What follows belongs to an exercise in optimizing a design on an open flow for small area, a short achievable clock period and few clock cycles per item; a production flow would make more cautious choices.
At most, simulation tests tie the RTL to the original design; equivalence was not proved.
The series may have gaps, and a smaller design here may also do less where the tests do not look.
Function not checked in runs 1 to 4 and 14: the RTL went through the layout flow alone.

Fig. 1: run 1, final layout
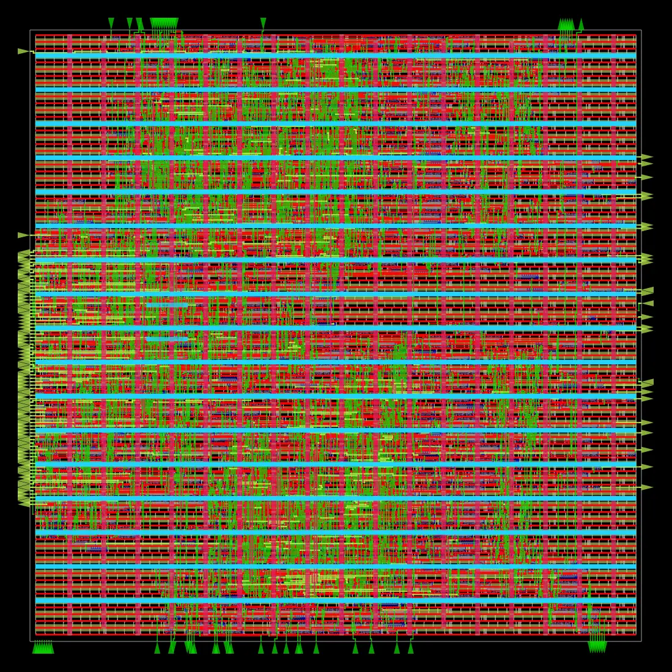
Fig. 2: run 1, signal wires by layer
Drawn at 1.5 px/um. Two of the layers only.
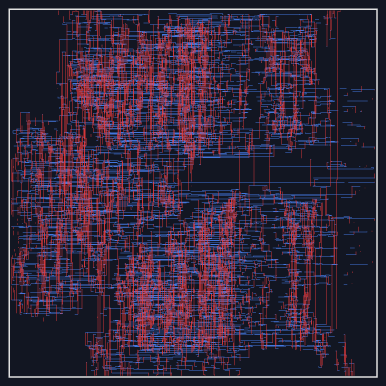
Fig. 3: run 1, clock wires, drivers and flops
Drawn at 2 px/um.
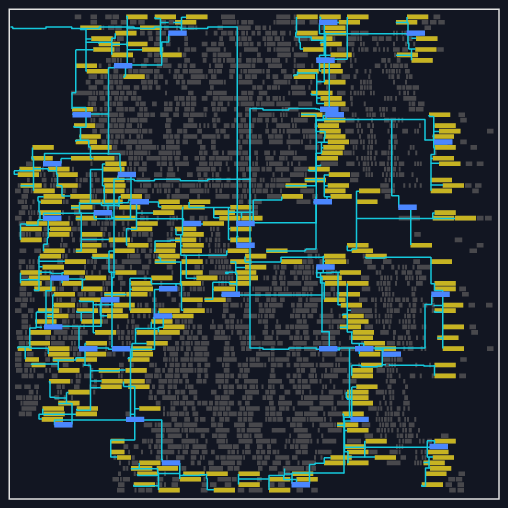
==> design/flow/design.v <==
`timescale 1ns / 1ps
module gain_core_s1 (
    input  wire [15:0] d,
    input  wire [23:0] bg,      
    output wire [19:0] ra,
    output wire [19:0] rb,
    output wire [2:0]  cin      
);
    wire neg0 = bg[2];
    wire two0 = bg[1];
    wire one0 = bg[0];
    wire neg1 = bg[5];
    wire two1 = bg[4];
    wire one1 = bg[3];
    wire neg2 = bg[8];
    wire two2 = bg[7];
    wire one2 = bg[6];
    wire neg3 = bg[11];
    wire two3 = bg[10];
    wire one3 = bg[9];
    wire neg4 = bg[14];
    wire two4 = bg[13];
    wire one4 = bg[12];
    wire neg5 = bg[17];
    wire two5 = bg[16];
    wire one5 = bg[15];
    wire neg6 = bg[20];
    wire two6 = bg[19];
    wire one6 = bg[18];
    wire neg7 = bg[23];
    wire two7 = bg[22];
    wire one7 = bg[21];
    wire [16:0] dx = {d[15], d};
    wire pp0_0 = (one0 & dx[0]) ^ neg0;
    wire pp0_1 = ((one0 & dx[1]) | (two0 & dx[0])) ^ neg0;
    wire pp0_2 = ((one0 & dx[2]) | (two0 & dx[1])) ^ neg0;
    wire pp0_3 = ((one0 & dx[3]) | (two0 & dx[2])) ^ neg0;
    wire pp0_4 = ((one0 & dx[4]) | (two0 & dx[3])) ^ neg0;
    wire pp0_5 = ((one0 & dx[5]) | (two0 & dx[4])) ^ neg0;
    wire pp0_6 = ((one0 & dx[6]) | (two0 & dx[5])) ^ neg0;
    wire pp0_7 = ((one0 & dx[7]) | (two0 & dx[6])) ^ neg0;
    wire pp0_8 = ((one0 & dx[8]) | (two0 & dx[7])) ^ neg0;
    wire pp0_9 = ((one0 & dx[9]) | (two0 & dx[8])) ^ neg0;
    wire pp0_10 = ((one0 & dx[10]) | (two0 & dx[9])) ^ neg0;
    wire pp0_11 = ((one0 & dx[11]) | (two0 & dx[10])) ^ neg0;
    wire pp0_12 = ((one0 & dx[12]) | (two0 & dx[11])) ^ neg0;
    wire pp0_13 = ((one0 & dx[13]) | (two0 & dx[12])) ^ neg0;
    wire pp0_14 = ((one0 & dx[14]) | (two0 & dx[13])) ^ neg0;
    wire pp0_15 = ((one0 & dx[15]) | (two0 & dx[14])) ^ neg0;
    wire pp0_16 = ~(((one0 & dx[16]) | (two0 & dx[15])) ^ neg0);
    wire pp1_0 = (one1 & dx[0]) ^ neg1;
    wire pp1_1 = ((one1 & dx[1]) | (two1 & dx[0])) ^ neg1;
    wire pp1_2 = ((one1 & dx[2]) | (two1 & dx[1])) ^ neg1;
    wire pp1_3 = ((one1 & dx[3]) | (two1 & dx[2])) ^ neg1;
    wire pp1_4 = ((one1 & dx[4]) | (two1 & dx[3])) ^ neg1;
    wire pp1_5 = ((one1 & dx[5]) | (two1 & dx[4])) ^ neg1;
    wire pp1_6 = ((one1 & dx[6]) | (two1 & dx[5])) ^ neg1;
    wire pp1_7 = ((one1 & dx[7]) | (two1 & dx[6])) ^ neg1;
    wire pp1_8 = ((one1 & dx[8]) | (two1 & dx[7])) ^ neg1;
    wire pp1_9 = ((one1 & dx[9]) | (two1 & dx[8])) ^ neg1;
    wire pp1_10 = ((one1 & dx[10]) | (two1 & dx[9])) ^ neg1;
    wire pp1_11 = ((one1 & dx[11]) | (two1 & dx[10])) ^ neg1;
    wire pp1_12 = ((one1 & dx[12]) | (two1 & dx[11])) ^ neg1;
    wire pp1_13 = ((one1 & dx[13]) | (two1 & dx[12])) ^ neg1;
    wire pp1_14 = ((one1 & dx[14]) | (two1 & dx[13])) ^ neg1;
    wire pp1_15 = ((one1 & dx[15]) | (two1 & dx[14])) ^ neg1;
    wire pp1_16 = ~(((one1 & dx[16]) | (two1 & dx[15])) ^ neg1);
    wire pp2_0 = (one2 & dx[0]) ^ neg2;
    wire pp2_1 = ((one2 & dx[1]) | (two2 & dx[0])) ^ neg2;
    wire pp2_2 = ((one2 & dx[2]) | (two2 & dx[1])) ^ neg2;
    wire pp2_3 = ((one2 & dx[3]) | (two2 & dx[2])) ^ neg2;
    wire pp2_4 = ((one2 & dx[4]) | (two2 & dx[3])) ^ neg2;
    wire pp2_5 = ((one2 & dx[5]) | (two2 & dx[4])) ^ neg2;
    wire pp2_6 = ((one2 & dx[6]) | (two2 & dx[5])) ^ neg2;
    wire pp2_7 = ((one2 & dx[7]) | (two2 & dx[6])) ^ neg2;
    wire pp2_8 = ((one2 & dx[8]) | (two2 & dx[7])) ^ neg2;
    wire pp2_9 = ((one2 & dx[9]) | (two2 & dx[8])) ^ neg2;
    wire pp2_10 = ((one2 & dx[10]) | (two2 & dx[9])) ^ neg2;
    wire pp2_11 = ((one2 & dx[11]) | (two2 & dx[10])) ^ neg2;
    wire pp2_12 = ((one2 & dx[12]) | (two2 & dx[11])) ^ neg2;
    wire pp2_13 = ((one2 & dx[13]) | (two2 & dx[12])) ^ neg2;
    wire pp2_14 = ((one2 & dx[14]) | (two2 & dx[13])) ^ neg2;
    wire pp2_15 = ((one2 & dx[15]) | (two2 & dx[14])) ^ neg2;
    wire pp2_16 = ~(((one2 & dx[16]) | (two2 & dx[15])) ^ neg2);
    wire pp3_0 = (one3 & dx[0]) ^ neg3;
    wire pp3_1 = ((one3 & dx[1]) | (two3 & dx[0])) ^ neg3;
    wire pp3_2 = ((one3 & dx[2]) | (two3 & dx[1])) ^ neg3;
    wire pp3_3 = ((one3 & dx[3]) | (two3 & dx[2])) ^ neg3;
    wire pp3_4 = ((one3 & dx[4]) | (two3 & dx[3])) ^ neg3;
    wire pp3_5 = ((one3 & dx[5]) | (two3 & dx[4])) ^ neg3;
    wire pp3_6 = ((one3 & dx[6]) | (two3 & dx[5])) ^ neg3;
    wire pp3_7 = ((one3 & dx[7]) | (two3 & dx[6])) ^ neg3;
    wire pp3_8 = ((one3 & dx[8]) | (two3 & dx[7])) ^ neg3;
    wire pp3_9 = ((one3 & dx[9]) | (two3 & dx[8])) ^ neg3;
    wire pp3_10 = ((one3 & dx[10]) | (two3 & dx[9])) ^ neg3;
    wire pp3_11 = ((one3 & dx[11]) | (two3 & dx[10])) ^ neg3;
    wire pp3_12 = ((one3 & dx[12]) | (two3 & dx[11])) ^ neg3;
    wire pp3_13 = ((one3 & dx[13]) | (two3 & dx[12])) ^ neg3;
    wire pp3_14 = ((one3 & dx[14]) | (two3 & dx[13])) ^ neg3;
    wire pp3_15 = ((one3 & dx[15]) | (two3 & dx[14])) ^ neg3;
    wire pp3_16 = ~(((one3 & dx[16]) | (two3 & dx[15])) ^ neg3);
    wire pp4_0 = (one4 & dx[0]) ^ neg4;
    wire pp4_1 = ((one4 & dx[1]) | (two4 & dx[0])) ^ neg4;
    wire pp4_2 = ((one4 & dx[2]) | (two4 & dx[1])) ^ neg4;
    wire pp4_3 = ((one4 & dx[3]) | (two4 & dx[2])) ^ neg4;
    wire pp4_4 = ((one4 & dx[4]) | (two4 & dx[3])) ^ neg4;
    wire pp4_5 = ((one4 & dx[5]) | (two4 & dx[4])) ^ neg4;
    wire pp4_6 = ((one4 & dx[6]) | (two4 & dx[5])) ^ neg4;
    wire pp4_7 = ((one4 & dx[7]) | (two4 & dx[6])) ^ neg4;
    wire pp4_8 = ((one4 & dx[8]) | (two4 & dx[7])) ^ neg4;
    wire pp4_9 = ((one4 & dx[9]) | (two4 & dx[8])) ^ neg4;
    wire pp4_10 = ((one4 & dx[10]) | (two4 & dx[9])) ^ neg4;
    wire pp4_11 = ((one4 & dx[11]) | (two4 & dx[10])) ^ neg4;
    wire pp4_12 = ((one4 & dx[12]) | (two4 & dx[11])) ^ neg4;
    wire pp4_13 = ((one4 & dx[13]) | (two4 & dx[12])) ^ neg4;
    wire pp4_14 = ((one4 & dx[14]) | (two4 & dx[13])) ^ neg4;
    wire pp4_15 = ((one4 & dx[15]) | (two4 & dx[14])) ^ neg4;
    wire pp4_16 = ~(((one4 & dx[16]) | (two4 & dx[15])) ^ neg4);
    wire pp5_0 = (one5 & dx[0]) ^ neg5;
    wire pp5_1 = ((one5 & dx[1]) | (two5 & dx[0])) ^ neg5;
    wire pp5_2 = ((one5 & dx[2]) | (two5 & dx[1])) ^ neg5;
    wire pp5_3 = ((one5 & dx[3]) | (two5 & dx[2])) ^ neg5;
    wire pp5_4 = ((one5 & dx[4]) | (two5 & dx[3])) ^ neg5;
    wire pp5_5 = ((one5 & dx[5]) | (two5 & dx[4])) ^ neg5;
    wire pp5_6 = ((one5 & dx[6]) | (two5 & dx[5])) ^ neg5;
    wire pp5_7 = ((one5 & dx[7]) | (two5 & dx[6])) ^ neg5;
    wire pp5_8 = ((one5 & dx[8]) | (two5 & dx[7])) ^ neg5;
    wire pp5_9 = ((one5 & dx[9]) | (two5 & dx[8])) ^ neg5;
    wire pp5_10 = ((one5 & dx[10]) | (two5 & dx[9])) ^ neg5;
    wire pp5_11 = ((one5 & dx[11]) | (two5 & dx[10])) ^ neg5;
    wire pp5_12 = ((one5 & dx[12]) | (two5 & dx[11])) ^ neg5;
    wire pp5_13 = ((one5 & dx[13]) | (two5 & dx[12])) ^ neg5;
    wire pp5_14 = ((one5 & dx[14]) | (two5 & dx[13])) ^ neg5;
    wire pp5_15 = ((one5 & dx[15]) | (two5 & dx[14])) ^ neg5;
    wire pp5_16 = ~(((one5 & dx[16]) | (two5 & dx[15])) ^ neg5);
    wire pp6_0 = (one6 & dx[0]) ^ neg6;
    wire pp6_1 = ((one6 & dx[1]) | (two6 & dx[0])) ^ neg6;
    wire pp6_2 = ((one6 & dx[2]) | (two6 & dx[1])) ^ neg6;
    wire pp6_3 = ((one6 & dx[3]) | (two6 & dx[2])) ^ neg6;
    wire pp6_4 = ((one6 & dx[4]) | (two6 & dx[3])) ^ neg6;
    wire pp6_5 = ((one6 & dx[5]) | (two6 & dx[4])) ^ neg6;
    wire pp6_6 = ((one6 & dx[6]) | (two6 & dx[5])) ^ neg6;
    wire pp6_7 = ((one6 & dx[7]) | (two6 & dx[6])) ^ neg6;
    wire pp6_8 = ((one6 & dx[8]) | (two6 & dx[7])) ^ neg6;
    wire pp6_9 = ((one6 & dx[9]) | (two6 & dx[8])) ^ neg6;
    wire pp6_10 = ((one6 & dx[10]) | (two6 & dx[9])) ^ neg6;
    wire pp6_11 = ((one6 & dx[11]) | (two6 & dx[10])) ^ neg6;
    wire pp6_12 = ((one6 & dx[12]) | (two6 & dx[11])) ^ neg6;
    wire pp6_13 = ((one6 & dx[13]) | (two6 & dx[12])) ^ neg6;
    wire pp6_14 = ((one6 & dx[14]) | (two6 & dx[13])) ^ neg6;
    wire pp6_15 = ((one6 & dx[15]) | (two6 & dx[14])) ^ neg6;
    wire pp6_16 = ~(((one6 & dx[16]) | (two6 & dx[15])) ^ neg6);
    wire pp7_0 = (one7 & dx[0]) ^ neg7;
    wire pp7_1 = ((one7 & dx[1]) | (two7 & dx[0])) ^ neg7;
    wire pp7_2 = ((one7 & dx[2]) | (two7 & dx[1])) ^ neg7;
    wire pp7_3 = ((one7 & dx[3]) | (two7 & dx[2])) ^ neg7;
    wire pp7_4 = ((one7 & dx[4]) | (two7 & dx[3])) ^ neg7;
    wire pp7_5 = ((one7 & dx[5]) | (two7 & dx[4])) ^ neg7;
    wire pp7_6 = ((one7 & dx[6]) | (two7 & dx[5])) ^ neg7;
    wire pp7_7 = ((one7 & dx[7]) | (two7 & dx[6])) ^ neg7;
    wire pp7_8 = ((one7 & dx[8]) | (two7 & dx[7])) ^ neg7;
    wire pp7_9 = ((one7 & dx[9]) | (two7 & dx[8])) ^ neg7;
    wire pp7_10 = ((one7 & dx[10]) | (two7 & dx[9])) ^ neg7;
    wire pp7_11 = ((one7 & dx[11]) | (two7 & dx[10])) ^ neg7;
    wire pp7_12 = ((one7 & dx[12]) | (two7 & dx[11])) ^ neg7;
    wire pp7_13 = ((one7 & dx[13]) | (two7 & dx[12])) ^ neg7;
    wire pp7_14 = ((one7 & dx[14]) | (two7 & dx[13])) ^ neg7;
    wire pp7_15 = ((one7 & dx[15]) | (two7 & dx[14])) ^ neg7;
    wire pp7_16 = ~(((one7 & dx[16]) | (two7 & dx[15])) ^ neg7);
    wire s1, c2;
    assign s1 = pp0_10 ^ pp1_8;
    assign c2 = pp0_10 & pp1_8;
    wire s3, c4;
    assign s3 = pp0_11 ^ pp1_9 ^ pp2_7;
    assign c4 = (pp0_11 & pp1_9) | (pp2_7 & (pp0_11 ^ pp1_9));
    wire s5, c6;
    assign s5 = pp0_12 ^ pp1_10 ^ pp2_8;
    assign c6 = (pp0_12 & pp1_10) | (pp2_8 & (pp0_12 ^ pp1_10));
    wire s7, c8;
    assign s7 = pp3_6 ^ pp4_4;
    assign c8 = pp3_6 & pp4_4;
    wire s9, c10;
    assign s9 = pp0_13 ^ pp1_11 ^ pp2_9;
    assign c10 = (pp0_13 & pp1_11) | (pp2_9 & (pp0_13 ^ pp1_11));
    wire s11, c12;
    assign s11 = pp3_7 ^ pp4_5;
    assign c12 = pp3_7 & pp4_5;
    wire s13, c14;
    assign s13 = pp0_14 ^ pp1_12 ^ pp2_10;
    assign c14 = (pp0_14 & pp1_12) | (pp2_10 & (pp0_14 ^ pp1_12));
    wire s15, c16;
    assign s15 = pp3_8 ^ pp4_6 ^ pp5_4;
    assign c16 = (pp3_8 & pp4_6) | (pp5_4 & (pp3_8 ^ pp4_6));
    wire s17, c18;
    assign s17 = pp6_2 ^ pp7_0;
    assign c18 = pp6_2 & pp7_0;
    wire s19, c20;
    assign s19 = pp0_15 ^ pp1_13 ^ pp2_11;
    assign c20 = (pp0_15 & pp1_13) | (pp2_11 & (pp0_15 ^ pp1_13));
    wire s21, c22;
    assign s21 = pp3_9 ^ pp4_7 ^ pp5_5;
    assign c22 = (pp3_9 & pp4_7) | (pp5_5 & (pp3_9 ^ pp4_7));
    wire s23, c24;
    assign s23 = pp6_3 ^ pp7_1;
    assign c24 = pp6_3 & pp7_1;
    wire s25, c26;
    assign s25 = pp0_16 ^ pp1_14 ^ pp2_12;
    assign c26 = (pp0_16 & pp1_14) | (pp2_12 & (pp0_16 ^ pp1_14));
    wire s27, c28;
    assign s27 = pp3_10 ^ pp4_8 ^ pp5_6;
    assign c28 = (pp3_10 & pp4_8) | (pp5_6 & (pp3_10 ^ pp4_8));
    wire s29, c30;
    assign s29 = pp6_4 ^ pp7_2 ^ 1'b1;
    assign c30 = (pp6_4 & pp7_2) | (1'b1 & (pp6_4 ^ pp7_2));
    wire s31, c32;
    assign s31 = pp1_15 ^ pp2_13 ^ pp3_11;
    assign c32 = (pp1_15 & pp2_13) | (pp3_11 & (pp1_15 ^ pp2_13));
    wire s33, c34;
    assign s33 = pp4_9 ^ pp5_7 ^ pp6_5;
    assign c34 = (pp4_9 & pp5_7) | (pp6_5 & (pp4_9 ^ pp5_7));
    wire s35, c36;
    assign s35 = pp7_3 ^ 1'b1;
    assign c36 = pp7_3 & 1'b1;
    wire s37, c38;
    assign s37 = pp1_16 ^ pp2_14 ^ pp3_12;
    assign c38 = (pp1_16 & pp2_14) | (pp3_12 & (pp1_16 ^ pp2_14));
    wire s39, c40;
    assign s39 = pp4_10 ^ pp5_8 ^ pp6_6;
    assign c40 = (pp4_10 & pp5_8) | (pp6_6 & (pp4_10 ^ pp5_8));
    wire s41, c42;
    assign s41 = pp2_15 ^ pp3_13 ^ pp4_11;
    assign c42 = (pp2_15 & pp3_13) | (pp4_11 & (pp2_15 ^ pp3_13));
    wire s43, c44;
    assign s43 = pp5_9 ^ pp6_7;
    assign c44 = pp5_9 & pp6_7;
    wire s45, c46;
    assign s45 = pp2_16 ^ pp3_14 ^ pp4_12;
    assign c46 = (pp2_16 & pp3_14) | (pp4_12 & (pp2_16 ^ pp3_14));
    wire s47, c48;
    assign s47 = pp3_15 ^ pp4_13;
    assign c48 = pp3_15 & pp4_13;
    wire s49, c50;
    assign s49 = pp0_6 ^ pp1_4;
    assign c50 = pp0_6 & pp1_4;
    wire s51, c52;
    assign s51 = pp0_7 ^ pp1_5;
    assign c52 = pp0_7 & pp1_5;
    wire s53, c54;
    assign s53 = pp0_8 ^ pp1_6 ^ pp2_4;
    assign c54 = (pp0_8 & pp1_6) | (pp2_4 & (pp0_8 ^ pp1_6));
    wire s55, c56;
    assign s55 = pp3_2 ^ pp4_0;
    assign c56 = pp3_2 & pp4_0;
    wire s57, c58;
    assign s57 = pp0_9 ^ pp1_7 ^ pp2_5;
    assign c58 = (pp0_9 & pp1_7) | (pp2_5 & (pp0_9 ^ pp1_7));
    wire s59, c60;
    assign s59 = pp3_3 ^ pp4_1;
    assign c60 = pp3_3 & pp4_1;
    wire s61, c62;
    assign s61 = s1 ^ pp2_6 ^ pp3_4;
    assign c62 = (s1 & pp2_6) | (pp3_4 & (s1 ^ pp2_6));
    wire s63, c64;
    assign s63 = pp4_2 ^ pp5_0 ^ neg5;
    assign c64 = (pp4_2 & pp5_0) | (neg5 & (pp4_2 ^ pp5_0));
    wire s65, c66;
    assign s65 = c2 ^ s3 ^ pp3_5;
    assign c66 = (c2 & s3) | (pp3_5 & (c2 ^ s3));
    wire s67, c68;
    assign s67 = pp4_3 ^ pp5_1 ^ 1'b1;
    assign c68 = (pp4_3 & pp5_1) | (1'b1 & (pp4_3 ^ pp5_1));
    wire s69, c70;
    assign s69 = c4 ^ s5 ^ s7;
    assign c70 = (c4 & s5) | (s7 & (c4 ^ s5));
    wire s71, c72;
    assign s71 = pp5_2 ^ pp6_0 ^ neg6;
    assign c72 = (pp5_2 & pp6_0) | (neg6 & (pp5_2 ^ pp6_0));
    wire s73, c74;
    assign s73 = c6 ^ c8 ^ s9;
    assign c74 = (c6 & c8) | (s9 & (c6 ^ c8));
    wire s75, c76;
    assign s75 = s11 ^ pp5_3 ^ pp6_1;
    assign c76 = (s11 & pp5_3) | (pp6_1 & (s11 ^ pp5_3));
    wire s77, c78;
    assign s77 = c10 ^ c12 ^ s13;
    assign c78 = (c10 & c12) | (s13 & (c10 ^ c12));
    wire s79, c80;
    assign s79 = s15 ^ s17 ^ neg7;
    assign c80 = (s15 & s17) | (neg7 & (s15 ^ s17));
    wire s81, c82;
    assign s81 = c14 ^ c16 ^ c18;
    assign c82 = (c14 & c16) | (c18 & (c14 ^ c16));
    wire s83, c84;
    assign s83 = s19 ^ s21 ^ s23;
    assign c84 = (s19 & s21) | (s23 & (s19 ^ s21));
    wire s85, c86;
    assign s85 = c20 ^ c22 ^ c24;
    assign c86 = (c20 & c22) | (c24 & (c20 ^ c22));
    wire s87, c88;
    assign s87 = s25 ^ s27 ^ s29;
    assign c88 = (s25 & s27) | (s29 & (s25 ^ s27));
    wire s89, c90;
    assign s89 = c26 ^ c28 ^ c30;
    assign c90 = (c26 & c28) | (c30 & (c26 ^ c28));
    wire s91, c92;
    assign s91 = s31 ^ s33 ^ s35;
    assign c92 = (s31 & s33) | (s35 & (s31 ^ s33));
    wire s93, c94;
    assign s93 = c32 ^ c34 ^ c36;
    assign c94 = (c32 & c34) | (c36 & (c32 ^ c34));
    wire s95, c96;
    assign s95 = s37 ^ s39 ^ pp7_4;
    assign c96 = (s37 & s39) | (pp7_4 & (s37 ^ s39));
    wire s97, c98;
    assign s97 = c38 ^ c40 ^ s41;
    assign c98 = (c38 & c40) | (s41 & (c38 ^ c40));
    wire s99, c100;
    assign s99 = s43 ^ pp7_5 ^ 1'b1;
    assign c100 = (s43 & pp7_5) | (1'b1 & (s43 ^ pp7_5));
    wire s101, c102;
    assign s101 = c42 ^ c44 ^ s45;
    assign c102 = (c42 & c44) | (s45 & (c42 ^ c44));
    wire s103, c104;
    assign s103 = pp5_10 ^ pp6_8 ^ pp7_6;
    assign c104 = (pp5_10 & pp6_8) | (pp7_6 & (pp5_10 ^ pp6_8));
    wire s105, c106;
    assign s105 = c46 ^ s47 ^ pp5_11;
    assign c106 = (c46 & s47) | (pp5_11 & (c46 ^ s47));
    wire s107, c108;
    assign s107 = pp6_9 ^ pp7_7 ^ 1'b1;
    assign c108 = (pp6_9 & pp7_7) | (1'b1 & (pp6_9 ^ pp7_7));
    wire s109, c110;
    assign s109 = c48 ^ pp3_16 ^ pp4_14;
    assign c110 = (c48 & pp3_16) | (pp4_14 & (c48 ^ pp3_16));
    wire s111, c112;
    assign s111 = pp5_12 ^ pp6_10 ^ pp7_8;
    assign c112 = (pp5_12 & pp6_10) | (pp7_8 & (pp5_12 ^ pp6_10));
    wire s113, c114;
    assign s113 = pp4_15 ^ pp5_13 ^ pp6_11;
    assign c114 = (pp4_15 & pp5_13) | (pp6_11 & (pp4_15 ^ pp5_13));
    wire s115, c116;
    assign s115 = pp7_9 ^ 1'b1;
    assign c116 = pp7_9 & 1'b1;
    wire s117, c118;
    assign s117 = pp4_16 ^ pp5_14 ^ pp6_12;
    assign c118 = (pp4_16 & pp5_14) | (pp6_12 & (pp4_16 ^ pp5_14));
    wire s119, c120;
    assign s119 = pp5_15 ^ pp6_13;
    assign c120 = pp5_15 & pp6_13;
    wire s121, c122;
    assign s121 = pp0_4 ^ pp1_2;
    assign c122 = pp0_4 & pp1_2;
    wire s123, c124;
    assign s123 = pp0_5 ^ pp1_3;
    assign c124 = pp0_5 & pp1_3;
    wire s125, c126;
    assign s125 = s49 ^ pp2_2 ^ pp3_0;
    assign c126 = (s49 & pp2_2) | (pp3_0 & (s49 ^ pp2_2));
    wire s127, c128;
    assign s127 = c50 ^ s51 ^ pp2_3;
    assign c128 = (c50 & s51) | (pp2_3 & (c50 ^ s51));
    wire s129, c130;
    assign s129 = c52 ^ s53 ^ s55;
    assign c130 = (c52 & s53) | (s55 & (c52 ^ s53));
    wire s131, c132;
    assign s131 = c54 ^ c56 ^ s57;
    assign c132 = (c54 & c56) | (s57 & (c54 ^ c56));
    wire s133, c134;
    assign s133 = c58 ^ c60 ^ s61;
    assign c134 = (c58 & c60) | (s61 & (c58 ^ c60));
    wire s135, c136;
    assign s135 = c62 ^ c64 ^ s65;
    assign c136 = (c62 & c64) | (s65 & (c62 ^ c64));
    wire s137, c138;
    assign s137 = c66 ^ c68 ^ s69;
    assign c138 = (c66 & c68) | (s69 & (c66 ^ c68));
    wire s139, c140;
    assign s139 = c70 ^ c72 ^ s73;
    assign c140 = (c70 & c72) | (s73 & (c70 ^ c72));
    wire s141, c142;
    assign s141 = c74 ^ c76 ^ s77;
    assign c142 = (c74 & c76) | (s77 & (c74 ^ c76));
    wire s143, c144;
    assign s143 = c78 ^ c80 ^ s81;
    assign c144 = (c78 & c80) | (s81 & (c78 ^ c80));
    wire s145, c146;
    assign s145 = c82 ^ c84 ^ s85;
    assign c146 = (c82 & c84) | (s85 & (c82 ^ c84));
    wire s147, c148;
    assign s147 = c86 ^ c88 ^ s89;
    assign c148 = (c86 & c88) | (s89 & (c86 ^ c88));
    wire s149, c150;
    assign s149 = c90 ^ c92 ^ s93;
    assign c150 = (c90 & c92) | (s93 & (c90 ^ c92));
    wire s151, c152;
    assign s151 = c94 ^ c96 ^ s97;
    assign c152 = (c94 & c96) | (s97 & (c94 ^ c96));
    wire s153, c154;
    assign s153 = c98 ^ c100 ^ s101;
    assign c154 = (c98 & c100) | (s101 & (c98 ^ c100));
    wire s155, c156;
    assign s155 = c102 ^ c104 ^ s105;
    assign c156 = (c102 & c104) | (s105 & (c102 ^ c104));
    wire s157, c158;
    assign s157 = c106 ^ c108 ^ s109;
    assign c158 = (c106 & c108) | (s109 & (c106 ^ c108));
    wire s159, c160;
    assign s159 = c110 ^ c112 ^ s113;
    assign c160 = (c110 & c112) | (s113 & (c110 ^ c112));
    wire s161, c162;
    assign s161 = c114 ^ c116 ^ s117;
    assign c162 = (c114 & c116) | (s117 & (c114 ^ c116));
    wire s163, c164;
    assign s163 = c118 ^ s119 ^ pp7_11;
    assign c164 = (c118 & s119) | (pp7_11 & (c118 ^ s119));
    wire s165, c166;
    assign s165 = c120 ^ pp5_16 ^ pp6_14;
    assign c166 = (c120 & pp5_16) | (pp6_14 & (c120 ^ pp5_16));
    wire s167, c168;
    assign s167 = pp6_15 ^ pp7_13;
    assign c168 = pp6_15 & pp7_13;
    wire s169, c170;
    assign s169 = pp0_2 ^ pp1_0;
    assign c170 = pp0_2 & pp1_0;
    wire s171, c172;
    assign s171 = pp0_3 ^ pp1_1;
    assign c172 = pp0_3 & pp1_1;
    wire s173, c174;
    assign s173 = s121 ^ pp2_0 ^ neg2;
    assign c174 = (s121 & pp2_0) | (neg2 & (s121 ^ pp2_0));
    wire s175, c176;
    assign s175 = c122 ^ s123 ^ pp2_1;
    assign c176 = (c122 & s123) | (pp2_1 & (c122 ^ s123));
    wire s177, c178;
    assign s177 = c124 ^ s125 ^ neg3;
    assign c178 = (c124 & s125) | (neg3 & (c124 ^ s125));
    wire s179, c180;
    assign s179 = c126 ^ s127 ^ pp3_1;
    assign c180 = (c126 & s127) | (pp3_1 & (c126 ^ s127));
    wire s181, c182;
    assign s181 = c128 ^ s129 ^ neg4;
    assign c182 = (c128 & s129) | (neg4 & (c128 ^ s129));
    wire s183, c184;
    assign s183 = c130 ^ s131 ^ s59;
    assign c184 = (c130 & s131) | (s59 & (c130 ^ s131));
    wire s185, c186;
    assign s185 = c132 ^ s133 ^ s63;
    assign c186 = (c132 & s133) | (s63 & (c132 ^ s133));
    wire s187, c188;
    assign s187 = c134 ^ s135 ^ s67;
    assign c188 = (c134 & s135) | (s67 & (c134 ^ s135));
    wire s189, c190;
    assign s189 = c136 ^ s137 ^ s71;
    assign c190 = (c136 & s137) | (s71 & (c136 ^ s137));
    wire s191, c192;
    assign s191 = c138 ^ s139 ^ s75;
    assign c192 = (c138 & s139) | (s75 & (c138 ^ s139));
    wire s193, c194;
    assign s193 = c140 ^ s141 ^ s79;
    assign c194 = (c140 & s141) | (s79 & (c140 ^ s141));
    wire s195, c196;
    assign s195 = c142 ^ s143 ^ s83;
    assign c196 = (c142 & s143) | (s83 & (c142 ^ s143));
    wire s197, c198;
    assign s197 = c144 ^ s145 ^ s87;
    assign c198 = (c144 & s145) | (s87 & (c144 ^ s145));
    wire s199, c200;
    assign s199 = c146 ^ s147 ^ s91;
    assign c200 = (c146 & s147) | (s91 & (c146 ^ s147));
    wire s201, c202;
    assign s201 = c148 ^ s149 ^ s95;
    assign c202 = (c148 & s149) | (s95 & (c148 ^ s149));
    wire s203, c204;
    assign s203 = c150 ^ s151 ^ s99;
    assign c204 = (c150 & s151) | (s99 & (c150 ^ s151));
    wire s205, c206;
    assign s205 = c152 ^ s153 ^ s103;
    assign c206 = (c152 & s153) | (s103 & (c152 ^ s153));
    wire s207, c208;
    assign s207 = c154 ^ s155 ^ s107;
    assign c208 = (c154 & s155) | (s107 & (c154 ^ s155));
    wire s209, c210;
    assign s209 = c156 ^ s157 ^ s111;
    assign c210 = (c156 & s157) | (s111 & (c156 ^ s157));
    wire s211, c212;
    assign s211 = c158 ^ s159 ^ s115;
    assign c212 = (c158 & s159) | (s115 & (c158 ^ s159));
    wire s213, c214;
    assign s213 = c160 ^ s161 ^ pp7_10;
    assign c214 = (c160 & s161) | (pp7_10 & (c160 ^ s161));
    wire s215, c216;
    assign s215 = c162 ^ s163 ^ 1'b1;
    assign c216 = (c162 & s163) | (1'b1 & (c162 ^ s163));
    wire s217, c218;
    assign s217 = c164 ^ s165 ^ pp7_12;
    assign c218 = (c164 & s165) | (pp7_12 & (c164 ^ s165));
    wire s219, c220;
    assign s219 = c166 ^ s167 ^ 1'b1;
    assign c220 = (c166 & s167) | (1'b1 & (c166 ^ s167));
    wire s221, c222;
    assign s221 = c168 ^ pp6_16 ^ pp7_14;
    assign c222 = (c168 & pp6_16) | (pp7_14 & (c168 ^ pp6_16));
    wire s223, c224;
    assign s223 = pp7_15 ^ 1'b1;
    assign c224 = pp7_15 & 1'b1;
    wire [11:0] la = {c186, c184, c182, c180, c178, c176, c174, c172, c170, s169, pp0_1, pp0_0};
    wire [11:0] lb = {s187, s185, s183, s181, s179, s177, s175, s173, s171, neg1, 1'b0, neg0};
    wire [8:0] ls = {1'b0, la[7:0]} + {1'b0, lb[7:0]};
    assign cin[0] = ls[8];
    wire [3:0] lg = la[11:8] & lb[11:8];
    wire [3:0] lp = la[11:8] ^ lb[11:8];
    assign cin[1] = lg[3] | (lp[3] & lg[2]) | (lp[3] & lp[2] & lg[1]) | (lp[3] & lp[2] & lp[1] & lg[0]);
    assign cin[2] = &lp;
    assign ra = {1'b1, c224, c222, c220, c218, c216, c214, c212, c210, c208, c206, c204, c202, c200, c198, c196, c194, c192, c190, c188};
    assign rb = {1'b0, pp7_16, s223, s221, s219, s217, s215, s213, s211, s209, s207, s205, s203, s201, s199, s197, s195, s193, s191, s189};
endmodule
module gain_recode (
    input  wire [15:0] g,
    output wire [23:0] bg
);
    assign bg[2] = g[1];
    assign bg[1] = (g[1] & ~g[0] & ~1'b0) | (~g[1] & g[0] & 1'b0);
    assign bg[0] = g[0] ^ 1'b0;
    assign bg[5] = g[3];
    assign bg[4] = (g[3] & ~g[2] & ~g[1]) | (~g[3] & g[2] & g[1]);
    assign bg[3] = g[2] ^ g[1];
    assign bg[8] = g[5];
    assign bg[7] = (g[5] & ~g[4] & ~g[3]) | (~g[5] & g[4] & g[3]);
    assign bg[6] = g[4] ^ g[3];
    assign bg[11] = g[7];
    assign bg[10] = (g[7] & ~g[6] & ~g[5]) | (~g[7] & g[6] & g[5]);
    assign bg[9] = g[6] ^ g[5];
    assign bg[14] = g[9];
    assign bg[13] = (g[9] & ~g[8] & ~g[7]) | (~g[9] & g[8] & g[7]);
    assign bg[12] = g[8] ^ g[7];
    assign bg[17] = g[11];
    assign bg[16] = (g[11] & ~g[10] & ~g[9]) | (~g[11] & g[10] & g[9]);
    assign bg[15] = g[10] ^ g[9];
    assign bg[20] = g[13];
    assign bg[19] = (g[13] & ~g[12] & ~g[11]) | (~g[13] & g[12] & g[11]);
    assign bg[18] = g[12] ^ g[11];
    assign bg[23] = g[15];
    assign bg[22] = (g[15] & ~g[14] & ~g[13]) | (~g[15] & g[14] & g[13]);
    assign bg[21] = g[14] ^ g[13];
endmodule
module gain_core_s2 (
    input  wire [19:0] ra,
    input  wire [19:0] rb,
    input  wire [2:0]  cin,
    output wire [15:0] data_o
);
    wire c = cin[1] | (cin[2] & cin[0]);
    wire [19:0] r = ra + rb + {19'd0, c};
    wire ovf = ~(&r[19:15] | ~|r[19:15]);
    assign data_o = ovf ? {r[19], {15{~r[19]}}} : r[15:0];
endmodule
module gain_core (
    input  wire [15:0] data_i,
    input  wire [15:0] gain_i,
    output wire [15:0] data_o
);
    wire [19:0] ra, rb;
    wire [2:0] cin;
    wire [23:0] bg;
    gain_recode  u_rc (.g(gain_i), .bg(bg));
    gain_core_s1 u_s1 (.d(data_i), .bg(bg), .ra(ra), .rb(rb), .cin(cin));
    gain_core_s2 u_s2 (.ra(ra), .rb(rb), .cin(cin), .data_o(data_o));
endmodule
`timescale 1ns / 1ps
module axis_gain_wrapper #(
    parameter integer C_S_AXI_DATA_WIDTH = 32,
    parameter integer C_S_AXI_ADDR_WIDTH = 4,
    parameter integer AUDIO_WIDTH        = 16,
    parameter integer GAIN_FBITS         = 12
)(
    input  wire aclk,
    input  wire aresetn,
    input  wire [31:0] s_axis_tdata,
    input  wire        s_axis_tlast,
    input  wire        s_axis_tvalid,
    output wire        s_axis_tready,
    output wire [31:0] m_axis_tdata,
    output wire        m_axis_tlast,
    output wire        m_axis_tvalid,
    input  wire        m_axis_tready,
    input  wire [C_S_AXI_ADDR_WIDTH-1:0] s_axi_awaddr,
    input  wire                          s_axi_awvalid,
    output wire                          s_axi_awready,
    input  wire [C_S_AXI_DATA_WIDTH-1:0] s_axi_wdata,
    input  wire [3:0]                    s_axi_wstrb,
    input  wire                          s_axi_wvalid,
    output wire                          s_axi_wready,
    output wire [1:0]                    s_axi_bresp,
    output reg                           s_axi_bvalid,
    input  wire                          s_axi_bready,
    input  wire [C_S_AXI_ADDR_WIDTH-1:0] s_axi_araddr,
    input  wire                          s_axi_arvalid,
    output wire                          s_axi_arready,
    output reg  [C_S_AXI_DATA_WIDTH-1:0] s_axi_rdata,
    output wire [1:0]                    s_axi_rresp,
    output reg                           s_axi_rvalid,
    input  wire                          s_axi_rready
);
    reg [31:0] reg_control;
    reg [31:0] reg_gain_l;
    reg [31:0] reg_gain_r;
    reg        wack;       
    reg [1:0]  rsel;       
    assign s_axi_awready = wack;
    assign s_axi_wready  = wack;
    assign s_axi_bresp   = 2'b00;
    assign s_axi_rresp   = 2'b00;
    assign s_axi_arready = !s_axi_rvalid;
    wire wgo = s_axi_awvalid && s_axi_wvalid && !wack && !s_axi_bvalid && !s_axi_rvalid;
    wire [1:0] addr_w = s_axi_awaddr[3:2];
    wire [31:0] wd_ctl = s_axi_wdata & {32{aresetn}};
    wire [31:0] wd_gn  = {wd_ctl[31:13], s_axi_wdata[12] | !aresetn, wd_ctl[11:0]};
    wire we_ctl = (wgo && addr_w == 2'd0) || !aresetn;
    wire we_gl  = (wgo && addr_w == 2'd1) || !aresetn;
    wire we_gr  = (wgo && addr_w == 2'd2) || !aresetn;
    always @(posedge aclk) begin
        if (we_ctl) reg_control <= wd_ctl;
        if (we_gl)  reg_gain_l  <= wd_gn;
        if (we_gr)  reg_gain_r  <= wd_gn;
    end
    always @(posedge aclk) begin
        if (!aresetn) begin
            wack         <= 1'b0;
            s_axi_bvalid <= 1'b0;
        end else begin
            wack <= wgo;
            if (wack)
                s_axi_bvalid <= 1'b1;
            else if (s_axi_bready)
                s_axi_bvalid <= 1'b0;
        end
    end
    wire rgo = s_axi_arvalid && !s_axi_rvalid;
    always @(posedge aclk) begin
        if (!aresetn) begin
            s_axi_rvalid <= 1'b0;
        end else begin
            if (rgo)
                s_axi_rvalid <= 1'b1;
            else if (s_axi_rready)
                s_axi_rvalid <= 1'b0;
        end
    end
    always @(posedge aclk) begin
        if (rgo) rsel <= s_axi_araddr[3:2];
    end
    always @* begin
        case (rsel)
            2'd0:    s_axi_rdata = reg_control;
            2'd1:    s_axi_rdata = reg_gain_l;
            2'd2:    s_axi_rdata = reg_gain_r;
            default: s_axi_rdata = 32'b0;
        endcase
    end
    reg        v0, l0;
    reg [31:0] d0;
    reg [23:0] b0l, b0r;              
    reg        v1, l1;
    reg [19:0] ral, rbl, rar, rbr;    
    reg [2:0]  cil, cir;      
    reg        v2, l2;
    reg [31:0] o2;
    wire ce = m_axis_tready || !v2;
    assign s_axis_tready = ce;
    assign m_axis_tvalid = v2;
    assign m_axis_tlast  = l2;
    assign m_axis_tdata  = o2;
    wire [15:0] gl = reg_control[0] ? reg_gain_l[15:0] : 16'h1000;
    wire [15:0] gr = reg_control[0] ? reg_gain_r[15:0] : 16'h1000;
    wire [23:0] bgl, bgr;
    gain_recode u_rc_l (.g(gl), .bg(bgl));
    gain_recode u_rc_r (.g(gr), .bg(bgr));
    wire [19:0] ral_d, rbl_d, rar_d, rbr_d;
    wire [2:0]  cil_d, cir_d;
    wire [15:0] ol_d, or_d;
    gain_core_s1 u_s1_l (.d(d0[15:0]),  .bg(b0l), .ra(ral_d), .rb(rbl_d), .cin(cil_d));
    gain_core_s1 u_s1_r (.d(d0[31:16]), .bg(b0r), .ra(rar_d), .rb(rbr_d), .cin(cir_d));
    gain_core_s2 u_s2_l (.ra(ral), .rb(rbl), .cin(cil), .data_o(ol_d));
    gain_core_s2 u_s2_r (.ra(rar), .rb(rbr), .cin(cir), .data_o(or_d));
    always @(posedge aclk) begin
        if (ce) begin
            d0  <= s_axis_tdata;
            l0  <= s_axis_tlast;
            b0l <= bgl;
            b0r <= bgr;
            ral <= ral_d;
            rbl <= rbl_d;
            cil <= cil_d;
            rar <= rar_d;
            rbr <= rbr_d;
            cir <= cir_d;
            l1  <= l0;
            o2  <= {or_d, ol_d};
            l2  <= l1;
        end
    end
    always @(posedge aclk) begin
        if (!aresetn) begin
            v0 <= 1'b0;
            v1 <= 1'b0;
            v2 <= 1'b0;
        end else if (ce) begin
            v0 <= s_axis_tvalid;
            v1 <= v0;
            v2 <= v1;
        end
    end
endmodule
==> design/flow/run.sh <==
#!/bin/bash
# synth_recipe.tcl (not shown) runs the flow's synth.tcl, then flattens the netlist and writes it again
# the make line also repeats each setting of config.mk as NAME=value (left out here)
make -C /OpenROAD-flow-scripts/flow DESIGN_CONFIG=/design/flow/config.mk WORK_HOME=/design/flow/orfs CLKGATE_MAP_FILE= SYNTH_SCRIPT=/design/flow/synth_recipe.tcl finish
==> design/flow/config.mk <==
export PLATFORM = sky130hd
export DESIGN_NAME = axis_gain_wrapper
export DESIGN_NICKNAME = axis_gain_wrapper
export VERILOG_FILES = /design/flow/design.v
export SDC_FILE = /design/flow/constraint.sdc
export NUM_CORES = 4
export LEC_CHECK = 0
export ABC_AREA = 1
export CAP_MARGIN = 20
export CORE_MARGIN = 2
export CORE_UTILIZATION = 40
export SETUP_SLACK_MARGIN = 4.3
export SLEW_MARGIN = 20
==> design/flow/constraint.sdc <==
create_clock -name core_clock -period 8.0 [get_ports {aclk}]
set_input_delay 1.6000 -clock core_clock [delete_from_list [all_inputs] [get_ports {aclk}]]
set_output_delay 1.6000 -clock core_clock [all_outputs]
set_load 0.01 [all_outputs]
==> metrics.md, run 1 <==
| Metric | Value |
|---|---|
| Most frequent cell after synthesis | `inv_1` |
| Grt peak-use layer | `met2` |
| Area share of the largest cell type after synthesis | `38.4%` |
| Vias | `about 17,000` |
| Post-cts sizing count | `between 100 and 150` |
| Gpl congestion | `approximately 0.87` |
| Crit path launch type | `primary input` |
| Share of async-settable or async-resettable flops after synthesis | `0%` |
| Final core utilization | `about half` |
| Fin area | `between 20,000 and 30,000 um^2` |
| Sequential share of the synthesized area | `38.9%` |
| IO Pins | `around 160` |
| Seq cells post-synth | `~300` |
| Worst hold endpoint | `l2` |
| Outcome | `timing/DRC/antenna clean` |
| ANT cells | `0` |
| Fin cells | `approximately 3,300` |
| Setup_tns | `0 ps` |
| Worst Tran Pin Value | `~870 ps` |
| Post-synthesis cell type count | `46` |
| Worst EP required | `between 6000 and 7000 ps` |
| Main synth FF type | `edfxtp_1` |
| RSZ-0062 raised after global routing | `true` |
| Core area | `between 50,000 and 60,000 um^2` |
| CTS sink cnt | `301` |
| Number of flops mapped to enable cells by yosys | `between 200 and 300` |
| Starting Density | `40.2%` |
| Top cells by count, synth | `inv_1, nand2_1, edfxtp_1` |
| Clock latency at the later pin of the worst-skew pair | `~560 ps` |
| H-tree depth | `2` |
| Reg-to-Reg End | `cir[1]` |
| Hold Path Class | `flop to flop` |
| Global Route met2 Usage | `32.2%` |
| WL final | `59,900 um` |
| First-pass GRT wire length | `between 90,000 and 100,000 um` |
| R2R setup slack | `~4300 ps` |
| Post-route antenna net violation count | `0` |
| Yosys top cell by area | `edfxtp_1` |
| DRT iter0 DRCs | `1,261` |
| Die ar. | `between 50,000 and 60,000 um^2` |
| Fin worst setup slack | `around 4200 ps` |
| Synthesis-to-layout area growth | `19.7%` |
| Synthesized cell area | `~23,000 um^2` |
| Slowest cell on crit path | `clkinvlp_4` |
| Worst Path Arrival | `roughly 2200 ps` |
| Post-Synth Adder-Cell Area | `20.3%` |
| Number of CTS-inserted buffers | `38` |
| FF-to-FF Start | `b0r[3]` |
| Max Cap Violations | `0` |
| GRT Util Overall | `between 10% and 20%` |
| Final hold slack | `~420 ps` |
| Root Buffer | `clkbuf_16` |
| Clock slew at reported path FFs | `50 ps` |
| Critical-path cell list | `buf_6 > nor2_4 > clkinvlp_4 > buf_6` |
| Met1 wire length | `26,600 um` |
| Largest family of logic cells by synthesized area | `adder cells` |
| Largest net degree at the start of global routing | `about 140` |
| Layout fillers | `5,324` |
| Post-CTS Hold Buffers | `0` |
| Max incr delay on CP | `roughly 190 ps` |
| Final nets | `approximately 2,900` |
| Global routing usage on met3 | `under 10%` |
| Average cell area after synthesis | `a little under 10 um^2` |
| Row count | `88` |
| Fmax | `between 200 and 300 MHz` |
| Crit path launch | `m_axis_tready` |
| Clk_skew | `roughly 12 ps` |
| DP HPWL | `roughly 42,000 um` |
| Final period util | `a little under half` |
| Post-Place Cells | `3,144` |
| Rel. slew slack | `~42%` |
| Post-synthesis cell count | `between 2,000 and 2,500` |
| DR WL met2 | `around 28,000 um` |
| Setup-failing EPs final | `0` |
| Initial antenna violation count | `2` |
| Final Hold Fails | `0` |
| Met3 wire len | `about 4000 um` |
| Synth Area in Compound Gates | `11.0%` |
| CTS max path bufs | `3` |
| Total grt overflow | `0` |
| Pre-CTS setup slack | `3270 ps` |
| Xor and xnor area share after synthesis | `around 11%` |
| Ys Warns | `1` |
| Setup crit end kind | `primary output` |
| Slew Viols, Final | `0` |
| Synth area leaders | `edfxtp_1, fa_1, xor2_1` |
| Residual DRC | `0` |
| Mux share of post-synthesis cell area | `0.0488%` |
| Drt wl/cell | `18.1 um` |
| Share of layout cells above drive strength 1 | `11.9%` |
| Fin crit period | `between 3000 and 4000 ps` |
| Reg2reg path depth | `11` |
| PortBufs | `149` |
| Post-DR vias/cell | `5.13` |
| Worst Setup EP | `s_axis_tready` |
| Most used cell, CP | `buf_6` |
| Post-placement cell area | `25,200 um^2` |
| DR pass1 iterations | `7` |
| Crit-path max FO | `2` |
| Hold_sp | `l1` |
| Setup Buffers After CTS | `58` |
| DR top layer | `met5` |
| Crit Path Class | `primary input to primary output` |
| CTS tree | `yes` |
| Vias in the first global route | `17,400` |
| GR Layer Usage met1 | `26.5%` |
| Hold path cells | `0` |
| Synth Area in Simple Gates | `9.00%` |
Back to the opening pictures, Fig. 1:
Die Span Y: 244 um
Die Wd: 244 um

Back to the opening pictures, Fig. 2:
[met2] red | wire length: 27.7 mm
[met1] blue | wire length: 26.6 mm

Back to the opening pictures, Fig. 3:
[cells driving clock nets] blue | count: 38
[clock wires] cyan | length: 4,450 um
[flip-flops] yellow | count: 301
flops lie: spread over the die
routed clock nets: 39

-- run 1: critical path: cells and delay by family --
family | cells | cell delay (ps)
buffers and inverters | 3 | 470
AND/OR/NAND/NOR | 1 | 110
-- run 1: state kept, by name, summed over array words and instances (netlist names), 24 cells and up --
register	count
d0	32
o2	32
reg_control	32
reg_gain_l	32
reg_gain_r	32
b0l	24
b0r	24
-- run 1: cell usage in the layout (no fill, tap or decap), types with 42 or more instances in the layout --
| cell | n |
|---|---|
| o22ai_1 | 226 |
| nand2_1 | 309 |
| inv_1 | 412 |
| o21ai_0 | 49 |
| ha_1 | 98 |
| clkbuf_16 | 43 |
| nor2_1 | 42 |
| buf_4 | 92 |
| fa_1 | 168 |
| nand3_1 | 64 |
| edfxtp_1 | 295 |
| a21oi_1 | 50 |
| xor2_1 | 280 |
| clkdlybuf4s50_1 | 115 |
-- run 1: cell type report --
cell class / count / area [um^2] / share of cell area [%]
multi-input cells: 1458 / 12100 / 43.9
flip-flops and latches: 301 / 8980 / 32.5
repair buffers: 254 / 2360 / 8.55
inverters: 463 / 1870 / 6.77
clock buffers: 49 / 1060 / 3.82
well taps: 765 / 957 / 3.47
clock inverters: 21 / 251 / 0.911
repair inverters: 1 / 5.00 / 0.0181
Fig. 4: run 1, cells colored by class
Drawn at 1.5 px/um.
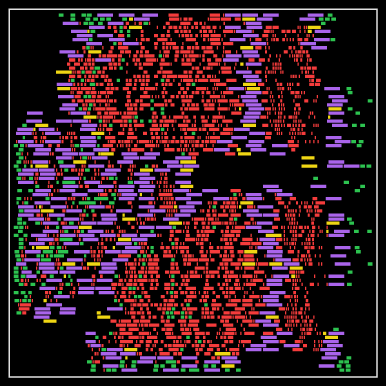

==> run 1 -> run 2 <==
--- a/design/flow/config.mk
+++ b/design/flow/config.mk
@@ -11,2 +11,3 @@
 export CORE_UTILIZATION = 40
+export CTS_BUF_LIST = sky130_fd_sc_hd__clkbuf_4 sky130_fd_sc_hd__clkbuf_8
 export SETUP_SLACK_MARGIN = 4.3
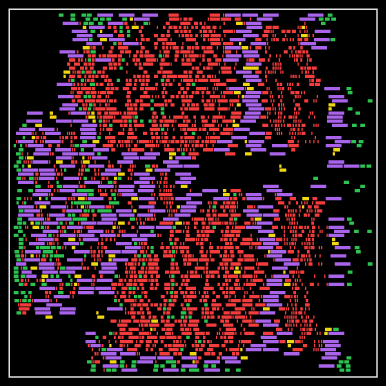
Fig. 5. Cells colored by class (run 2).
Drawn at 1.5 px/um.
[all other logic] red | cells: 1,922 | share of their area: 53%
[clock drivers and dummy loads] yellow | cells: 100 | share of their area: 4.0%
[flops] purple | cells: 301 | share of their area: 34%
[other buffers and delay cells] green | cells: 258 | share of their area: 9.1%

==> run 2 against run 1 <==
Utilization is 0.39 points lower. Global-route usage is 0.17 points higher. Register-to-register slack worse by 20 ps. First-iteration DRC count is 0.56% lower. Critical path type unchanged.
==> metrics.md, run 2 <==
| Metric | Value |
|---|---|
| Outcome | `timing/DRC/antenna clean` |
| Rel. slew slack | `42.3% (+0.31 points)` |
| Critical path depth | `4 (unchanged)` |
| CTS tree | `yes` |
| Synth area leaders | `edfxtp_1, fa_1, xor2_1` |
| Fin crit period | `3790 ps (-8.93 ps)` |
| Most frequent cells in the layout | `inv_1, nand2_1, edfxtp_1` |
| Post-route antenna net violation count | `0 (unchanged)` |
| GRT Util Overall | `20.1% (+0.17 points)` |
| Fmax | `264 MHz (+0.24%)` |
| Hold_sp | `l1` |
| WP buf/inv | `3 (unchanged)` |
| Post-Place Cells | `3,144 (unchanged)` |
| Worst Setup EP | `s_axis_tready` |
| Reg2reg path depth | `11 (unchanged)` |
| First-pass GRT wire length | `95,600 um (+0.90%)` |
| Post-CTS Hold Buffers | `0 (unchanged)` |
| Yosys top cell by area | `edfxtp_1` |
| Residual DRC | `0 (unchanged)` |
| Ys Warns | `1 (unchanged)` |
| Hold Path Class | `flop to flop` |
| Die Span Y | `244 um (unchanged)` |
| Sequential share of the synthesized area | `38.9% (unchanged)` |
| Average cell area after synthesis | `9.91 um^2 (unchanged)` |
| Final nets | `2,895 (+0.70%)` |
| Post-DR vias/cell | `5.13 (about the same)` |
| Core area | `57,400 um^2 (unchanged)` |
| Total grt overflow | `0 (unchanged)` |
| Drt wl/cell | `18.0 um (-0.41%)` |
| Clk_skew | `34.0 ps (+22.0 ps)` |
| Setup crit end kind | `primary output` |
| Setup_tns | `0 ps (unchanged)` |
| Final hold slack | `418 ps (-0.335 ps)` |
| Area share of the largest cell type after synthesis | `38.4% (unchanged)` |
| Crit path max-delay family | `buffers and inverters` |
| Max Cap Violations | `0 (unchanged)` |
| DRT iter0 DRCs | `1,254 (-0.56%)` |
| Root Buffer | `clkbuf_8` |
| Largest net degree at the start of global routing | `136 (unchanged)` |
| Initial antenna violation count | `3 (+1)` |
| Seq cells post-synth | `301 (unchanged)` |
| Critical-path cell list | `buf_6 > nor2_4 > clkinvlp_4 > buf_6` |
| Most used cell, CP | `buf_6` |
| Synthesis-to-layout area growth | `18.8%` |
| Worst Tran Pin Value | `865 ps (-4.66 ps)` |
| Gpl congestion | `0.875 (unchanged)` |
| Reg-to-Reg End | `cir[1]` |
| R2R setup slack | `4310 ps (-20 ps)` |
| Starting Density | `40.2% (unchanged)` |
| Die ar. | `59,600 um^2 (unchanged)` |
| Post-placement cell area | `25,200 um^2 (unchanged)` |
| Number of CTS-inserted buffers | `54 (+42%)` |
| Number of flops mapped to enable cells by yosys | `295 (unchanged)` |
| Most frequent cell after synthesis | `inv_1` |
| WL final | `60,300 um (+0.67%)` |
| Final core utilization | `47.7% (-0.39 points)` |
| PortBufs | `149 (unchanged)` |
| Row count | `88 (unchanged)` |
| Worst hold endpoint | `l2` |
| Vias | `17,200 (+1.2%)` |
| DR pass1 iterations | `6 (-1)` |
| Fin area | `27,400 um^2 (-0.82%)` |
| Crit Path Class | `primary input to primary output` |
| Share of layout cells above drive strength 1 | `13.6% (+1.7 points)` |
| Slew Viols, Final | `0 (unchanged)` |
| Share of async-settable or async-resettable flops after synthesis | `0% (unchanged)` |
| Main synth FF type | `edfxtp_1` |
| Slowest cell on crit path | `clkinvlp_4` |
| Worst EP required | `6400 ps (about the same)` |
| CTS sink cnt | `301 (unchanged)` |
| Crit path launch | `m_axis_tready` |
| DP HPWL | `42,100 um (unchanged)` |
| Setup-failing EPs final | `0 (unchanged)` |
| RSZ-0062 raised after global routing | `true` |
| Post-synthesis cell count | `2,328 (unchanged)` |
| Most common cell after layout, fill and taps aside | `inv_1` |
| H-tree depth | `2 (unchanged)` |
| Top cells by count, synth | `inv_1, nand2_1, edfxtp_1` |
| Clock latency at the later pin of the worst-skew pair | `660 ps (+100 ps)` |
| Fin worst setup slack | `4210 ps (+8.93 ps)` |
| Final Hold Fails | `0 (unchanged)` |
| Final period util | `47.4% (-0.11 points)` |
| Die Wd | `244 um (unchanged)` |
| Post-synthesis cell type count | `46 (unchanged)` |
| CTS max path bufs | `3 (unchanged)` |
| Vias in the first global route | `17,600 (+1.2%)` |
| Crit path launch type | `primary input` |
| Hold path cells | `0 (unchanged)` |
| FF-to-FF Start | `b0r[3]` |
| Max incr delay on CP | `190 ps (about the same)` |
| Clock slew at reported path FFs | `50 ps (about the same)` |
| Worst Path Arrival | `2190 ps (about the same)` |
| Pre-CTS setup slack | `3270 ps (unchanged)` |
| IO Pins | `162 (unchanged)` |
| Fin cells | `3,348 (+1.1%)` |
| Synthesized cell area | `23,100 um^2 (unchanged)` |
| Crit-path max FO | `2 (unchanged)` |
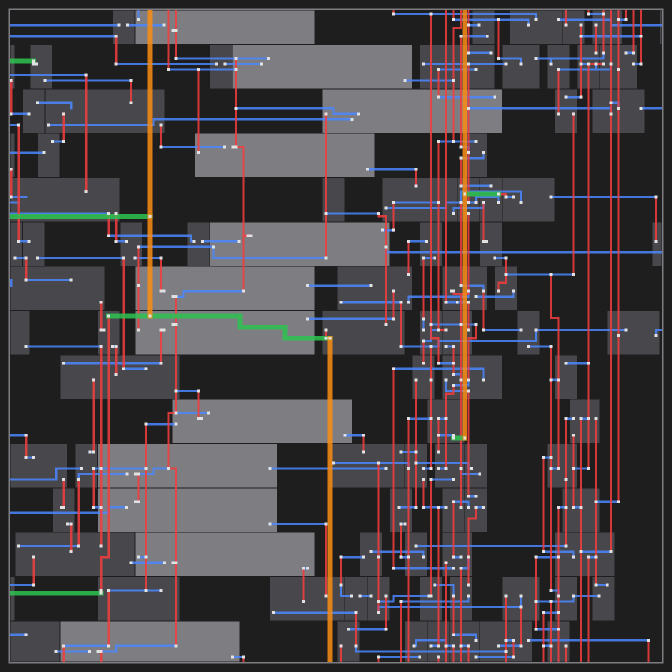
Fig. 6. A small window of the routed layout (run 2).
Window x 163 to 203, y 41 to 81 um. Cells in gray, sequential cells in the stronger gray; small squares are vias.
[met1] blue
[met2] red
[met4] orange
[met3] green
sequential cells in the window: 12
cells with their middle in the window: 90
most frequent: inv_1 (22), nand2_1 (19), edfxtp_1 (12)
netlist names of flops here include: `ral` (6), `rbl` (6)

## run 2: cell counts after synthesis
No cell type changed its count.
## run 2: layout make-up
class / instances / area, um^2
Clock buffer: 76 / 908
Tap cell: 765 / 957
Sequential cell: 301 / 8980
Clock inverter: 24 / 145
Inverter: 463 / 1870
Fill cell: 5348 / 30000
Multi-Input combinational cell: 1458 / 12100
Timing Repair Buffer: 258 / 2400
Antenna cell: 2 / 5.00
Timing Repair inverter: 1 / 5.00
## run 2: logic make-up after synthesis
group / share of synthesized area [%]
fa+ha+maj: 20.3
xor+xnor: 11.1
other cells: 0.0163
flops: 38.9
simple gates: 9.00
buf+inv: 9.60
compound gates: 11.0
mux: 0.0488
## run 2: routing by layer
metal	GRT usage, %	up-vias	wire (um)
met3	4.75	120	4390
met2	32.5	622	27800
li1	-	8149	-
met1	26.6	8281	26500
met5	0	-	25
met4	6.89	4	1610
## run 2: repair_timing
item                                    CTS  global route
endpoints found under the setup margin   43            54
pin swaps                                12            18
resized for setup                       200            31
cloned                                    6             1
setup buffers                            63            32
Fig. 7: run 2, signal wires by layer
Drawn at 1.5 px/um. Two of the layers only.
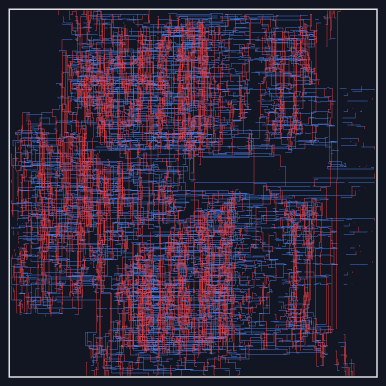

==> run 2 -> run 3 <==
--- a/design/flow/config.mk
+++ b/design/flow/config.mk
@@ -11,3 +11,3 @@
 export CORE_UTILIZATION = 40
-export CTS_BUF_LIST = sky130_fd_sc_hd__clkbuf_4 sky130_fd_sc_hd__clkbuf_8
+export CTS_BUF_LIST = sky130_fd_sc_hd__clkbuf_2 sky130_fd_sc_hd__clkbuf_4
 export SETUP_SLACK_MARGIN = 4.3
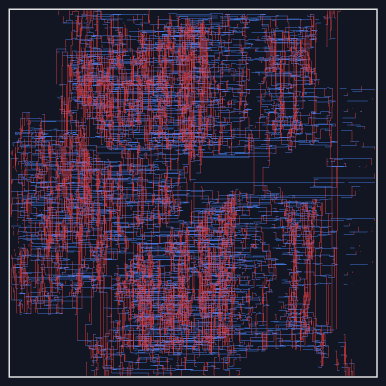
Fig. 8. Signal wires by layer (run 3).
Drawn at 1.5 px/um. Two of the layers only.
Vias: 17,300
WL final: 60,300 um

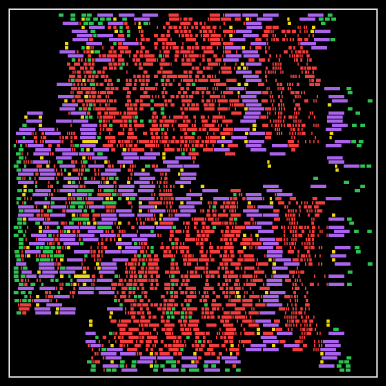
Fig. 9. Cells colored by class (run 3).
Drawn at 1.5 px/um.
[other buffers and delay cells] green | cells: 262 | share of their area: 9.2%
[all other logic] red | cells: 1,921 | share of their area: 53%
[clock drivers and dummy loads] yellow | cells: 141 | share of their area: 4.0%
[flops] purple | cells: 301 | share of their area: 34%

==> run 3 against run 2 <==
Clock-buffer cell count increased by 43. Final area grew 0.60%. Largest cell class unchanged. Utilization grew 0.29 points. Area after synthesis stayed put. Via count up 0.87%. Still clean on timing, DRC and antenna. Highest routed layer unchanged. Fmax down 1.8%. Non-clock buffer count grew 4. Clock skew grew 38 ps.
==> metrics.md, run 3 <==
| Metric | Value |
|---|---|
| Share of layout cells above drive strength 1 | `15.8% (+2.2 points)` |
| Synth area leaders | `edfxtp_1, fa_1, xor2_1` |
| Synthesized cell area | `23,100 um^2 (unchanged)` |
| Average cell area after synthesis | `9.91 um^2 (unchanged)` |
| Fin crit period | `3860 ps (+71.1 ps)` |
| GRT Util Overall | `20.2% (+0.12 points)` |
| Die Wd | `244 um (unchanged)` |
| Clock buffers | `119 (+57%)` |
| Fin area | `27,600 um^2 (+0.60%)` |
| Global Route met2 Usage | `32.4% (-0.075 points)` |
| Sequential share of the synthesized area | `38.9% (unchanged)` |
| Area share of the largest cell type after synthesis | `38.4% (unchanged)` |
| Hold_sp | `l1` |
| Post-route antenna net violation count | `0 (unchanged)` |
| ANT cells | `3 (+1)` |
| Global routing usage on met3 | `5.20% (+0.45 points)` |
| Crit path launch | `rsel[0]` |
| RSZ-0062 raised after global routing | `true` |
| Post-placement cell area | `25,200 um^2 (unchanged)` |
| Crit-path max FO | `7 (+5)` |
| Final Hold Fails | `0 (unchanged)` |
| Fin cells | `3,393 (+1.3%)` |
| Final period util | `48.3% (+0.89 points)` |
| Seq Cell Count | `301 (unchanged)` |
| Worst Tran Pin Value | `869 ps (+3.70 ps)` |
| Share of async-settable or async-resettable flops after synthesis | `0% (unchanged)` |
| Grt peak-use layer | `met2` |
| Post-synthesis cell count | `2,328 (unchanged)` |
| Worst Path Arrival | `2260 ps (+70 ps)` |
| DR pass1 iterations | `6 (unchanged)` |
| DP HPWL | `42,100 um (unchanged)` |
| Residual DRC | `0 (unchanged)` |
| Gpl congestion | `0.875 (unchanged)` |
| Clock latency at the later pin of the worst-skew pair | `810 ps (+150 ps)` |
| First-pass GRT wire length | `95,900 um (+0.32%)` |
| Crit path launch type | `flop` |
| CTS tree | `yes` |
| Post-synthesis cell type count | `46 (unchanged)` |
| Post-DR vias/cell | `5.11 (-0.46%)` |
| Total grt overflow | `0 (unchanged)` |
| Setup crit end kind | `primary output` |
| NonClk Buf Share | `8.90% (+0.13 points)` |
| Synthesis-to-layout area growth | `19.5%` |
| Core area | `57,400 um^2 (unchanged)` |
| Setup-failing EPs final | `0 (unchanged)` |
| FF-to-FF Start | `b0r[3]` |
| FF+latch area | `8980 um^2 (unchanged)` |
| Die ar. | `59,600 um^2 (unchanged)` |
| WP buf/inv | `3 (unchanged)` |
| Top cells by count, synth | `inv_1, nand2_1, edfxtp_1` |
| Rel. slew slack | `42.1% (-0.25 points)` |
| Seq cells post-synth | `301 (unchanged)` |
| Root Buffer | `clkbuf_4` |
| Vias in the first global route | `17,800 (+1.2%)` |
| Clk_skew | `71.7 ps (+37.7 ps)` |
| Hold Path Class | `flop to flop` |
| Crit Path Class | `flop to primary output` |
| Fin worst setup slack | `4140 ps (-71.1 ps)` |
| CTS sink cnt | `301 (unchanged)` |
| Outcome | `timing/DRC/antenna clean` |
| Final hold slack | `422 ps (+3.69 ps)` |
| Slowest cell on crit path | `edfxtp_1` |
| Clock slew at reported path FFs | `70 ps (+20 ps)` |
| IO Pins | `162 (unchanged)` |
| Multi-input gates | `1,458 (unchanged)` |
| Tap Count | `765 (unchanged)` |
| Area-dominant class | `multi-input gates` |
| Crit path max-delay family | `buffers and inverters` |
| Drt wl/cell | `17.8 um (-1.3%)` |
| Final nets | `2,926 (+1.1%)` |
| Starting Density | `40.2% (unchanged)` |
| Die Span Y | `244 um (unchanged)` |
| Slew Viols, Final | `0 (unchanged)` |
| Multi-input combinational area share | `44.4% (+0.12 points)` |
| H-tree depth | `3 (+1)` |
| Most frequent cell after synthesis | `inv_1` |
| Main synth FF type | `edfxtp_1` |
| Buffers excl. clock | `262 (+1.6%)` |
| Number of flops mapped to enable cells by yosys | `295 (unchanged)` |
| Pre-CTS setup slack | `3270 ps (unchanged)` |
| Most common cell after layout, fill and taps aside | `inv_1` |
| GR Layer Usage met1 | `26.5% (-0.14 points)` |
| Setup_tns | `0 ps (unchanged)` |
| Post-Place Cells | `3,144 (unchanged)` |
| DRT iter0 DRCs | `1,286 (+2.6%)` |
| Fraction of area in registers | `32.6% (-0.20 points)` |
| Number of CTS-inserted buffers | `82 (+52%)` |
| Non-clk invs | `463 (-0.22%)` |
| Most frequent cells in the layout | `inv_1, nand2_1, edfxtp_1` |
| Row count | `88 (unchanged)` |
| Layout fillers | `5,355 (+0.13%)` |
| Fmax | `259 MHz (-1.8%)` |
| Initial antenna violation count | `3 (unchanged)` |
| Largest net degree at the start of global routing | `136 (unchanged)` |
| Final core utilization | `48.0% (+0.29 points)` |
| Ys Warns | `1 (unchanged)` |
| PortBufs | `149 (unchanged)` |
| CTS max path bufs | `3 (unchanged)` |
| Yosys top cell by area | `edfxtp_1` |
| Worst EP required | `6400 ps (about the same)` |
| Max Cap Violations | `0 (unchanged)` |
| R2R setup slack | `4310 ps (about the same)` |
| Max incr delay on CP | `440 ps (+250 ps)` |
| Critical-path cell list | `buf_12 > or2_4 > buf_6 > o211ai_1 > buf_2` |
| Clk cell area share | `3.85% (about the same)` |
| Footprint of the multi-input gates | `12,200 um^2 (+0.88%)` |
[run 3: cells by family after synthesis]
logic type	count (synthesis)	synth area share (%)
buf+inv	574	9.60
fa+ha+maj	272	20.3
other cells	1	0.0163
xor+xnor	292	11.1
simple gates	479	9.00
compound gates	408	11.0
mux	1	0.0488
flops	301	38.9
[run 3: final timing paths]
check                                       end  cells past startpoint
worst max-delay path            s_axi_rdata[30]                      5
worst min-delay path                         l2                      0
worst max register to register           cir[1]                     11
worst min register to register               l2                      0
[run 3: per-layer routing]
| layer | part of all wire (%) | vias up |
|---|---|---|
| met5 | 0.023 | - |
| met3 | 8.1 | 118 |
| met1 | 43 | 8309 |
| met4 | 2.7 | 2 |
| li1 | - | 8252 |
| met2 | 46 | 645 |
[run 3: timing repair]
item,CTS,global route
resized for setup,212,58
buffers inserted,65,33
hold buffers,0,0
cloned,7,0
setup endpoints to repair,45,57
pin swaps,14,27
Fig. 10: run 3, a small window of the routed layout
Window x 163 to 203, y 41 to 81 um. Cells in gray, sequential cells in the stronger gray; small squares are vias.
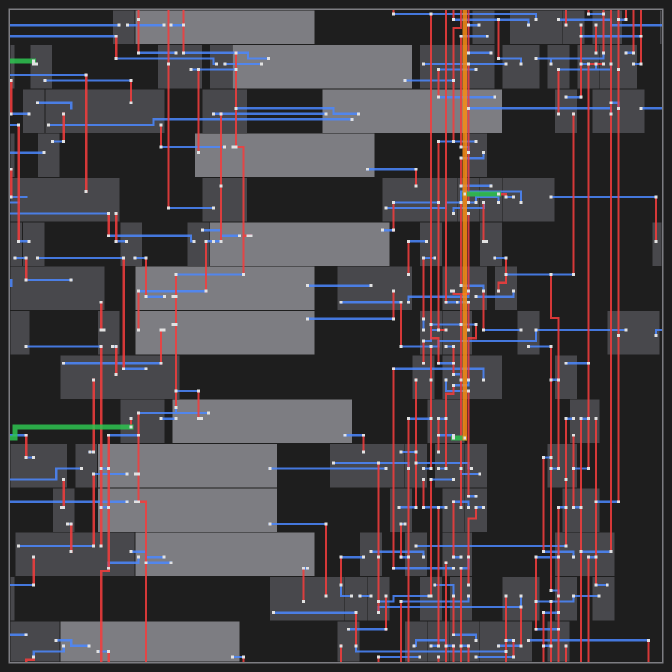

==> run 3 -> run 4 <==
==> design/flow/flow/run.sh (new file) <==
#!/bin/bash
set -euo pipefail
export BUFFER_PORTS_ARGS="-buffer_cell sky130_fd_sc_hd__buf_1"
bash standard.sh > standard_flow.log 2>&1
==> design/flow/standard.sh (new file) <==
#!/bin/bash
# synth_recipe.tcl (not shown) runs the flow's synth.tcl, then flattens the netlist and writes it again
# the make line also repeats each setting of config.mk as NAME=value (left out here)
make -C /OpenROAD-flow-scripts/flow DESIGN_CONFIG=/design/flow/config.mk WORK_HOME=/design/flow/orfs CLKGATE_MAP_FILE= SYNTH_SCRIPT=/design/flow/synth_recipe.tcl "${@:-finish}"
--- a/design/flow/config.mk
+++ b/design/flow/config.mk
@@ -11,3 +11,3 @@
 export CORE_UTILIZATION = 40
-export CTS_BUF_LIST = sky130_fd_sc_hd__clkbuf_2 sky130_fd_sc_hd__clkbuf_4
+export CTS_BUF_LIST = sky130_fd_sc_hd__clkbuf_4 sky130_fd_sc_hd__clkbuf_8
 export SETUP_SLACK_MARGIN = 4.3
removed: design/flow/run.sh
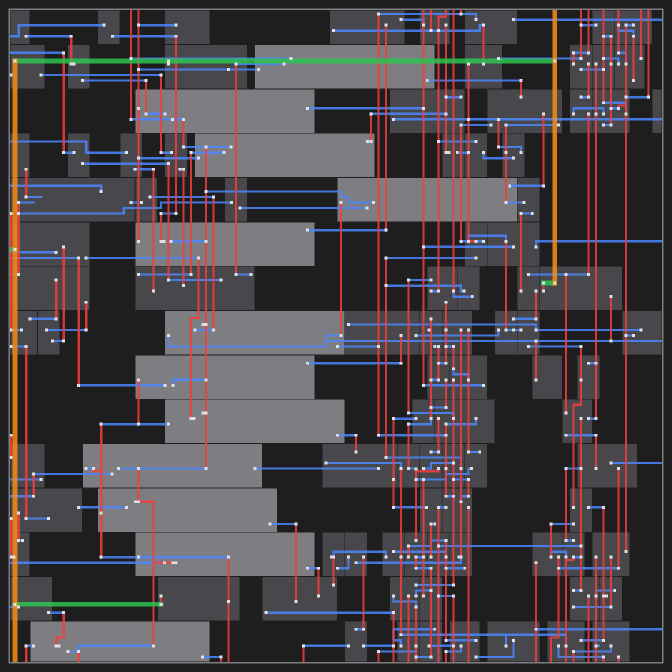
Fig. 11. A small window of the routed layout (run 4).
Window x 163 to 203, y 41 to 81 um. Cells in gray, sequential cells in the stronger gray; small squares are vias.

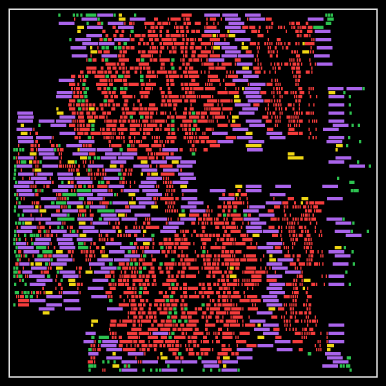
Fig. 12. Cells colored by class (run 4).
Drawn at 1.5 px/um.
[other buffers and delay cells] green | cells: 260 | share of their area: 6.4%
[all other logic] red | cells: 1,922 | share of their area: 55%
[flops] purple | cells: 301 | share of their area: 35%
[clock drivers and dummy loads] yellow | cells: 97 | share of their area: 4.3%

==> run 4 against run 3 <==
Non-clock buffer count fell by 2. Register-to-register slack got worse by 60 ps. Critical path depth did not move. Routed wire length rose by 0.10%. Sequential share of layout area rose by 0.86 points. Area after synthesis did not move. Via count fell by 0.77%. Synthesized cell count did not move. Clock skew fell by 34 ps. Highest routed layer unchanged.
==> metrics.md, run 4 <==
| Metric | Value |
|---|---|
| Top cells by count, synth | `inv_1, nand2_1, edfxtp_1` |
| Die ar. | `59,600 um^2 (unchanged)` |
| Main synth FF type | `edfxtp_1` |
| Post-Synth Adder-Cell Area | `20.3% (unchanged)` |
| Initial antenna violation count | `4 (+1)` |
| Fin crit period | `3790 ps (-70.0 ps)` |
| Non-clk invs | `464 (+0.22%)` |
| Final Hold Fails | `0 (unchanged)` |
| Sequential share of the synthesized area | `38.9% (unchanged)` |
| Vias in the first global route | `17,500 (-1.9%)` |
| Number of CTS-inserted buffers | `54 (-34%)` |
| IO Pins | `162 (unchanged)` |
| Synth Area in Simple Gates | `9.00% (unchanged)` |
| Synth area leaders | `edfxtp_1, fa_1, xor2_1` |
| Most used cell, CP | `buf_6` |
| Worst Path Arrival | `2190 ps (-70 ps)` |
| Xor and xnor area share after synthesis | `11.1% (unchanged)` |
| ANT cells | `1 (-2)` |
| Largest net degree at the start of global routing | `122 (-10%)` |
| Post-synthesis cell count | `2,328 (unchanged)` |
| Seq cells post-synth | `301 (unchanged)` |
| Clock buffers | `76 (-36%)` |
| DP HPWL | `41,800 um (-0.75%)` |
| Clk cell area share | `4.14% (+0.29 points)` |
| Fin cells | `3,346 (-1.4%)` |
| Rel. slew slack | `36.7% (-5.4 points)` |
| Clock latency at the later pin of the worst-skew pair | `670 ps (-140 ps)` |
| Clk_skew | `38.2 ps (-33.5 ps)` |
| Multi-input combinational area share | `45.7% (+1.4 points)` |
| Core area | `57,400 um^2 (unchanged)` |
| CTS max path bufs | `3 (unchanged)` |
| Yosys top cell by area | `edfxtp_1` |
| Crit-path max FO | `2 (-5)` |
| Die Span Y | `244 um (unchanged)` |
| Synthesized cell area | `23,100 um^2 (unchanged)` |
| Most frequent cells in the layout | `inv_1, nand2_1, edfxtp_1` |
| Largest family of logic cells by synthesized area | `adder cells` |
| Post-synthesis cell type count | `46 (unchanged)` |
| Setup_tns | `0 ps (unchanged)` |
| Total grt overflow | `0 (unchanged)` |
| Root Buffer | `clkbuf_8` |
| Final period util | `47.4% (-0.87 points)` |
| Post-DR vias/cell | `5.14 (+0.63%)` |
| Grt peak-use layer | `met2` |
| GRT Util Overall | `20.1% (-0.13 points)` |
| Footprint of the multi-input gates | `12,300 um^2 (+0.41%)` |
| Share of layout cells above drive strength 1 | `14.3% (-1.5 points)` |
| Number of flops mapped to enable cells by yosys | `295 (unchanged)` |
| Slowest cell on crit path | `buf_12` |
| Starting Density | `40.2% (unchanged)` |
| Worst Tran Pin Value | `949 ps (+80.7 ps)` |
| Outcome | `timing/DRC/antenna clean` |
| Post-Place Cells | `3,144 (unchanged)` |
| Area-dominant class | `multi-input gates` |
| Fmax | `264 MHz (+1.8%)` |
| Slew Viols, Final | `0 (unchanged)` |
| CTS sink cnt | `301 (unchanged)` |
| CTS tree | `yes` |
| Average cell area after synthesis | `9.91 um^2 (unchanged)` |
| RSZ-0062 raised after global routing | `true` |
| Critical-path cell list | `buf_6 > nor2_4 > clkinvlp_4 > buf_12 > buf_6` |
| Fraction of area in registers | `33.4% (+0.86 points)` |
| H-tree depth | `2 (-1)` |
| Tap Count | `765 (unchanged)` |
| Share of async-settable or async-resettable flops after synthesis | `0% (unchanged)` |
| Post-CTS Hold Buffers | `0 (unchanged)` |
| Post-route antenna net violation count | `0 (unchanged)` |
| Worst EP required | `6400 ps (about the same)` |
| Area share of the largest cell type after synthesis | `38.4% (unchanged)` |
| Vias | `17,200 (-0.77%)` |
| NonClk Buf Share | `6.14% (-2.8 points)` |
| Row count | `88 (unchanged)` |
| Seq Cell Count | `301 (unchanged)` |
| Synth Area in Compound Gates | `11.0% (unchanged)` |
| WL final | `60,400 um (+0.10%)` |
| Layout fillers | `5,301 (-1.0%)` |
| Buffers excl. clock | `260 (-0.76%)` |
| Fin area | `26,900 um^2 (-2.6%)` |
| DRT iter0 DRCs | `1,171 (-8.9%)` |
| Final hold slack | `421 ps (-1.20 ps)` |
| Most common cell after layout, fill and taps aside | `inv_1` |
| Synthesis-to-layout area growth | `16.4%` |
| Fin worst setup slack | `4210 ps (+70.0 ps)` |
| Final nets | `2,897 (-0.99%)` |
| FF+latch area | `8980 um^2 (unchanged)` |
| Die Wd | `244 um (unchanged)` |
| Gpl congestion | `0.892 (+2.0%)` |
| First-pass GRT wire length | `95,700 um (-0.28%)` |
| Max incr delay on CP | `150 ps (-290 ps)` |
| DR pass1 iterations | `5 (-1)` |
| Post-placement cell area | `24,300 um^2 (-3.7%)` |
| Final core utilization | `46.8% (-1.2 points)` |
| Pre-CTS setup slack | `3810 ps (+542 ps)` |
| Ys Warns | `1 (unchanged)` |
| Residual DRC | `0 (unchanged)` |
| Hold Path Class | `flop to flop` |
| Clock slew at reported path FFs | `60 ps (about the same)` |
| Crit path launch type | `primary input` |
| Mux share of post-synthesis cell area | `0.0488% (unchanged)` |
| Most frequent cell after synthesis | `inv_1` |
| GR Layer Usage met1 | `27.1% (+0.66 points)` |
| Global Route met2 Usage | `31.9% (-0.49 points)` |
| PortBufs | `149 (unchanged)` |
| Crit Path Class | `primary input to primary output` |
| Max Cap Violations | `0 (unchanged)` |
| Drt wl/cell | `18.0 um (+1.5%)` |
| Setup crit end kind | `primary output` |
| Global routing usage on met3 | `4.87% (-0.33 points)` |
| Setup-failing EPs final | `0 (unchanged)` |
| Multi-input gates | `1,458 (unchanged)` |
run 4: cell counts after synthesis:
No cell type changed its count.
run 4: worst max-delay path, delay by kind of cell:
kind / cells / cell delay (ps)
buffers and inverters: 4 / 470
AND/OR/NAND/NOR: 1 / 100
run 4: timing repair:
| action | CTS | global route |
|---|---|---|
| pin swaps | 18 | 37 |
| buffers inserted | 66 | 31 |
| resized for setup | 95 | 47 |
| cloned | 6 | 1 |
| endpoints found under the setup margin | 42 | 59 |
run 4: path summary, 6_finish.rpt:
path | startpoint | endpoint | slack [ps] | depth (start not counted)
worst min register to register | l1 | l2 | 420 | 0
worst min-delay path | l1 | l2 | 420 | 0
worst max register to register | b0l[6] | cil[1] | 4250 | 11
worst max-delay path | m_axis_tready | s_axis_tready | 4210 | 5
run 4: layer usage:
layer,wire length [um],up-vias
li1,-,8141
met1,26700,8316
met2,27500,607
met3,4540,123
met5,41,-
met4,1620,6
Fig. 13: run 4, clock wires, drivers and flops
Drawn at 2 px/um.
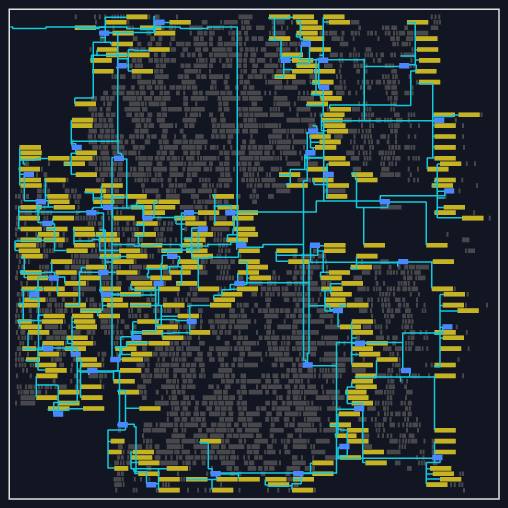

==> run 4 -> run 5 <==
--- a/design/flow/design.v
+++ b/design/flow/design.v
@@ -507,4 +507,34 @@
     wire [11:0] lb = {s187, s185, s183, s181, s179, s177, s175, s173, s171, neg1, 1'b0, neg0};
-    wire [8:0] ls = {1'b0, la[7:0]} + {1'b0, lb[7:0]};
-    assign cin[0] = ls[8];
+    wire lgi0 = la[0] & lb[0];
+    wire lpi0 = la[0] ^ lb[0];
+    wire lgi1 = la[1] & lb[1];
+    wire lpi1 = la[1] ^ lb[1];
+    wire lgi2 = la[2] & lb[2];
+    wire lpi2 = la[2] ^ lb[2];
+    wire lgi3 = la[3] & lb[3];
+    wire lpi3 = la[3] ^ lb[3];
+    wire lgi4 = la[4] & lb[4];
+    wire lpi4 = la[4] ^ lb[4];
+    wire lgi5 = la[5] & lb[5];
+    wire lpi5 = la[5] ^ lb[5];
+    wire lgi6 = la[6] & lb[6];
+    wire lpi6 = la[6] ^ lb[6];
+    wire lgi7 = la[7] & lb[7];
+    wire lpi7 = la[7] ^ lb[7];
+    wire qgu0_1 = lgi1 | (lpi1 & lgi0);
+    wire qgu0_3 = lgi3 | (lpi3 & lgi2);
+    wire qpu0_3 = lpi3 & lpi2;
+    wire qgu0_5 = lgi5 | (lpi5 & lgi4);
+    wire qpu0_5 = lpi5 & lpi4;
+    wire qgu0_7 = lgi7 | (lpi7 & lgi6);
+    wire qpu0_7 = lpi7 & lpi6;
+    wire qgu1_3 = qgu0_3 | (qpu0_3 & qgu0_1);
+    wire qgu1_7 = qgu0_7 | (qpu0_7 & qgu0_5);
+    wire qpu1_7 = qpu0_7 & qpu0_5;
+    wire qgu2_7 = qgu1_7 | (qpu1_7 & qgu1_3);
+    wire qgd4_5 = qgu0_5 | (qpu0_5 & qgu1_3);
+    wire qgd5_2 = lgi2 | (lpi2 & qgu0_1);
+    wire qgd5_4 = lgi4 | (lpi4 & qgu1_3);
+    wire qgd5_6 = lgi6 | (lpi6 & qgd4_5);
+    assign cin[0] = qgu2_7;
     wire [3:0] lg = la[11:8] & lb[11:8];
@@ -521,25 +551,25 @@
     assign bg[2] = g[1];
-    assign bg[1] = (g[1] & ~g[0] & ~1'b0) | (~g[1] & g[0] & 1'b0);
-    assign bg[0] = g[0] ^ 1'b0;
+    assign bg[1] = ((g[1] & ~g[0] & ~1'b0) | (~g[1] & g[0] & 1'b0));
+    assign bg[0] = (g[0] ^ 1'b0);
     assign bg[5] = g[3];
-    assign bg[4] = (g[3] & ~g[2] & ~g[1]) | (~g[3] & g[2] & g[1]);
-    assign bg[3] = g[2] ^ g[1];
+    assign bg[4] = ((g[3] & ~g[2] & ~g[1]) | (~g[3] & g[2] & g[1]));
+    assign bg[3] = (g[2] ^ g[1]);
     assign bg[8] = g[5];
-    assign bg[7] = (g[5] & ~g[4] & ~g[3]) | (~g[5] & g[4] & g[3]);
-    assign bg[6] = g[4] ^ g[3];
+    assign bg[7] = ((g[5] & ~g[4] & ~g[3]) | (~g[5] & g[4] & g[3]));
+    assign bg[6] = (g[4] ^ g[3]);
     assign bg[11] = g[7];
-    assign bg[10] = (g[7] & ~g[6] & ~g[5]) | (~g[7] & g[6] & g[5]);
-    assign bg[9] = g[6] ^ g[5];
+    assign bg[10] = ((g[7] & ~g[6] & ~g[5]) | (~g[7] & g[6] & g[5]));
+    assign bg[9] = (g[6] ^ g[5]);
     assign bg[14] = g[9];
-    assign bg[13] = (g[9] & ~g[8] & ~g[7]) | (~g[9] & g[8] & g[7]);
-    assign bg[12] = g[8] ^ g[7];
+    assign bg[13] = ((g[9] & ~g[8] & ~g[7]) | (~g[9] & g[8] & g[7]));
+    assign bg[12] = (g[8] ^ g[7]);
     assign bg[17] = g[11];
-    assign bg[16] = (g[11] & ~g[10] & ~g[9]) | (~g[11] & g[10] & g[9]);
-    assign bg[15] = g[10] ^ g[9];
+    assign bg[16] = ((g[11] & ~g[10] & ~g[9]) | (~g[11] & g[10] & g[9]));
+    assign bg[15] = (g[10] ^ g[9]);
     assign bg[20] = g[13];
-    assign bg[19] = (g[13] & ~g[12] & ~g[11]) | (~g[13] & g[12] & g[11]);
-    assign bg[18] = g[12] ^ g[11];
+    assign bg[19] = ((g[13] & ~g[12] & ~g[11]) | (~g[13] & g[12] & g[11]));
+    assign bg[18] = (g[12] ^ g[11]);
     assign bg[23] = g[15];
-    assign bg[22] = (g[15] & ~g[14] & ~g[13]) | (~g[15] & g[14] & g[13]);
-    assign bg[21] = g[14] ^ g[13];
+    assign bg[22] = ((g[15] & ~g[14] & ~g[13]) | (~g[15] & g[14] & g[13]));
+    assign bg[21] = (g[14] ^ g[13]);
 endmodule
@@ -552,3 +582,111 @@
     wire c = cin[1] | (cin[2] & cin[0]);
-    wire [19:0] r = ra + rb + {19'd0, c};
+    wire g0 = ra[0] & rb[0];
+    wire p0 = ra[0] ^ rb[0];
+    wire g1 = ra[1] & rb[1];
+    wire p1 = ra[1] ^ rb[1];
+    wire g2 = ra[2] & rb[2];
+    wire p2 = ra[2] ^ rb[2];
+    wire g3 = ra[3] & rb[3];
+    wire p3 = ra[3] ^ rb[3];
+    wire g4 = ra[4] & rb[4];
+    wire p4 = ra[4] ^ rb[4];
+    wire g5 = ra[5] & rb[5];
+    wire p5 = ra[5] ^ rb[5];
+    wire g6 = ra[6] & rb[6];
+    wire p6 = ra[6] ^ rb[6];
+    wire g7 = ra[7] & rb[7];
+    wire p7 = ra[7] ^ rb[7];
+    wire g8 = ra[8] & rb[8];
+    wire p8 = ra[8] ^ rb[8];
+    wire g9 = ra[9] & rb[9];
+    wire p9 = ra[9] ^ rb[9];
+    wire g10 = ra[10] & rb[10];
+    wire p10 = ra[10] ^ rb[10];
+    wire g11 = ra[11] & rb[11];
+    wire p11 = ra[11] ^ rb[11];
+    wire g12 = ra[12] & rb[12];
+    wire p12 = ra[12] ^ rb[12];
+    wire g13 = ra[13] & rb[13];
+    wire p13 = ra[13] ^ rb[13];
+    wire g14 = ra[14] & rb[14];
+    wire p14 = ra[14] ^ rb[14];
+    wire g15 = ra[15] & rb[15];
+    wire p15 = ra[15] ^ rb[15];
+    wire g16 = ra[16] & rb[16];
+    wire p16 = ra[16] ^ rb[16];
+    wire g17 = ra[17] & rb[17];
+    wire p17 = ra[17] ^ rb[17];
+    wire g18 = ra[18] & rb[18];
+    wire p18 = ra[18] ^ rb[18];
+    wire g19 = ra[19] & rb[19];
+    wire p19 = ra[19] ^ rb[19];
+    wire kgu0_1 = g0 | (p0 & c);
+    wire kgu0_3 = g2 | (p2 & g1);
+    wire kpu0_3 = p2 & p1;
+    wire kgu0_5 = g4 | (p4 & g3);
+    wire kpu0_5 = p4 & p3;
+    wire kgu0_7 = g6 | (p6 & g5);
+    wire kpu0_7 = p6 & p5;
+    wire kgu0_9 = g8 | (p8 & g7);
+    wire kpu0_9 = p8 & p7;
+    wire kgu0_11 = g10 | (p10 & g9);
+    wire kpu0_11 = p10 & p9;
+    wire kgu0_13 = g12 | (p12 & g11);
+    wire kpu0_13 = p12 & p11;
+    wire kgu0_15 = g14 | (p14 & g13);
+    wire kpu0_15 = p14 & p13;
+    wire kgu0_17 = g16 | (p16 & g15);
+    wire kpu0_17 = p16 & p15;
+    wire kgu0_19 = g18 | (p18 & g17);
+    wire kpu0_19 = p18 & p17;
+    wire kgu1_3 = kgu0_3 | (kpu0_3 & kgu0_1);
+    wire kgu1_7 = kgu0_7 | (kpu0_7 & kgu0_5);
+    wire kpu1_7 = kpu0_7 & kpu0_5;
+    wire kgu1_11 = kgu0_11 | (kpu0_11 & kgu0_9);
+    wire kpu1_11 = kpu0_11 & kpu0_9;
+    wire kgu1_15 = kgu0_15 | (kpu0_15 & kgu0_13);
+    wire kpu1_15 = kpu0_15 & kpu0_13;
+    wire kgu1_19 = kgu0_19 | (kpu0_19 & kgu0_17);
+    wire kpu1_19 = kpu0_19 & kpu0_17;
+    wire kgu2_7 = kgu1_7 | (kpu1_7 & kgu1_3);
+    wire kgu2_15 = kgu1_15 | (kpu1_15 & kgu1_11);
+    wire kpu2_15 = kpu1_15 & kpu1_11;
+    wire kgu3_15 = kgu2_15 | (kpu2_15 & kgu2_7);
+    wire kgd7_11 = kgu1_11 | (kpu1_11 & kgu2_7);
+    wire kgd7_19 = kgu1_19 | (kpu1_19 & kgu3_15);
+    wire kgd8_5 = kgu0_5 | (kpu0_5 & kgu1_3);
+    wire kgd8_9 = kgu0_9 | (kpu0_9 & kgu2_7);
+    wire kgd8_13 = kgu0_13 | (kpu0_13 & kgd7_11);
+    wire kgd8_17 = kgu0_17 | (kpu0_17 & kgu3_15);
+    wire kgd9_2 = g1 | (p1 & kgu0_1);
+    wire kgd9_4 = g3 | (p3 & kgu1_3);
+    wire kgd9_6 = g5 | (p5 & kgd8_5);
+    wire kgd9_8 = g7 | (p7 & kgu2_7);
+    wire kgd9_10 = g9 | (p9 & kgd8_9);
+    wire kgd9_12 = g11 | (p11 & kgd7_11);
+    wire kgd9_14 = g13 | (p13 & kgd8_13);
+    wire kgd9_16 = g15 | (p15 & kgu3_15);
+    wire kgd9_18 = g17 | (p17 & kgd8_17);
+    wire kgd9_20 = g19 | (p19 & kgd7_19);
+    wire [19:0] r;
+    assign r[0] = p0 ^ c;
+    assign r[1] = p1 ^ kgu0_1;
+    assign r[2] = p2 ^ kgd9_2;
+    assign r[3] = p3 ^ kgu1_3;
+    assign r[4] = p4 ^ kgd9_4;
+    assign r[5] = p5 ^ kgd8_5;
+    assign r[6] = p6 ^ kgd9_6;
+    assign r[7] = p7 ^ kgu2_7;
+    assign r[8] = p8 ^ kgd9_8;
+    assign r[9] = p9 ^ kgd8_9;
+    assign r[10] = p10 ^ kgd9_10;
+    assign r[11] = p11 ^ kgd7_11;
+    assign r[12] = p12 ^ kgd9_12;
+    assign r[13] = p13 ^ kgd8_13;
+    assign r[14] = p14 ^ kgd9_14;
+    assign r[15] = p15 ^ kgu3_15;
+    assign r[16] = p16 ^ kgd9_16;
+    assign r[17] = p17 ^ kgd8_17;
+    assign r[18] = p18 ^ kgd9_18;
+    assign r[19] = p19 ^ kgd7_19;
     wire ovf = ~(&r[19:15] | ~|r[19:15]);
--- a/design/flow/config.mk
+++ b/design/flow/config.mk
@@ -11,3 +11,5 @@
 export CORE_UTILIZATION = 40
-export CTS_BUF_LIST = sky130_fd_sc_hd__clkbuf_4 sky130_fd_sc_hd__clkbuf_8
+export CTS_BUF_LIST = sky130_fd_sc_hd__clkbuf_8 sky130_fd_sc_hd__clkbuf_16
+export CTS_CLUSTER_DIAMETER = 50
+export CTS_CLUSTER_SIZE = 20
 export SETUP_SLACK_MARGIN = 4.3
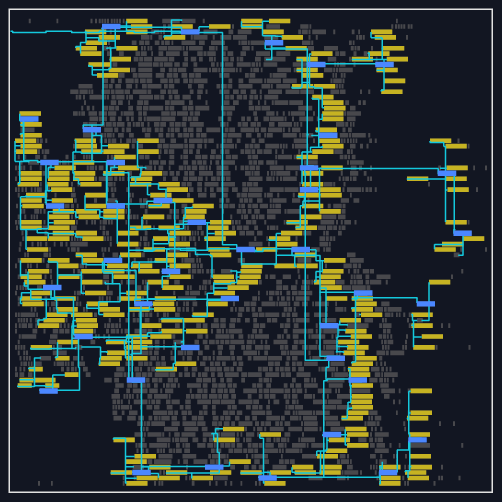
Fig. 14. Clock wires, drivers and flops (run 5).
Drawn at 2 px/um.
[flip-flops] yellow | count: 301
[clock wires] cyan | length: 4,200 um
[cells driving clock nets] blue | count: 40
flops lie: spread over the die
routed clock nets: 41

==> run 5 against run 4 <==
Still clean on timing, DRC and antenna. Final area is 1.8% lower. Utilization up 0.87 points. Final cell count fell by 6.9%. Clock skew up 7.1 ps. Die area down 2.7%. Sequential share of layout area increased by 0.61 points. Fmax grew 1.3%. Area after synthesis fell by 2.8%.
==> metrics.md, run 5 <==
| Metric | Value |
|---|---|
| Outcome | `timing/DRC/antenna clean` |
| Die ar. | `58,000 um^2 (-2.7%)` |
| Worst EP required | `8320 ps (+1920 ps)` |
| FF+latch area | `8980 um^2 (unchanged)` |
| PortBufs | `149 (unchanged)` |
| Non-clk invs | `450 (-3.0%)` |
| Final period util | `46.8% (-0.62 points)` |
| Root Buffer | `clkbuf_16` |
| Hold Path Class | `flop to flop` |
| Layout fillers | `5,109 (-3.6%)` |
| Setup-failing EPs final | `0 (unchanged)` |
| Mux share of post-synthesis cell area | `0.0502% (+0.0014 points)` |
| Clk_skew | `45.2 ps (+7.07 ps)` |
| Share of async-settable or async-resettable flops after synthesis | `0% (unchanged)` |
| NonClk Buf Share | `5.92% (-0.22 points)` |
| Seq Cell Count | `301 (unchanged)` |
| Most frequent cells in the layout | `inv_1, edfxtp_1, xor2_1` |
| Crit-path max FO | `4 (+2)` |
| Final Hold Fails | `0 (unchanged)` |
| Final nets | `2,709 (-6.5%)` |
| Setup crit end kind | `flop` |
| Rel. slew slack | `37.5% (+0.78 points)` |
| Buffers excl. clock | `265 (+1.9%)` |
| Slowest cell on crit path | `fa_1` |
| Final core utilization | `47.7% (+0.87 points)` |
| CTS max path bufs | `3 (unchanged)` |
| DR pass1 iterations | `5 (unchanged)` |
| DP HPWL | `37,900 um (-9.1%)` |
| Largest net degree at the start of global routing | `89 (-27%)` |
| Residual DRC | `0 (unchanged)` |
| Footprint of the multi-input gates | `11,500 um^2 (-6.2%)` |
| Number of flops mapped to enable cells by yosys | `295 (unchanged)` |
| Share of layout cells above drive strength 1 | `12.9% (-1.4 points)` |
| Worst Tran Pin Value | `938 ps (-11.7 ps)` |
| Most common cell after layout, fill and taps aside | `inv_1` |
| Gpl congestion | `0.876 (-1.8%)` |
| Starting Density | `40.6% (+0.34 points)` |
| Clock latency at the later pin of the worst-skew pair | `580 ps (-90 ps)` |
| Main synth FF type | `edfxtp_1` |
| Slew Viols, Final | `0 (unchanged)` |
| Ys Warns | `1 (unchanged)` |
| Vias in the first global route | `15,800 (-9.9%)` |
| Number of CTS-inserted buffers | `40 (-26%)` |
| Pre-CTS setup slack | `3370 ps (-443 ps)` |
| Crit path launch type | `flop` |
| Core area | `55,300 um^2 (-3.6%)` |
| Clock slew at reported path FFs | `70 ps (about the same)` |
| Initial antenna violation count | `4 (unchanged)` |
| Area-dominant class | `multi-input gates` |
| Post-Synth Adder-Cell Area | `22.3% (+2.0 points)` |
| Top cells by count, synth | `inv_1, edfxtp_1, xor2_1` |
| WP buf/inv | `2 (-2)` |
| H-tree depth | `2 (unchanged)` |
| Post-Place Cells | `2,931 (-6.8%)` |
| Seq cells post-synth | `301 (unchanged)` |
| Fin crit period | `3740 ps (-49.3 ps)` |
| Setup_tns | `0 ps (unchanged)` |
| Worst Path Arrival | `4060 ps (+1870 ps)` |
| Multi-input gates | `1,277 (-12%)` |
| Post-DR vias/cell | `5.10 (-0.68%)` |
| Synth Area in Compound Gates | `10.7% (-0.33 points)` |
| Multi-input combinational area share | `43.7% (-2.0 points)` |
| Row count | `86 (-2.3%)` |
| Total grt overflow | `0 (unchanged)` |
| Tap Count | `748 (-2.2%)` |
| CTS sink cnt | `301 (unchanged)` |
| Fraction of area in registers | `34.0% (+0.61 points)` |
| Synth area leaders | `edfxtp_1, fa_1, xor2_1` |
| RSZ-0062 raised after global routing | `true` |
| Fin worst setup slack | `4260 ps (+49.3 ps)` |
| Synthesis-to-layout area growth | `17.6%` |
| Fin cells | `3,116 (-6.9%)` |
| Synth Area in Simple Gates | `6.10% (-2.9 points)` |
| Crit path max-delay family | `adder cells` |
| IO Pins | `162 (unchanged)` |
| CTS tree | `yes` |
| Fmax | `267 MHz (+1.3%)` |
| Average cell area after synthesis | `10.5 um^2 (+6.0%)` |
| Crit Path Class | `flop to flop` |
| Most used cell, CP | `fa_1` |
| Critical-path cell list | `clkinvlp_4 > o22ai_2 > xor2_1 > fa_1 > inv_1 > fa_1 > fa_1 > fa_1 > ha_4 > a21oi_1 > nand3_1` |
| Clk cell area share | `5.67% (+1.5 points)` |
| Sequential share of the synthesized area | `40.0% (+1.1 points)` |
| ANT cells | `1 (unchanged)` |
| Die Span Y | `241 um (-1.4%)` |
| Post-CTS Hold Buffers | `0 (unchanged)` |
| Xor and xnor area share after synthesis | `11.1% (about the same)` |
| Synthesized cell area | `22,400 um^2 (-2.8%)` |
| Area share of the largest cell type after synthesis | `39.5% (+1.1 points)` |
| Die Wd | `241 um (-1.4%)` |
| Most frequent cell after synthesis | `inv_1` |
| DRT iter0 DRCs | `1,137 (-2.9%)` |
| Clock buffers | `42 (-45%)` |
| Largest family of logic cells by synthesized area | `adder cells` |
| Max Cap Violations | `0 (unchanged)` |
| Post-route antenna net violation count | `0 (unchanged)` |
Testbench counts for the RTL of run 5, summed over its fixed seeds: cycles 16,480, samples 16,384.
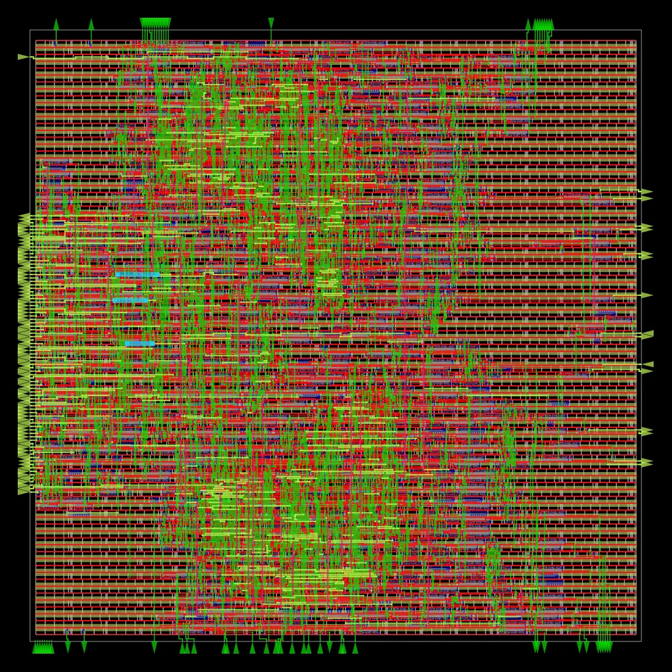
Fig. 15. Routing view (run 5).
Vias: 15,900
GRT Util Overall: 18.8%
WL final: 54,200 um

-- run 5: final timing paths --
path         slack, ps  cells past startpoint    from  endpoint
max reg2reg       4260                     11  b0l[0]    cil[1]
min reg2reg        420                      0      l1        l2
max               4260                     11  b0l[0]    cil[1]
min                420                      0      l1        l2
-- run 5: layer usage --
layer | wire [um] | share of wire [%] | up-vias | track usage [%]
li1 | - | - | 7516 | -
met1 | 23500 | 43 | 7633 | 25.6
met2 | 24600 | 45 | 642 | 29.3
met3 | 4570 | 8.4 | 105 | 4.63
met4 | 1540 | 2.8 | 6 | 6.79
met5 | 37 | 0.068 | - | 0
-- run 5: per-stage QoR --
step / area [um^2] / hold WS (ps)
2_1_floorplan: 22500 / 400
3_3_place_gp: 23600 / 407
3_5_place_dp: 23600 / 409
4_1_cts: 25700 / 420
5_1_grt: 26400 / 434
6_report: 26400 / 418
-- run 5: timing repair --
action                                  in CTS  in global routing
gates resized for setup                     56                 46
pin swaps                                    4                 13
gates cloned                                 3                  1
endpoints found under the setup margin     168                 72
buffers inserted                            50                 56
Fig. 16: run 5, a small window of the routed layout
Window x 161 to 201, y 40 to 80 um. Cells in gray, sequential cells in the stronger gray; small squares are vias.
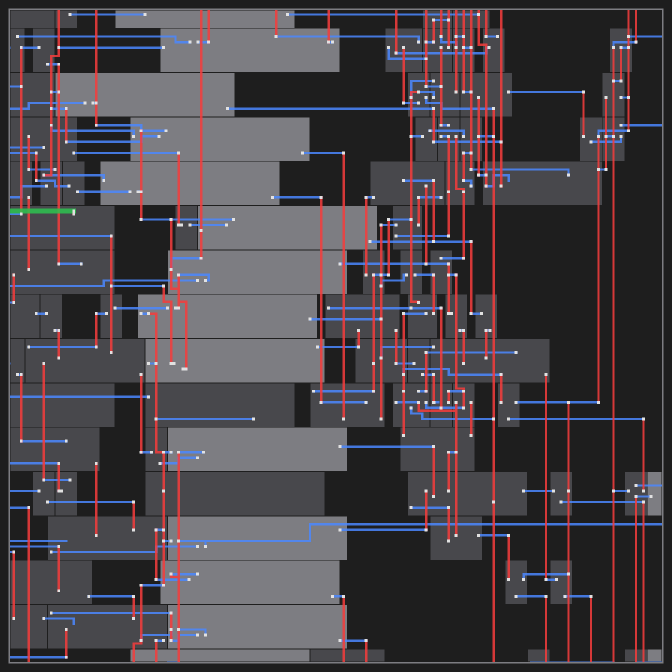

==> run 5 -> run 6 <==
--- a/design/flow/config.mk
+++ b/design/flow/config.mk
@@ -11,5 +11,5 @@
 export CORE_UTILIZATION = 40
-export CTS_BUF_LIST = sky130_fd_sc_hd__clkbuf_8 sky130_fd_sc_hd__clkbuf_16
-export CTS_CLUSTER_DIAMETER = 50
-export CTS_CLUSTER_SIZE = 20
+export CTS_BUF_LIST = sky130_fd_sc_hd__clkbuf_8
+export CTS_CLUSTER_DIAMETER = 60
+export CTS_CLUSTER_SIZE = 14
 export SETUP_SLACK_MARGIN = 4.3
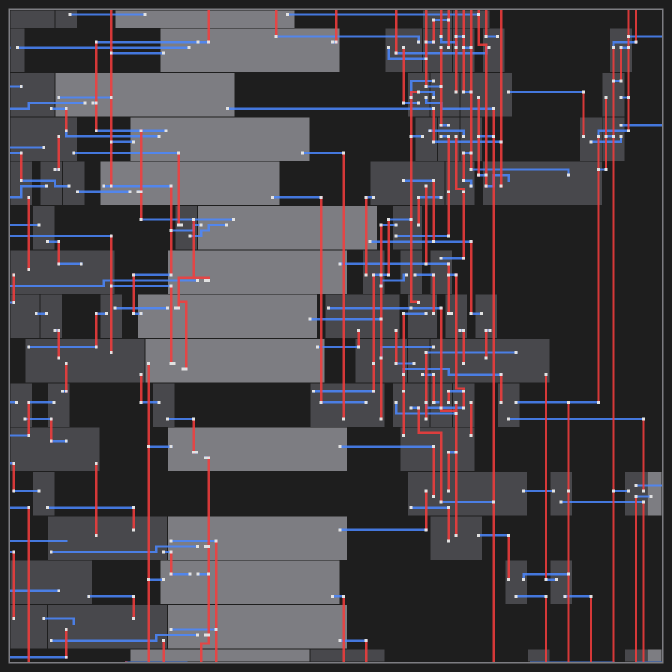
Fig. 17. A small window of the routed layout (run 6).
Window x 161 to 201, y 40 to 80 um. Cells in gray, sequential cells in the stronger gray; small squares are vias.
[met1] blue
[met2] red
most frequent: inv_1 (18), nand2_1 (16), edfxtp_1 (12)
cells with their middle in the window: 70
netlist names of flops here include: `ral` (7), `rbl` (5)
sequential cells in the window: 12

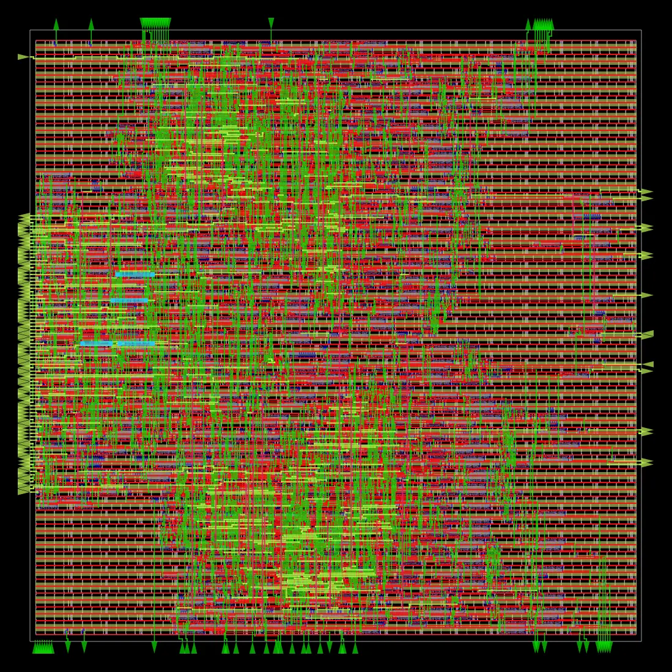
Fig. 18. Routing view (run 6).
GRT Util Overall: 18.9%
DR top layer: met5
met3 wire len: 4470 um

==> run 6 against run 5 <==
Critical endpoint unchanged. Utilization down 0.87 points. Fmax down 1.9%. Die area unchanged. Highest routed layer unchanged. Register-to-register slack worse by 70 ps. Clock skew down 2.9 ps. Critical path depth unchanged.
==> metrics.md, run 6 <==
| Metric | Value |
|---|---|
| Outcome | `timing/DRC/antenna clean` |
| Top cells by count, synth | `inv_1, edfxtp_1, xor2_1` |
| Post-Place Cells | `2,931 (unchanged)` |
| Post-CTS Hold Buffers | `0 (unchanged)` |
| Footprint of the multi-input gates | `11,600 um^2 (+0.62%)` |
| Setup-failing EPs final | `0 (unchanged)` |
| Post-synthesis cell type count | `between 40 and 50` |
| Average cell area after synthesis | `10.5 um^2 (unchanged)` |
| Vias | `15,800 (-0.35%)` |
| R2R setup slack | `4190 ps (-70 ps)` |
| DP HPWL | `37,900 um (unchanged)` |
| GR Layer Usage met1 | `25.8% (+0.20 points)` |
| Reg-to-Reg End | `cil[1]` |
| Reg2reg path depth | `11 (unchanged)` |
| H-tree depth | `2 (unchanged)` |
| Root Buffer | `clkbuf_8` |
| Clk cell area share | `3.07% (-2.6 points)` |
| ANT cells | `2 (+1)` |
| Clock buffers | `39 (-7.1%)` |
| Seq Cell Count | `301 (unchanged)` |
| Hold_sp | `l1` |
| Final period util | `47.7% (+0.91 points)` |
| Die Span Y | `241 um (unchanged)` |
| Synthesized cell area | `22,400 um^2 (unchanged)` |
| Global Route met2 Usage | `29.4% (+0.12 points)` |
| Worst hold endpoint | `l2` |
| RSZ-0062 raised after global routing | `true` |
| Worst Tran Pin Value | `931 ps (-6.84 ps)` |
| Core area | `55,300 um^2 (unchanged)` |
| Vias in the first global route | `15,800 (+0.0063%)` |
| Post-DR vias/cell | `5.09 (-0.35%)` |
| Crit path launch type | `flop` |
| Number of flops mapped to enable cells by yosys | `295 (unchanged)` |
| Initial antenna violation count | `6 (+2)` |
| Total grt overflow | `0 (unchanged)` |
| Die ar. | `58,000 um^2 (unchanged)` |
| Multi-input gates | `1,277 (unchanged)` |
| Clock slew at reported path FFs | `70 ps (about the same)` |
| IO Pins | `162 (unchanged)` |
| Drt wl/cell | `approximately 18 um` |
| Met1 wire length | `23,900 um (+1.3%)` |
| Yosys top cell by area | `edfxtp_1` |
| FF+latch area | `8980 um^2 (unchanged)` |
| Max Cap Violations | `0 (unchanged)` |
| Seq cells post-synth | `301 (unchanged)` |
| Slew Viols, Final | `0 (unchanged)` |
| Gpl congestion | `0.876 (unchanged)` |
| Number of CTS-inserted buffers | `38 (-5.0%)` |
| Post-route antenna net violation count | `0 (unchanged)` |
| Hold path cells | `0 (unchanged)` |
| Worst EP required | `8360 ps (+40 ps)` |
| Worst Path Arrival | `4180 ps (+120 ps)` |
| Area-dominant class | `multi-input gates` |
| Starting Density | `40.6% (unchanged)` |
| CTS sink cnt | `301 (unchanged)` |
| Worst Setup EP | `cil[1]` |
| Crit-path max FO | `4 (unchanged)` |
| Sequential share of the synthesized area | `40.0% (unchanged)` |
| NonClk Buf Share | `6.60% (+0.68 points)` |
| Post-placement cell area | `23,600 um^2 (unchanged)` |
| Fraction of area in registers | `34.7% (+0.63 points)` |
| CTS max path bufs | `3 (unchanged)` |
| Rel. slew slack | `37.9% (+0.46 points)` |
| Clk_skew | `42.4 ps (-2.86 ps)` |
| Synthesis-to-layout area growth | `15.4%` |
| PortBufs | `149 (unchanged)` |
| DRT iter0 DRCs | `1,060 (-6.8%)` |
| Multi-input combinational area share | `44.8% (+1.1 points)` |
| DR pass1 iterations | `5 (unchanged)` |
| Share of async-settable or async-resettable flops after synthesis | `0% (unchanged)` |
| Post-synthesis cell count | `between 2,000 and 2,500` |
| Die Wd | `241 um (unchanged)` |
| Tap Count | `748 (unchanged)` |
| WL final | `54,700 um (+0.79%)` |
| Main synth FF type | `edfxtp_1` |
| Final Hold Fails | `0 (unchanged)` |
| Synth area leaders | `edfxtp_1, fa_1, xor2_1` |
| Fin cells | `3,116 (unchanged)` |
| Most common cell after layout, fill and taps aside | `inv_1` |
| Clock latency at the later pin of the worst-skew pair | `640 ps (+60 ps)` |
| Non-clk invs | `450 (unchanged)` |
| First-pass GRT wire length | `86,500 um` |
| Crit Path Class | `flop to flop` |
| CTS tree | `yes` |
| Largest net degree at the start of global routing | `89 (unchanged)` |
| Row count | `86 (unchanged)` |
| Hold Path Class | `flop to flop` |
| Final nets | `2,715 (+0.22%)` |
| Most frequent cells in the layout | `inv_1, edfxtp_1, xor2_1` |
| Buffers excl. clock | `273 (+3.0%)` |
| Residual DRC | `0 (unchanged)` |
| FF-to-FF Start | `b0l[3]` |
| Setup crit end kind | `flop` |
| Setup_tns | `0 ps (unchanged)` |
| Most frequent cell after synthesis | `inv_1` |
| Layout fillers | `5,195 (+1.7%)` |
| Crit path launch | `b0l[3]` |
| Global routing usage on met3 | `4.84% (+0.21 points)` |
| DR WL met2 | `24,700 um (+0.71%)` |
| Fin area | `25,900 um^2 (-1.8%)` |
| Grt peak-use layer | `met2` |
| Share of layout cells above drive strength 1 | `14.1% (+1.2 points)` |
| Area share of the largest cell type after synthesis | `39.5% (unchanged)` |
| Fmax | `262 MHz (-1.9%)` |
| Ys Warns | `1 (unchanged)` |
| Fin crit period | `3810 ps (+73.0 ps)` |
## run 6: cell counts after synthesis
Identical to the previous run, type by type.
## run 6: worst max-delay path, cell delays in order, from the launching register on
cell        delay (ps)
edfxtp_1           420
clkinvlp_4         160
o22ai_2            200
xor2_1             210
fa_1               480
inv_2               80
fa_1               430
fa_1               490
fa_1               590
ha_4               220
a21oi_1            160
nand3_1            110
## run 6: repair_timing
| action | CTS | global route |
|---|---|---|
| buffers inserted | 53 | 59 |
| pin swaps | 5 | 20 |
| gates cloned | 4 | 2 |
| hold endpoints to repair | 0 | 0 |
| gates resized for setup | 64 | 85 |
| setup endpoints to repair | 168 | 170 |
## run 6: kinds of logic after synthesis
logic type               synth area share (%)
buffers and inverters                    9.72
AO/OA/AOI/OAI                            10.7
AND/OR/NAND/NOR                          6.10
flip-flops                               40.0
adder cells (fa/ha/maj)                  22.3
XOR/XNOR                                 11.1
other                                  0.0167
multiplexers                           0.0502
## run 6: per-stage QoR
step / util, % / hold slack, ps / setup WS, ps
CTS: 45.3 / 423 / 4200
global route: 46.8 / 437 / 4080
detailed placement: 42.6 / 409 / 3370
global placement: 42.6 / 407 / 3440
floorplan: - / 400 / 2460
finish: 46.8 / 420 / 4190
Fig. 19: run 6, clock wires, drivers and flops
Drawn at 2 px/um.
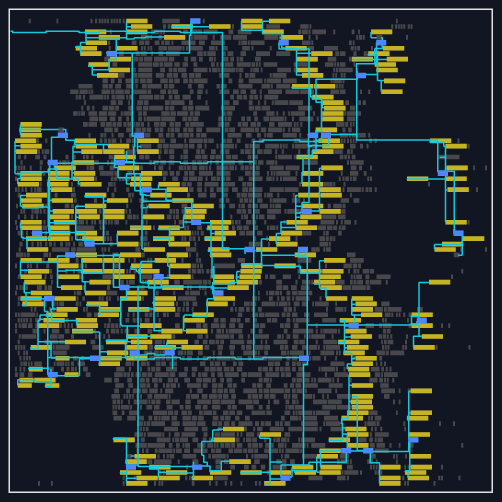

==> run 6 -> run 7 <==
--- a/design/flow/config.mk
+++ b/design/flow/config.mk
@@ -11,6 +11,4 @@
 export CORE_UTILIZATION = 40
-export CTS_BUF_LIST = sky130_fd_sc_hd__clkbuf_8
-export CTS_CLUSTER_DIAMETER = 60
-export CTS_CLUSTER_SIZE = 14
-export SETUP_SLACK_MARGIN = 4.3
+export CTS_BUF_LIST = sky130_fd_sc_hd__clkbuf_4 sky130_fd_sc_hd__clkbuf_8
+export SETUP_SLACK_MARGIN = 4.0
 export SLEW_MARGIN = 20
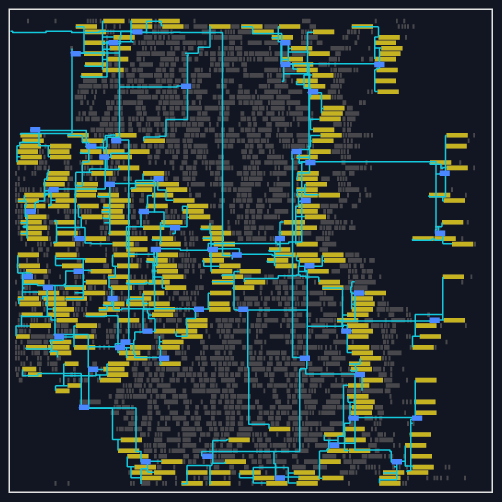
Fig. 20. Clock wires, drivers and flops (run 7).
Drawn at 2 px/um.
[clock wires] cyan | length: 4,680 um
[cells driving clock nets] blue | count: 54
[flip-flops] yellow | count: 301
routed clock nets: 55

==> run 7 against run 6 <==
Largest cell class unchanged. First-iteration DRC count increased by 3.6%. Still clean. Fmax decreased by 1.7%. Critical path depth shrank 7. Critical path type is now flop to primary output.
==> metrics.md, run 7 <==
| Metric | Value |
|---|---|
| First-pass GRT wire length | `84,700 um (-2.1%)` |
| Total grt overflow | `0 (unchanged)` |
| Final core utilization | `45.7% (-1.1 points)` |
| Starting Density | `40.6% (unchanged)` |
| Max incr delay on CP | `460 ps (-130 ps)` |
| CTS sink cnt | `301 (unchanged)` |
| Row count | `86 (unchanged)` |
| Worst EP required | `6400 ps (-1960 ps)` |
| Most common cell after layout, fill and taps aside | `inv_1` |
| Setup_tns | `0 ps (unchanged)` |
| Synthesis-to-layout area growth | `12.8%` |
| Core area | `55,300 um^2 (unchanged)` |
| Slowest cell on crit path | `edfxtp_1` |
| GR Layer Usage met1 | `24.9% (-0.90 points)` |
| Initial antenna violation count | `5 (-1)` |
| Hold Path Class | `flop to flop` |
| DR top layer | `met5` |
| WL final | `53,400 um (-2.3%)` |
| Post-DR vias/cell | `5.07 (-0.28%)` |
| Synthesized cell area | `22,400 um^2 (unchanged)` |
| Max Cap Violations | `0 (unchanged)` |
| Clk_skew | `42.8 ps (+0.466 ps)` |
| Crit Path Class | `flop to primary output` |
| DR WL met2 | `24,100 um (-2.7%)` |
| RSZ-0062 raised after global routing | `true` |
| Pre-CTS setup slack | `3390 ps (+16.8 ps)` |
| CTS max path bufs | `3 (unchanged)` |
| Die Wd | `241 um (unchanged)` |
| WP buf/inv | `2 (unchanged)` |
| Crit-path max FO | `26 (+22)` |
| Global Route met2 Usage | `28.6% (-0.84 points)` |
| Outcome | `timing/DRC/antenna clean` |
| FF+latch area | `8980 um^2 (unchanged)` |
| Fmax | `258 MHz (-1.7%)` |
| Fin worst setup slack | `4120 ps (-64.6 ps)` |
| Final Hold Fails | `0 (unchanged)` |
| Synth area leaders | `edfxtp_1, fa_1, xor2_1` |
| Slew Viols, Final | `0 (unchanged)` |
| Setup-failing EPs final | `0 (unchanged)` |
| Drt wl/cell | `17.2 um (-1.8%)` |
| Crit path launch type | `flop` |
| Largest net degree at the start of global routing | `85 (-4.5%)` |
| Final period util | `48.5% (+0.81 points)` |
| H-tree depth | `2 (unchanged)` |
| Worst Path Arrival | `2280 ps (-1900 ps)` |
| Number of flops mapped to enable cells by yosys | `295 (unchanged)` |
| Die Span Y | `241 um (unchanged)` |
| Grt peak-use layer | `met2` |
| Sequential share of the synthesized area | `40.0% (unchanged)` |
| IO Pins | `162 (unchanged)` |
| Share of layout cells above drive strength 1 | `9.88% (-4.2 points)` |
| Critical-path cell list | `clkinv_4 > nand2_1 > o221ai_2 > buf_1` |
| Crit path max-delay family | `flip-flops` |
| Residual DRC | `0 (unchanged)` |
| Yosys top cell by area | `edfxtp_1` |
| Met1 wire length | `23,200 um (-2.6%)` |
| Met3 wire len | `4550 um (+1.7%)` |
| Root Buffer | `clkbuf_8` |
| Ys Warns | `1 (unchanged)` |
| Main synth FF type | `edfxtp_1` |
| Number of CTS-inserted buffers | `54 (+42%)` |
| Most frequent cells in the layout | `inv_1, edfxtp_1, xor2_1` |
| Setup crit end kind | `primary output` |
| Top cells by count, synth | `inv_1, edfxtp_1, xor2_1` |
| Footprint of the multi-input gates | `11,400 um^2 (-2.1%)` |
| Final nets | `2,679 (-1.3%)` |
| CTS tree | `yes` |
| Fin area | `25,300 um^2 (-2.3%)` |
| Share of async-settable or async-resettable flops after synthesis | `0% (unchanged)` |
| Fin crit period | `3880 ps (+64.6 ps)` |
| Die ar. | `58,000 um^2 (unchanged)` |
| Average cell area after synthesis | `10.5 um^2 (unchanged)` |
| Post-route antenna net violation count | `0 (unchanged)` |
| Worst Tran Pin Value | `949 ps (+18.2 ps)` |
| Gpl congestion | `0.869 (-0.80%)` |
| Most frequent cell after synthesis | `inv_1` |
| Vias | `15,700 (-0.83%)` |
| Layout fillers | `5,248 (+1.0%)` |
| Rel. slew slack | `36.7% (-1.2 points)` |
| DRT iter0 DRCs | `1,098 (+3.6%)` |
| Clock slew at reported path FFs | `60 ps (about the same)` |
| GRT Util Overall | `18.4% (-0.45 points)` |
| Post-placement cell area | `23,500 um^2 (about the same)` |
| Post-Place Cells | `2,930 (-0.034%)` |
| DR pass1 iterations | `5 (unchanged)` |
| Post-synthesis cell count | `2,135 (unchanged)` |
| Global routing usage on met3 | `4.85% (+0.011 points)` |
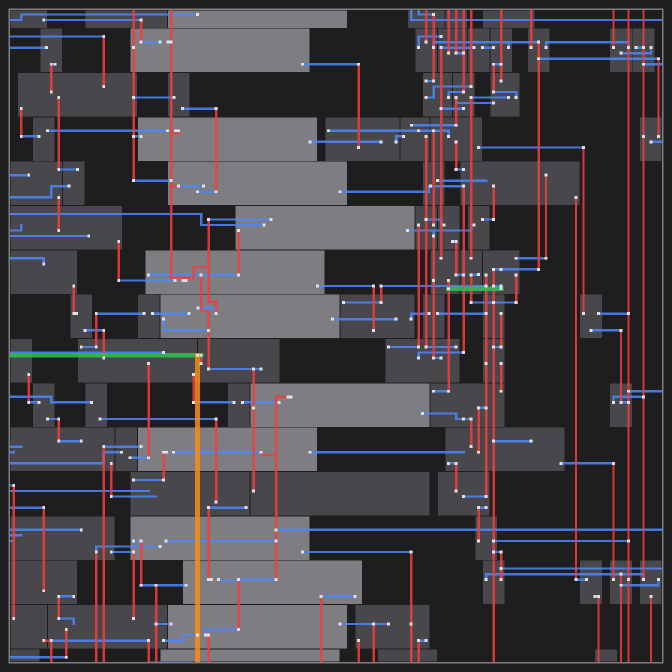
Fig. 21. A small window of the routed layout (run 7).
Window x 161 to 201, y 40 to 80 um. Cells in gray, sequential cells in the stronger gray; small squares are vias.
[met1] blue
[met3] green
[met4] orange
[met2] red
most frequent: nand2_1 (17), inv_1 (16)
sequential cells in the window: 11
netlist names of flops here include: `rbl` (6), `ral` (5)
cells with their middle in the window: 70

[run 7: what timing repair did]
item,4_1_cts,5_1_grt
pin swaps,1,0
hold buffers,0,0
gates cloned,0,1
buffers inserted,24,42
endpoints found under the setup margin,37,107
resized for setup,30,4
[run 7: cell families after synthesis]
family	share of synthesized area, %
and+or+nand+nor	6.10
xor gates and xnor gates	11.1
AOI/OAI and AO/OA	10.7
buffers and inverters	9.72
other	0.0167
muxes	0.0502
DFF	40.0
adders and majority gates	22.3
[run 7: worst paths after layout]
path | cells past startpoint | slack [ps] | from | to
worst max-delay path | 4 | 4120 | rsel[1] | s_axi_rdata[12]
worst min-delay path | 0 | 420 | l1 | l2
worst max register to register | 11 | 4120 | b0r[0] | cir[1]
worst min register to register | 0 | 420 | l1 | l2
[run 7: layout make-up]
cell class              instances  area share, %
clock inverters                30          0.920
well taps                     748           3.70
flip-flops and latches        301           35.5
clock buffers                  70           3.49
diodes                          2         0.0198
repair buffers                223           4.44
multi-input cells            1276           44.9
inverters                     449           7.08
Fig. 22: run 7, cells colored by class
Drawn at 1.5 px/um.
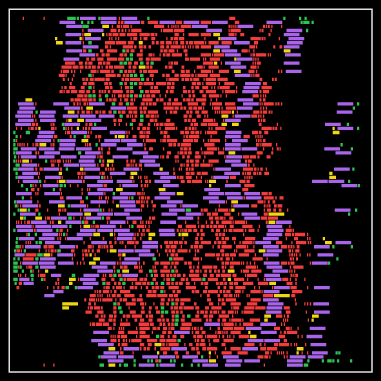

==> run 7 -> run 8 <==
--- a/design/flow/config.mk
+++ b/design/flow/config.mk
@@ -12,3 +12,3 @@
 export CTS_BUF_LIST = sky130_fd_sc_hd__clkbuf_4 sky130_fd_sc_hd__clkbuf_8
-export SETUP_SLACK_MARGIN = 4.0
+export SETUP_SLACK_MARGIN = 4.6
 export SLEW_MARGIN = 20
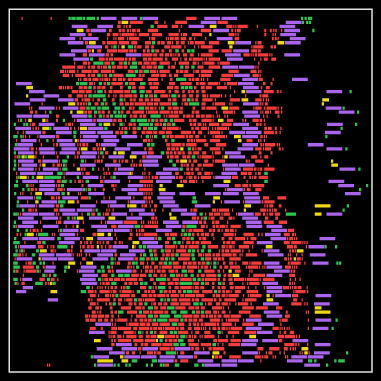
Fig. 23. Cells colored by class (run 8).
Drawn at 1.5 px/um.
[flops] purple | cells: 301 | share of their area: 33%
[other buffers and delay cells] green | cells: 381 | share of their area: 11%
[clock drivers and dummy loads] yellow | cells: 101 | share of their area: 4.0%
[all other logic] red | cells: 1,735 | share of their area: 52%

==> run 8 against run 7 <==
Final area rose by 11%. Global-route usage rose by 1.5 points. Area after synthesis did not move. Setup slack improved by 130 ps.
==> metrics.md, run 8 <==
| Metric | Value |
|---|---|
| Outcome | `timing/DRC/antenna clean` |
| Final Hold Fails | `0 (unchanged)` |
| Share of async-settable or async-resettable flops after synthesis | `0% (unchanged)` |
| Crit-path max FO | `6 (-77%)` |
| Seq cells post-synth | `301` |
| DR WL met2 | `27,300 um (+14%)` |
| First-pass GRT wire length | `91,200 um (+7.6%)` |
| Setup-failing EPs final | `0 (unchanged)` |
| Reg-to-Reg End | `rbl[7]` |
| Setup Buffers After CTS | `154 (+540%)` |
| Synth area leaders | `edfxtp_1, fa_1, xor2_1` |
| Global Route met2 Usage | `31.5% (+2.9 points)` |
| R2R setup slack | `4250 ps (+130 ps)` |
| Initial antenna violation count | `5 (unchanged)` |
| Max incr delay on CP | `580 ps (+120 ps)` |
| Most used cell, CP | `buf_6` |
| Final period util | `46.9% (-1.6 points)` |
| Top cells by count, synth | `inv_1, edfxtp_1, xor2_1` |
| Vias | `16,900 (+7.2%)` |
| Vias in the first global route | `16,900` |
| Post-route antenna net violation count | `0 (unchanged)` |
| Max Cap Violations | `0 (unchanged)` |
| Hold Path Class | `flop to flop` |
| Largest family of logic cells by synthesized area | `adder cells` |
| Row count | `86 (unchanged)` |
| Sequential share of the synthesized area | `40.0% (unchanged)` |
| Die ar. | `58,000 um^2 (unchanged)` |
| Number of CTS-inserted buffers | `54 (unchanged)` |
| CTS sink cnt | `301 (unchanged)` |
| Clk_skew | `36.3 ps (-6.53 ps)` |
| Mux share of post-synthesis cell area | `0.0502% (unchanged)` |
| WP buf/inv | `8 (+6)` |
| Slew Viols, Final | `0 (unchanged)` |
| Setup crit end kind | `flop` |
| Xor and xnor area share after synthesis | `11.1% (unchanged)` |
| Post-Synth Adder-Cell Area | `22.3% (unchanged)` |
| Post-synthesis cell count | `2,135 (unchanged)` |
| Met1 wire length | `24,800 um (+6.8%)` |
| Post-cts sizing count | `174 (+480%)` |
| Synth Area in Simple Gates | `6.10% (unchanged)` |
| Slowest cell on crit path | `fa_1` |
| Global routing usage on met3 | `5.25% (+0.40 points)` |
| Clock slew at reported path FFs | `80 ps (+20 ps)` |
| Synthesis-to-layout area growth | `25.1%` |
| Hold_sp | `l1` |
| Die Wd | `241 um (unchanged)` |
| CTS max path bufs | `3 (unchanged)` |
| Most frequent cell after synthesis | `inv_1` |
| Ys Warns | `1 (unchanged)` |
| Worst hold endpoint | `l2` |
| Worst Path Arrival | `4150 ps (+1870 ps)` |
| Pre-CTS setup slack | `3550 ps (+164 ps)` |
| Residual DRC | `0 (unchanged)` |
| Critical-path cell list | `clkinvlp_4 > buf_6 > buf_6 > buf_6 > buf_12 > o22ai_1 > xor2_1 > fa_1 > fa_1 > inv_1 > fa_2 > inv_2 > fa_2 > inv_1` |
| Starting Density | `40.6% (unchanged)` |
| Total grt overflow | `0 (unchanged)` |
| Fin crit period | `3750 ps (-125 ps)` |
| Reg2reg path depth | `14 (+3)` |
| Post-DR vias/cell | `5.16 (+1.7%)` |
| CTS tree | `yes` |
| DR top layer | `met5` |
| Gpl congestion | `0.879 (+1.2%)` |
| Core area | `55,300 um^2 (unchanged)` |
| Root Buffer | `clkbuf_8` |
| Most frequent cells in the layout | `inv_1, edfxtp_1, xor2_1` |
| Fin worst setup slack | `4250 ps (+125 ps)` |
| Footprint of the multi-input gates | `12,300 um^2 (+7.9%)` |
| Crit path launch type | `flop` |
| Final core utilization | `50.7% (+5.0 points)` |
| Synthesized cell area | `22,400 um^2 (unchanged)` |
| IO Pins | `162 (unchanged)` |
| Setup_tns | `0 ps (unchanged)` |
| H-tree depth | `2 (unchanged)` |
| Worst Tran Pin Value | `946 ps (-3.35 ps)` |
| DR pass1 iterations | `6 (+1)` |
| GRT Util Overall | `20.0% (+1.5 points)` |
| Hold path cells | `0 (unchanged)` |
| Crit path max-delay family | `adder cells` |
| Number of flops mapped to enable cells by yosys | `295 (unchanged)` |
| Layout fillers | `4,819 (-8.2%)` |
| PortBufs | `about 150` |
| Drt wl/cell | `18.3 um (+6.1%)` |
| Rel. slew slack | `37.0% (+0.22 points)` |
| Worst EP required | `8400 ps (+2000 ps)` |
| Met3 wire len | `5230 um (+15%)` |
| Area share of the largest cell type after synthesis | `39.5%` |
| Average cell area after synthesis | `10.5 um^2 (unchanged)` |
| Share of layout cells above drive strength 1 | `24.5% (+15 points)` |
| Yosys top cell by area | `edfxtp_1` |
| Final nets | `2,847 (+6.3%)` |
| WL final | `59,700 um (+12%)` |
| Fmax | `266 MHz (+3.3%)` |
| Die Span Y | `241 um (unchanged)` |
| FF+latch area | `8980 um^2 (unchanged)` |
| DP HPWL | `38,000 um` |
| DRT iter0 DRCs | `1,257 (+14%)` |
| RSZ-0062 raised after global routing | `true` |
| FF-to-FF Start | `d0[11]` |
| Main synth FF type | `edfxtp_1` |
| Crit Path Class | `flop to flop` |
| Post-CTS Hold Buffers | `0 (unchanged)` |
| Post-synthesis cell type count | `42` |
| Clock latency at the later pin of the worst-skew pair | `roughly 650 ps` |
| Synth Area in Compound Gates | `10.7% (unchanged)` |
| Most common cell after layout, fill and taps aside | `inv_1` |
| GR Layer Usage met1 | `26.2% (+1.3 points)` |
| Grt peak-use layer | `met2` |
| Largest net degree at the start of global routing | `78 (-8.2%)` |
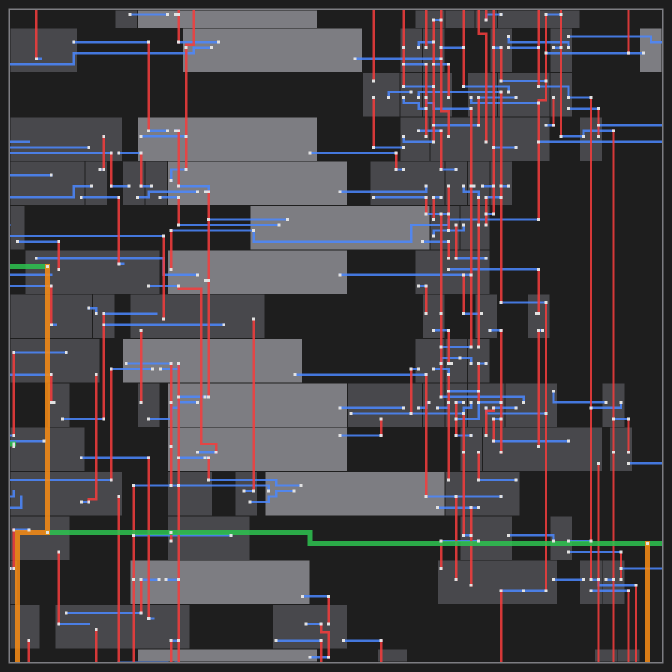
Fig. 24. A small window of the routed layout (run 8).
Window x 161 to 201, y 40 to 80 um. Cells in gray, sequential cells in the stronger gray; small squares are vias.

## run 8: cell counts after synthesis
Identical to the previous run, type by type.
## run 8: layout make-up
cell class	count	area share, %
inverter	449	6.78
timing repair inverter	6	0.152
clock inverter	30	0.780
multi-input combinational	1280	43.6
antenna	1	0.00892
clock buffer	71	3.13
tap	748	3.33
timing repair buffer	381	10.2
sequential	301	32.0
## run 8: stage by stage
step	hold WS, ps	std cells	instance area (um^2)
after floorplan	400	2138	22700
after global placement	409	2930	23600
after detailed placement	419	2930	23600
after CTS	412	3192	26600
after global routing	417	3267	28100
final	403	3267	28100
## run 8: how the worst max path moves through the flow
stage	start	endpoint	slack (ps)	cells past startpoint
floorplan	m_axis_tready	s_axis_tready	2460	2
finish	d0[11]	rbl[7]	4250	14
global placement	b0l[5]	cil[1]	3630	10
CTS	rsel[0]	s_axi_rdata[14]	4290	4
detailed placement	b0l[5]	cil[1]	3550	10
global route	d0[11]	rbl[7]	4190	14
Fig. 25: run 8, routing view
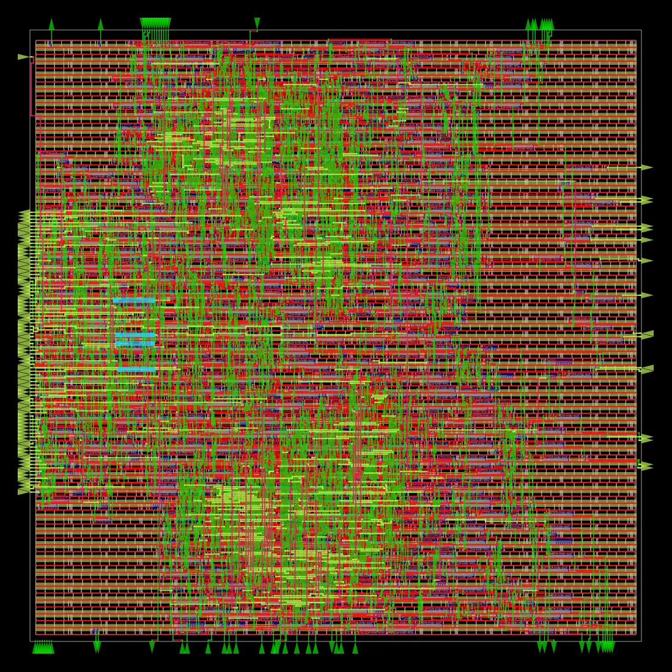

==> run 8 -> run 9 <==
--- a/design/flow/config.mk
+++ b/design/flow/config.mk
@@ -12,3 +12,3 @@
 export CTS_BUF_LIST = sky130_fd_sc_hd__clkbuf_4 sky130_fd_sc_hd__clkbuf_8
-export SETUP_SLACK_MARGIN = 4.6
+export SETUP_SLACK_MARGIN = 4.3
 export SLEW_MARGIN = 20
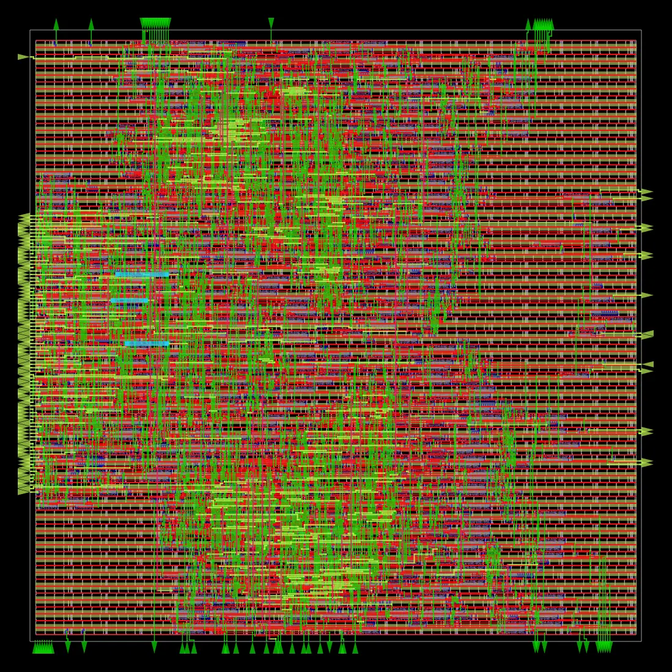
Fig. 26. Routing view (run 9).
GRT Util Overall: 19.0%
WL final: 54,700 um

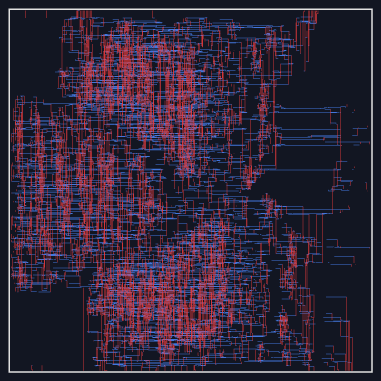
Fig. 27. Signal wires by layer (run 9).
Drawn at 1.5 px/um. Two of the layers only.
[met2] red | wire length: 24.7 mm
[met1] blue | wire length: 23.7 mm

==> run 9 against run 8 <==
Still clean. First-iteration DRC count fell by 7.2%. Fmax shrank 0.29%. Final cell count down 3.9%. Largest cell class unchanged.
==> metrics.md, run 9 <==
| Metric | Value |
|---|---|
| Initial antenna violation count | `5 (unchanged)` |
| Final period util | `47.1% (+0.14 points)` |
| Max Cap Violations | `0 (unchanged)` |
| Ys Warns | `1 (unchanged)` |
| Total grt overflow | `0 (unchanged)` |
| CTS sink cnt | `301 (unchanged)` |
| Number of flops mapped to enable cells by yosys | `295 (unchanged)` |
| IO Pins | `162 (unchanged)` |
| Hold path cells | `0 (unchanged)` |
| Outcome | `timing/DRC/antenna clean` |
| Setup crit end kind | `flop` |
| Critical-path cell list | `clkinv_1 > xor2_1 > fa_1 > inv_1 > fa_1 > fa_1 > fa_1 > ha_4 > a21oi_1 > nand3_1` |
| Slew Viols, Final | `0 (unchanged)` |
| Area share of the largest cell type after synthesis | `39.5% (unchanged)` |
| Xor and xnor area share after synthesis | `11.1% (unchanged)` |
| Root Buffer | `clkbuf_8` |
| Main synth FF type | `edfxtp_1` |
| Worst Tran Pin Value | `927 ps (-18.5 ps)` |
| Pre-CTS setup slack | `3370 ps (-181 ps)` |
| Crit path launch type | `flop` |
| Crit Path Class | `flop to flop` |
| PortBufs | `149 (unchanged)` |
| Fin area | `26,100 um^2 (-6.9%)` |
| CTS max path bufs | `3 (unchanged)` |
| Post-CTS Hold Buffers | `0 (unchanged)` |
| Post-Synth Adder-Cell Area | `22.3% (unchanged)` |
| Largest family of logic cells by synthesized area | `adder cells` |
| Number of CTS-inserted buffers | `55 (+1.9%)` |
| Post-route antenna net violation count | `0 (unchanged)` |
| Row count | `86 (unchanged)` |
| Final hold slack | `419 ps (+16.4 ps)` |
| Vias | `16,000 (-5.2%)` |
| Rel. slew slack | `38.2% (+1.2 points)` |
| R2R setup slack | `4240 ps (about the same)` |
| Yosys top cell by area | `edfxtp_1` |
| Setup-failing EPs final | `0 (unchanged)` |
| Synth Area in Compound Gates | `10.7% (unchanged)` |
| Share of async-settable or async-resettable flops after synthesis | `0% (unchanged)` |
| Most frequent cells in the layout | `inv_1, edfxtp_1, xor2_1` |
| Max incr delay on CP | `550 ps (-30 ps)` |
| Largest net degree at the start of global routing | `89 (+14%)` |
| Drt wl/cell | `17.4 um (-4.7%)` |
| Average cell area after synthesis | `10.5 um^2 (unchanged)` |
| Post-synthesis cell type count | `42 (unchanged)` |
| Worst hold endpoint | `l2` |
| Sequential share of the synthesized area | `40.0% (unchanged)` |
| Most common cell after layout, fill and taps aside | `inv_1` |
| DR pass1 iterations | `5 (-1)` |
| H-tree depth | `2 (unchanged)` |
| RSZ-0062 raised after global routing | `true` |
| Synthesized cell area | `22,400 um^2 (unchanged)` |
| Post-Place Cells | `2,931 (+0.034%)` |
| Hold Path Class | `flop to flop` |
| Share of layout cells above drive strength 1 | `14.4% (-10 points)` |
| Die Span Y | `241 um (unchanged)` |
| Final core utilization | `47.3% (-3.5 points)` |
| Clk_skew | `34.5 ps (-1.81 ps)` |
| Residual DRC | `0 (unchanged)` |
| CTS tree | `yes` |
| Final Hold Fails | `0 (unchanged)` |
| Starting Density | `40.6% (unchanged)` |
| DRT iter0 DRCs | `1,167 (-7.2%)` |
| Slowest cell on crit path | `fa_1` |
| Synth area leaders | `edfxtp_1, fa_1, xor2_1` |
| Vias in the first global route | `15,900 (-5.9%)` |
| Clock slew at reported path FFs | `60 ps (-20 ps)` |
| Hold_sp | `l1` |
| Reg2reg path depth | `10 (-4)` |
| Fin worst setup slack | `4240 ps (-10.9 ps)` |
| Most frequent cell after synthesis | `inv_1` |
| Fin cells | `3,138 (-3.9%)` |
| Gpl congestion | `0.876 (-0.40%)` |
| Worst EP required | `8360 ps (-40 ps)` |
| Most used cell, CP | `fa_1` |
| Synthesis-to-layout area growth | `16.5%` |
| Top cells by count, synth | `inv_1, edfxtp_1, xor2_1` |
| Die ar. | `58,000 um^2 (unchanged)` |
| Synth Area in Simple Gates | `6.10% (unchanged)` |
| Fin crit period | `3760 ps (+10.9 ps)` |
| Reg-to-Reg End | `cil[1]` |
| Post-DR vias/cell | `5.09 (-1.3%)` |
| FF-to-FF Start | `b0l[5]` |
| First-pass GRT wire length | `86,900 um (-4.7%)` |
| Clock latency at the later pin of the worst-skew pair | `650 ps (about the same)` |
| Post-synthesis cell count | `2,135 (unchanged)` |
| Core area | `55,300 um^2 (unchanged)` |
| Mux share of post-synthesis cell area | `0.0502% (unchanged)` |
| Final nets | `2,719 (-4.5%)` |
| Setup_tns | `0 ps (unchanged)` |
| Post-placement cell area | `23,600 um^2 (-0.18%)` |
| Critical path depth | `10 (-4)` |
| Crit path max-delay family | `adder cells` |
| DP HPWL | `37,900 um (about the same)` |
| WP buf/inv | `2 (-6)` |
| Worst Path Arrival | `4130 ps (-20 ps)` |
| Seq cells post-synth | `301 (unchanged)` |
| Fmax | `266 MHz (-0.29%)` |
| Crit-path max FO | `6 (unchanged)` |
| Die Wd | `241 um (unchanged)` |
## run 9: routing by layer
layer  up-vias  part of all wire, %  track usage, %
met5         -                0.086               0
met2       628                   45            29.6
met3       112                  8.3            4.59
met1      7706                   43            25.7
met4         6                  3.0            6.94
li1       7526                    -               -
## run 9: final cells by class
| cell class | instances | area [um^2] |
|---|---|---|
| Timing Repair inverter | 1 | 5.00 |
| Timing Repair Buffer | 260 | 1590 |
| Sequential cell | 301 | 8980 |
| Multi-Input combinational cell | 1277 | 11600 |
| Inverter | 449 | 1850 |
| Antenna cell | 2 | 5.00 |
| Clock inverter | 31 | 317 |
| Clock buffer | 69 | 862 |
| Tap cell | 748 | 936 |
| Fill cell | 5156 | 29200 |
## run 9: worst max-delay path by stage
stage | from | end | slack [ps]
after floorplan | m_axis_tready | s_axis_tready | 2460
after global placement | m_axis_tready | o2[17] | 3440
after detailed placement | m_axis_tready | rbr[0] | 3370
after CTS | d0[7] | cil[1] | 4230
after global routing | d0[9] | cil[1] | 4130
final | b0l[5] | cil[1] | 4240
## run 9: timing repair
action,in CTS,in global routing
setup buffers,49,50
setup endpoints to repair,163,153
resized for setup,59,91
cloned,4,2
pin swaps,6,16
Fig. 28: run 9, final layout
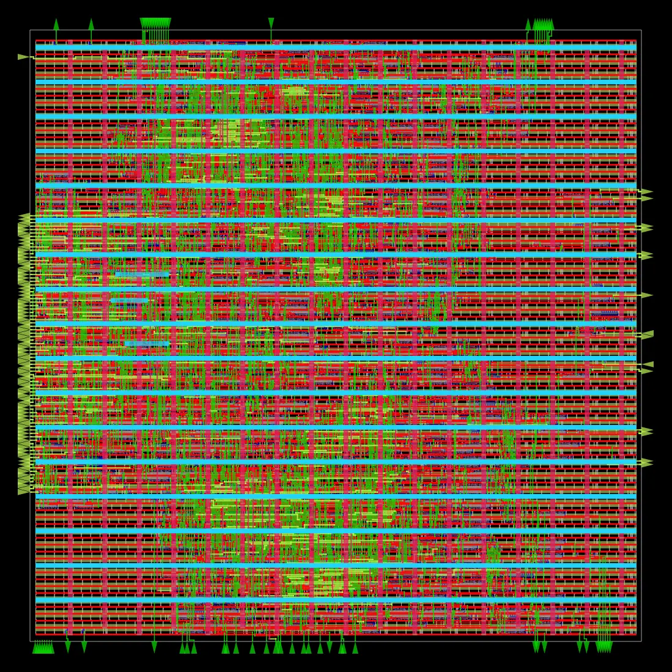

==> run 9 -> run 10 <==
==> design/flow/flow/run.sh (replaced) <==
#!/bin/bash
# Standard layout with two changes:
#  - the port buffers use the smallest buffer cell;
#  - after the standard synthesis, flow/flip_fa.py removes inverters around
#    full adders (a full adder is self-dual, so some adders take the
#    complements of their inputs instead); registers are not touched.
# Each step's output goes to its own log file in this folder.
set -euo pipefail
export BUFFER_PORTS_ARGS="-buffer_cell sky130_fd_sc_hd__buf_1"
RES=orfs/results/sky130hd/axis_gain_wrapper/base
bash standard.sh synth > synth_flow.log 2>&1
cp "$RES/1_2_yosys.v" synth_netlist_standard.v
python3 flow/flip_fa.py synth_netlist_standard.v "$RES/1_2_yosys.v" > flip_fa.log 2>&1
touch "$RES/1_2_yosys.v"
bash standard.sh > layout_flow.log 2>&1
==> design/flow/flow/flip_fa.py (new file) <==
#!/usr/bin/env python3
"""Post-synthesis clean-up of inverters around full adders.

A full adder is self-dual: FA(~a, ~b, ~c) = (~sum, ~cout). Synthesis often
leaves inverters between full adders. This script chooses a set of full
adders to "flip" (feed them the complements of their inputs; their outputs
then carry the complements of the original values) so that fewer signals
need an inverted copy, then rebuilds the inverters: one inverter per signal
that some input needs inverted. Registers and all other cells are left as
they are; the logic function of every register input and output port is
unchanged.

usage: flip_fa.py IN.v OUT.v
"""
import re, sys, collections

OUTP = {'X', 'Y', 'Q', 'Q_N', 'SUM', 'COUT', 'HI', 'LO'}

def is_inv(t):
    return re.match(r'sky130_fd_sc_hd__(inv|clkinv)_\d+$', t) is not None

def is_fa(t):
    return re.match(r'sky130_fd_sc_hd__fa_\d+$', t) is not None

def norm(n):
    return n.strip()

def emit_net(n):
    return n + ' ' if n.startswith('\\') else n

def main():
    src, dst = sys.argv[1], sys.argv[2]
    text = open(src).read()
    cell_re = re.compile(r'^  (sky130_fd_sc_hd__\w+) (\S+)\s+\((.*?)\n  \);\n', re.S | re.M)
    cells = []
    first = None; last = None
    for m in cell_re.finditer(text):
        if first is None: first = m.start()
        last = m.end()
        pins = [(p, norm(n)) for p, n in re.findall(r'\.(\w+)\(([^()]*)\)', m.group(3))]
        cells.append([m.group(1), m.group(2), pins])
    head, tail = text[:first], text[last:]
    assert tail.strip().startswith('endmodule'), 'unexpected netlist layout'
    assert 'assign' not in head and 'assign' not in tail, 'assign statements not handled'
    # port bits
    ports = set()
    for kind, rng, names in re.findall(r'^\s*(input|output|inout)\s*(\[[^\]]*\])?\s*([^;]*);', head, re.M):
        for nm in names.split(','):
            nm = nm.strip()
            if rng:
                hi, lo = [int(x) for x in rng[1:-1].split(':')]
                for b in range(min(hi, lo), max(hi, lo) + 1):
                    ports.add(f'{nm}[{b}]')
            ports.add(nm)
    drv = {}
    for i, (t, nm, pins) in enumerate(cells):
        for p, n in pins:
            if p in OUTP:
                drv[n] = (i, p)
    removable = [is_inv(t) and dict(pins)['Y'] not in ports for t, nm, pins in cells]
    fa = [is_fa(t) for t, nm, pins in cells]

    def root(n):
        par = 0
        while n in drv and removable[drv[n][0]]:
            n = dict(cells[drv[n][0]][2])['A']
            par ^= 1
        return n, par

    # consumer pins: (cell, pin index, root, parity)
    cons = collections.defaultdict(list)
    for i, (t, nm, pins) in enumerate(cells):
        if removable[i]: continue
        for k, (p, n) in enumerate(pins):
            if p in OUTP: continue
            r, q = root(n)
            cons[r].append((i, k, q))

    def rdrv(r):
        if r in drv and fa[drv[r][0]]:
            return drv[r][0]
        return None

    flip = [0] * len(cells)

    def need(r):
        d = rdrv(r)
        fd = flip[d] if d is not None else 0
        return any(q ^ fd ^ (flip[i] if fa[i] else 0) for i, k, q in cons[r])

    touch = collections.defaultdict(set)
    for r, lst in cons.items():
        for i, k, q in lst:
            touch[i].add(r)
        d = rdrv(r)
        if d is not None:
            touch[d].add(r)
    before = sum(need(r) for r in cons)
    improved = True
    while improved:
        improved = False
        for i in range(len(cells)):
            if not fa[i]: continue
            rs = touch[i]
            b = sum(need(r) for r in rs)
            flip[i] ^= 1
            a = sum(need(r) for r in rs)
            if a < b:
                improved = True
            else:
                flip[i] ^= 1
    after = sum(need(r) for r in cons)

    # the outputs of flipped adders now carry complemented values: rename them
    ren = {}
    for i in range(len(cells)):
        if flip[i]:
            for k, (p, n) in enumerate(cells[i][2]):
                if p in OUTP:
                    assert n not in ports
                    ren[n] = f'_ff{len(ren)}_'
                    cells[i][2][k] = (p, ren[n])
    # rebuild
    invnet = {}
    newcells = []
    wires = []
    for r in sorted(cons):
        if need(r):
            n = f'_fi{len(invnet)}_'
            invnet[r] = n
            wires.append(f'  wire {n};\n')
            newcells.append(f'  sky130_fd_sc_hd__inv_1 _fic{len(newcells)}_ (\n    .A({emit_net(ren.get(r, r))}),\n    .Y({n})\n  );\n')
    for r, lst in cons.items():
        d = rdrv(r)
        fd = flip[d] if d is not None else 0
        for i, k, q in lst:
            par = q ^ fd ^ (flip[i] if fa[i] else 0)
            p, n = cells[i][2][k]
            cells[i][2][k] = (p, invnet[r] if par else ren.get(r, r))
    # drop declarations of wires no cell uses any more (the removed inverters' outputs)
    used = set()
    for i, (t, nm, pins) in enumerate(cells):
        if removable[i]: continue
        for p, n in pins:
            used.add(n)
            used.add(re.sub(r'\[\d+\]$', '', n))
    def keep(line):
        m = re.match(r'^  wire (\S+) ?;$', line)
        if not m: return True
        return m.group(1) in used or m.group(1) in ports
    head = '\n'.join(l for l in head.split('\n') if keep(l))
    out = [head.rstrip('\n') + '\n']
    out.extend(wires)
    out.extend(f'  wire {n};\n' for n in ren.values())
    for i, (t, nm, pins) in enumerate(cells):
        if removable[i]: continue
        body = ',\n'.join(f'    .{p}({emit_net(n)})' for p, n in pins)
        out.append(f'  {t} {emit_net(nm)} (\n{body}\n  );\n')
    out.extend(newcells)
    out.append(tail)
    open(dst, 'w').write(''.join(out))
    nrem = sum(removable)
    sys.stderr.write(f'flip_fa: removed {nrem} inverters, added {len(newcells)}; '
                     f'flipped {sum(flip)} of {sum(fa)} full adders '
                     f'(inverted signals {before} -> {after})\n')

main()
--- a/design/flow/config.mk
+++ b/design/flow/config.mk
@@ -12,3 +12,3 @@
 export CTS_BUF_LIST = sky130_fd_sc_hd__clkbuf_4 sky130_fd_sc_hd__clkbuf_8
-export SETUP_SLACK_MARGIN = 4.3
+export SETUP_SLACK_MARGIN = 4.0
 export SLEW_MARGIN = 20
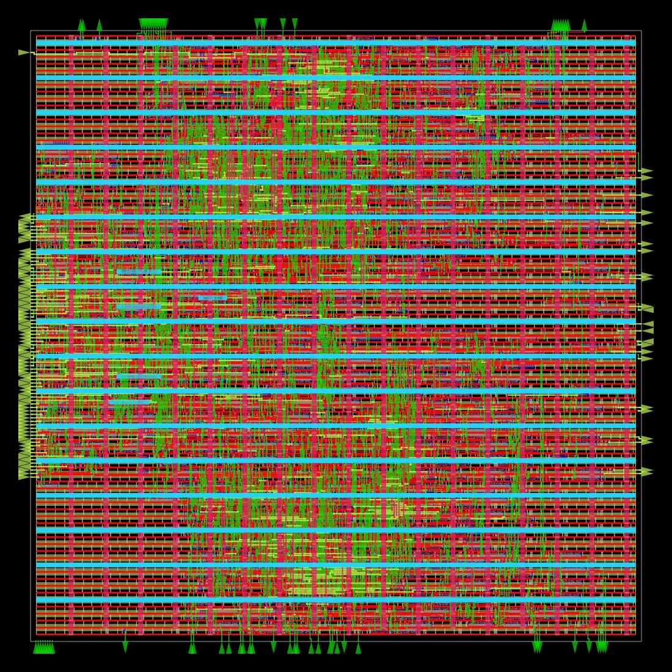
Fig. 29. Final layout (run 10).
final core utilization: 45.7%
Die Wd: 239 um
row count: 86

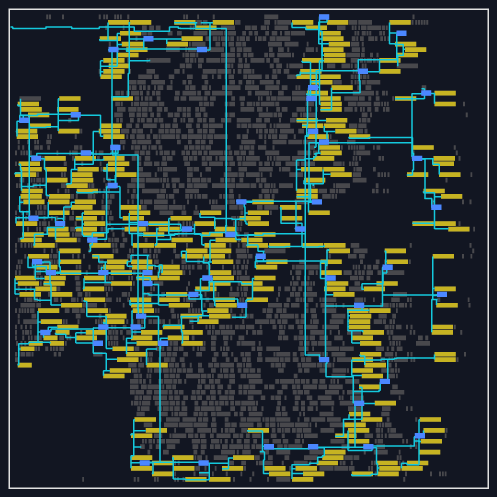
Fig. 30. Clock wires, drivers and flops (run 10).
Drawn at 2 px/um.
clock latency at the later pin of the worst-skew pair: 650 ps
clk_skew: 23.2 ps

==> run 10 against run 9 <==
Setup slack worse by 150 ps. Global-route usage is 0.31 points higher. Final cell count fell by 5.8%. Utilization shrank 1.5 points. Fmax is 3.8% lower. Clock-buffer cell count increased by 1. Via count is 2.7% lower. Non-clock buffer count shrank 37.
==> metrics.md, run 10 <==
| Metric | Value |
|---|---|
| Outcome | `timing/DRC/antenna clean` |
| CTS max path bufs | `3 (unchanged)` |
| WP buf/inv | `3 (+1)` |
| Crit path launch type | `primary input` |
| Setup_tns | `0 ps (unchanged)` |
| Post-Place Cells | `2,783 (-5.0%)` |
| Fin cells | `2,956 (-5.8%)` |
| Clock slew at reported path FFs | `50 ps (about the same)` |
| Fmax | `256 MHz (-3.8%)` |
| DR WL met2 | `24,100 um (-2.5%)` |
| Vias in the first global route | `16,000 (+0.33%)` |
| Pre-CTS setup slack | `3610 ps (+238 ps)` |
| Crit path max-delay family | `buffers and inverters` |
| Total grt overflow | `0 (unchanged)` |
| Most frequent cells in the layout | `inv_1, edfxtp_1, xor2_1` |
| Post-synthesis cell count | `2,032 (-4.8%)` |
| DP HPWL | `37,900 um (about the same)` |
| Met3 wire len | `4480 um (-1.8%)` |
| Vias | `15,600 (-2.7%)` |
| GR Layer Usage met1 | `25.5% (-0.23 points)` |
| PortBufs | `149 (unchanged)` |
| Number of CTS-inserted buffers | `56 (+1.8%)` |
| Reg-to-Reg End | `cil[1]` |
| GRT Util Overall | `19.3% (+0.31 points)` |
| Setup crit end kind | `primary output` |
| Setup-failing EPs final | `0 (unchanged)` |
| Fin area | `25,100 um^2 (-4.2%)` |
| WL final | `54,500 um (-0.31%)` |
| RSZ-0062 raised after global routing | `true` |
| Final Hold Fails | `0 (unchanged)` |
| Most common cell after layout, fill and taps aside | `inv_1` |
| Die ar. | `57,000 um^2 (-1.7%)` |
| Average cell area after synthesis | `10.8 um^2 (+3.3%)` |
| DR top layer | `met5` |
| Met1 wire length | `23,600 um (-0.37%)` |
| Final nets | `2,579 (-5.1%)` |
| Share of layout cells above drive strength 1 | `10.6% (-3.8 points)` |
| H-tree depth | `2 (unchanged)` |
| Final hold slack | `417 ps (-2.57 ps)` |
| Starting Density | `40.2% (-0.31 points)` |
| Post-DR vias/cell | `5.26 (+3.3%)` |
| Residual DRC | `0 (unchanged)` |
| Ys Warns | `1 (unchanged)` |
| Worst EP required | `6400 ps (-1960 ps)` |
| Post-route antenna net violation count | `0 (unchanged)` |
| Worst Path Arrival | `2310 ps (-1820 ps)` |
| Rel. slew slack | `34.3% (-3.9 points)` |
| Reg2reg path depth | `11 (+1)` |
| Crit-path max FO | `4 (-2)` |
| Root Buffer | `clkbuf_8` |
| First-pass GRT wire length | `86,900 um (about the same)` |
| Gpl congestion | `0.887 (+1.3%)` |
| Final period util | `48.9% (+1.9 points)` |
| DRT iter0 DRCs | `1,357 (+16%)` |
| R2R setup slack | `4100 ps (-140 ps)` |
| Post-placement cell area | `23,100 um^2 (-1.8%)` |
| Fin worst setup slack | `4090 ps (-149 ps)` |
| Synthesis-to-layout area growth | `13.7%` |
| Synthesized cell area | `22,000 um^2 (-1.7%)` |
| Slew Viols, Final | `0 (unchanged)` |
| FF-to-FF Start | `b0l[1]` |
| DR pass1 iterations | `5 (unchanged)` |
| Global routing usage on met3 | `4.95% (+0.37 points)` |
| Worst hold endpoint | `l1` |
| Hold_sp | `l0` |
| Hold Path Class | `flop to flop` |
| CTS sink cnt | `301 (unchanged)` |
| Crit Path Class | `primary input to primary output` |
| Global Route met2 Usage | `29.8% (+0.18 points)` |
| ANT cells | `0 (-2)` |
| Max Cap Violations | `0 (unchanged)` |
| IO Pins | `162 (unchanged)` |
| Initial antenna violation count | `5 (unchanged)` |
| Max incr delay on CP | `230 ps (-320 ps)` |
| Hold path cells | `0 (unchanged)` |
| Grt peak-use layer | `met2` |
| Worst Tran Pin Value | `985 ps (+57.9 ps)` |
| Slowest cell on crit path | `buf_2` |
| Fin crit period | `3910 ps (+149 ps)` |
| Largest net degree at the start of global routing | `138 (+55%)` |
| Drt wl/cell | `18.4 um (+5.8%)` |
| CTS tree | `yes` |
| Critical-path cell list | `buf_1 > nor2_4 > clkinvlp_4 > buf_2` |
| Core area | `54,800 um^2 (-0.97%)` |
==> run 10: final cells by class <==
type	instances	area, um^2
Tap cell	704	881
Clock inverter	35	340
Clock buffer	70	901
Sequential cell	301	8980
Multi-Input combinational cell	1277	11400
Timing Repair Buffer	223	1140
Fill cell	5067	29700
Inverter	346	1400
==> run 10: worst max path at each step <==
stage	slack, ps	cells after the start	endpoint	startpoint
detailed placement	3610	10	cir[1]	b0r[5]
floorplan	2460	2	s_axis_tready	m_axis_tready
finish	4090	4	s_axis_tready	m_axis_tready
global route	3930	11	cil[1]	b0l[1]
CTS	4000	11	cil[1]	b0l[1]
global placement	3680	10	cir[1]	b0r[5]
==> run 10: repair_timing <==
item | CTS | global route
setup buffers | 36 | 30
resized for setup | 35 | 5
pin swaps | 1 | 1
cloned | 2 | 0
endpoints found under the hold margin | 0 | 0
endpoints found under the setup margin | 37 | 28
hold buffers | 0 | 0
Fig. 31: run 10, cells colored by class
Drawn at 1.5 px/um.
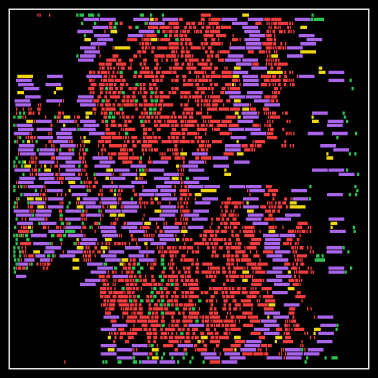

==> run 10 -> run 11 <==
--- a/design/flow/config.mk
+++ b/design/flow/config.mk
@@ -12,3 +12,3 @@
 export CTS_BUF_LIST = sky130_fd_sc_hd__clkbuf_4 sky130_fd_sc_hd__clkbuf_8
-export SETUP_SLACK_MARGIN = 4.0
+export SETUP_SLACK_MARGIN = 4.3
 export SLEW_MARGIN = 20
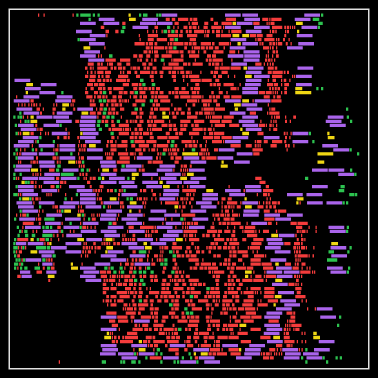
Fig. 32. Cells colored by class (run 11).
Drawn at 1.5 px/um.
[clock drivers and dummy loads] yellow | cells: 92 | share of their area: 4.2%
[all other logic] red | cells: 1,625 | share of their area: 53%
[other buffers and delay cells] green | cells: 235 | share of their area: 5.5%
[flops] purple | cells: 301 | share of their area: 37%

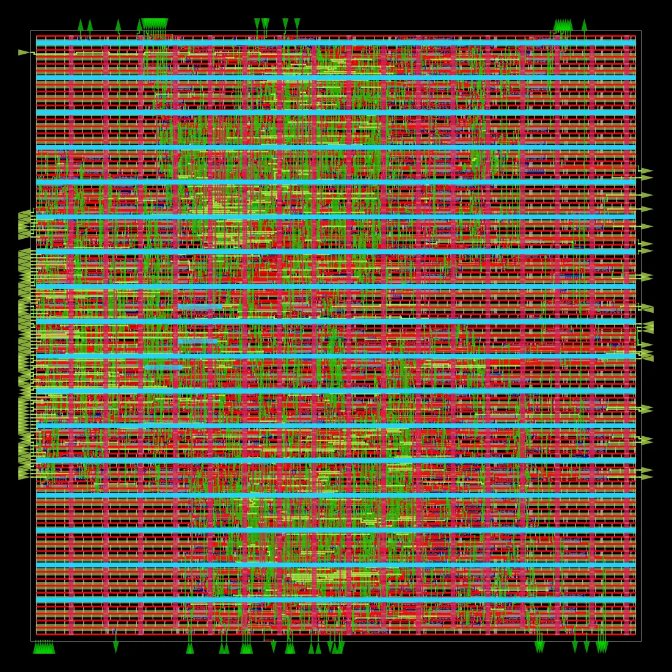
Fig. 33. Final layout (run 11).
IO Pins: 162
Die Span Y: 239 um
fin area: 25,200 um^2
WL final: 56,100 um
final core utilization: 46.0%

==> run 11 against run 10 <==
Still clean on timing, DRC and antenna. Synthesized cell count is the same. Register-to-register slack better by 110 ps. Clock skew grew 21 ps. Flip-flop and latch count unchanged. Routed wire length grew 2.9%. Die area did not move. Area after synthesis is the same. Utilization increased by 0.26 points. Critical path depth did not move. Global-route usage is 0.31 points higher. Highest routed layer unchanged.
==> metrics.md, run 11 <==
| Metric | Value |
|---|---|
| FF-to-FF Start | `b0r[0]` |
| Worst hold endpoint | `l2` |
| Drt wl/cell | `19.0 um (+2.8%)` |
| First-pass GRT wire length | `87,600 um (+0.76%)` |
| Crit-path max FO | `2 (-2)` |
| Hold_sp | `l1` |
| Layout fillers | `4,996 (-1.4%)` |
| Final nets | `2,590 (+0.43%)` |
| Post-route antenna net violation count | `0 (unchanged)` |
| Crit path launch | `m_axis_tready` |
| Die Wd | `239 um (unchanged)` |
| DRT iter0 DRCs | `1,339 (-1.3%)` |
| PortBufs | `149 (unchanged)` |
| H-tree depth | `2 (unchanged)` |
| Worst EP required | `6400 ps (about the same)` |
| Number of CTS-inserted buffers | `53 (-5.4%)` |
| Fmax | `262 MHz (+2.7%)` |
| CTS sink cnt | `301 (unchanged)` |
| Worst Path Arrival | `2210 ps (-100 ps)` |
| Final Hold Fails | `0 (unchanged)` |
| Largest net degree at the start of global routing | `143 (+3.6%)` |
| Global routing usage on met3 | `5.21% (+0.25 points)` |
| DR top layer | `met5` |
| Starting Density | `40.2% (unchanged)` |
| Vias | `15,600 (+0.53%)` |
| Slew Viols, Final | `0 (unchanged)` |
| Most frequent cells in the layout | `inv_1, edfxtp_1, xor2_1` |
| Reg2reg path depth | `11 (unchanged)` |
| Average cell area after synthesis | `10.8 um^2 (unchanged)` |
| Max Cap Violations | `0 (unchanged)` |
| Reg-to-Reg End | `cir[1]` |
| Global Route met2 Usage | `30.6% (+0.75 points)` |
| Synthesized cell area | `22,000 um^2 (unchanged)` |
| Post-Place Cells | `2,784 (+0.036%)` |
| Most common cell after layout, fill and taps aside | `inv_1` |
| Crit path launch type | `primary input` |
| Row count | `86 (unchanged)` |
| Hold Path Class | `flop to flop` |
| Residual DRC | `0 (unchanged)` |
| Setup Buffers After CTS | `54 (+50%)` |
| Clock latency at the later pin of the worst-skew pair | `640 ps (about the same)` |
| Post-CTS Hold Buffers | `0 (unchanged)` |
| GRT Util Overall | `19.6% (+0.31 points)` |
| Met3 wire len | `5030 um (+12%)` |
| Vias in the first global route | `16,100 (+1.0%)` |
| Fin cells | `2,958 (+0.068%)` |
| Synthesis-to-layout area growth | `14.3%` |
| Fin crit period | `3810 ps (-102 ps)` |
| R2R setup slack | `4210 ps (+110 ps)` |
| Clock slew at reported path FFs | `60 ps (about the same)` |
| Post-synthesis cell count | `2,032 (unchanged)` |
| Post-cts sizing count | `64 (+83%)` |
| RSZ-0062 raised after global routing | `true` |
| Crit Path Class | `primary input to primary output` |
| Setup_tns | `0 ps (unchanged)` |
| DR pass1 iterations | `5 (unchanged)` |
| Root Buffer | `clkbuf_8` |
| Core area | `54,800 um^2 (unchanged)` |
| Clk_skew | `44.1 ps (+20.9 ps)` |
| Worst Setup EP | `s_axis_tready` |
| CTS tree | `yes` |
| Outcome | `timing/DRC/antenna clean` |
| Gpl congestion | `0.904 (+1.9%)` |
| Met1 wire length | `23,600 um (+0.19%)` |
| DP HPWL | `38,200 um (+0.80%)` |
| Setup crit end kind | `primary output` |
| Setup-failing EPs final | `0 (unchanged)` |
| GR Layer Usage met1 | `25.5% (+0.087 points)` |
| DR WL met2 | `25,100 um (+3.9%)` |
| Die ar. | `57,000 um^2 (unchanged)` |
| Grt peak-use layer | `met2` |
| Total grt overflow | `0 (unchanged)` |
| Post-DR vias/cell | `5.29 (+0.47%)` |
| Hold path cells | `0 (unchanged)` |
| Rel. slew slack | `45.5% (+11 points)` |
| Final period util | `47.6% (-1.3 points)` |
| Ys Warns | `1 (unchanged)` |
| Share of layout cells above drive strength 1 | `11.9% (+1.3 points)` |
| CTS max path bufs | `3 (unchanged)` |
| Initial antenna violation count | `4 (-1)` |
| Worst Tran Pin Value | `818 ps (-167 ps)` |
run 11: worst max-delay path, stage by stage:
cell and delay, ps:
buf_6 90, nor2_4 100, clkinvlp_4 210, buf_6 200
run 11: through the flow:
| step | util (%) | setup WS [ps] | instance area, um^2 | hold slack [ps] |
|---|---|---|---|---|
| 5_1_grt | 46.0 | 4110 | 25200 | 441 |
| 3_5_place_dp | 42.2 | 3600 | 23100 | 405 |
| 3_3_place_gp | 42.2 | 3700 | 23100 | 407 |
| 6_report | 46.0 | 4190 | 25200 | 416 |
| 4_1_cts | 45.4 | 4150 | 24900 | 419 |
| 2_1_floorplan | - | 2460 | 22100 | 400 |
run 11: cell type report:
cell class / count / area, um^2 / area share [%]
Inverter: 346 / 1410 / 5.58
Sequential cell: 301 / 8980 / 35.6
Antenna cell: 1 / 2.50 / 0.00993
Timing Repair Buffer: 235 / 1340 / 5.31
Clock inverter: 24 / 185 / 0.735
Tap cell: 704 / 881 / 3.50
Multi-Input combinational cell: 1279 / 11600 / 45.9
Clock buffer: 68 / 842 / 3.34
Fig. 34: run 11, a small window of the routed layout
Window x 159 to 199, y 40 to 80 um. Cells in gray, sequential cells in the stronger gray; small squares are vias.
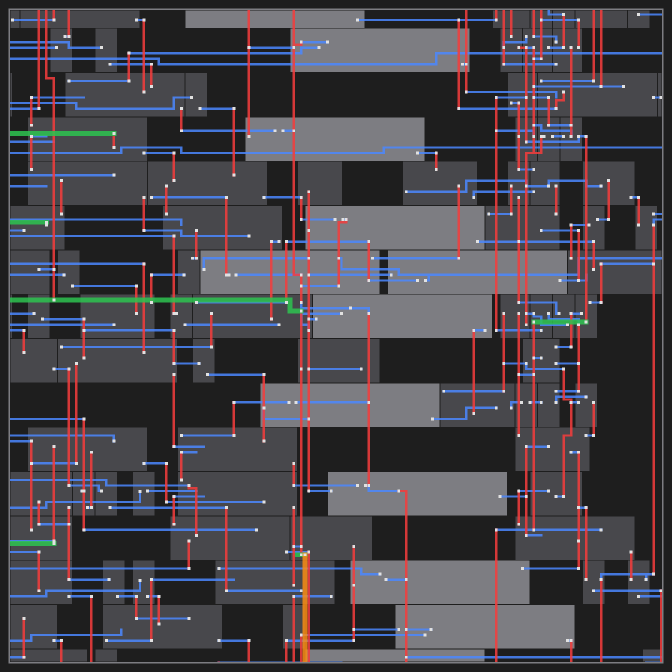

==> run 11 -> run 12 <==
--- a/design/flow/config.mk
+++ b/design/flow/config.mk
@@ -10,3 +10,3 @@
 export CORE_MARGIN = 2
-export CORE_UTILIZATION = 40
+export CORE_UTILIZATION = 60
 export CTS_BUF_LIST = sky130_fd_sc_hd__clkbuf_4 sky130_fd_sc_hd__clkbuf_8
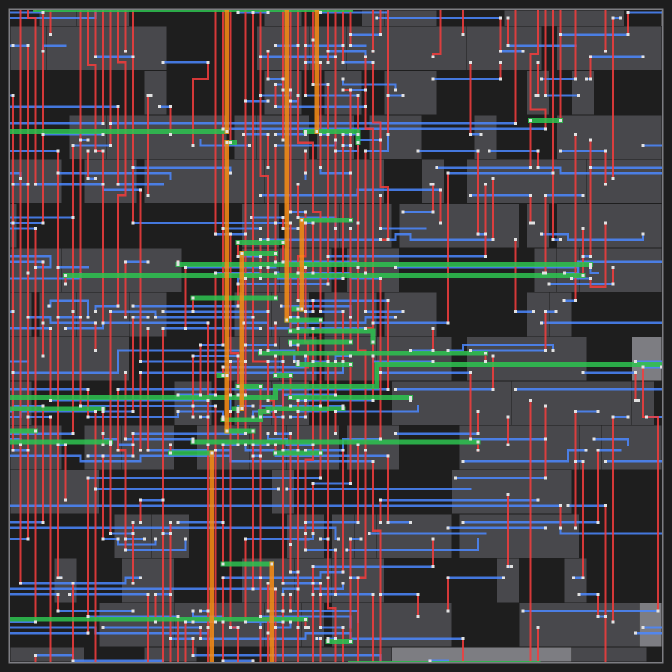
Fig. 35. A small window of the routed layout (run 12).
Window x 127 to 167, y 29 to 69 um. Cells in gray, sequential cells in the stronger gray; small squares are vias.
[met3] green
[met2] red
[met1] blue
[met4] orange
cells with their middle in the window: 97
most frequent: xor2_1 (26), fa_1 (24), o22ai_1 (23)
sequential cells in the window: 0

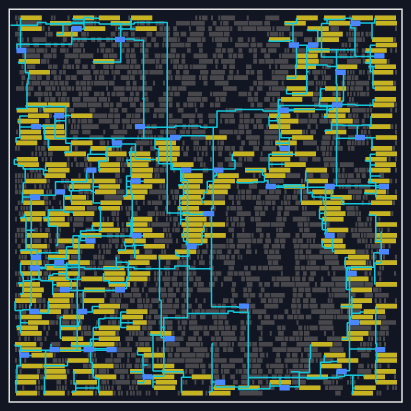
Fig. 36. Clock wires, drivers and flops (run 12).
Drawn at 2 px/um.
[cells driving clock nets] blue | count: 52
[flip-flops] yellow | count: 301
[clock wires] cyan | length: 4,240 um
routed clock nets: 53
flops lie: spread over the die

==> run 12 against run 11 <==
Die area fell by 33%. Still clean. Non-clock buffer count fell by 12. Critical endpoint unchanged. Hold slack improved by 4.1 ps.
==> metrics.md, run 12 <==
| Metric | Value |
|---|---|
| Vias in the first global route | `15,900 (-1.7%)` |
| Post-synthesis cell count | `2,032 (unchanged)` |
| Total grt overflow | `0 (unchanged)` |
| Worst Path Arrival | `2190 ps (-20 ps)` |
| Die Span Y | `196 um (-18%)` |
| Post-route antenna net violation count | `0 (unchanged)` |
| Core area | `36,400 um^2 (-33%)` |
| Final Hold Fails | `0 (unchanged)` |
| Share of layout cells above drive strength 1 | `12.6% (+0.69 points)` |
| PortBufs | `149 (unchanged)` |
| Global routing usage on met3 | `6.27% (+1.1 points)` |
| Rel. slew slack | `40.3% (-5.2 points)` |
| Setup crit end kind | `primary output` |
| Non-clk invs | `347 (+0.29%)` |
| Setup_tns | `0 ps (unchanged)` |
| Layout fillers | `2,799 (-44%)` |
| Most frequent cells in the layout | `inv_1, edfxtp_1, xor2_1` |
| Number of CTS-inserted buffers | `52 (-1.9%)` |
| WP buf/inv | `4 (+1)` |
| Drt wl/cell | `20.0 um (+5.4%)` |
| Multi-input combinational area share | `46.4% (+0.47 points)` |
| DR pass1 iterations | `6 (+1)` |
| CTS max path bufs | `3 (unchanged)` |
| Crit path max-delay family | `buffers and inverters` |
| Grt peak-use layer | `met2` |
| Met1 wire length | `23,700 um (+0.15%)` |
| Max incr delay on CP | `140 ps (-70 ps)` |
| Pre-CTS setup slack | `3680 ps (+75.0 ps)` |
| Starting Density | `60.5% (+20 points)` |
| Met3 wire len | `4560 um (-9.3%)` |
| Crit path launch type | `primary input` |
| Ys Warns | `1 (unchanged)` |
| Critical-path cell list | `buf_6 > nor2_4 > clkinvlp_4 > buf_12 > buf_6` |
| Worst Tran Pin Value | `895 ps (+77.6 ps)` |
| Max Cap Violations | `0 (unchanged)` |
| Vias | `15,800 (+1.1%)` |
| Crit-path max FO | `2 (unchanged)` |
| Setup-failing EPs final | `0 (unchanged)` |
| Initial antenna violation count | `0 (-4)` |
| Multi-input gates | `1,279 (unchanged)` |
| Fraction of area in registers | `35.8% (+0.17 points)` |
| Die ar. | `38,300 um^2 (-33%)` |
| CTS sink cnt | `301 (unchanged)` |
| Slew Viols, Final | `0 (unchanged)` |
| Residual DRC | `0 (unchanged)` |
| Average cell area after synthesis | `10.8 um^2 (unchanged)` |
| Fmax | `264 MHz (+0.46%)` |
| Post-DR vias/cell | `5.82 (+10%)` |
| Hold Path Class | `flop to flop` |
| Final period util | `47.4% (-0.22 points)` |
| Synthesis-to-layout area growth | `13.8%` |
| Crit Path Class | `primary input to primary output` |
| Buffers excl. clock | `223 (-5.1%)` |
| Most common cell after layout, fill and taps aside | `inv_1` |
| Root Buffer | `clkbuf_8` |
| Tap Count | `468 (-34%)` |
| Fin worst setup slack | `4210 ps (+17.6 ps)` |
| Clk_skew | `43.1 ps (-0.950 ps)` |
| DR top layer | `met4` |
| Clock latency at the later pin of the worst-skew pair | `670 ps (+30 ps)` |
| GRT Util Overall | `28.8% (+9.3 points)` |
| Synthesized cell area | `22,000 um^2 (unchanged)` |
| DRT iter0 DRCs | `1,457 (+8.8%)` |
| NonClk Buf Share | `5.25% (-0.054 points)` |
| Worst EP required | `6400 ps (about the same)` |
| H-tree depth | `2 (unchanged)` |
| WL final | `54,200 um (-3.3%)` |
| Fin crit period | `3790 ps (-17.6 ps)` |
| Seq Cell Count | `301 (unchanged)` |
| Final nets | `2,578 (-0.46%)` |
| RSZ-0062 raised after global routing | `true` |
| First-pass GRT wire length | `85,600 um (-2.2%)` |
| Gpl congestion | `0.889 (-1.7%)` |
| GR Layer Usage met1 | `41.1% (+16 points)` |
| Largest net degree at the start of global routing | `154 (+7.7%)` |
| Most used cell, CP | `buf_6` |
| Row count | `70 (-19%)` |
| Global Route met2 Usage | `45.1% (+15 points)` |
| Die Wd | `196 um (-18%)` |
| CTS tree | `yes` |
| Slowest cell on crit path | `buf_12` |
| Clock slew at reported path FFs | `60 ps (about the same)` |
| Clk cell area share | `4.58% (+0.50 points)` |
| Outcome | `timing/DRC/antenna clean` |
| Footprint of the multi-input gates | `11,600 um^2 (+0.54%)` |
| Clock buffers | `74 (+8.8%)` |
| IO Pins | `162 (unchanged)` |
| Area-dominant class | `multi-input gates` |
| DR WL met2 | `24,600 um (-2.0%)` |
| DP HPWL | `35,800 um (-6.3%)` |
| FF+latch area | `8980 um^2 (unchanged)` |
| ANT cells | `0 (-1)` |
==> run 12: what timing repair did <==
item / in CTS / in global routing
setup endpoints to repair: 71 / 65
hold endpoints to repair: 0 / 0
resized for setup: 68 / 56
cloned: 7 / 1
setup buffers: 54 / 9
hold buffers: 0 / 0
pin swaps: 8 / 10
==> run 12: final timing paths <==
check                   to           from  slack (ps)  cells past startpoint
max          s_axis_tready  m_axis_tready        4210                      5
min                     l1             l0         420                      0
max reg2reg         cil[1]         d0[10]        4250                     11
min reg2reg             l1             l0         420                      0
==> run 12: per-stage QoR <==
stage / instance area, um^2 / utilization [%] / cells / hold WS (ps)
after global routing: 25100 / 68.8 / 2716 / 427
after floorplan: 22100 / - / 2035 / 400
final: 25100 / 68.8 / 2716 / 420
after global placement: 22800 / 62.7 / 2547 / 402
after CTS: 24800 / 67.9 / 2706 / 420
after detailed placement: 22800 / 62.7 / 2547 / 405
Fig. 37: run 12, signal wires by layer
Drawn at 2 px/um. Two of the layers only.
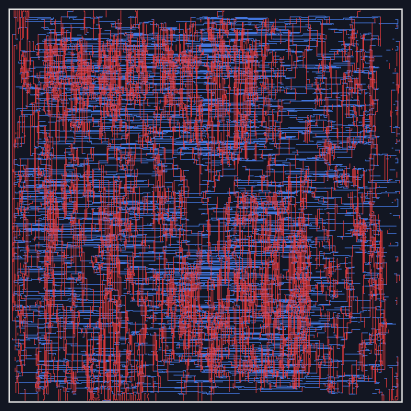

==> run 12 -> run 13 <==
--- a/design/flow/flow/run.sh
+++ b/design/flow/flow/run.sh
@@ -3,2 +3,3 @@
 #  - the port buffers use the smallest buffer cell;
+#  - m_axis_tready and s_axis_tready sit next to each other (flow/io.tcl);
 #  - after the standard synthesis, flow/flip_fa.py removes inverters around
@@ -9,2 +10,3 @@
 export BUFFER_PORTS_ARGS="-buffer_cell sky130_fd_sc_hd__buf_1"
+export IO_CONSTRAINTS="$PWD/flow/io.tcl"
 RES=orfs/results/sky130hd/axis_gain_wrapper/base
==> design/flow/flow/io.tcl (new file) <==
# Keep the two ready pins of the stream side by side: s_axis_tready is a
# combinational function of m_axis_tready (the only input-to-output path).
set_io_pin_constraint -group -order -pin_names {m_axis_tready s_axis_tready}
--- a/design/flow/config.mk
+++ b/design/flow/config.mk
@@ -10,3 +10,3 @@
 export CORE_MARGIN = 2
-export CORE_UTILIZATION = 60
+export CORE_UTILIZATION = 40
 export CTS_BUF_LIST = sky130_fd_sc_hd__clkbuf_4 sky130_fd_sc_hd__clkbuf_8
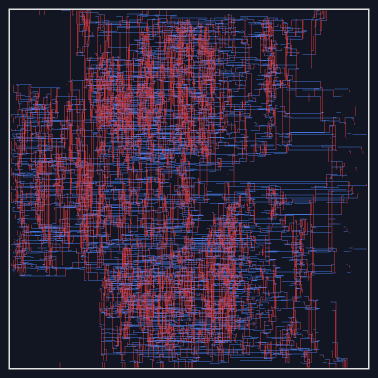
Fig. 38. Signal wires by layer (run 13).
Drawn at 1.5 px/um. Two of the layers only.
[met1] blue | wire length: 24.1 mm
[met2] red | wire length: 25.8 mm

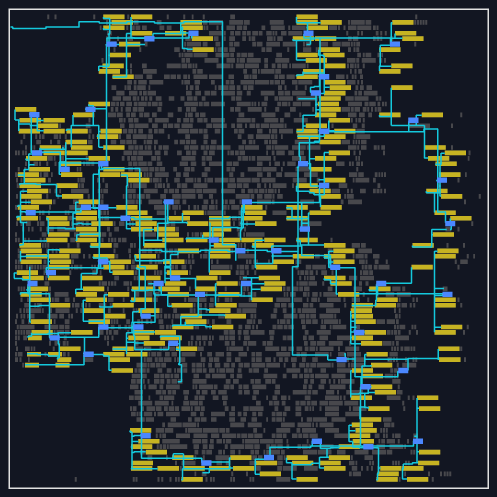
Fig. 39. Clock wires, drivers and flops (run 13).
Drawn at 2 px/um.
[flip-flops] yellow | count: 301
[clock wires] cyan | length: 4,520 um
[cells driving clock nets] blue | count: 54
routed clock nets: 55

==> run 13 against run 12 <==
Final cell count grew 9.3%. Hold slack better by 1.7 ps. Clock skew decreased by 7.9 ps. Critical path depth is 6 higher. Setup slack gained 38 ps. Clock-buffer cell count increased by 3. Still clean. Highest routed layer is now met5. First-iteration DRC count fell by 13%. Via count decreased by 0.72%.
==> metrics.md, run 13 <==
| Metric | Value |
|---|---|
| Most frequent cells in the layout | `inv_1, edfxtp_1, xor2_1` |
| Die ar. | `57,000 um^2 (+49%)` |
| Crit path launch | `b0l[3]` |
| Reg2reg path depth | `11 (unchanged)` |
| Root Buffer | `clkbuf_8` |
| Post-route antenna net violation count | `0 (unchanged)` |
| Final period util | `46.9% (-0.48 points)` |
| Outcome | `timing/DRC/antenna clean` |
| Final hold slack | `422 ps (+1.73 ps)` |
| WP buf/inv | `2 (-2)` |
| Hold_sp | `l1` |
| Critical-path cell list | `clkinvlp_4 > o22ai_2 > xor2_1 > fa_1 > inv_1 > fa_1 > fa_1 > fa_1 > ha_4 > a21oi_1 > nand3_1` |
| Initial antenna violation count | `7 (+7)` |
| Total grt overflow | `0 (unchanged)` |
| Fin area | `25,300 um^2 (+1.0%)` |
| Final Hold Fails | `0 (unchanged)` |
| Worst Setup EP | `cil[1]` |
| DR top layer | `met5` |
| Reg-to-Reg End | `cil[1]` |
| Final core utilization | `46.2% (-23 points)` |
| Worst Tran Pin Value | `884 ps (-11.0 ps)` |
| Max incr delay on CP | `570 ps (+430 ps)` |
| Hold Path Class | `flop to flop` |
| Met1 wire length | `24,100 um (+1.9%)` |
| Crit path launch type | `flop` |
| First-pass GRT wire length | `89,500 um (+4.5%)` |
| WL final | `57,000 um (+5.2%)` |
| Residual DRC | `0 (unchanged)` |
| Critical path depth | `11 (+6)` |
| Post-synthesis cell count | `2,032 (unchanged)` |
| IO Pins | `162 (unchanged)` |
| DR WL met2 | `25,800 um (+5.1%)` |
| Most common cell after layout, fill and taps aside | `inv_1` |
| Post-DR vias/cell | `5.29 (-9.2%)` |
| Rel. slew slack | `41.0% (+0.73 points)` |
| CTS sink cnt | `301 (unchanged)` |
| Vias in the first global route | `16,200 (+2.3%)` |
| Crit path max-delay family | `adder cells` |
| Starting Density | `40.2% (-20 points)` |
| Fin cells | `2,969 (+9.3%)` |
| Clock latency at the later pin of the worst-skew pair | `660 ps (about the same)` |
| Fin crit period | `3760 ps (-38.3 ps)` |
| Pre-CTS setup slack | `3580 ps (-98.5 ps)` |
| Post-placement cell area | `23,100 um^2 (+1.3%)` |
| Clk_skew | `35.2 ps (-7.90 ps)` |
| R2R setup slack | `4240 ps (about the same)` |
| Largest net degree at the start of global routing | `61 (-60%)` |
| CTS max path bufs | `3 (unchanged)` |
| Slew Viols, Final | `0 (unchanged)` |
| Final nets | `2,594 (+0.62%)` |
| GRT Util Overall | `20.0% (-8.8 points)` |
| Synthesis-to-layout area growth | `14.9%` |
| Setup_tns | `0 ps (unchanged)` |
| Slowest cell on crit path | `fa_1` |
| PortBufs | `149 (unchanged)` |
| Clock slew at reported path FFs | `60 ps (about the same)` |
| Worst Path Arrival | `4130 ps (+1940 ps)` |
| Gpl congestion | `0.882 (-0.74%)` |
| Most used cell, CP | `fa_1` |
| Die Wd | `239 um (+22%)` |
| DRT iter0 DRCs | `1,270 (-13%)` |
| RSZ-0062 raised after global routing | `true` |
| Fmax | `266 MHz (+1.0%)` |
| Hold path cells | `0 (unchanged)` |
| Vias | `15,700 (-0.72%)` |
| Number of CTS-inserted buffers | `54 (+3.8%)` |
| H-tree depth | `2 (unchanged)` |
| Share of layout cells above drive strength 1 | `12.4% (-0.17 points)` |
| DP HPWL | `38,500 um (+7.6%)` |
| Fin worst setup slack | `4240 ps (+38.3 ps)` |
| CTS tree | `yes` |
| FF-to-FF Start | `b0l[3]` |
| Row count | `86 (+23%)` |
| Core area | `54,800 um^2 (+50%)` |
| DR pass1 iterations | `7 (+1)` |
| Crit Path Class | `flop to flop` |
| Setup-failing EPs final | `0 (unchanged)` |
| Synthesized cell area | `22,000 um^2 (unchanged)` |
| Worst EP required | `8370 ps (+1970 ps)` |
| Post-Place Cells | `2,785 (+9.3%)` |
| Setup crit end kind | `flop` |
| Max Cap Violations | `0 (unchanged)` |
| Drt wl/cell | `19.2 um (-3.8%)` |
| Met3 wire len | `4720 um (+3.4%)` |
| Crit-path max FO | `4 (+2)` |
| Die Span Y | `239 um (+22%)` |
| Ys Warns | `1 (unchanged)` |
| Average cell area after synthesis | `10.8 um^2 (unchanged)` |
| Worst hold endpoint | `l2` |
-- run 13: cell count changes in the layout (fill, tap and decap cells not counted), moves of 4 or more --
cell and delta:
buf_1 +13, buf_2 -13, nand2_4 -5, buf_6 -10, buf_4 +24, o221ai_2 -5
nand2_1 +6, o221ai_1 +4
-- run 13: final cells by class --
type                       count  area, um^2
antenna                        2        5.00
timing repair inverter         1        5.00
tap                          704         881
multi-input combinational   1278       11600
clock buffer                  77         922
clock inverter                22         204
timing repair buffer         238        1330
fill                        5013       29400
inverter                     346        1420
sequential                   301        8980
-- run 13: what timing repair did --
item | CTS | global route
resized for setup | 48 | 46
setup buffers | 58 | 19
setup endpoints to repair | 73 | 56
cloned | 4 | 2
pin swaps | 7 | 13
hold endpoints to repair | 0 | 0
hold buffers | 0 | 0
-- run 13: layer usage --
metal / up-vias / GRT usage (%)
met1: 7599 / 26.2
met3: 157 / 5.21
met5: - / 0
met2: 644 / 31.2
li1: 7283 / -
met4: 10 / 9.03
Fig. 40: run 13, cells colored by class
Drawn at 1.5 px/um.
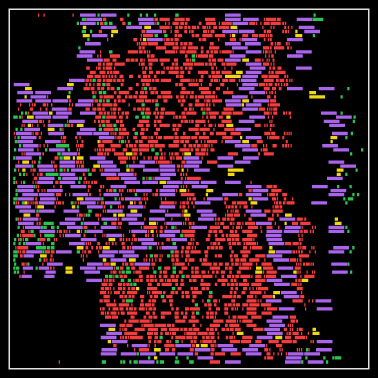

==> run 13 -> run 14 <==
--- a/design/flow/design.v
+++ b/design/flow/design.v
@@ -523,2 +523,6 @@
     wire lpi7 = la[7] ^ lb[7];
+    wire lgi8 = la[8] & lb[8];
+    wire lpi8 = la[8] ^ lb[8];
+    wire lgi9 = la[9] & lb[9];
+    wire lpi9 = la[9] ^ lb[9];
     wire qgu0_1 = lgi1 | (lpi1 & lgi0);
@@ -530,2 +534,4 @@
     wire qpu0_7 = lpi7 & lpi6;
+    wire qgu0_9 = lgi9 | (lpi9 & lgi8);
+    wire qpu0_9 = lpi9 & lpi8;
     wire qgu1_3 = qgu0_3 | (qpu0_3 & qgu0_1);
@@ -534,10 +540,12 @@
     wire qgu2_7 = qgu1_7 | (qpu1_7 & qgu1_3);
-    wire qgd4_5 = qgu0_5 | (qpu0_5 & qgu1_3);
-    wire qgd5_2 = lgi2 | (lpi2 & qgu0_1);
-    wire qgd5_4 = lgi4 | (lpi4 & qgu1_3);
-    wire qgd5_6 = lgi6 | (lpi6 & qgd4_5);
-    assign cin[0] = qgu2_7;
-    wire [3:0] lg = la[11:8] & lb[11:8];
-    wire [3:0] lp = la[11:8] ^ lb[11:8];
-    assign cin[1] = lg[3] | (lp[3] & lg[2]) | (lp[3] & lp[2] & lg[1]) | (lp[3] & lp[2] & lp[1] & lg[0]);
+    wire qgd6_5 = qgu0_5 | (qpu0_5 & qgu1_3);
+    wire qgd6_9 = qgu0_9 | (qpu0_9 & qgu2_7);
+    wire qgd7_2 = lgi2 | (lpi2 & qgu0_1);
+    wire qgd7_4 = lgi4 | (lpi4 & qgu1_3);
+    wire qgd7_6 = lgi6 | (lpi6 & qgd6_5);
+    wire qgd7_8 = lgi8 | (lpi8 & qgu2_7);
+    assign cin[0] = qgd6_9;
+    wire [1:0] lg = la[11:10] & lb[11:10];
+    wire [1:0] lp = la[11:10] ^ lb[11:10];
+    assign cin[1] = lg[1] | (lp[1] & lg[0]);
     assign cin[2] = &lp;
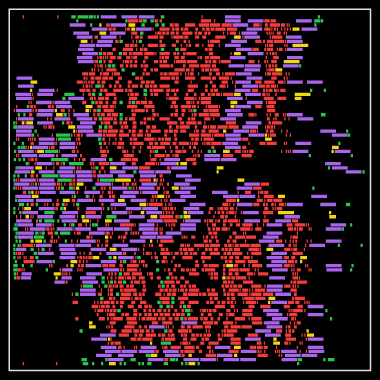
Fig. 41. Cells colored by class (run 14).
Drawn at 1.5 px/um.
core area: 55,100 um^2
fraction of area in registers: 34.7%
fin area: 25,900 um^2
final core utilization: 47.0%

==> run 14 against run 13 <==
Hold slack lost 5.1 ps. Critical endpoint is now s_axi_rdata[10]. Flip-flop and latch count is the same. Fmax decreased by 0.33%. Register-to-register slack gained 80 ps.
==> metrics.md, run 14 <==
| Metric | Value |
|---|---|
| Max Cap Violations | `0 (unchanged)` |
| Row count | `86 (unchanged)` |
| WP buf/inv | `3 (+1)` |
| Initial antenna violation count | `5 (-2)` |
| IO Pins | `162 (unchanged)` |
| Starting Density | `40.4% (+0.14 points)` |
| Post-placement cell area | `23,400 um^2 (+1.1%)` |
| Root Buffer | `clkbuf_8` |
| Most frequent cells in the layout | `inv_1, edfxtp_1, xor2_1` |
| Die ar. | `57,500 um^2 (+0.92%)` |
| Pre-CTS setup slack | `3800 ps (+228 ps)` |
| Post-Place Cells | `2,845 (+2.2%)` |
| Average cell area after synthesis | `10.9 um^2 (+0.19%)` |
| Fin crit period | `3770 ps (+12.3 ps)` |
| DRT iter0 DRCs | `1,146 (-9.8%)` |
| Share of layout cells above drive strength 1 | `14.3% (+1.9 points)` |
| Setup crit end kind | `primary output` |
| Post-CTS Hold Buffers | `0 (unchanged)` |
| Final Hold Fails | `0 (unchanged)` |
| Residual DRC | `0 (unchanged)` |
| Number of CTS-inserted buffers | `54 (unchanged)` |
| Ys Warns | `1 (unchanged)` |
| Vias in the first global route | `16,100 (-0.84%)` |
| PortBufs | `149 (unchanged)` |
| Vias | `15,700 (-0.26%)` |
| Post-DR vias/cell | `5.16 (-2.4%)` |
| Crit-path max FO | `8 (+4)` |
| Drt wl/cell | `18.6 um (-3.4%)` |
| Post-synthesis cell count | `2,047 (+0.74%)` |
| Rel. slew slack | `33.0% (-8.1 points)` |
| Setup Buffers After CTS | `61 (+5.2%)` |
| Clock latency at the later pin of the worst-skew pair | `650 ps (about the same)` |
| Final period util | `47.1% (+0.15 points)` |
| Crit path max-delay family | `buffers and inverters` |
| Slew Viols, Final | `0 (unchanged)` |
| Crit path launch type | `flop` |
| Worst Path Arrival | `2170 ps (-1960 ps)` |
| Critical-path cell list | `buf_12 > or2_4 > buf_16 > o211ai_1 > buf_4` |
| DR pass1 iterations | `8 (+1)` |
| CTS sink cnt | `301 (unchanged)` |
| Hold Path Class | `flop to flop` |
| Clock slew at reported path FFs | `60 ps (about the same)` |
| Crit Path Class | `flop to primary output` |
| Fin cells | `3,033 (+2.2%)` |
| Synthesis-to-layout area growth | `16.4%` |
| Worst EP required | `6400 ps (-1970 ps)` |
| First-pass GRT wire length | `88,600 um (-0.97%)` |
| Total grt overflow | `0 (unchanged)` |
| Worst Tran Pin Value | `1010 ps (+121 ps)` |
| Post-route antenna net violation count | `0 (unchanged)` |
| Fin worst setup slack | `4230 ps (-12.3 ps)` |
| Fmax | `265 MHz (-0.33%)` |
| CTS tree | `yes` |
| Post-cts sizing count | `101 (+110%)` |
| FF+latch area | `8980 um^2 (unchanged)` |
| H-tree depth | `2 (unchanged)` |
| Layout fillers | `5,131 (+2.4%)` |
| WL final | `56,300 um (-1.4%)` |
| Synthesized cell area | `22,200 um^2 (+0.93%)` |
| Largest net degree at the start of global routing | `153 (+150%)` |
| Max incr delay on CP | `440 ps (-130 ps)` |
| RSZ-0062 raised after global routing | `true` |
| Setup-failing EPs final | `0 (unchanged)` |
| Final nets | `2,613 (+0.73%)` |
| Outcome | `timing/DRC/antenna clean` |
| Gpl congestion | `0.881 (-0.17%)` |
| Most common cell after layout, fill and taps aside | `inv_1` |
| Die Span Y | `240 um (+0.46%)` |
| Footprint of the multi-input gates | `11,800 um^2 (+1.6%)` |
| Clk_skew | `38.7 ps (+3.50 ps)` |
| Slowest cell on crit path | `edfxtp_1` |
| CTS max path bufs | `3 (unchanged)` |
| Setup_tns | `0 ps (unchanged)` |
| GRT Util Overall | `19.8% (-0.24 points)` |
| DP HPWL | `37,900 um (-1.7%)` |
| Die Wd | `240 um (+0.46%)` |
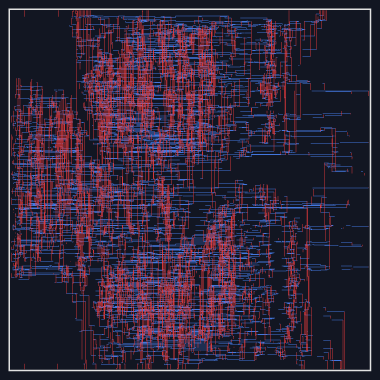
Fig. 42. Signal wires by layer (run 14).
Drawn at 1.5 px/um. Two of the layers only.
[met2] red | wire length: 25.4 mm
[met1] blue | wire length: 23.5 mm

-- run 14: per-layer routing --
layer	vias up	routed length (um)	global-route usage, %
met2	680	25400	30.6
met1	7509	23500	25.7
met5	-	32	0
met3	166	4810	4.92
li1	7293	-	-
met4	4	2500	10.2
-- run 14: cell type report --
cell class / instances / share of cell area [%]
repair buffers: 245 / 6.35
clock buffers: 66 / 3.22
clock inverters: 34 / 1.14
multi-input cells: 1289 / 45.5
diodes: 2 / 0.0193
well taps: 748 / 3.62
flip-flops and latches: 301 / 34.7
inverters: 348 / 5.51
-- run 14: worst paths after layout --
kind | end | startpoint | cells past startpoint | slack [ps]
max | s_axi_rdata[10] | rsel[0] | 5 | 4230
min | l2 | l1 | 0 | 420
max reg2reg | cir[1] | b0r[0] | 10 | 4320
min reg2reg | l2 | l1 | 0 | 420
-- run 14: through the flow --
stage,util [%],hold slack (ps)
after floorplan,-,400
after global placement,42.5,408
after detailed placement,42.5,406
after CTS,46.3,420
after global routing,47.0,426
final,47.0,417
Fig. 43: run 14, final layout
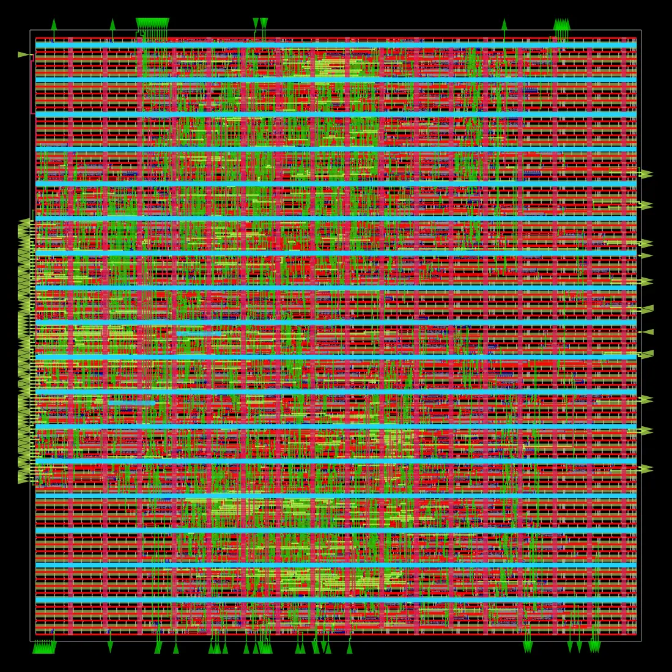

==> run 14 -> run 15 <==
--- a/design/flow/design.v
+++ b/design/flow/design.v
@@ -753,3 +753,3 @@
     reg        wack;       
-    reg [1:0]  rsel;       
+    reg [2:0]  rsel;       
     assign s_axi_awready = wack;
@@ -795,11 +795,12 @@
     always @(posedge aclk) begin
-        if (rgo) rsel <= s_axi_araddr[3:2];
+        if (rgo) begin
+            rsel[0] <= s_axi_araddr[3:2] == 2'd0;
+            rsel[1] <= s_axi_araddr[3:2] == 2'd1;
+            rsel[2] <= s_axi_araddr[3:2] == 2'd2;
+        end
     end
     always @* begin
-        case (rsel)
-            2'd0:    s_axi_rdata = reg_control;
-            2'd1:    s_axi_rdata = reg_gain_l;
-            2'd2:    s_axi_rdata = reg_gain_r;
-            default: s_axi_rdata = 32'b0;
-        endcase
+        s_axi_rdata = ({32{rsel[0]}} & reg_control) |
+                      ({32{rsel[1]}} & reg_gain_l) |
+                      ({32{rsel[2]}} & reg_gain_r);
     end
--- a/design/flow/config.mk
+++ b/design/flow/config.mk
@@ -8,3 +8,3 @@
 export ABC_AREA = 1
-export CAP_MARGIN = 20
+export CAP_MARGIN = 5
 export CORE_MARGIN = 2
@@ -12,3 +12,3 @@
 export CTS_BUF_LIST = sky130_fd_sc_hd__clkbuf_4 sky130_fd_sc_hd__clkbuf_8
-export SETUP_SLACK_MARGIN = 4.3
-export SLEW_MARGIN = 20
+export SETUP_SLACK_MARGIN = 4.35
+export SLEW_MARGIN = 5
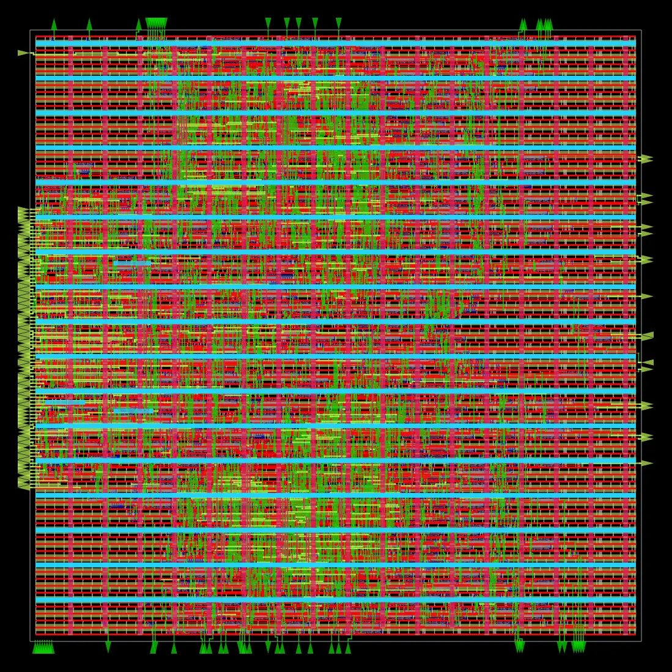
Fig. 44. Final layout (run 15).
fin cells: 2,979
Die Wd: 239 um
Die ar.: 57,200 um^2
Die Span Y: 239 um

==> run 15 against run 14 <==
Routed wire length decreased by 6.4%. Final area fell by 3.2%. Global-route usage is 1.1 points lower. Sequential share of layout area grew 1.3 points. Largest cell class unchanged.
==> metrics.md, run 15 <==
| Metric | Value |
|---|---|
| CTS tree | `yes` |
| Total grt overflow | `0 (unchanged)` |
| CTS sink cnt | `302 (+0.33%)` |
| Fmax | `275 MHz (+3.6%)` |
| Reg2reg path depth | `10 (unchanged)` |
| Non-clk invs | `316 (-9.2%)` |
| Area-dominant class | `multi-input gates` |
| PortBufs | `149 (unchanged)` |
| Drt wl/cell | `17.7 um (-4.7%)` |
| Crit-path max FO | `2 (-6)` |
| Slowest cell on crit path | `buf_6` |
| Gpl congestion | `0.890 (+1.1%)` |
| DP HPWL | `36,500 um (-3.8%)` |
| Setup crit end kind | `primary output` |
| FF-to-FF Start | `b0l[0]` |
| IO Pins | `162 (unchanged)` |
| Residual DRC | `0 (unchanged)` |
| Crit Path Class | `primary input to primary output` |
| Pre-CTS setup slack | `3780 ps (-29.0 ps)` |
| Worst Tran Pin Value | `844 ps (-162 ps)` |
| GRT Util Overall | `18.7% (-1.1 points)` |
| DR pass1 iterations | `5 (-3)` |
| WL final | `52,700 um (-6.4%)` |
| Multi-input gates | `1,335 (+3.6%)` |
| ANT cells | `5 (+3)` |
| Setup-failing EPs final | `0 (unchanged)` |
| Clock buffers | `75 (+14%)` |
| Clock slew at reported path FFs | `60 ps (about the same)` |
| Seq Cell Count | `302 (+0.33%)` |
| Rel. slew slack | `43.8% (+11 points)` |
| Multi-input combinational area share | `46.3% (+0.85 points)` |
| Max Cap Violations | `0 (unchanged)` |
| Post-synthesis cell count | `2,059 (+0.59%)` |
| RSZ-0062 raised after global routing | `true` |
| DRT iter0 DRCs | `1,074 (-6.3%)` |
| Root Buffer | `clkbuf_8` |
| Vias in the first global route | `15,800 (-2.0%)` |
| Row count | `86 (unchanged)` |
| Fin worst setup slack | `4360 ps (+132 ps)` |
| Max incr delay on CP | `130 ps (-310 ps)` |
| NonClk Buf Share | `4.55% (-1.8 points)` |
| Clk cell area share | `4.45% (+0.094 points)` |
| FF+latch area | `9010 um^2 (+0.33%)` |
| Clock latency at the later pin of the worst-skew pair | `660 ps (about the same)` |
| Reg-to-Reg End | `cil[1]` |
| Outcome | `timing/DRC/antenna clean` |
| Slew Viols, Final | `0 (unchanged)` |
| Hold Path Class | `flop to flop` |
| Vias | `15,200 (-2.6%)` |
| Number of CTS-inserted buffers | `54 (unchanged)` |
| Crit path max-delay family | `buffers and inverters` |
| Final Hold Fails | `0 (unchanged)` |
| Post-DR vias/cell | `5.12 (-0.81%)` |
| Average cell area after synthesis | `10.7 um^2 (-1.1%)` |
| Setup_tns | `0 ps (unchanged)` |
| Core area | `54,900 um^2 (-0.39%)` |
| Ys Warns | `1 (unchanged)` |
| Most common cell after layout, fill and taps aside | `nand2_1` |
| Share of layout cells above drive strength 1 | `11.2% (-3.1 points)` |
| Worst hold endpoint | `l2` |
| Hold_sp | `l1` |
| Initial antenna violation count | `7 (+2)` |
| CTS max path bufs | `3 (unchanged)` |
| Largest net degree at the start of global routing | `148 (-3.3%)` |
| Tap Count | `704 (-5.9%)` |
| Most frequent cells in the layout | `nand2_1, edfxtp_1, inv_1` |
| Synthesis-to-layout area growth | `13.3%` |
| Buffers excl. clock | `222 (-9.4%)` |
| WP buf/inv | `3 (unchanged)` |
| Fin crit period | `3640 ps (-132 ps)` |
| Final period util | `45.5% (-1.6 points)` |
| Layout fillers | `5,117 (-0.27%)` |
| Clk_skew | `34.0 ps (-4.75 ps)` |
| Hold path cells | `0 (unchanged)` |
| Synthesized cell area | `22,100 um^2 (-0.56%)` |
| R2R setup slack | `4390 ps (+70 ps)` |
Testbench counts for the RTL of run 15, summed over its fixed seeds: cycles 16,480, samples 16,384.
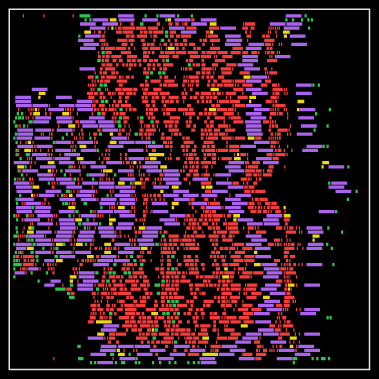
Fig. 45. Cells colored by class (run 15).
Drawn at 1.5 px/um.
[all other logic] red | cells: 1,651 | share of their area: 53%
[clock drivers and dummy loads] yellow | cells: 95 | share of their area: 4.6%
[flops] purple | cells: 302 | share of their area: 37%
[other buffers and delay cells] green | cells: 222 | share of their area: 4.7%

==> run 15: per-stage QoR <==
step / area [um^2] / util [%] / std cells / hold WS (ps)
2_1_floorplan: 22200 / - / 2062 / 400
3_3_place_gp: 23200 / 42.3 / 2816 / 408
3_5_place_dp: 23200 / 42.3 / 2816 / 411
4_1_cts: 24800 / 45.2 / 2961 / 404
5_1_grt: 25000 / 45.6 / 2975 / 405
6_report: 25100 / 45.7 / 2979 / 406
==> run 15: what timing repair did <==
item,4_1_cts,5_1_grt
gates resized for setup,29,23
endpoints found under the setup margin,69,21
pin swaps,1,14
hold buffers,0,0
buffers inserted,50,13
==> run 15: worst max-delay path by stage <==
stage,from,endpoint,depth (start not counted)
after global routing,b0l[3],cil[1],10
after floorplan,m_axis_tready,s_axis_tready,2
after global placement,b0r[5],cir[1],9
final,m_axis_tready,s_axis_tready,4
after CTS,b0l[8],cil[1],9
after detailed placement,b0l[5],cil[1],9
==> run 15: metal layers <==
metal	GRT usage (%)	routed length [um]
met1	25.3	23000
met2	28.2	23300
met3	5.25	4510
met4	7.84	1790
met5	0	40
==> run 15 -> run 16 <==
--- a/design/flow/config.mk
+++ b/design/flow/config.mk
@@ -8,3 +8,3 @@
 export ABC_AREA = 1
-export CAP_MARGIN = 5
+export CAP_MARGIN = 20
 export CORE_MARGIN = 2
@@ -13,2 +13,2 @@
 export SETUP_SLACK_MARGIN = 4.35
-export SLEW_MARGIN = 5
+export SLEW_MARGIN = 20
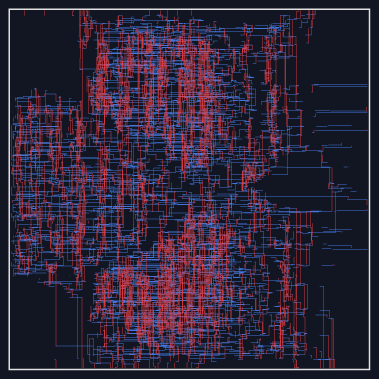
Fig. 46. Signal wires by layer (run 16).
Drawn at 1.5 px/um. Two of the layers only.
drt wl/cell: 17.7 um
Vias: 15,200
GRT Util Overall: 18.7%

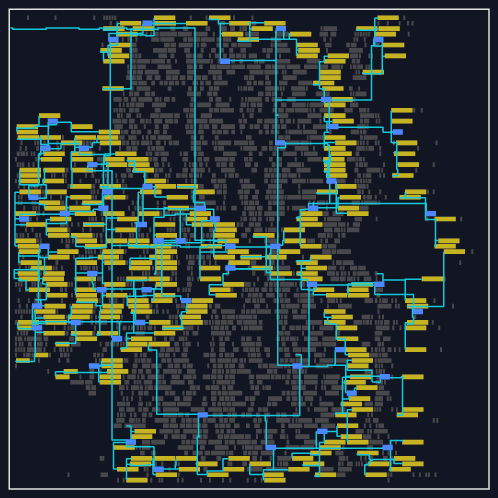
Fig. 47. Clock wires, drivers and flops (run 16).
Drawn at 2 px/um.
[flip-flops] yellow | count: 302
[clock wires] cyan | length: 4,540 um
[cells driving clock nets] blue | count: 54
routed clock nets: 55

==> run 16 against run 15 <==
Sequential share of layout area is the same. Fmax is the same. Setup slack is the same. Via count is the same. Highest routed layer unchanged. Synthesized cell count is the same.
==> metrics.md, run 16 <==
| Metric | Value |
|---|---|
| Gpl congestion | `0.890 (unchanged)` |
| Hold Path Class | `flop to flop` |
| CTS tree | `yes` |
| Fraction of area in registers | `36.0%` |
| CTS sink cnt | `302 (unchanged)` |
| Reg-to-Reg End | `cil[1]` |
| Fin crit period | `3640 ps (unchanged)` |
| Post-DR vias/cell | `5.12 (unchanged)` |
| Synthesized cell area | `22,100 um^2 (unchanged)` |
| Seq Cell Count | `302 (unchanged)` |
| Ys Warns | `1 (unchanged)` |
| Final nets | `2,605` |
| Footprint of the multi-input gates | `11,600 um^2` |
| Number of CTS-inserted buffers | `54 (unchanged)` |
| First-pass GRT wire length | `around 85,000 um` |
| Die ar. | `57,200 um^2 (unchanged)` |
| PortBufs | `149 (unchanged)` |
| Outcome | `timing/DRC/antenna clean` |
| Synthesis-to-layout area growth | `13.3% (unchanged)` |
| Pre-CTS setup slack | `3780 ps (unchanged)` |
| Fmax | `275 MHz (unchanged)` |
| Setup-failing EPs final | `0 (unchanged)` |
| Clk_skew | `34.0 ps (unchanged)` |
| Setup_tns | `0 ps (unchanged)` |
| Clock latency at the later pin of the worst-skew pair | `660 ps (about the same)` |
| Setup crit end kind | `primary output` |
| Worst Tran Pin Value | `844 ps (unchanged)` |
| DRT iter0 DRCs | `1,074 (unchanged)` |
| FF+latch area | `9010 um^2 (unchanged)` |
| Max Cap Violations | `0 (unchanged)` |
| Row count | `86 (unchanged)` |
| Share of layout cells above drive strength 1 | `11.2% (unchanged)` |
| Layout fillers | `5,117 (unchanged)` |
| Total grt overflow | `0 (unchanged)` |
| Non-clk invs | `316 (unchanged)` |
| Clock buffers | `75 (unchanged)` |
| Post-CTS Hold Buffers | `0 (unchanged)` |
| Clk cell area share | `4.45% (unchanged)` |
| CTS max path bufs | `3 (unchanged)` |
| Most frequent cells in the layout | `nand2_1, edfxtp_1, inv_1` |
| Largest net degree at the start of global routing | `148 (unchanged)` |
| Starting Density | `around 40%` |
| Reg2reg path depth | `10 (unchanged)` |
| Initial antenna violation count | `7 (unchanged)` |
| RSZ-0062 raised after global routing | `true` |
| Worst hold endpoint | `l2` |
| Tap Count | `704 (unchanged)` |
| Rel. slew slack | `43.8% (unchanged)` |
| Post-synthesis cell count | `2,059 (unchanged)` |
| IO Pins | `162 (unchanged)` |
| WL final | `52,700 um (unchanged)` |
| FF-to-FF Start | `b0l[0]` |
| Buffers excl. clock | `222 (unchanged)` |
| Clock slew at reported path FFs | `60 ps (about the same)` |
| Fin cells | `2,979 (unchanged)` |
| Slew Viols, Final | `0 (unchanged)` |
| Die Span Y | `239 um (unchanged)` |
| Die Wd | `239 um (unchanged)` |
| Hold_sp | `l1` |
| Most common cell after layout, fill and taps aside | `nand2_1` |
| Fin area | `25,100 um^2 (unchanged)` |
| Crit-path max FO | `2 (unchanged)` |
| Multi-input combinational area share | `46.3% (unchanged)` |
| Hold path cells | `0 (unchanged)` |
| DP HPWL | `36,500 um (unchanged)` |
| Final Hold Fails | `0 (unchanged)` |
| Final hold slack | `406 ps (unchanged)` |
| Crit Path Class | `primary input to primary output` |
| H-tree depth | `2` |
| Worst EP required | `6400 ps` |
| Post-Place Cells | `2,816 (unchanged)` |
| Multi-input gates | `1,335 (unchanged)` |
| Area-dominant class | `multi-input gates` |
| Vias in the first global route | `15,800 (unchanged)` |
| Core area | `54,900 um^2 (unchanged)` |
| Worst Path Arrival | `around 2000 ps` |
| Final core utilization | `45.7% (unchanged)` |
| ANT cells | `5 (unchanged)` |
| NonClk Buf Share | `4.55% (unchanged)` |
| Final period util | `45.5% (unchanged)` |
| Crit path launch type | `primary input` |
| Average cell area after synthesis | `10.7 um^2 (unchanged)` |
| DR pass1 iterations | `5 (unchanged)` |
| Post-route antenna net violation count | `0` |
| Fin worst setup slack | `4360 ps (unchanged)` |
| R2R setup slack | `4390 ps (about the same)` |
| Post-placement cell area | `23,200 um^2 (unchanged)` |
| Residual DRC | `0 (unchanged)` |
| Root Buffer | `clkbuf_8` |
==> run 16: worst max-delay path, cell delays in order <==
cell	delay, ps
buf_6	100
nor2_4	100
clkinvlp_4	110
buf_6	130
==> run 16: how the worst max path moves through the flow <==
stage,from,to,slack [ps],cells after the start
6_report,m_axis_tready,s_axis_tready,4360,4
5_1_grt,b0l[3],cil[1],4270,10
4_1_cts,b0l[8],cil[1],4320,9
3_5_place_dp,b0l[5],cil[1],3780,9
3_3_place_gp,b0r[5],cir[1],3820,9
2_1_floorplan,m_axis_tready,s_axis_tready,2460,2
==> run 16: per-layer routing <==
metal / GRT usage (%) / up-vias / share of wire (%)
met5: 0 / - / 0.076
met4: 7.84 / 6 / 3.4
met3: 5.25 / 120 / 8.6
met2: 28.2 / 552 / 44
met1: 25.3 / 7333 / 44
li1: - / 7238 / -
==> run 16: timing repair <==
item / 4_1_cts / 5_1_grt
pin swaps: 1 / 14
buffers inserted: 50 / 13
gates resized for setup: 29 / 23
setup endpoints to repair: 69 / 21
Fig. 48: run 16, routing view
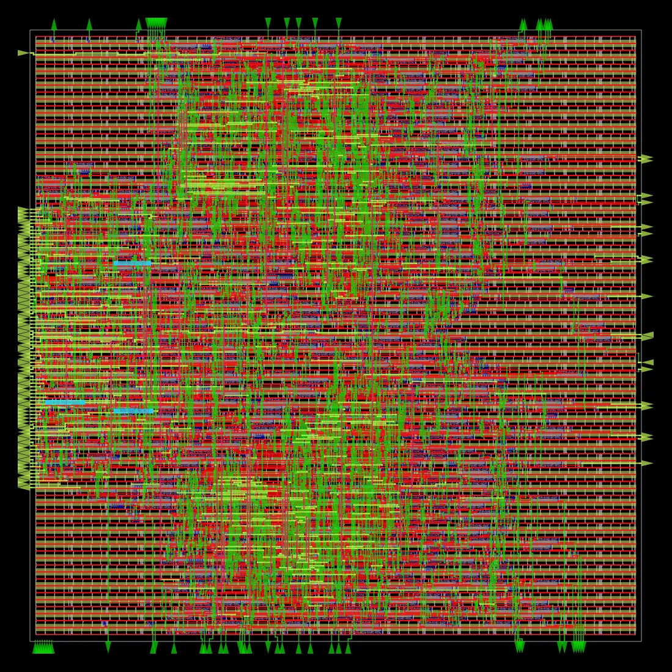

==> run 16 -> run 17 <==
--- a/design/flow/config.mk
+++ b/design/flow/config.mk
@@ -12,3 +12,3 @@
 export CTS_BUF_LIST = sky130_fd_sc_hd__clkbuf_4 sky130_fd_sc_hd__clkbuf_8
-export SETUP_SLACK_MARGIN = 4.35
+export SETUP_SLACK_MARGIN = 4.45
 export SLEW_MARGIN = 20
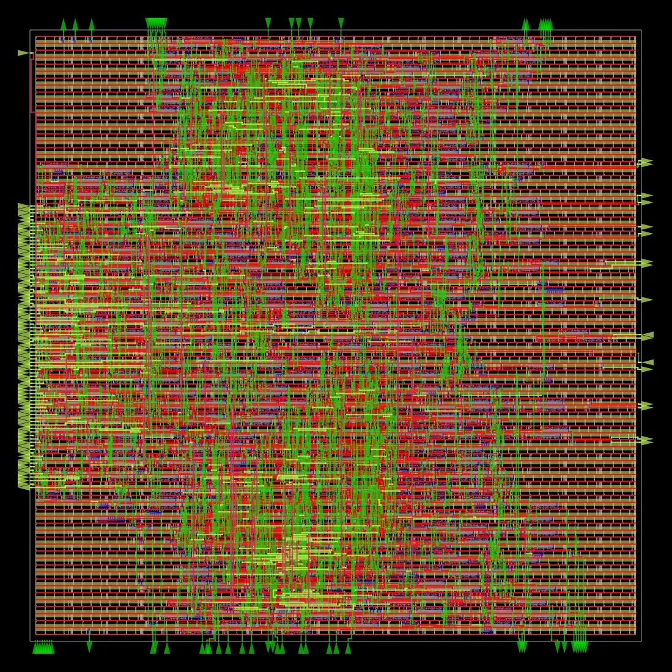
Fig. 49. Routing view (run 17).
drt wl/cell: 17.6 um
DR top layer: met4

==> run 17 against run 16 <==
Routed wire length is 0.25% higher. Area after synthesis unchanged. Utilization rose by 0.51 points. Setup slack better by 1.8 ps. Register-to-register slack got worse by 20 ps. Final area rose by 1.1%. Critical path type unchanged. First-iteration DRC count fell by 0.93%. Flip-flop and latch count stayed put. Synthesized cell count is the same. Highest routed layer is now met4. Hold slack better by 6.9 ps.
==> metrics.md, run 17 <==
| Metric | Value |
|---|---|
| Clock slew at reported path FFs | `60 ps (about the same)` |
| Die Span Y | `239 um (unchanged)` |
| Layout fillers | `5,106 (-0.21%)` |
| Total grt overflow | `0 (unchanged)` |
| Crit path max-delay family | `buffers and inverters` |
| Crit Path Class | `primary input to primary output` |
| Largest net degree at the start of global routing | `147 (-0.68%)` |
| Residual DRC | `0 (unchanged)` |
| Fin crit period | `3630 ps (-1.83 ps)` |
| Fmax | `275 MHz (about the same)` |
| Ys Warns | `1 (unchanged)` |
| Die ar. | `57,200 um^2 (unchanged)` |
| DRT iter0 DRCs | `1,064 (-0.93%)` |
| Post-route antenna net violation count | `0 (unchanged)` |
| Final hold slack | `413 ps (+6.91 ps)` |
| Critical-path cell list | `buf_6 > nor2_4 > clkinvlp_4 > buf_6` |
| Setup crit end kind | `primary output` |
| Row count | `86 (unchanged)` |
| Final core utilization | `46.2% (+0.51 points)` |
| Final Hold Fails | `0 (unchanged)` |
| Initial antenna violation count | `1 (-6)` |
| Share of layout cells above drive strength 1 | `13.0% (+1.8 points)` |
| Setup-failing EPs final | `0 (unchanged)` |
| Root Buffer | `clkbuf_8` |
| Starting Density | `40.3% (unchanged)` |
| Final nets | `2,638 (+1.3%)` |
| Post-placement cell area | `23,200 um^2 (unchanged)` |
| Rel. slew slack | `43.7% (-0.073 points)` |
| Most common cell after layout, fill and taps aside | `nand2_1` |
| Clock latency at the later pin of the worst-skew pair | `640 ps (-20 ps)` |
| WP buf/inv | `3 (unchanged)` |
| Gpl congestion | `0.882 (-0.90%)` |
| IO Pins | `162 (unchanged)` |
| Slowest cell on crit path | `buf_6` |
| Number of CTS-inserted buffers | `52 (-3.7%)` |
| WL final | `52,800 um (+0.25%)` |
| Core area | `54,900 um^2 (unchanged)` |
| Hold Path Class | `flop to flop` |
| CTS tree | `yes` |
| Post-Place Cells | `2,816 (unchanged)` |
| Synthesized cell area | `22,100 um^2 (unchanged)` |
| Post-synthesis cell count | `2,059 (unchanged)` |
| Fin worst setup slack | `4370 ps (+1.83 ps)` |
| Setup_tns | `0 ps (unchanged)` |
| CTS sink cnt | `302 (unchanged)` |
| Vias in the first global route | `15,800 (+0.10%)` |
| Synthesis-to-layout area growth | `14.5%` |
| RSZ-0062 raised after global routing | `true` |
| Final period util | `45.4% (about the same)` |
| Max Cap Violations | `0 (unchanged)` |
| Clk_skew | `27.8 ps (-6.21 ps)` |
| CTS max path bufs | `3 (unchanged)` |
| Die Wd | `239 um (unchanged)` |
| Post-DR vias/cell | `5.14 (+0.38%)` |
| Crit path launch type | `primary input` |
| Pre-CTS setup slack | `3780 ps (+8.05 ps)` |
| Slew Viols, Final | `0 (unchanged)` |
| GRT Util Overall | `18.6% (-0.12 points)` |
| DR pass1 iterations | `5 (unchanged)` |
| PortBufs | `149 (unchanged)` |
| Worst EP required | `6400 ps (about the same)` |
| Worst Path Arrival | `2030 ps (about the same)` |
| Vias | `15,400 (+1.2%)` |
| Post-CTS Hold Buffers | `0 (unchanged)` |
| Worst Tran Pin Value | `845 ps (+1.09 ps)` |
| Most used cell, CP | `buf_6` |
| Post-cts sizing count | `35 (+21%)` |
| Max incr delay on CP | `120 ps (about the same)` |
| H-tree depth | `2 (unchanged)` |
| Most frequent cells in the layout | `nand2_1, edfxtp_1, xor2_1` |
| Crit-path max FO | `2 (unchanged)` |
| First-pass GRT wire length | `84,300 um (-0.51%)` |
| DP HPWL | `36,600 um (+0.26%)` |
| Setup Buffers After CTS | `45 (-10%)` |
| Fin area | `25,300 um^2 (+1.1%)` |
| Average cell area after synthesis | `10.7 um^2 (unchanged)` |
| Outcome | `timing/DRC/antenna clean` |
| Fin cells | `3,004 (+0.84%)` |
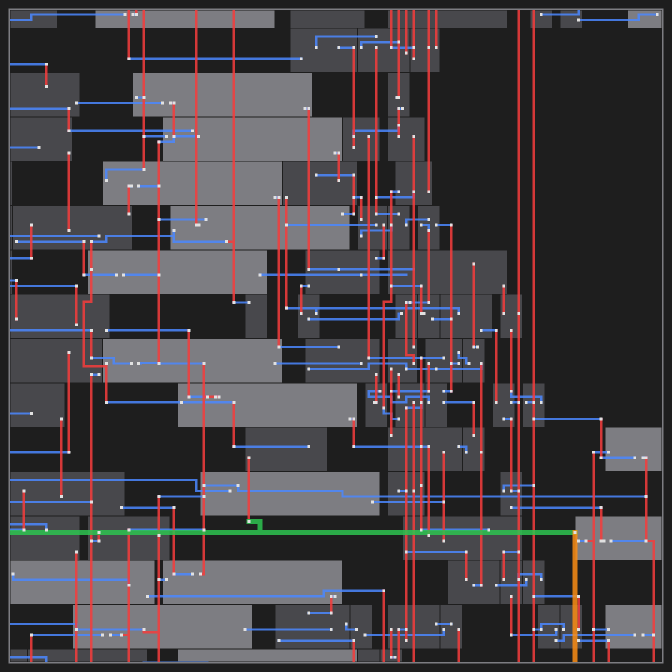
Fig. 50. A small window of the routed layout (run 17).
Window x 159 to 199, y 40 to 80 um. Cells in gray, sequential cells in the stronger gray; small squares are vias.
[met3] green
[met2] red
[met4] orange
[met1] blue
cells with their middle in the window: 62
most frequent: nand2_1 (14), edfxtp_1 (11), fa_1 (9)
sequential cells in the window: 11
netlist names of flops here include: `ral` (6), `rbl` (5)

## run 17: cell count changes in the layout (fill, tap and decap cells not counted), moves of 5 or more
| cell | change |
|---|---|
| inv_4 | +5 |
| clkbuf_8 | -6 |
| buf_4 | +31 |
| clkinvlp_4 | +16 |
| inv_1 | -22 |
## run 17: final cells by class
type                       count  area, um^2  area share, %
clock buffer                  67         835           3.29
clock inverter                22         235          0.928
multi-input combinational   1335       11600           45.8
inverter                     316        1360           5.38
antenna                        1        2.50        0.00988
sequential                   302        9010           35.6
tap                          704         881           3.48
timing repair buffer         257        1420           5.60
## run 17: final timing paths
kind              slack, ps  depth (start not counted)            end     startpoint
setup reg to reg       4370                         10         cir[1]         d0[27]
setup / recovery       4370                          4  s_axis_tready  m_axis_tready
hold / removal          410                          0             l1             l0
hold reg to reg         410                          0             l1             l0
## run 17: routing by layer
| metal | track usage, % | vias up | routed length, um |
|---|---|---|---|
| met5 | 0 | - | 0 |
| met4 | 7.65 | 0 | 1840 |
| met3 | 4.32 | 126 | 4180 |
| met2 | 29.0 | 594 | 23700 |
| met1 | 24.9 | 7419 | 23100 |
| li1 | - | 7297 | - |
Fig. 51: run 17, cells colored by class
Drawn at 1.5 px/um.
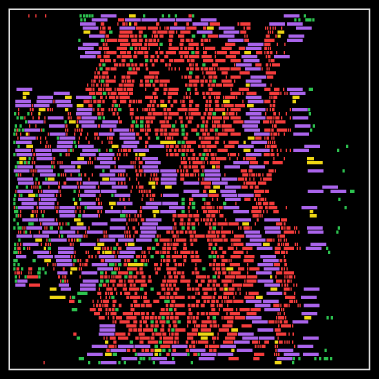

==> run 17 -> run 18 <==
--- a/design/flow/config.mk
+++ b/design/flow/config.mk
@@ -11,4 +11,6 @@
 export CORE_UTILIZATION = 40
-export CTS_BUF_LIST = sky130_fd_sc_hd__clkbuf_4 sky130_fd_sc_hd__clkbuf_8
-export SETUP_SLACK_MARGIN = 4.45
+export CTS_BUF_LIST = sky130_fd_sc_hd__clkbuf_8
+export CTS_CLUSTER_DIAMETER = 60
+export CTS_CLUSTER_SIZE = 14
+export SETUP_SLACK_MARGIN = 4.35
 export SLEW_MARGIN = 20
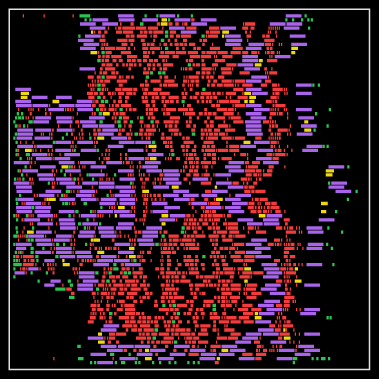
Fig. 52. Cells colored by class (run 18).
Drawn at 1.5 px/um.
[flops] purple | cells: 302 | share of their area: 38%
[clock drivers and dummy loads] yellow | cells: 63 | share of their area: 3.1%
[other buffers and delay cells] green | cells: 223 | share of their area: 4.8%
[all other logic] red | cells: 1,651 | share of their area: 54%

==> run 18 against run 17 <==
Routed wire length down 1.2%. Non-clock buffer count down 34. Still clean. Critical path type is now flop to flop. Die area unchanged.
==> metrics.md, run 18 <==
| Metric | Value |
|---|---|
| Ys Warns | `1 (unchanged)` |
| Final period util | `45.7% (+0.27 points)` |
| Post-DR vias/cell | `5.15 (+0.22%)` |
| Pre-CTS setup slack | `3780 ps (-8.05 ps)` |
| Die Span Y | `239 um (unchanged)` |
| Fraction of area in registers | `36.5% (+0.98 points)` |
| Multi-input gates | `1,335 (unchanged)` |
| H-tree depth | `2 (unchanged)` |
| Rel. slew slack | `42.9% (-0.80 points)` |
| Clk_skew | `56.8 ps (+29.1 ps)` |
| Worst Tran Pin Value | `857 ps (+12.0 ps)` |
| Vias in the first global route | `15,500 (-1.7%)` |
| NonClk Buf Share | `4.65% (-0.95 points)` |
| Core area | `54,900 um^2 (unchanged)` |
| WL final | `52,200 um (-1.2%)` |
| Crit path launch | `b0l[8]` |
| FF+latch area | `9010 um^2 (unchanged)` |
| Fin area | `24,700 um^2 (-2.7%)` |
| DRT iter0 DRCs | `972 (-8.6%)` |
| Multi-input combinational area share | `46.9% (+1.1 points)` |
| Grt peak-use layer | `met2` |
| Final core utilization | `44.9% (-1.2 points)` |
| Setup crit end kind | `flop` |
| DP HPWL | `36,500 um (-0.26%)` |
| Met3 wire len | `4230 um (+1.2%)` |
| Outcome | `timing/DRC/antenna clean` |
| Final Hold Fails | `0 (unchanged)` |
| Most common cell after layout, fill and taps aside | `nand2_1` |
| Final nets | `2,589 (-1.9%)` |
| Post-route antenna net violation count | `0 (unchanged)` |
| Synthesis-to-layout area growth | `11.5%` |
| Post-Place Cells | `2,816 (unchanged)` |
| Setup-failing EPs final | `0 (unchanged)` |
| First-pass GRT wire length | `84,100 um (-0.25%)` |
| Buffers excl. clock | `223 (-13%)` |
| GRT Util Overall | `18.5% (-0.029 points)` |
| ANT cells | `5 (+4)` |
| Starting Density | `40.3% (unchanged)` |
| GR Layer Usage met1 | `25.4% (+0.44 points)` |
| Root Buffer | `clkbuf_8` |
| CTS tree | `yes` |
| Crit-path max FO | `8 (+6)` |
| Slew Viols, Final | `0 (unchanged)` |
| Slowest cell on crit path | `fa_1` |
| Crit path launch type | `flop` |
| Gpl congestion | `0.890 (+0.91%)` |
| CTS max path bufs | `3 (unchanged)` |
| Average cell area after synthesis | `10.7 um^2 (unchanged)` |
| Synthesized cell area | `22,100 um^2 (unchanged)` |
| Global routing usage on met3 | `4.71% (+0.39 points)` |
| Fin worst setup slack | `4340 ps (-22.0 ps)` |
| Total grt overflow | `0 (unchanged)` |
| Clock slew at reported path FFs | `70 ps (about the same)` |
| Most used cell, CP | `fa_1` |
| Hold_sp | `l1` |
| Most frequent cells in the layout | `nand2_1, edfxtp_1, inv_1, xor2_1, o22ai_1` |
| Fin cells | `2,948 (-1.9%)` |
| Max incr delay on CP | `560 ps (+440 ps)` |
| DR top layer | `met5` |
| Hold Path Class | `flop to flop` |
| Clock latency at the later pin of the worst-skew pair | `630 ps (about the same)` |
| Footprint of the multi-input gates | `11,600 um^2 (-0.32%)` |
| Worst EP required | `8370 ps (+1970 ps)` |
| Critical-path cell list | `inv_1 > xor2_1 > fa_1 > inv_2 > fa_1 > fa_1 > fa_1 > ha_1 > a21o_1` |
| PortBufs | `149 (unchanged)` |
| Reg2reg path depth | `9 (-1)` |
| Final hold slack | `419 ps (+6.36 ps)` |
| Met1 wire length | `23,100 um (about the same)` |
| RSZ-0062 raised after global routing | `true` |
| Residual DRC | `0 (unchanged)` |
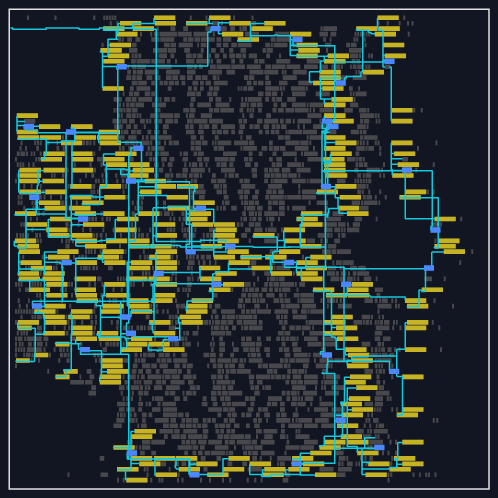
Fig. 53. Clock wires, drivers and flops (run 18).
Drawn at 2 px/um.
[flip-flops] yellow | count: 302
[clock wires] cyan | length: 4,280 um
[cells driving clock nets] blue | count: 37
flops lie: spread over the die
routed clock nets: 38

==> run 18: cell count changes in the layout (fill, tap and decap cells not counted), sizes merged <==
cell | previous run | this run
inv | 272 | 291
diode | 1 | 5
bufinv | 5 | 0
clkbuf | 69 | 38
buf | 255 | 222
clkinvlp | 47 | 43
clkinv | 14 | 8
==> run 18: worst max-delay path: cells and delay by family (launching register included) <==
family	cells	cell delay, ps
xor gates and xnor gates	1	160
DFF	1	380
AOI/OAI and AO/OA	1	160
buffers and inverters	2	410
adders and majority gates	5	2310
==> run 18: path summary, 6_finish.rpt <==
path | endpoint | slack [ps]
min | l2 | 420
max | cil[1] | 4340
min reg2reg | l2 | 420
max reg2reg | cil[1] | 4340
==> run 18: timing repair <==
action	CTS	global route
resized for setup	29	26
endpoints found under the hold margin	0	0
hold buffers	0	0
pin swaps	2	5
endpoints found under the setup margin	70	23
buffers inserted	46	18
Fig. 54: run 18, a small window of the routed layout
Window x 159 to 199, y 40 to 80 um. Cells in gray, sequential cells in the stronger gray; small squares are vias.
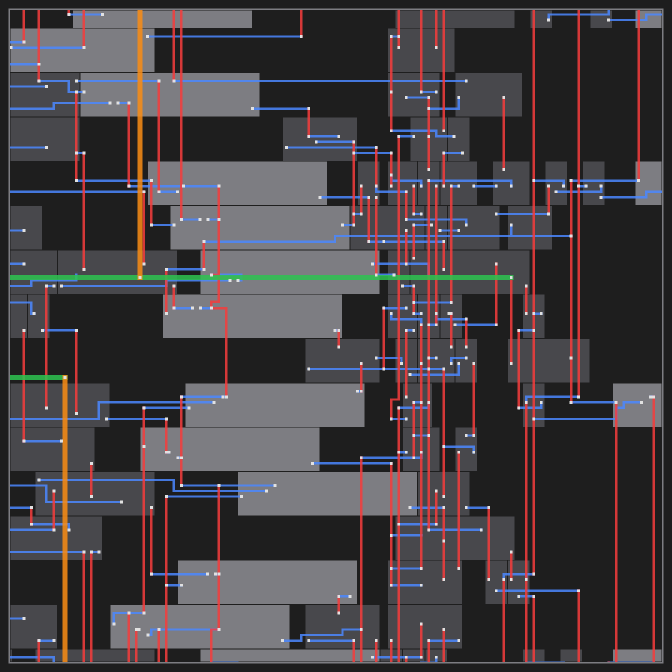

==> run 18 -> run 19 <==
--- a/design/flow/flow/run.sh
+++ b/design/flow/flow/run.sh
@@ -5,4 +5,6 @@
 #  - after the standard synthesis, flow/flip_fa.py removes inverters around
-#    full adders (a full adder is self-dual, so some adders take the
-#    complements of their inputs instead); registers are not touched.
+#    full adders and xor gates (a full adder is self-dual, so some adders
+#    take the complements of their inputs instead; an xor2 absorbs an
+#    inverted input or output by becoming an xnor2); registers are not
+#    touched.
 # Each step's output goes to its own log file in this folder.
--- a/design/flow/flow/flip_fa.py
+++ b/design/flow/flow/flip_fa.py
@@ -23,2 +23,10 @@
     return re.match(r'sky130_fd_sc_hd__fa_\d+$', t) is not None
+
+XOR_SWAP = {}
+for k in (1, 2, 4):
+    XOR_SWAP[f'sky130_fd_sc_hd__xor2_{k}'] = f'sky130_fd_sc_hd__xnor2_{k}'
+    XOR_SWAP[f'sky130_fd_sc_hd__xnor2_{k}'] = f'sky130_fd_sc_hd__xor2_{k}'
+
+def is_xor(t):
+    return t in XOR_SWAP
 
@@ -61,2 +69,4 @@
     fa = [is_fa(t) for t, nm, pins in cells]
+    xo = [is_xor(t) for t, nm, pins in cells]
+    flex = [a or b for a, b in zip(fa, xo)]
 
@@ -79,3 +89,3 @@
     def rdrv(r):
-        if r in drv and fa[drv[r][0]]:
+        if r in drv and flex[drv[r][0]]:
             return drv[r][0]
@@ -88,3 +98,3 @@
         fd = flip[d] if d is not None else 0
-        return any(q ^ fd ^ (flip[i] if fa[i] else 0) for i, k, q in cons[r])
+        return any(q ^ fd ^ (flip[i] if fa[i] else 0) for i, k, q in cons[r] if not xo[i])
 
@@ -98,15 +108,34 @@
     before = sum(need(r) for r in cons)
-    improved = True
-    while improved:
-        improved = False
-        for i in range(len(cells)):
-            if not fa[i]: continue
-            rs = touch[i]
-            b = sum(need(r) for r in rs)
+    # greedy single flips, then a few rounds of random perturbation kept
+    # only when they lower the count (deterministic seed)
+    def descend(order):
+        improved = True
+        while improved:
+            improved = False
+            for i in order:
+                rs = touch[i]
+                b = sum(need(r) for r in rs)
+                flip[i] ^= 1
+                a = sum(need(r) for r in rs)
+                if a < b:
+                    improved = True
+                else:
+                    flip[i] ^= 1
+    import random
+    rng = random.Random(1)
+    idx = [i for i in range(len(cells)) if flex[i]]
+    descend(idx)
+    best = sum(need(r) for r in cons)
+    best_flip = list(flip)
+    for it in range(600):
+        for i in rng.sample(idx, max(1, len(idx) // 10)):
             flip[i] ^= 1
-            a = sum(need(r) for r in rs)
-            if a < b:
-                improved = True
-            else:
-                flip[i] ^= 1
+        order = list(idx)
+        rng.shuffle(order)
+        descend(order)
+        cur = sum(need(r) for r in cons)
+        if cur < best:
+            best, best_flip = cur, list(flip)
+        else:
+            flip[:] = best_flip
     after = sum(need(r) for r in cons)
@@ -116,3 +145,3 @@
     for i in range(len(cells)):
-        if flip[i]:
+        if flip[i] and flex[i]:
             for k, (p, n) in enumerate(cells[i][2]):
@@ -132,2 +161,3 @@
             newcells.append(f'  sky130_fd_sc_hd__inv_1 _fic{len(newcells)}_ (\n    .A({emit_net(ren.get(r, r))}),\n    .Y({n})\n  );\n')
+    xpar = [0] * len(cells)
     for r, lst in cons.items():
@@ -136,5 +166,19 @@
         for i, k, q in lst:
+            p, n = cells[i][2][k]
+            if xo[i]:
+                # an xor takes the signal as it is; its type absorbs the parity
+                xpar[i] ^= q ^ fd
+                cells[i][2][k] = (p, ren.get(r, r))
+                continue
             par = q ^ fd ^ (flip[i] if fa[i] else 0)
-            p, n = cells[i][2][k]
             cells[i][2][k] = (p, invnet[r] if par else ren.get(r, r))
+    nswap = 0
+    for i in range(len(cells)):
+        if xo[i] and (xpar[i] ^ flip[i]):
+            new_t = XOR_SWAP[cells[i][0]]
+            opin = 'Y' if 'xnor' in new_t else 'X'
+            cells[i][0] = new_t
+            cells[i][2] = [(opin if p in ('X', 'Y') else p, n) for p, n in cells[i][2]]
+            nswap += 1
+
     # drop declarations of wires no cell uses any more (the removed inverters' outputs)
@@ -163,3 +207,3 @@
     sys.stderr.write(f'flip_fa: removed {nrem} inverters, added {len(newcells)}; '
-                     f'flipped {sum(flip)} of {sum(fa)} full adders '
+                     f'flipped {sum(f for f, a in zip(flip, fa) if a)} of {sum(fa)} full adders and {sum(f for f, x in zip(flip, xo) if x)} of {sum(xo)} xors, {nswap} xor/xnor swaps '
                      f'(inverted signals {before} -> {after})\n')
--- a/design/flow/config.mk
+++ b/design/flow/config.mk
@@ -11,5 +11,3 @@
 export CORE_UTILIZATION = 40
-export CTS_BUF_LIST = sky130_fd_sc_hd__clkbuf_8
-export CTS_CLUSTER_DIAMETER = 60
-export CTS_CLUSTER_SIZE = 14
+export CTS_BUF_LIST = sky130_fd_sc_hd__clkbuf_4 sky130_fd_sc_hd__clkbuf_8
 export SETUP_SLACK_MARGIN = 4.35
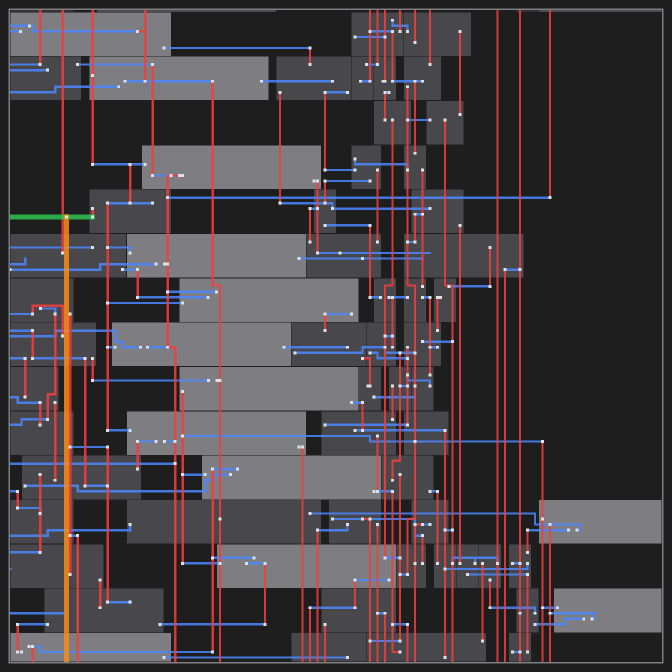
Fig. 55. A small window of the routed layout (run 19).
Window x 158 to 198, y 39 to 79 um. Cells in gray, sequential cells in the stronger gray; small squares are vias.
[met4] orange
[met3] green
[met1] blue
[met2] red
sequential cells in the window: 13
most frequent: edfxtp_1 (13), nand2_1 (11), fa_1 (11)
netlist names of flops here include: `rbl` (6), `ral` (5), `o2` (2)
cells with their middle in the window: 62

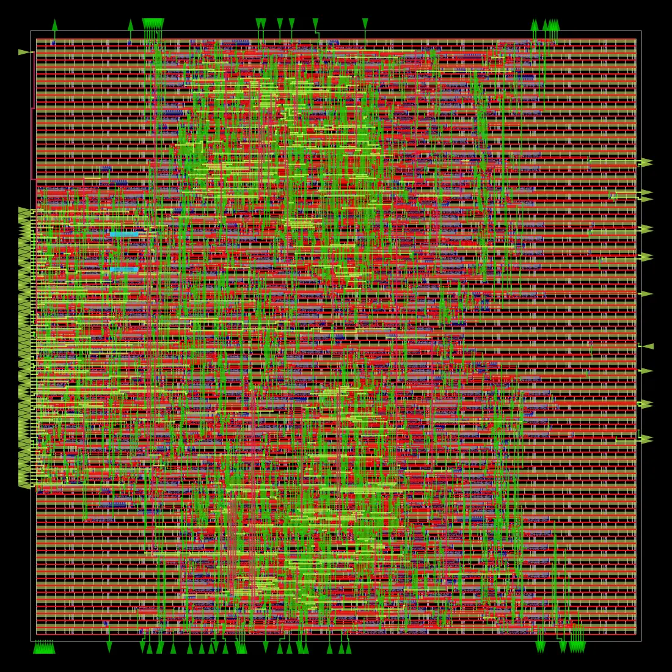
Fig. 56. Routing view (run 19).
GRT Util Overall: 18.6%
DR WL met2: 23,200 um

==> run 19 against run 18 <==
Still clean. Non-clock buffer count rose by 8. Utilization increased by 1.4 points. Synthesized cell count fell by 4.7%. First-iteration DRC count increased by 9.6%. Critical path type is now primary input to primary output. Critical endpoint is now s_axis_tready.
==> metrics.md, run 19 <==
| Metric | Value |
|---|---|
| DP HPWL | `35,300 um (-3.2%)` |
| Final Hold Fails | `0 (unchanged)` |
| Hold path cells | `0` |
| Grt peak-use layer | `met2` |
| Footprint of the multi-input gates | `11,700 um^2 (+0.96%)` |
| Critical path depth | `5 (-4)` |
| DRT iter0 DRCs | `1,065 (+9.6%)` |
| CTS sink cnt | `roughly 300` |
| Row count | `85` |
| Post-route antenna net violation count | `0 (unchanged)` |
| Clk_skew | `29.0 ps (-27.8 ps)` |
| Setup_tns | `0 ps` |
| Starting Density | `40.4% (+0.12 points)` |
| Number of CTS-inserted buffers | `53` |
| Hold Path Class | `flop to flop` |
| PortBufs | `149 (unchanged)` |
| Layout fillers | `around 5,000` |
| Max incr delay on CP | `150 ps (-410 ps)` |
| Worst Path Arrival | `2180 ps` |
| Gpl congestion | `0.881 (-1.1%)` |
| DR top layer | `met5` |
| Fmax | `about 260 MHz` |
| Residual DRC | `0 (unchanged)` |
| RSZ-0062 raised after global routing | `true` |
| Rel. slew slack | `27.1% (-16 points)` |
| Global routing usage on met3 | `5.06% (+0.35 points)` |
| Clock slew at reported path FFs | `60 ps (about the same)` |
| Crit-path max FO | `2 (-6)` |
| CTS max path bufs | `3 (unchanged)` |
| Post-CTS Hold Buffers | `0 (unchanged)` |
| Post-Place Cells | `2,719 (-3.4%)` |
| Initial antenna violation count | `5` |
| Synthesis-to-layout area growth | `14.6%` |
| Largest net degree at the start of global routing | `70` |
| Die Span Y | `237 um (-0.81%)` |
| Die Wd | `between 200 and 250 um` |
| Most frequent cells in the layout | `nand2_1, edfxtp_1, xor2_1` |
| Drt wl/cell | `between 15 and 20 um` |
| Synthesized cell area | `21,800 um^2 (-1.6%)` |
| Fin area | `24,900 um^2 (+1.1%)` |
| First-pass GRT wire length | `83,700 um (-0.45%)` |
| Global Route met2 Usage | `between 20% and 30%` |
| Clock latency at the later pin of the worst-skew pair | `630 ps (about the same)` |
| Fin crit period | `3780 ps` |
| H-tree depth | `2 (unchanged)` |
| Fin cells | `2,883 (-2.2%)` |
| Ys Warns | `1 (unchanged)` |
| Met1 wire length | `22,400 um (-2.9%)` |
| Max Cap Violations | `0` |
| Outcome | `timing/DRC/antenna clean` |
| Vias | `between 15,000 and 20,000` |
| Total grt overflow | `0 (unchanged)` |
| Post-synthesis cell count | `1,962` |
| Reg2reg path depth | `9 (unchanged)` |
| Slowest cell on crit path | `clkbuf_16` |
| Setup crit end kind | `primary output` |
| Worst EP required | `6400 ps (-1970 ps)` |
| Final nets | `2,516 (-2.8%)` |
| DR pass1 iterations | `5` |
| Met3 wire len | `4860 um (+15%)` |
| Critical-path cell list | `buf_8 > nor2_4 > clkinvlp_4 > clkbuf_16 > buf_6` |
| Slew Viols, Final | `0 (unchanged)` |
| Post-placement cell area | `22,900 um^2` |
| Root Buffer | `clkbuf_8` |
| Final period util | `47.2% (+1.5 points)` |
| Post-DR vias/cell | `5.22 (+1.4%)` |
| Core area | `53,800 um^2 (-1.9%)` |
| Crit path launch type | `primary input` |
| Crit path max-delay family | `buffers and inverters` |
| Worst Tran Pin Value | `1090 ps (+236 ps)` |
| CTS tree | `yes` |
| Vias in the first global route | `15,500 (-0.35%)` |
| Share of layout cells above drive strength 1 | `roughly an eighth` |
| Setup-failing EPs final | `0 (unchanged)` |
| WP buf/inv | `4 (+2)` |
| IO Pins | `162` |
| Average cell area after synthesis | `11.1 um^2 (+3.2%)` |
| FF+latch area | `9010 um^2 (unchanged)` |
| GR Layer Usage met1 | `25.0% (-0.37 points)` |
| Die ar. | `about 56,000 um^2` |
| Crit Path Class | `primary input to primary output` |
| WL final | `52,200 um (about the same)` |
==> run 19: stage by stage <==
| stage | hold WS, ps | worst slack, ps | util [%] |
|---|---|---|---|
| finish | 419 | 4220 | 46.3 |
| global route | 423 | 4190 | 46.3 |
| CTS | 421 | 4110 | 45.8 |
| detailed placement | 407 | 3320 | 42.5 |
| global placement | 403 | 3410 | 42.5 |
| floorplan | 400 | 2460 | - |
==> run 19: layout make-up <==
class | instances | share of cell area (%)
Sequential cell | 302 | 36.1
Timing Repair Buffer | 231 | 5.19
Antenna cell | 3 | 0.0301
Inverter | 219 | 3.73
Tap cell | 696 | 3.49
Clock inverter | 28 | 1.18
Clock buffer | 69 | 3.48
Multi-Input combinational cell | 1335 | 46.8
==> run 19: what timing repair did <==
item / 4_1_cts / 5_1_grt
endpoints found under the setup margin: 97 / 15
pin swaps: 3 / 18
gates resized for setup: 29 / 44
gates cloned: 2 / 0
setup buffers: 51 / 11
hold endpoints to repair: 0 / 0
==> run 19: path summary, 6_finish.rpt <==
check	startpoint	to	slack, ps
max	m_axis_tready	s_axis_tready	4220
min	l0	l1	420
max reg2reg	b0r[3]	cir[1]	4330
min reg2reg	l0	l1	420
Fig. 57: run 19, clock wires, drivers and flops
Drawn at 2 px/um.
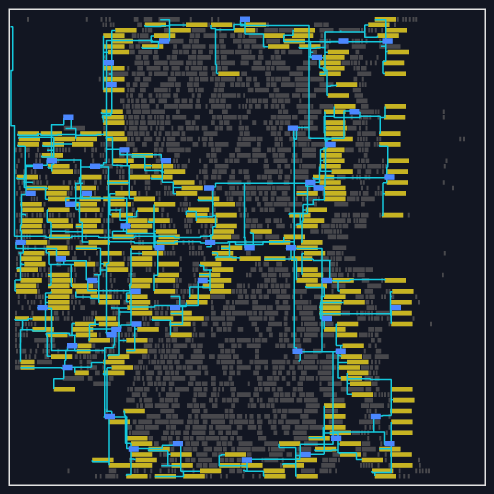

==> run 19 -> run 20 <==
--- a/design/flow/flow/run.sh
+++ b/design/flow/flow/run.sh
@@ -8,3 +8,4 @@
 #    inverted input or output by becoming an xnor2); registers are not
-#    touched.
+#    touched. The gate that drives s_axis_tready (and s_axi_arready) is
+#    copied for the loads inside, so the port does not share their fanout.
 # Each step's output goes to its own log file in this folder.
--- a/design/flow/flow/flip_fa.py
+++ b/design/flow/flow/flip_fa.py
@@ -1,11 +1,13 @@
 #!/usr/bin/env python3
-"""Post-synthesis clean-up of inverters around full adders.
-
-A full adder is self-dual: FA(~a, ~b, ~c) = (~sum, ~cout). Synthesis often
-leaves inverters between full adders. This script chooses a set of full
-adders to "flip" (feed them the complements of their inputs; their outputs
-then carry the complements of the original values) so that fewer signals
-need an inverted copy, then rebuilds the inverters: one inverter per signal
-that some input needs inverted. Registers and all other cells are left as
-they are; the logic function of every register input and output port is
+"""Post-synthesis clean-up of inverters around full adders and xor gates.
+
+A full adder is self-dual: FA(~a, ~b, ~c) = (~sum, ~cout). An xor2 takes an
+inverted input, or gives an inverted output, by becoming an xnor2 (and back).
+Synthesis often leaves inverters between such cells. This script chooses a
+set of full adders and xors to "flip" (a flipped adder takes the complements
+of its inputs and its outputs carry the complements of the original values;
+a flipped xor gives the complement of its original output) so that fewer
+signals need an inverted copy, then rebuilds the inverters: one inverter per
+signal that some input needs inverted. Registers and all other cells are left
+as they are; the logic function of every register input and output port is
 unchanged.
@@ -195,2 +197,26 @@
     head = '\n'.join(l for l in head.split('\n') if keep(l))
+    # an output port driven by a single-input/simple gate that also feeds
+    # logic inside: give the inside loads their own copy of the gate, so the
+    # port's path does not carry the inside fanout
+    ndup = 0
+    for i, (t, nm, pins) in enumerate(cells):
+        if removable[i] or cells[i][0] in XOR_SWAP or fa[i]: continue
+        if not re.match(r'sky130_fd_sc_hd__(inv|clkinv|nand2|nor2|or2|and2|buf|clkbuf)_\d+$', t): continue
+        outs = [(k, n) for k, (p, n) in enumerate(pins) if p in OUTP]
+        if len(outs) != 1: continue
+        k, n = outs[0]
+        if n not in ports: continue
+        inside = [(j, kk) for j, (tt, nn, pp) in enumerate(cells) if not removable[j]
+                  for kk, (p2, n2) in enumerate(pp) if p2 not in OUTP and n2 == n]
+        if not inside: continue
+        nn = f'_fd{ndup}_'
+        ndup += 1
+        wires.append(f'  wire {nn};\n')
+        newpins = [(p, nn if kk == k else x) for kk, (p, x) in enumerate(pins)]
+        body = ',\n'.join(f'    .{p}({emit_net(x)})' for p, x in newpins)
+        newcells.append(f'  {t} _fdc{ndup}_ (\n{body}\n  );\n')
+        for j, kk in inside:
+            p2, n2 = cells[j][2][kk]
+            cells[j][2][kk] = (p2, nn)
+    sys.stderr.write(f'flip_fa: {ndup} output port drivers duplicated for inside loads\n')
     out = [head.rstrip('\n') + '\n']
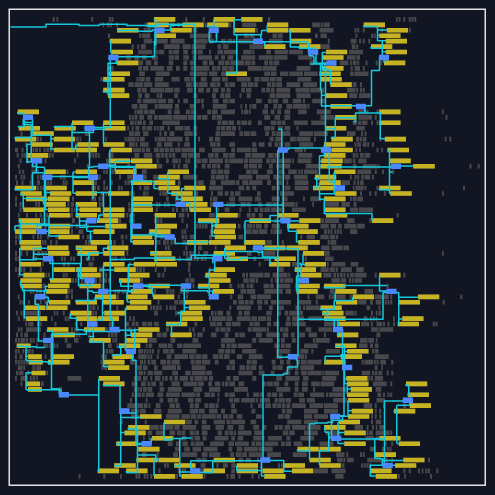
Fig. 58. Clock wires, drivers and flops (run 20).
Drawn at 2 px/um.
[clock wires] cyan | length: 4,410 um
[flip-flops] yellow | count: 302
[cells driving clock nets] blue | count: 53
flops lie: spread over the die
routed clock nets: 54

==> run 20 against run 19 <==
Routed wire length decreased by 1.3%. Critical path depth up 4. Utilization decreased by 0.80 points. Final cell count down 0.59%. Fmax is 3.3% higher. Non-clock buffer count fell by 11. Hold slack gained 2.6 ps. Via count is 0.31% lower. Still clean.
==> metrics.md, run 20 <==
| Metric | Value |
|---|---|
| WP buf/inv | `1 (-3)` |
| Final core utilization | `45.5% (-0.80 points)` |
| Number of CTS-inserted buffers | `53 (unchanged)` |
| Row count | `85 (unchanged)` |
| Buffers excl. clock | `220 (-4.8%)` |
| Clock slew at reported path FFs | `60 ps (about the same)` |
| Post-route antenna net violation count | `0 (unchanged)` |
| Starting Density | `40.4% (about the same)` |
| Fmax | `273 MHz (+3.3%)` |
| Critical path depth | `9 (+4)` |
| Max incr delay on CP | `540 ps (+390 ps)` |
| Max Cap Violations | `0 (unchanged)` |
| Residual DRC | `0 (unchanged)` |
| Setup_tns | `0 ps (unchanged)` |
| Vias in the first global route | `15,400 (-0.42%)` |
| Fin cells | `2,866 (-0.59%)` |
| Fin worst setup slack | `4340 ps (+121 ps)` |
| Average cell area after synthesis | `11.1 um^2 (about the same)` |
| Final period util | `45.7% (-1.5 points)` |
| Hold_sp | `l1` |
| Ys Warns | `1 (unchanged)` |
| Worst Tran Pin Value | `1230 ps (+138 ps)` |
| Crit path launch | `b0r[0]` |
| Fin crit period | `3660 ps (-121 ps)` |
| FF+latch area | `9010 um^2 (unchanged)` |
| NonClk Buf Share | `4.58% (-0.60 points)` |
| Multi-input combinational area share | `47.4% (+0.68 points)` |
| GRT Util Overall | `18.4% (-0.19 points)` |
| Post-synthesis cell count | `1,964 (+0.10%)` |
| Worst Setup EP | `cir[1]` |
| Tap Count | `696 (unchanged)` |
| Fraction of area in registers | `36.8% (+0.64 points)` |
| Setup crit end kind | `flop` |
| Vias | `15,000 (-0.31%)` |
| Setup-failing EPs final | `0 (unchanged)` |
| Worst Path Arrival | `4030 ps (+1850 ps)` |
| Clk cell area share | `3.85% (-0.82 points)` |
| Slowest cell on crit path | `fa_1` |
| RSZ-0062 raised after global routing | `true` |
| Post-DR vias/cell | `5.24 (+0.28%)` |
| ANT cells | `1 (-2)` |
| Slew Viols, Final | `0 (unchanged)` |
| Reg-to-Reg End | `cir[1]` |
| H-tree depth | `2 (unchanged)` |
| Synthesized cell area | `21,800 um^2 (about the same)` |
| CTS sink cnt | `302 (unchanged)` |
| IO Pins | `162 (unchanged)` |
| Reg2reg path depth | `9 (unchanged)` |
| Worst EP required | `8370 ps (+1970 ps)` |
| CTS max path bufs | `3 (unchanged)` |
| Final nets | `2,507 (-0.36%)` |
| Crit path launch type | `flop` |
| Largest net degree at the start of global routing | `197 (+180%)` |
| Clock latency at the later pin of the worst-skew pair | `630 ps (about the same)` |
| FF-to-FF Start | `b0r[0]` |
| Outcome | `timing/DRC/antenna clean` |
| Seq Cell Count | `302 (unchanged)` |
| Multi-input gates | `1,335 (unchanged)` |
| Initial antenna violation count | `1 (-4)` |
| Die Span Y | `237 um (about the same)` |
| CTS tree | `yes` |
| Post-CTS Hold Buffers | `0 (unchanged)` |
| Hold Path Class | `flop to flop` |
| Final hold slack | `422 ps (+2.56 ps)` |
| Share of layout cells above drive strength 1 | `11.1% (-1.4 points)` |
| Clock buffers | `66 (-4.3%)` |
| Non-clk invs | `221 (+0.91%)` |
| Layout fillers | `5,066 (+1.2%)` |
| Crit path max-delay family | `adder cells` |
| Core area | `53,800 um^2 (unchanged)` |
| Most frequent cells in the layout | `nand2_1, edfxtp_1, xor2_1` |
| Footprint of the multi-input gates | `11,600 um^2 (-0.31%)` |
| Fin area | `24,500 um^2 (-1.7%)` |
| Total grt overflow | `0 (unchanged)` |
| Root Buffer | `clkbuf_8` |
| First-pass GRT wire length | `82,900 um (-1.0%)` |
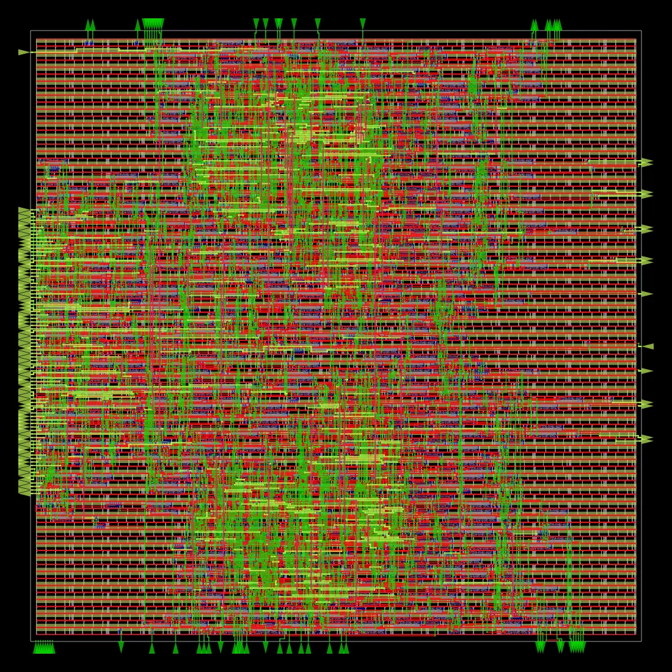
Fig. 59. Routing view (run 20).
met1 wire length: 22,400 um
met3 wire len: 4350 um
WL final: 51,500 um
drt wl/cell: 18.0 um
DR WL met2: 23,100 um

[run 20: changes by cell type in the layout (fill, tap and decap cells not counted), moves of 2 or more]
cell,previous run,this run
clkinv_1,7,15
bufinv_16,6,0
clkinv_2,12,6
buf_4,73,68
buf_6,6,1
o22ai_1,224,229
o22ai_2,13,8
inv_1,189,193
clkbuf_8,56,53
bufbuf_16,2,0
clkinvlp_4,29,31
diode_2,3,1
[run 20: layer usage]
layer,GRT usage (%),share of wire (%),up-vias
met1,25.1,43,7214
met2,29.0,45,642
met3,3.96,8.4,120
met5,0,0,-
li1,-,-,7029
met4,6.99,3.3,0
[run 20: timing repair]
item                       CTS  global route
gates cloned                 0             0
gates resized for setup     24            27
hold endpoints to repair     0             0
buffers inserted            39            17
setup endpoints to repair   13            13
pin swaps                    0            11

## Gallery

A small window of the routed layout.
shot_01.png
Window x 158 to 198, y 39 to 79 um. Cells in gray, sequential cells in the stronger gray; small squares are vias.
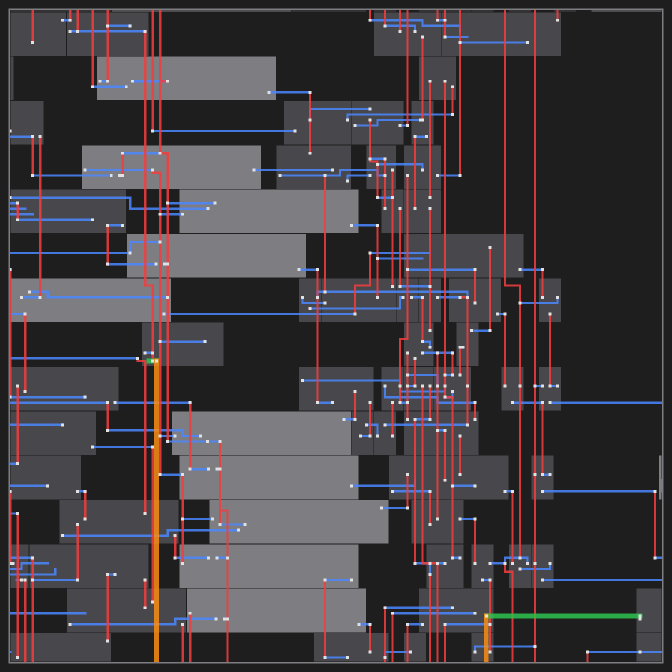
shot_02.png
Window x 160 to 200, y 40 to 80 um. Cells in gray, sequential cells in the stronger gray; small squares are vias.
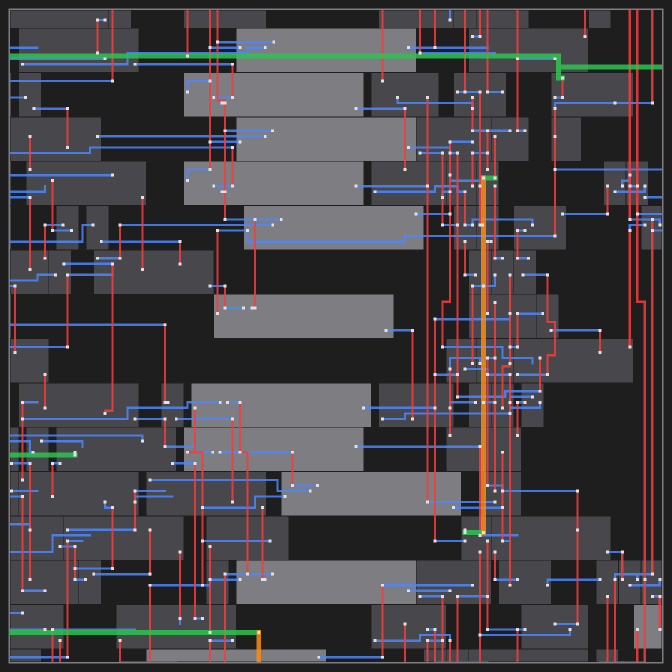
shot_03.png
Window x 163 to 203, y 41 to 81 um. Cells in gray, sequential cells in the stronger gray; small squares are vias.
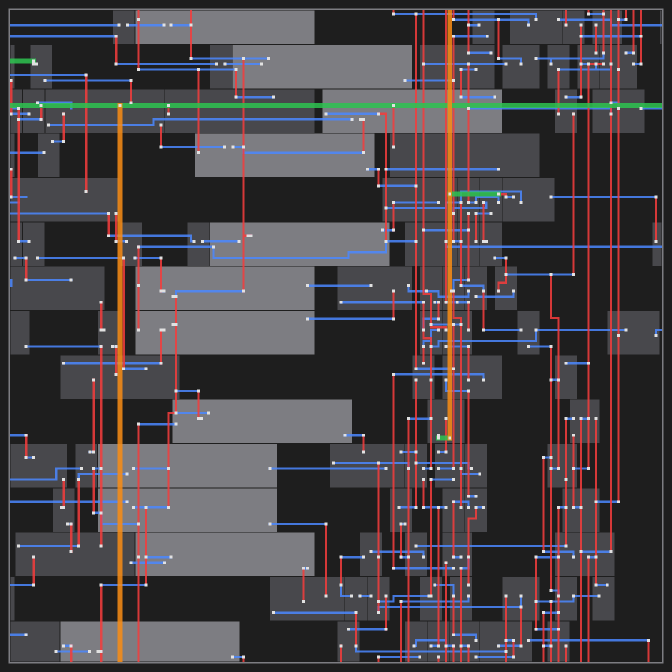
shot_04.png
Window x 159 to 199, y 40 to 80 um. Cells in gray, sequential cells in the stronger gray; small squares are vias.
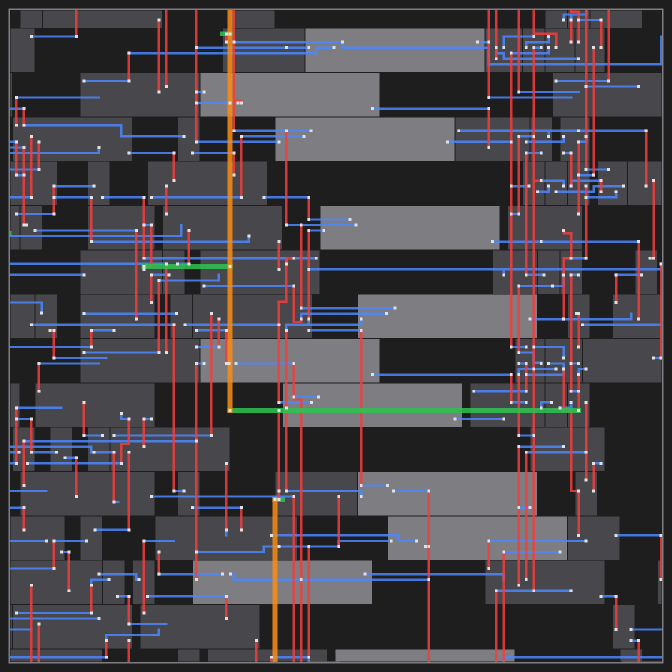
shot_05.png
Window x 159 to 199, y 40 to 80 um. Cells in gray, sequential cells in the stronger gray; small squares are vias.
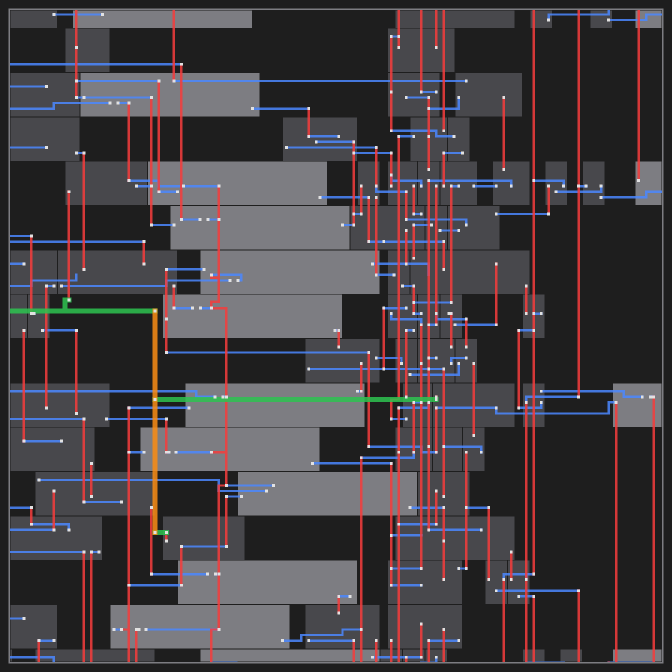
shot_06.png
Window x 161 to 201, y 40 to 80 um. Cells in gray, sequential cells in the stronger gray; small squares are vias.
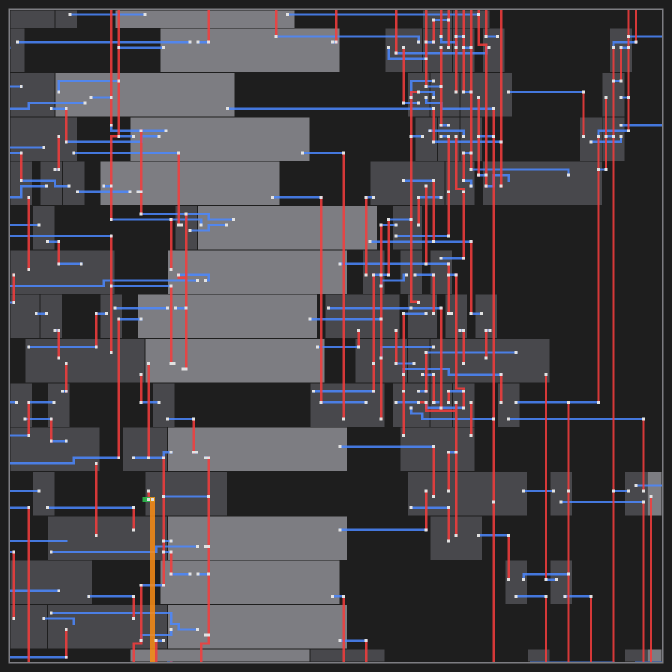
For run 13, see shot_04.png.
For run 1, see shot_03.png.
For run 20, see shot_01.png.
For run 15, see shot_05.png.
For run 14, see shot_02.png.
For run 9, see shot_06.png.

Key to shot_04.png:
[met4] orange
[met1] blue
[met3] green
[met2] red
most frequent: inv_1 (18), fa_1 (15), edfxtp_1 (10)
sequential cells in the window: 10
netlist names of flops here include: `ral` (5), `rbl` (5)
cells with their middle in the window: 74


## Gallery

Final layout.
(a)
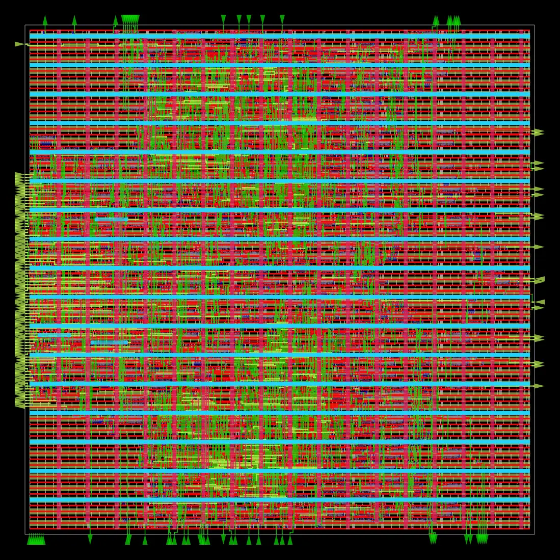
(b)
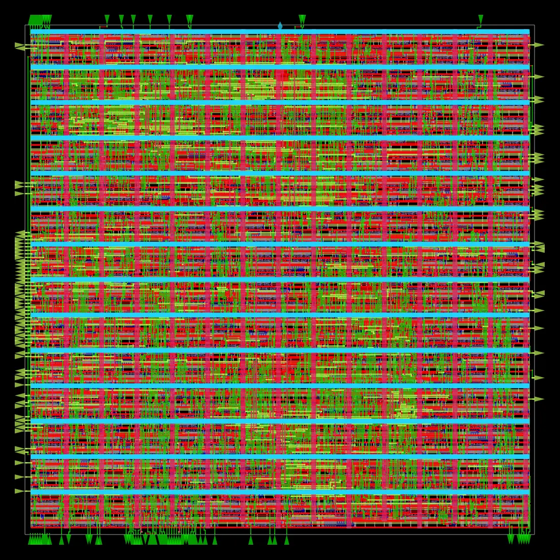
The one with the largest die is (a).
The one with the highest utilization is (b).
(b) comes from run 12.
(a) comes from run 18.

## re-timing with driven ports
No port has a modelled driver above. Below, the same layouts with a new extraction and two added sets of constraints.
Step 1 assumes that a clkbuf_16 drives the clock port and a buf_2 every other input.
Step 2 times the ports against the registers' clock, not the clock port: input delays grow and output delays shrink by t, the midpoint of the rising clock arrivals with the driver on.
a / b / c = no drivers / after step 1 / after step 2; a / b = the first two.
run | t, ns | slack for setup (ns) | worst hold slack (ns) | latest minus earliest clock arrival (ns) | pins driven straight from the clock port
run 1 | 0.617 | 4.201 / 4.170 / 4.170 | 0.419 / 0.419 / 0.419 | 0.013 / 0.013 | 1
run 2 | 0.702 | 4.210 / 4.179 / 4.179 | 0.418 / 0.418 / 0.418 | 0.047 / 0.047 | 1
run 3 | 0.839 | 4.139 / 4.079 / 4.179 | 0.422 / 0.422 / 0.422 | 0.080 / 0.081 | 1
run 4 | 0.709 | 4.209 / 4.176 / 3.876 | 0.421 / 0.421 / 0.421 | 0.046 / 0.046 | 1
run 5 | 0.616 | 4.258 / 4.258 / 3.955 | 0.418 / 0.418 / 0.418 | 0.054 / 0.054 | 1
run 6 | 0.667 | 4.185 / 4.185 / 3.960 | 0.420 / 0.420 / 0.420 | 0.049 / 0.049 | 1
run 7 | 0.693 | 4.121 / 4.064 / 3.707 | 0.417 / 0.417 / 0.417 | 0.044 / 0.043 | 1
run 8 | 0.688 | 4.246 / 4.246 / 4.156 | 0.403 / 0.403 / 0.403 | 0.038 / 0.038 | 1
run 9 | 0.693 | 4.235 / 4.235 / 3.969 | 0.419 / 0.419 / 0.419 | 0.036 / 0.036 | 1
run 10 | 0.689 | 4.086 / 4.061 / 4.061 | 0.417 / 0.417 / 0.417 | 0.026 / 0.026 | 1
run 11 | 0.669 | 4.188 / 4.151 / 4.117 | 0.416 / 0.416 / 0.416 | 0.044 / 0.044 | 1
run 12 | 0.698 | 4.206 / 4.165 / 4.165 | 0.420 / 0.420 / 0.420 | 0.047 / 0.047 | 1
run 13 | 0.697 | 4.244 / 4.244 / 4.244 | 0.422 / 0.422 / 0.422 | 0.041 / 0.041 | 1
run 14 | 0.688 | 4.232 / 4.175 / 4.305 | 0.417 / 0.417 / 0.417 | 0.047 / 0.047 | 1
run 15 | 0.698 | 4.364 / 4.315 / 4.315 | 0.406 / 0.406 / 0.406 | 0.041 / 0.041 | 1
run 16 | 0.698 | 4.364 / 4.315 / 4.315 | 0.406 / 0.406 / 0.406 | 0.041 / 0.041 | 1
run 17 | 0.680 | 4.365 / 4.321 / 4.321 | 0.413 / 0.413 / 0.413 | 0.029 / 0.029 | 1
run 18 | 0.659 | 4.343 / 4.313 / 4.313 | 0.419 / 0.419 / 0.419 | 0.057 / 0.057 | 1
run 19 | 0.669 | 4.222 / 4.184 / 4.046 | 0.419 / 0.419 / 0.419 | 0.034 / 0.034 | 1
run 20 | 0.676 | 4.343 / 4.343 / 4.343 | 0.422 / 0.422 / 0.422 | 0.026 / 0.025 | 1
After both steps setup and hold are still met in every run listed. The setup slack of run 7, which loses most, moves by -0.057 ns with the drivers and by -0.414 ns with both steps.
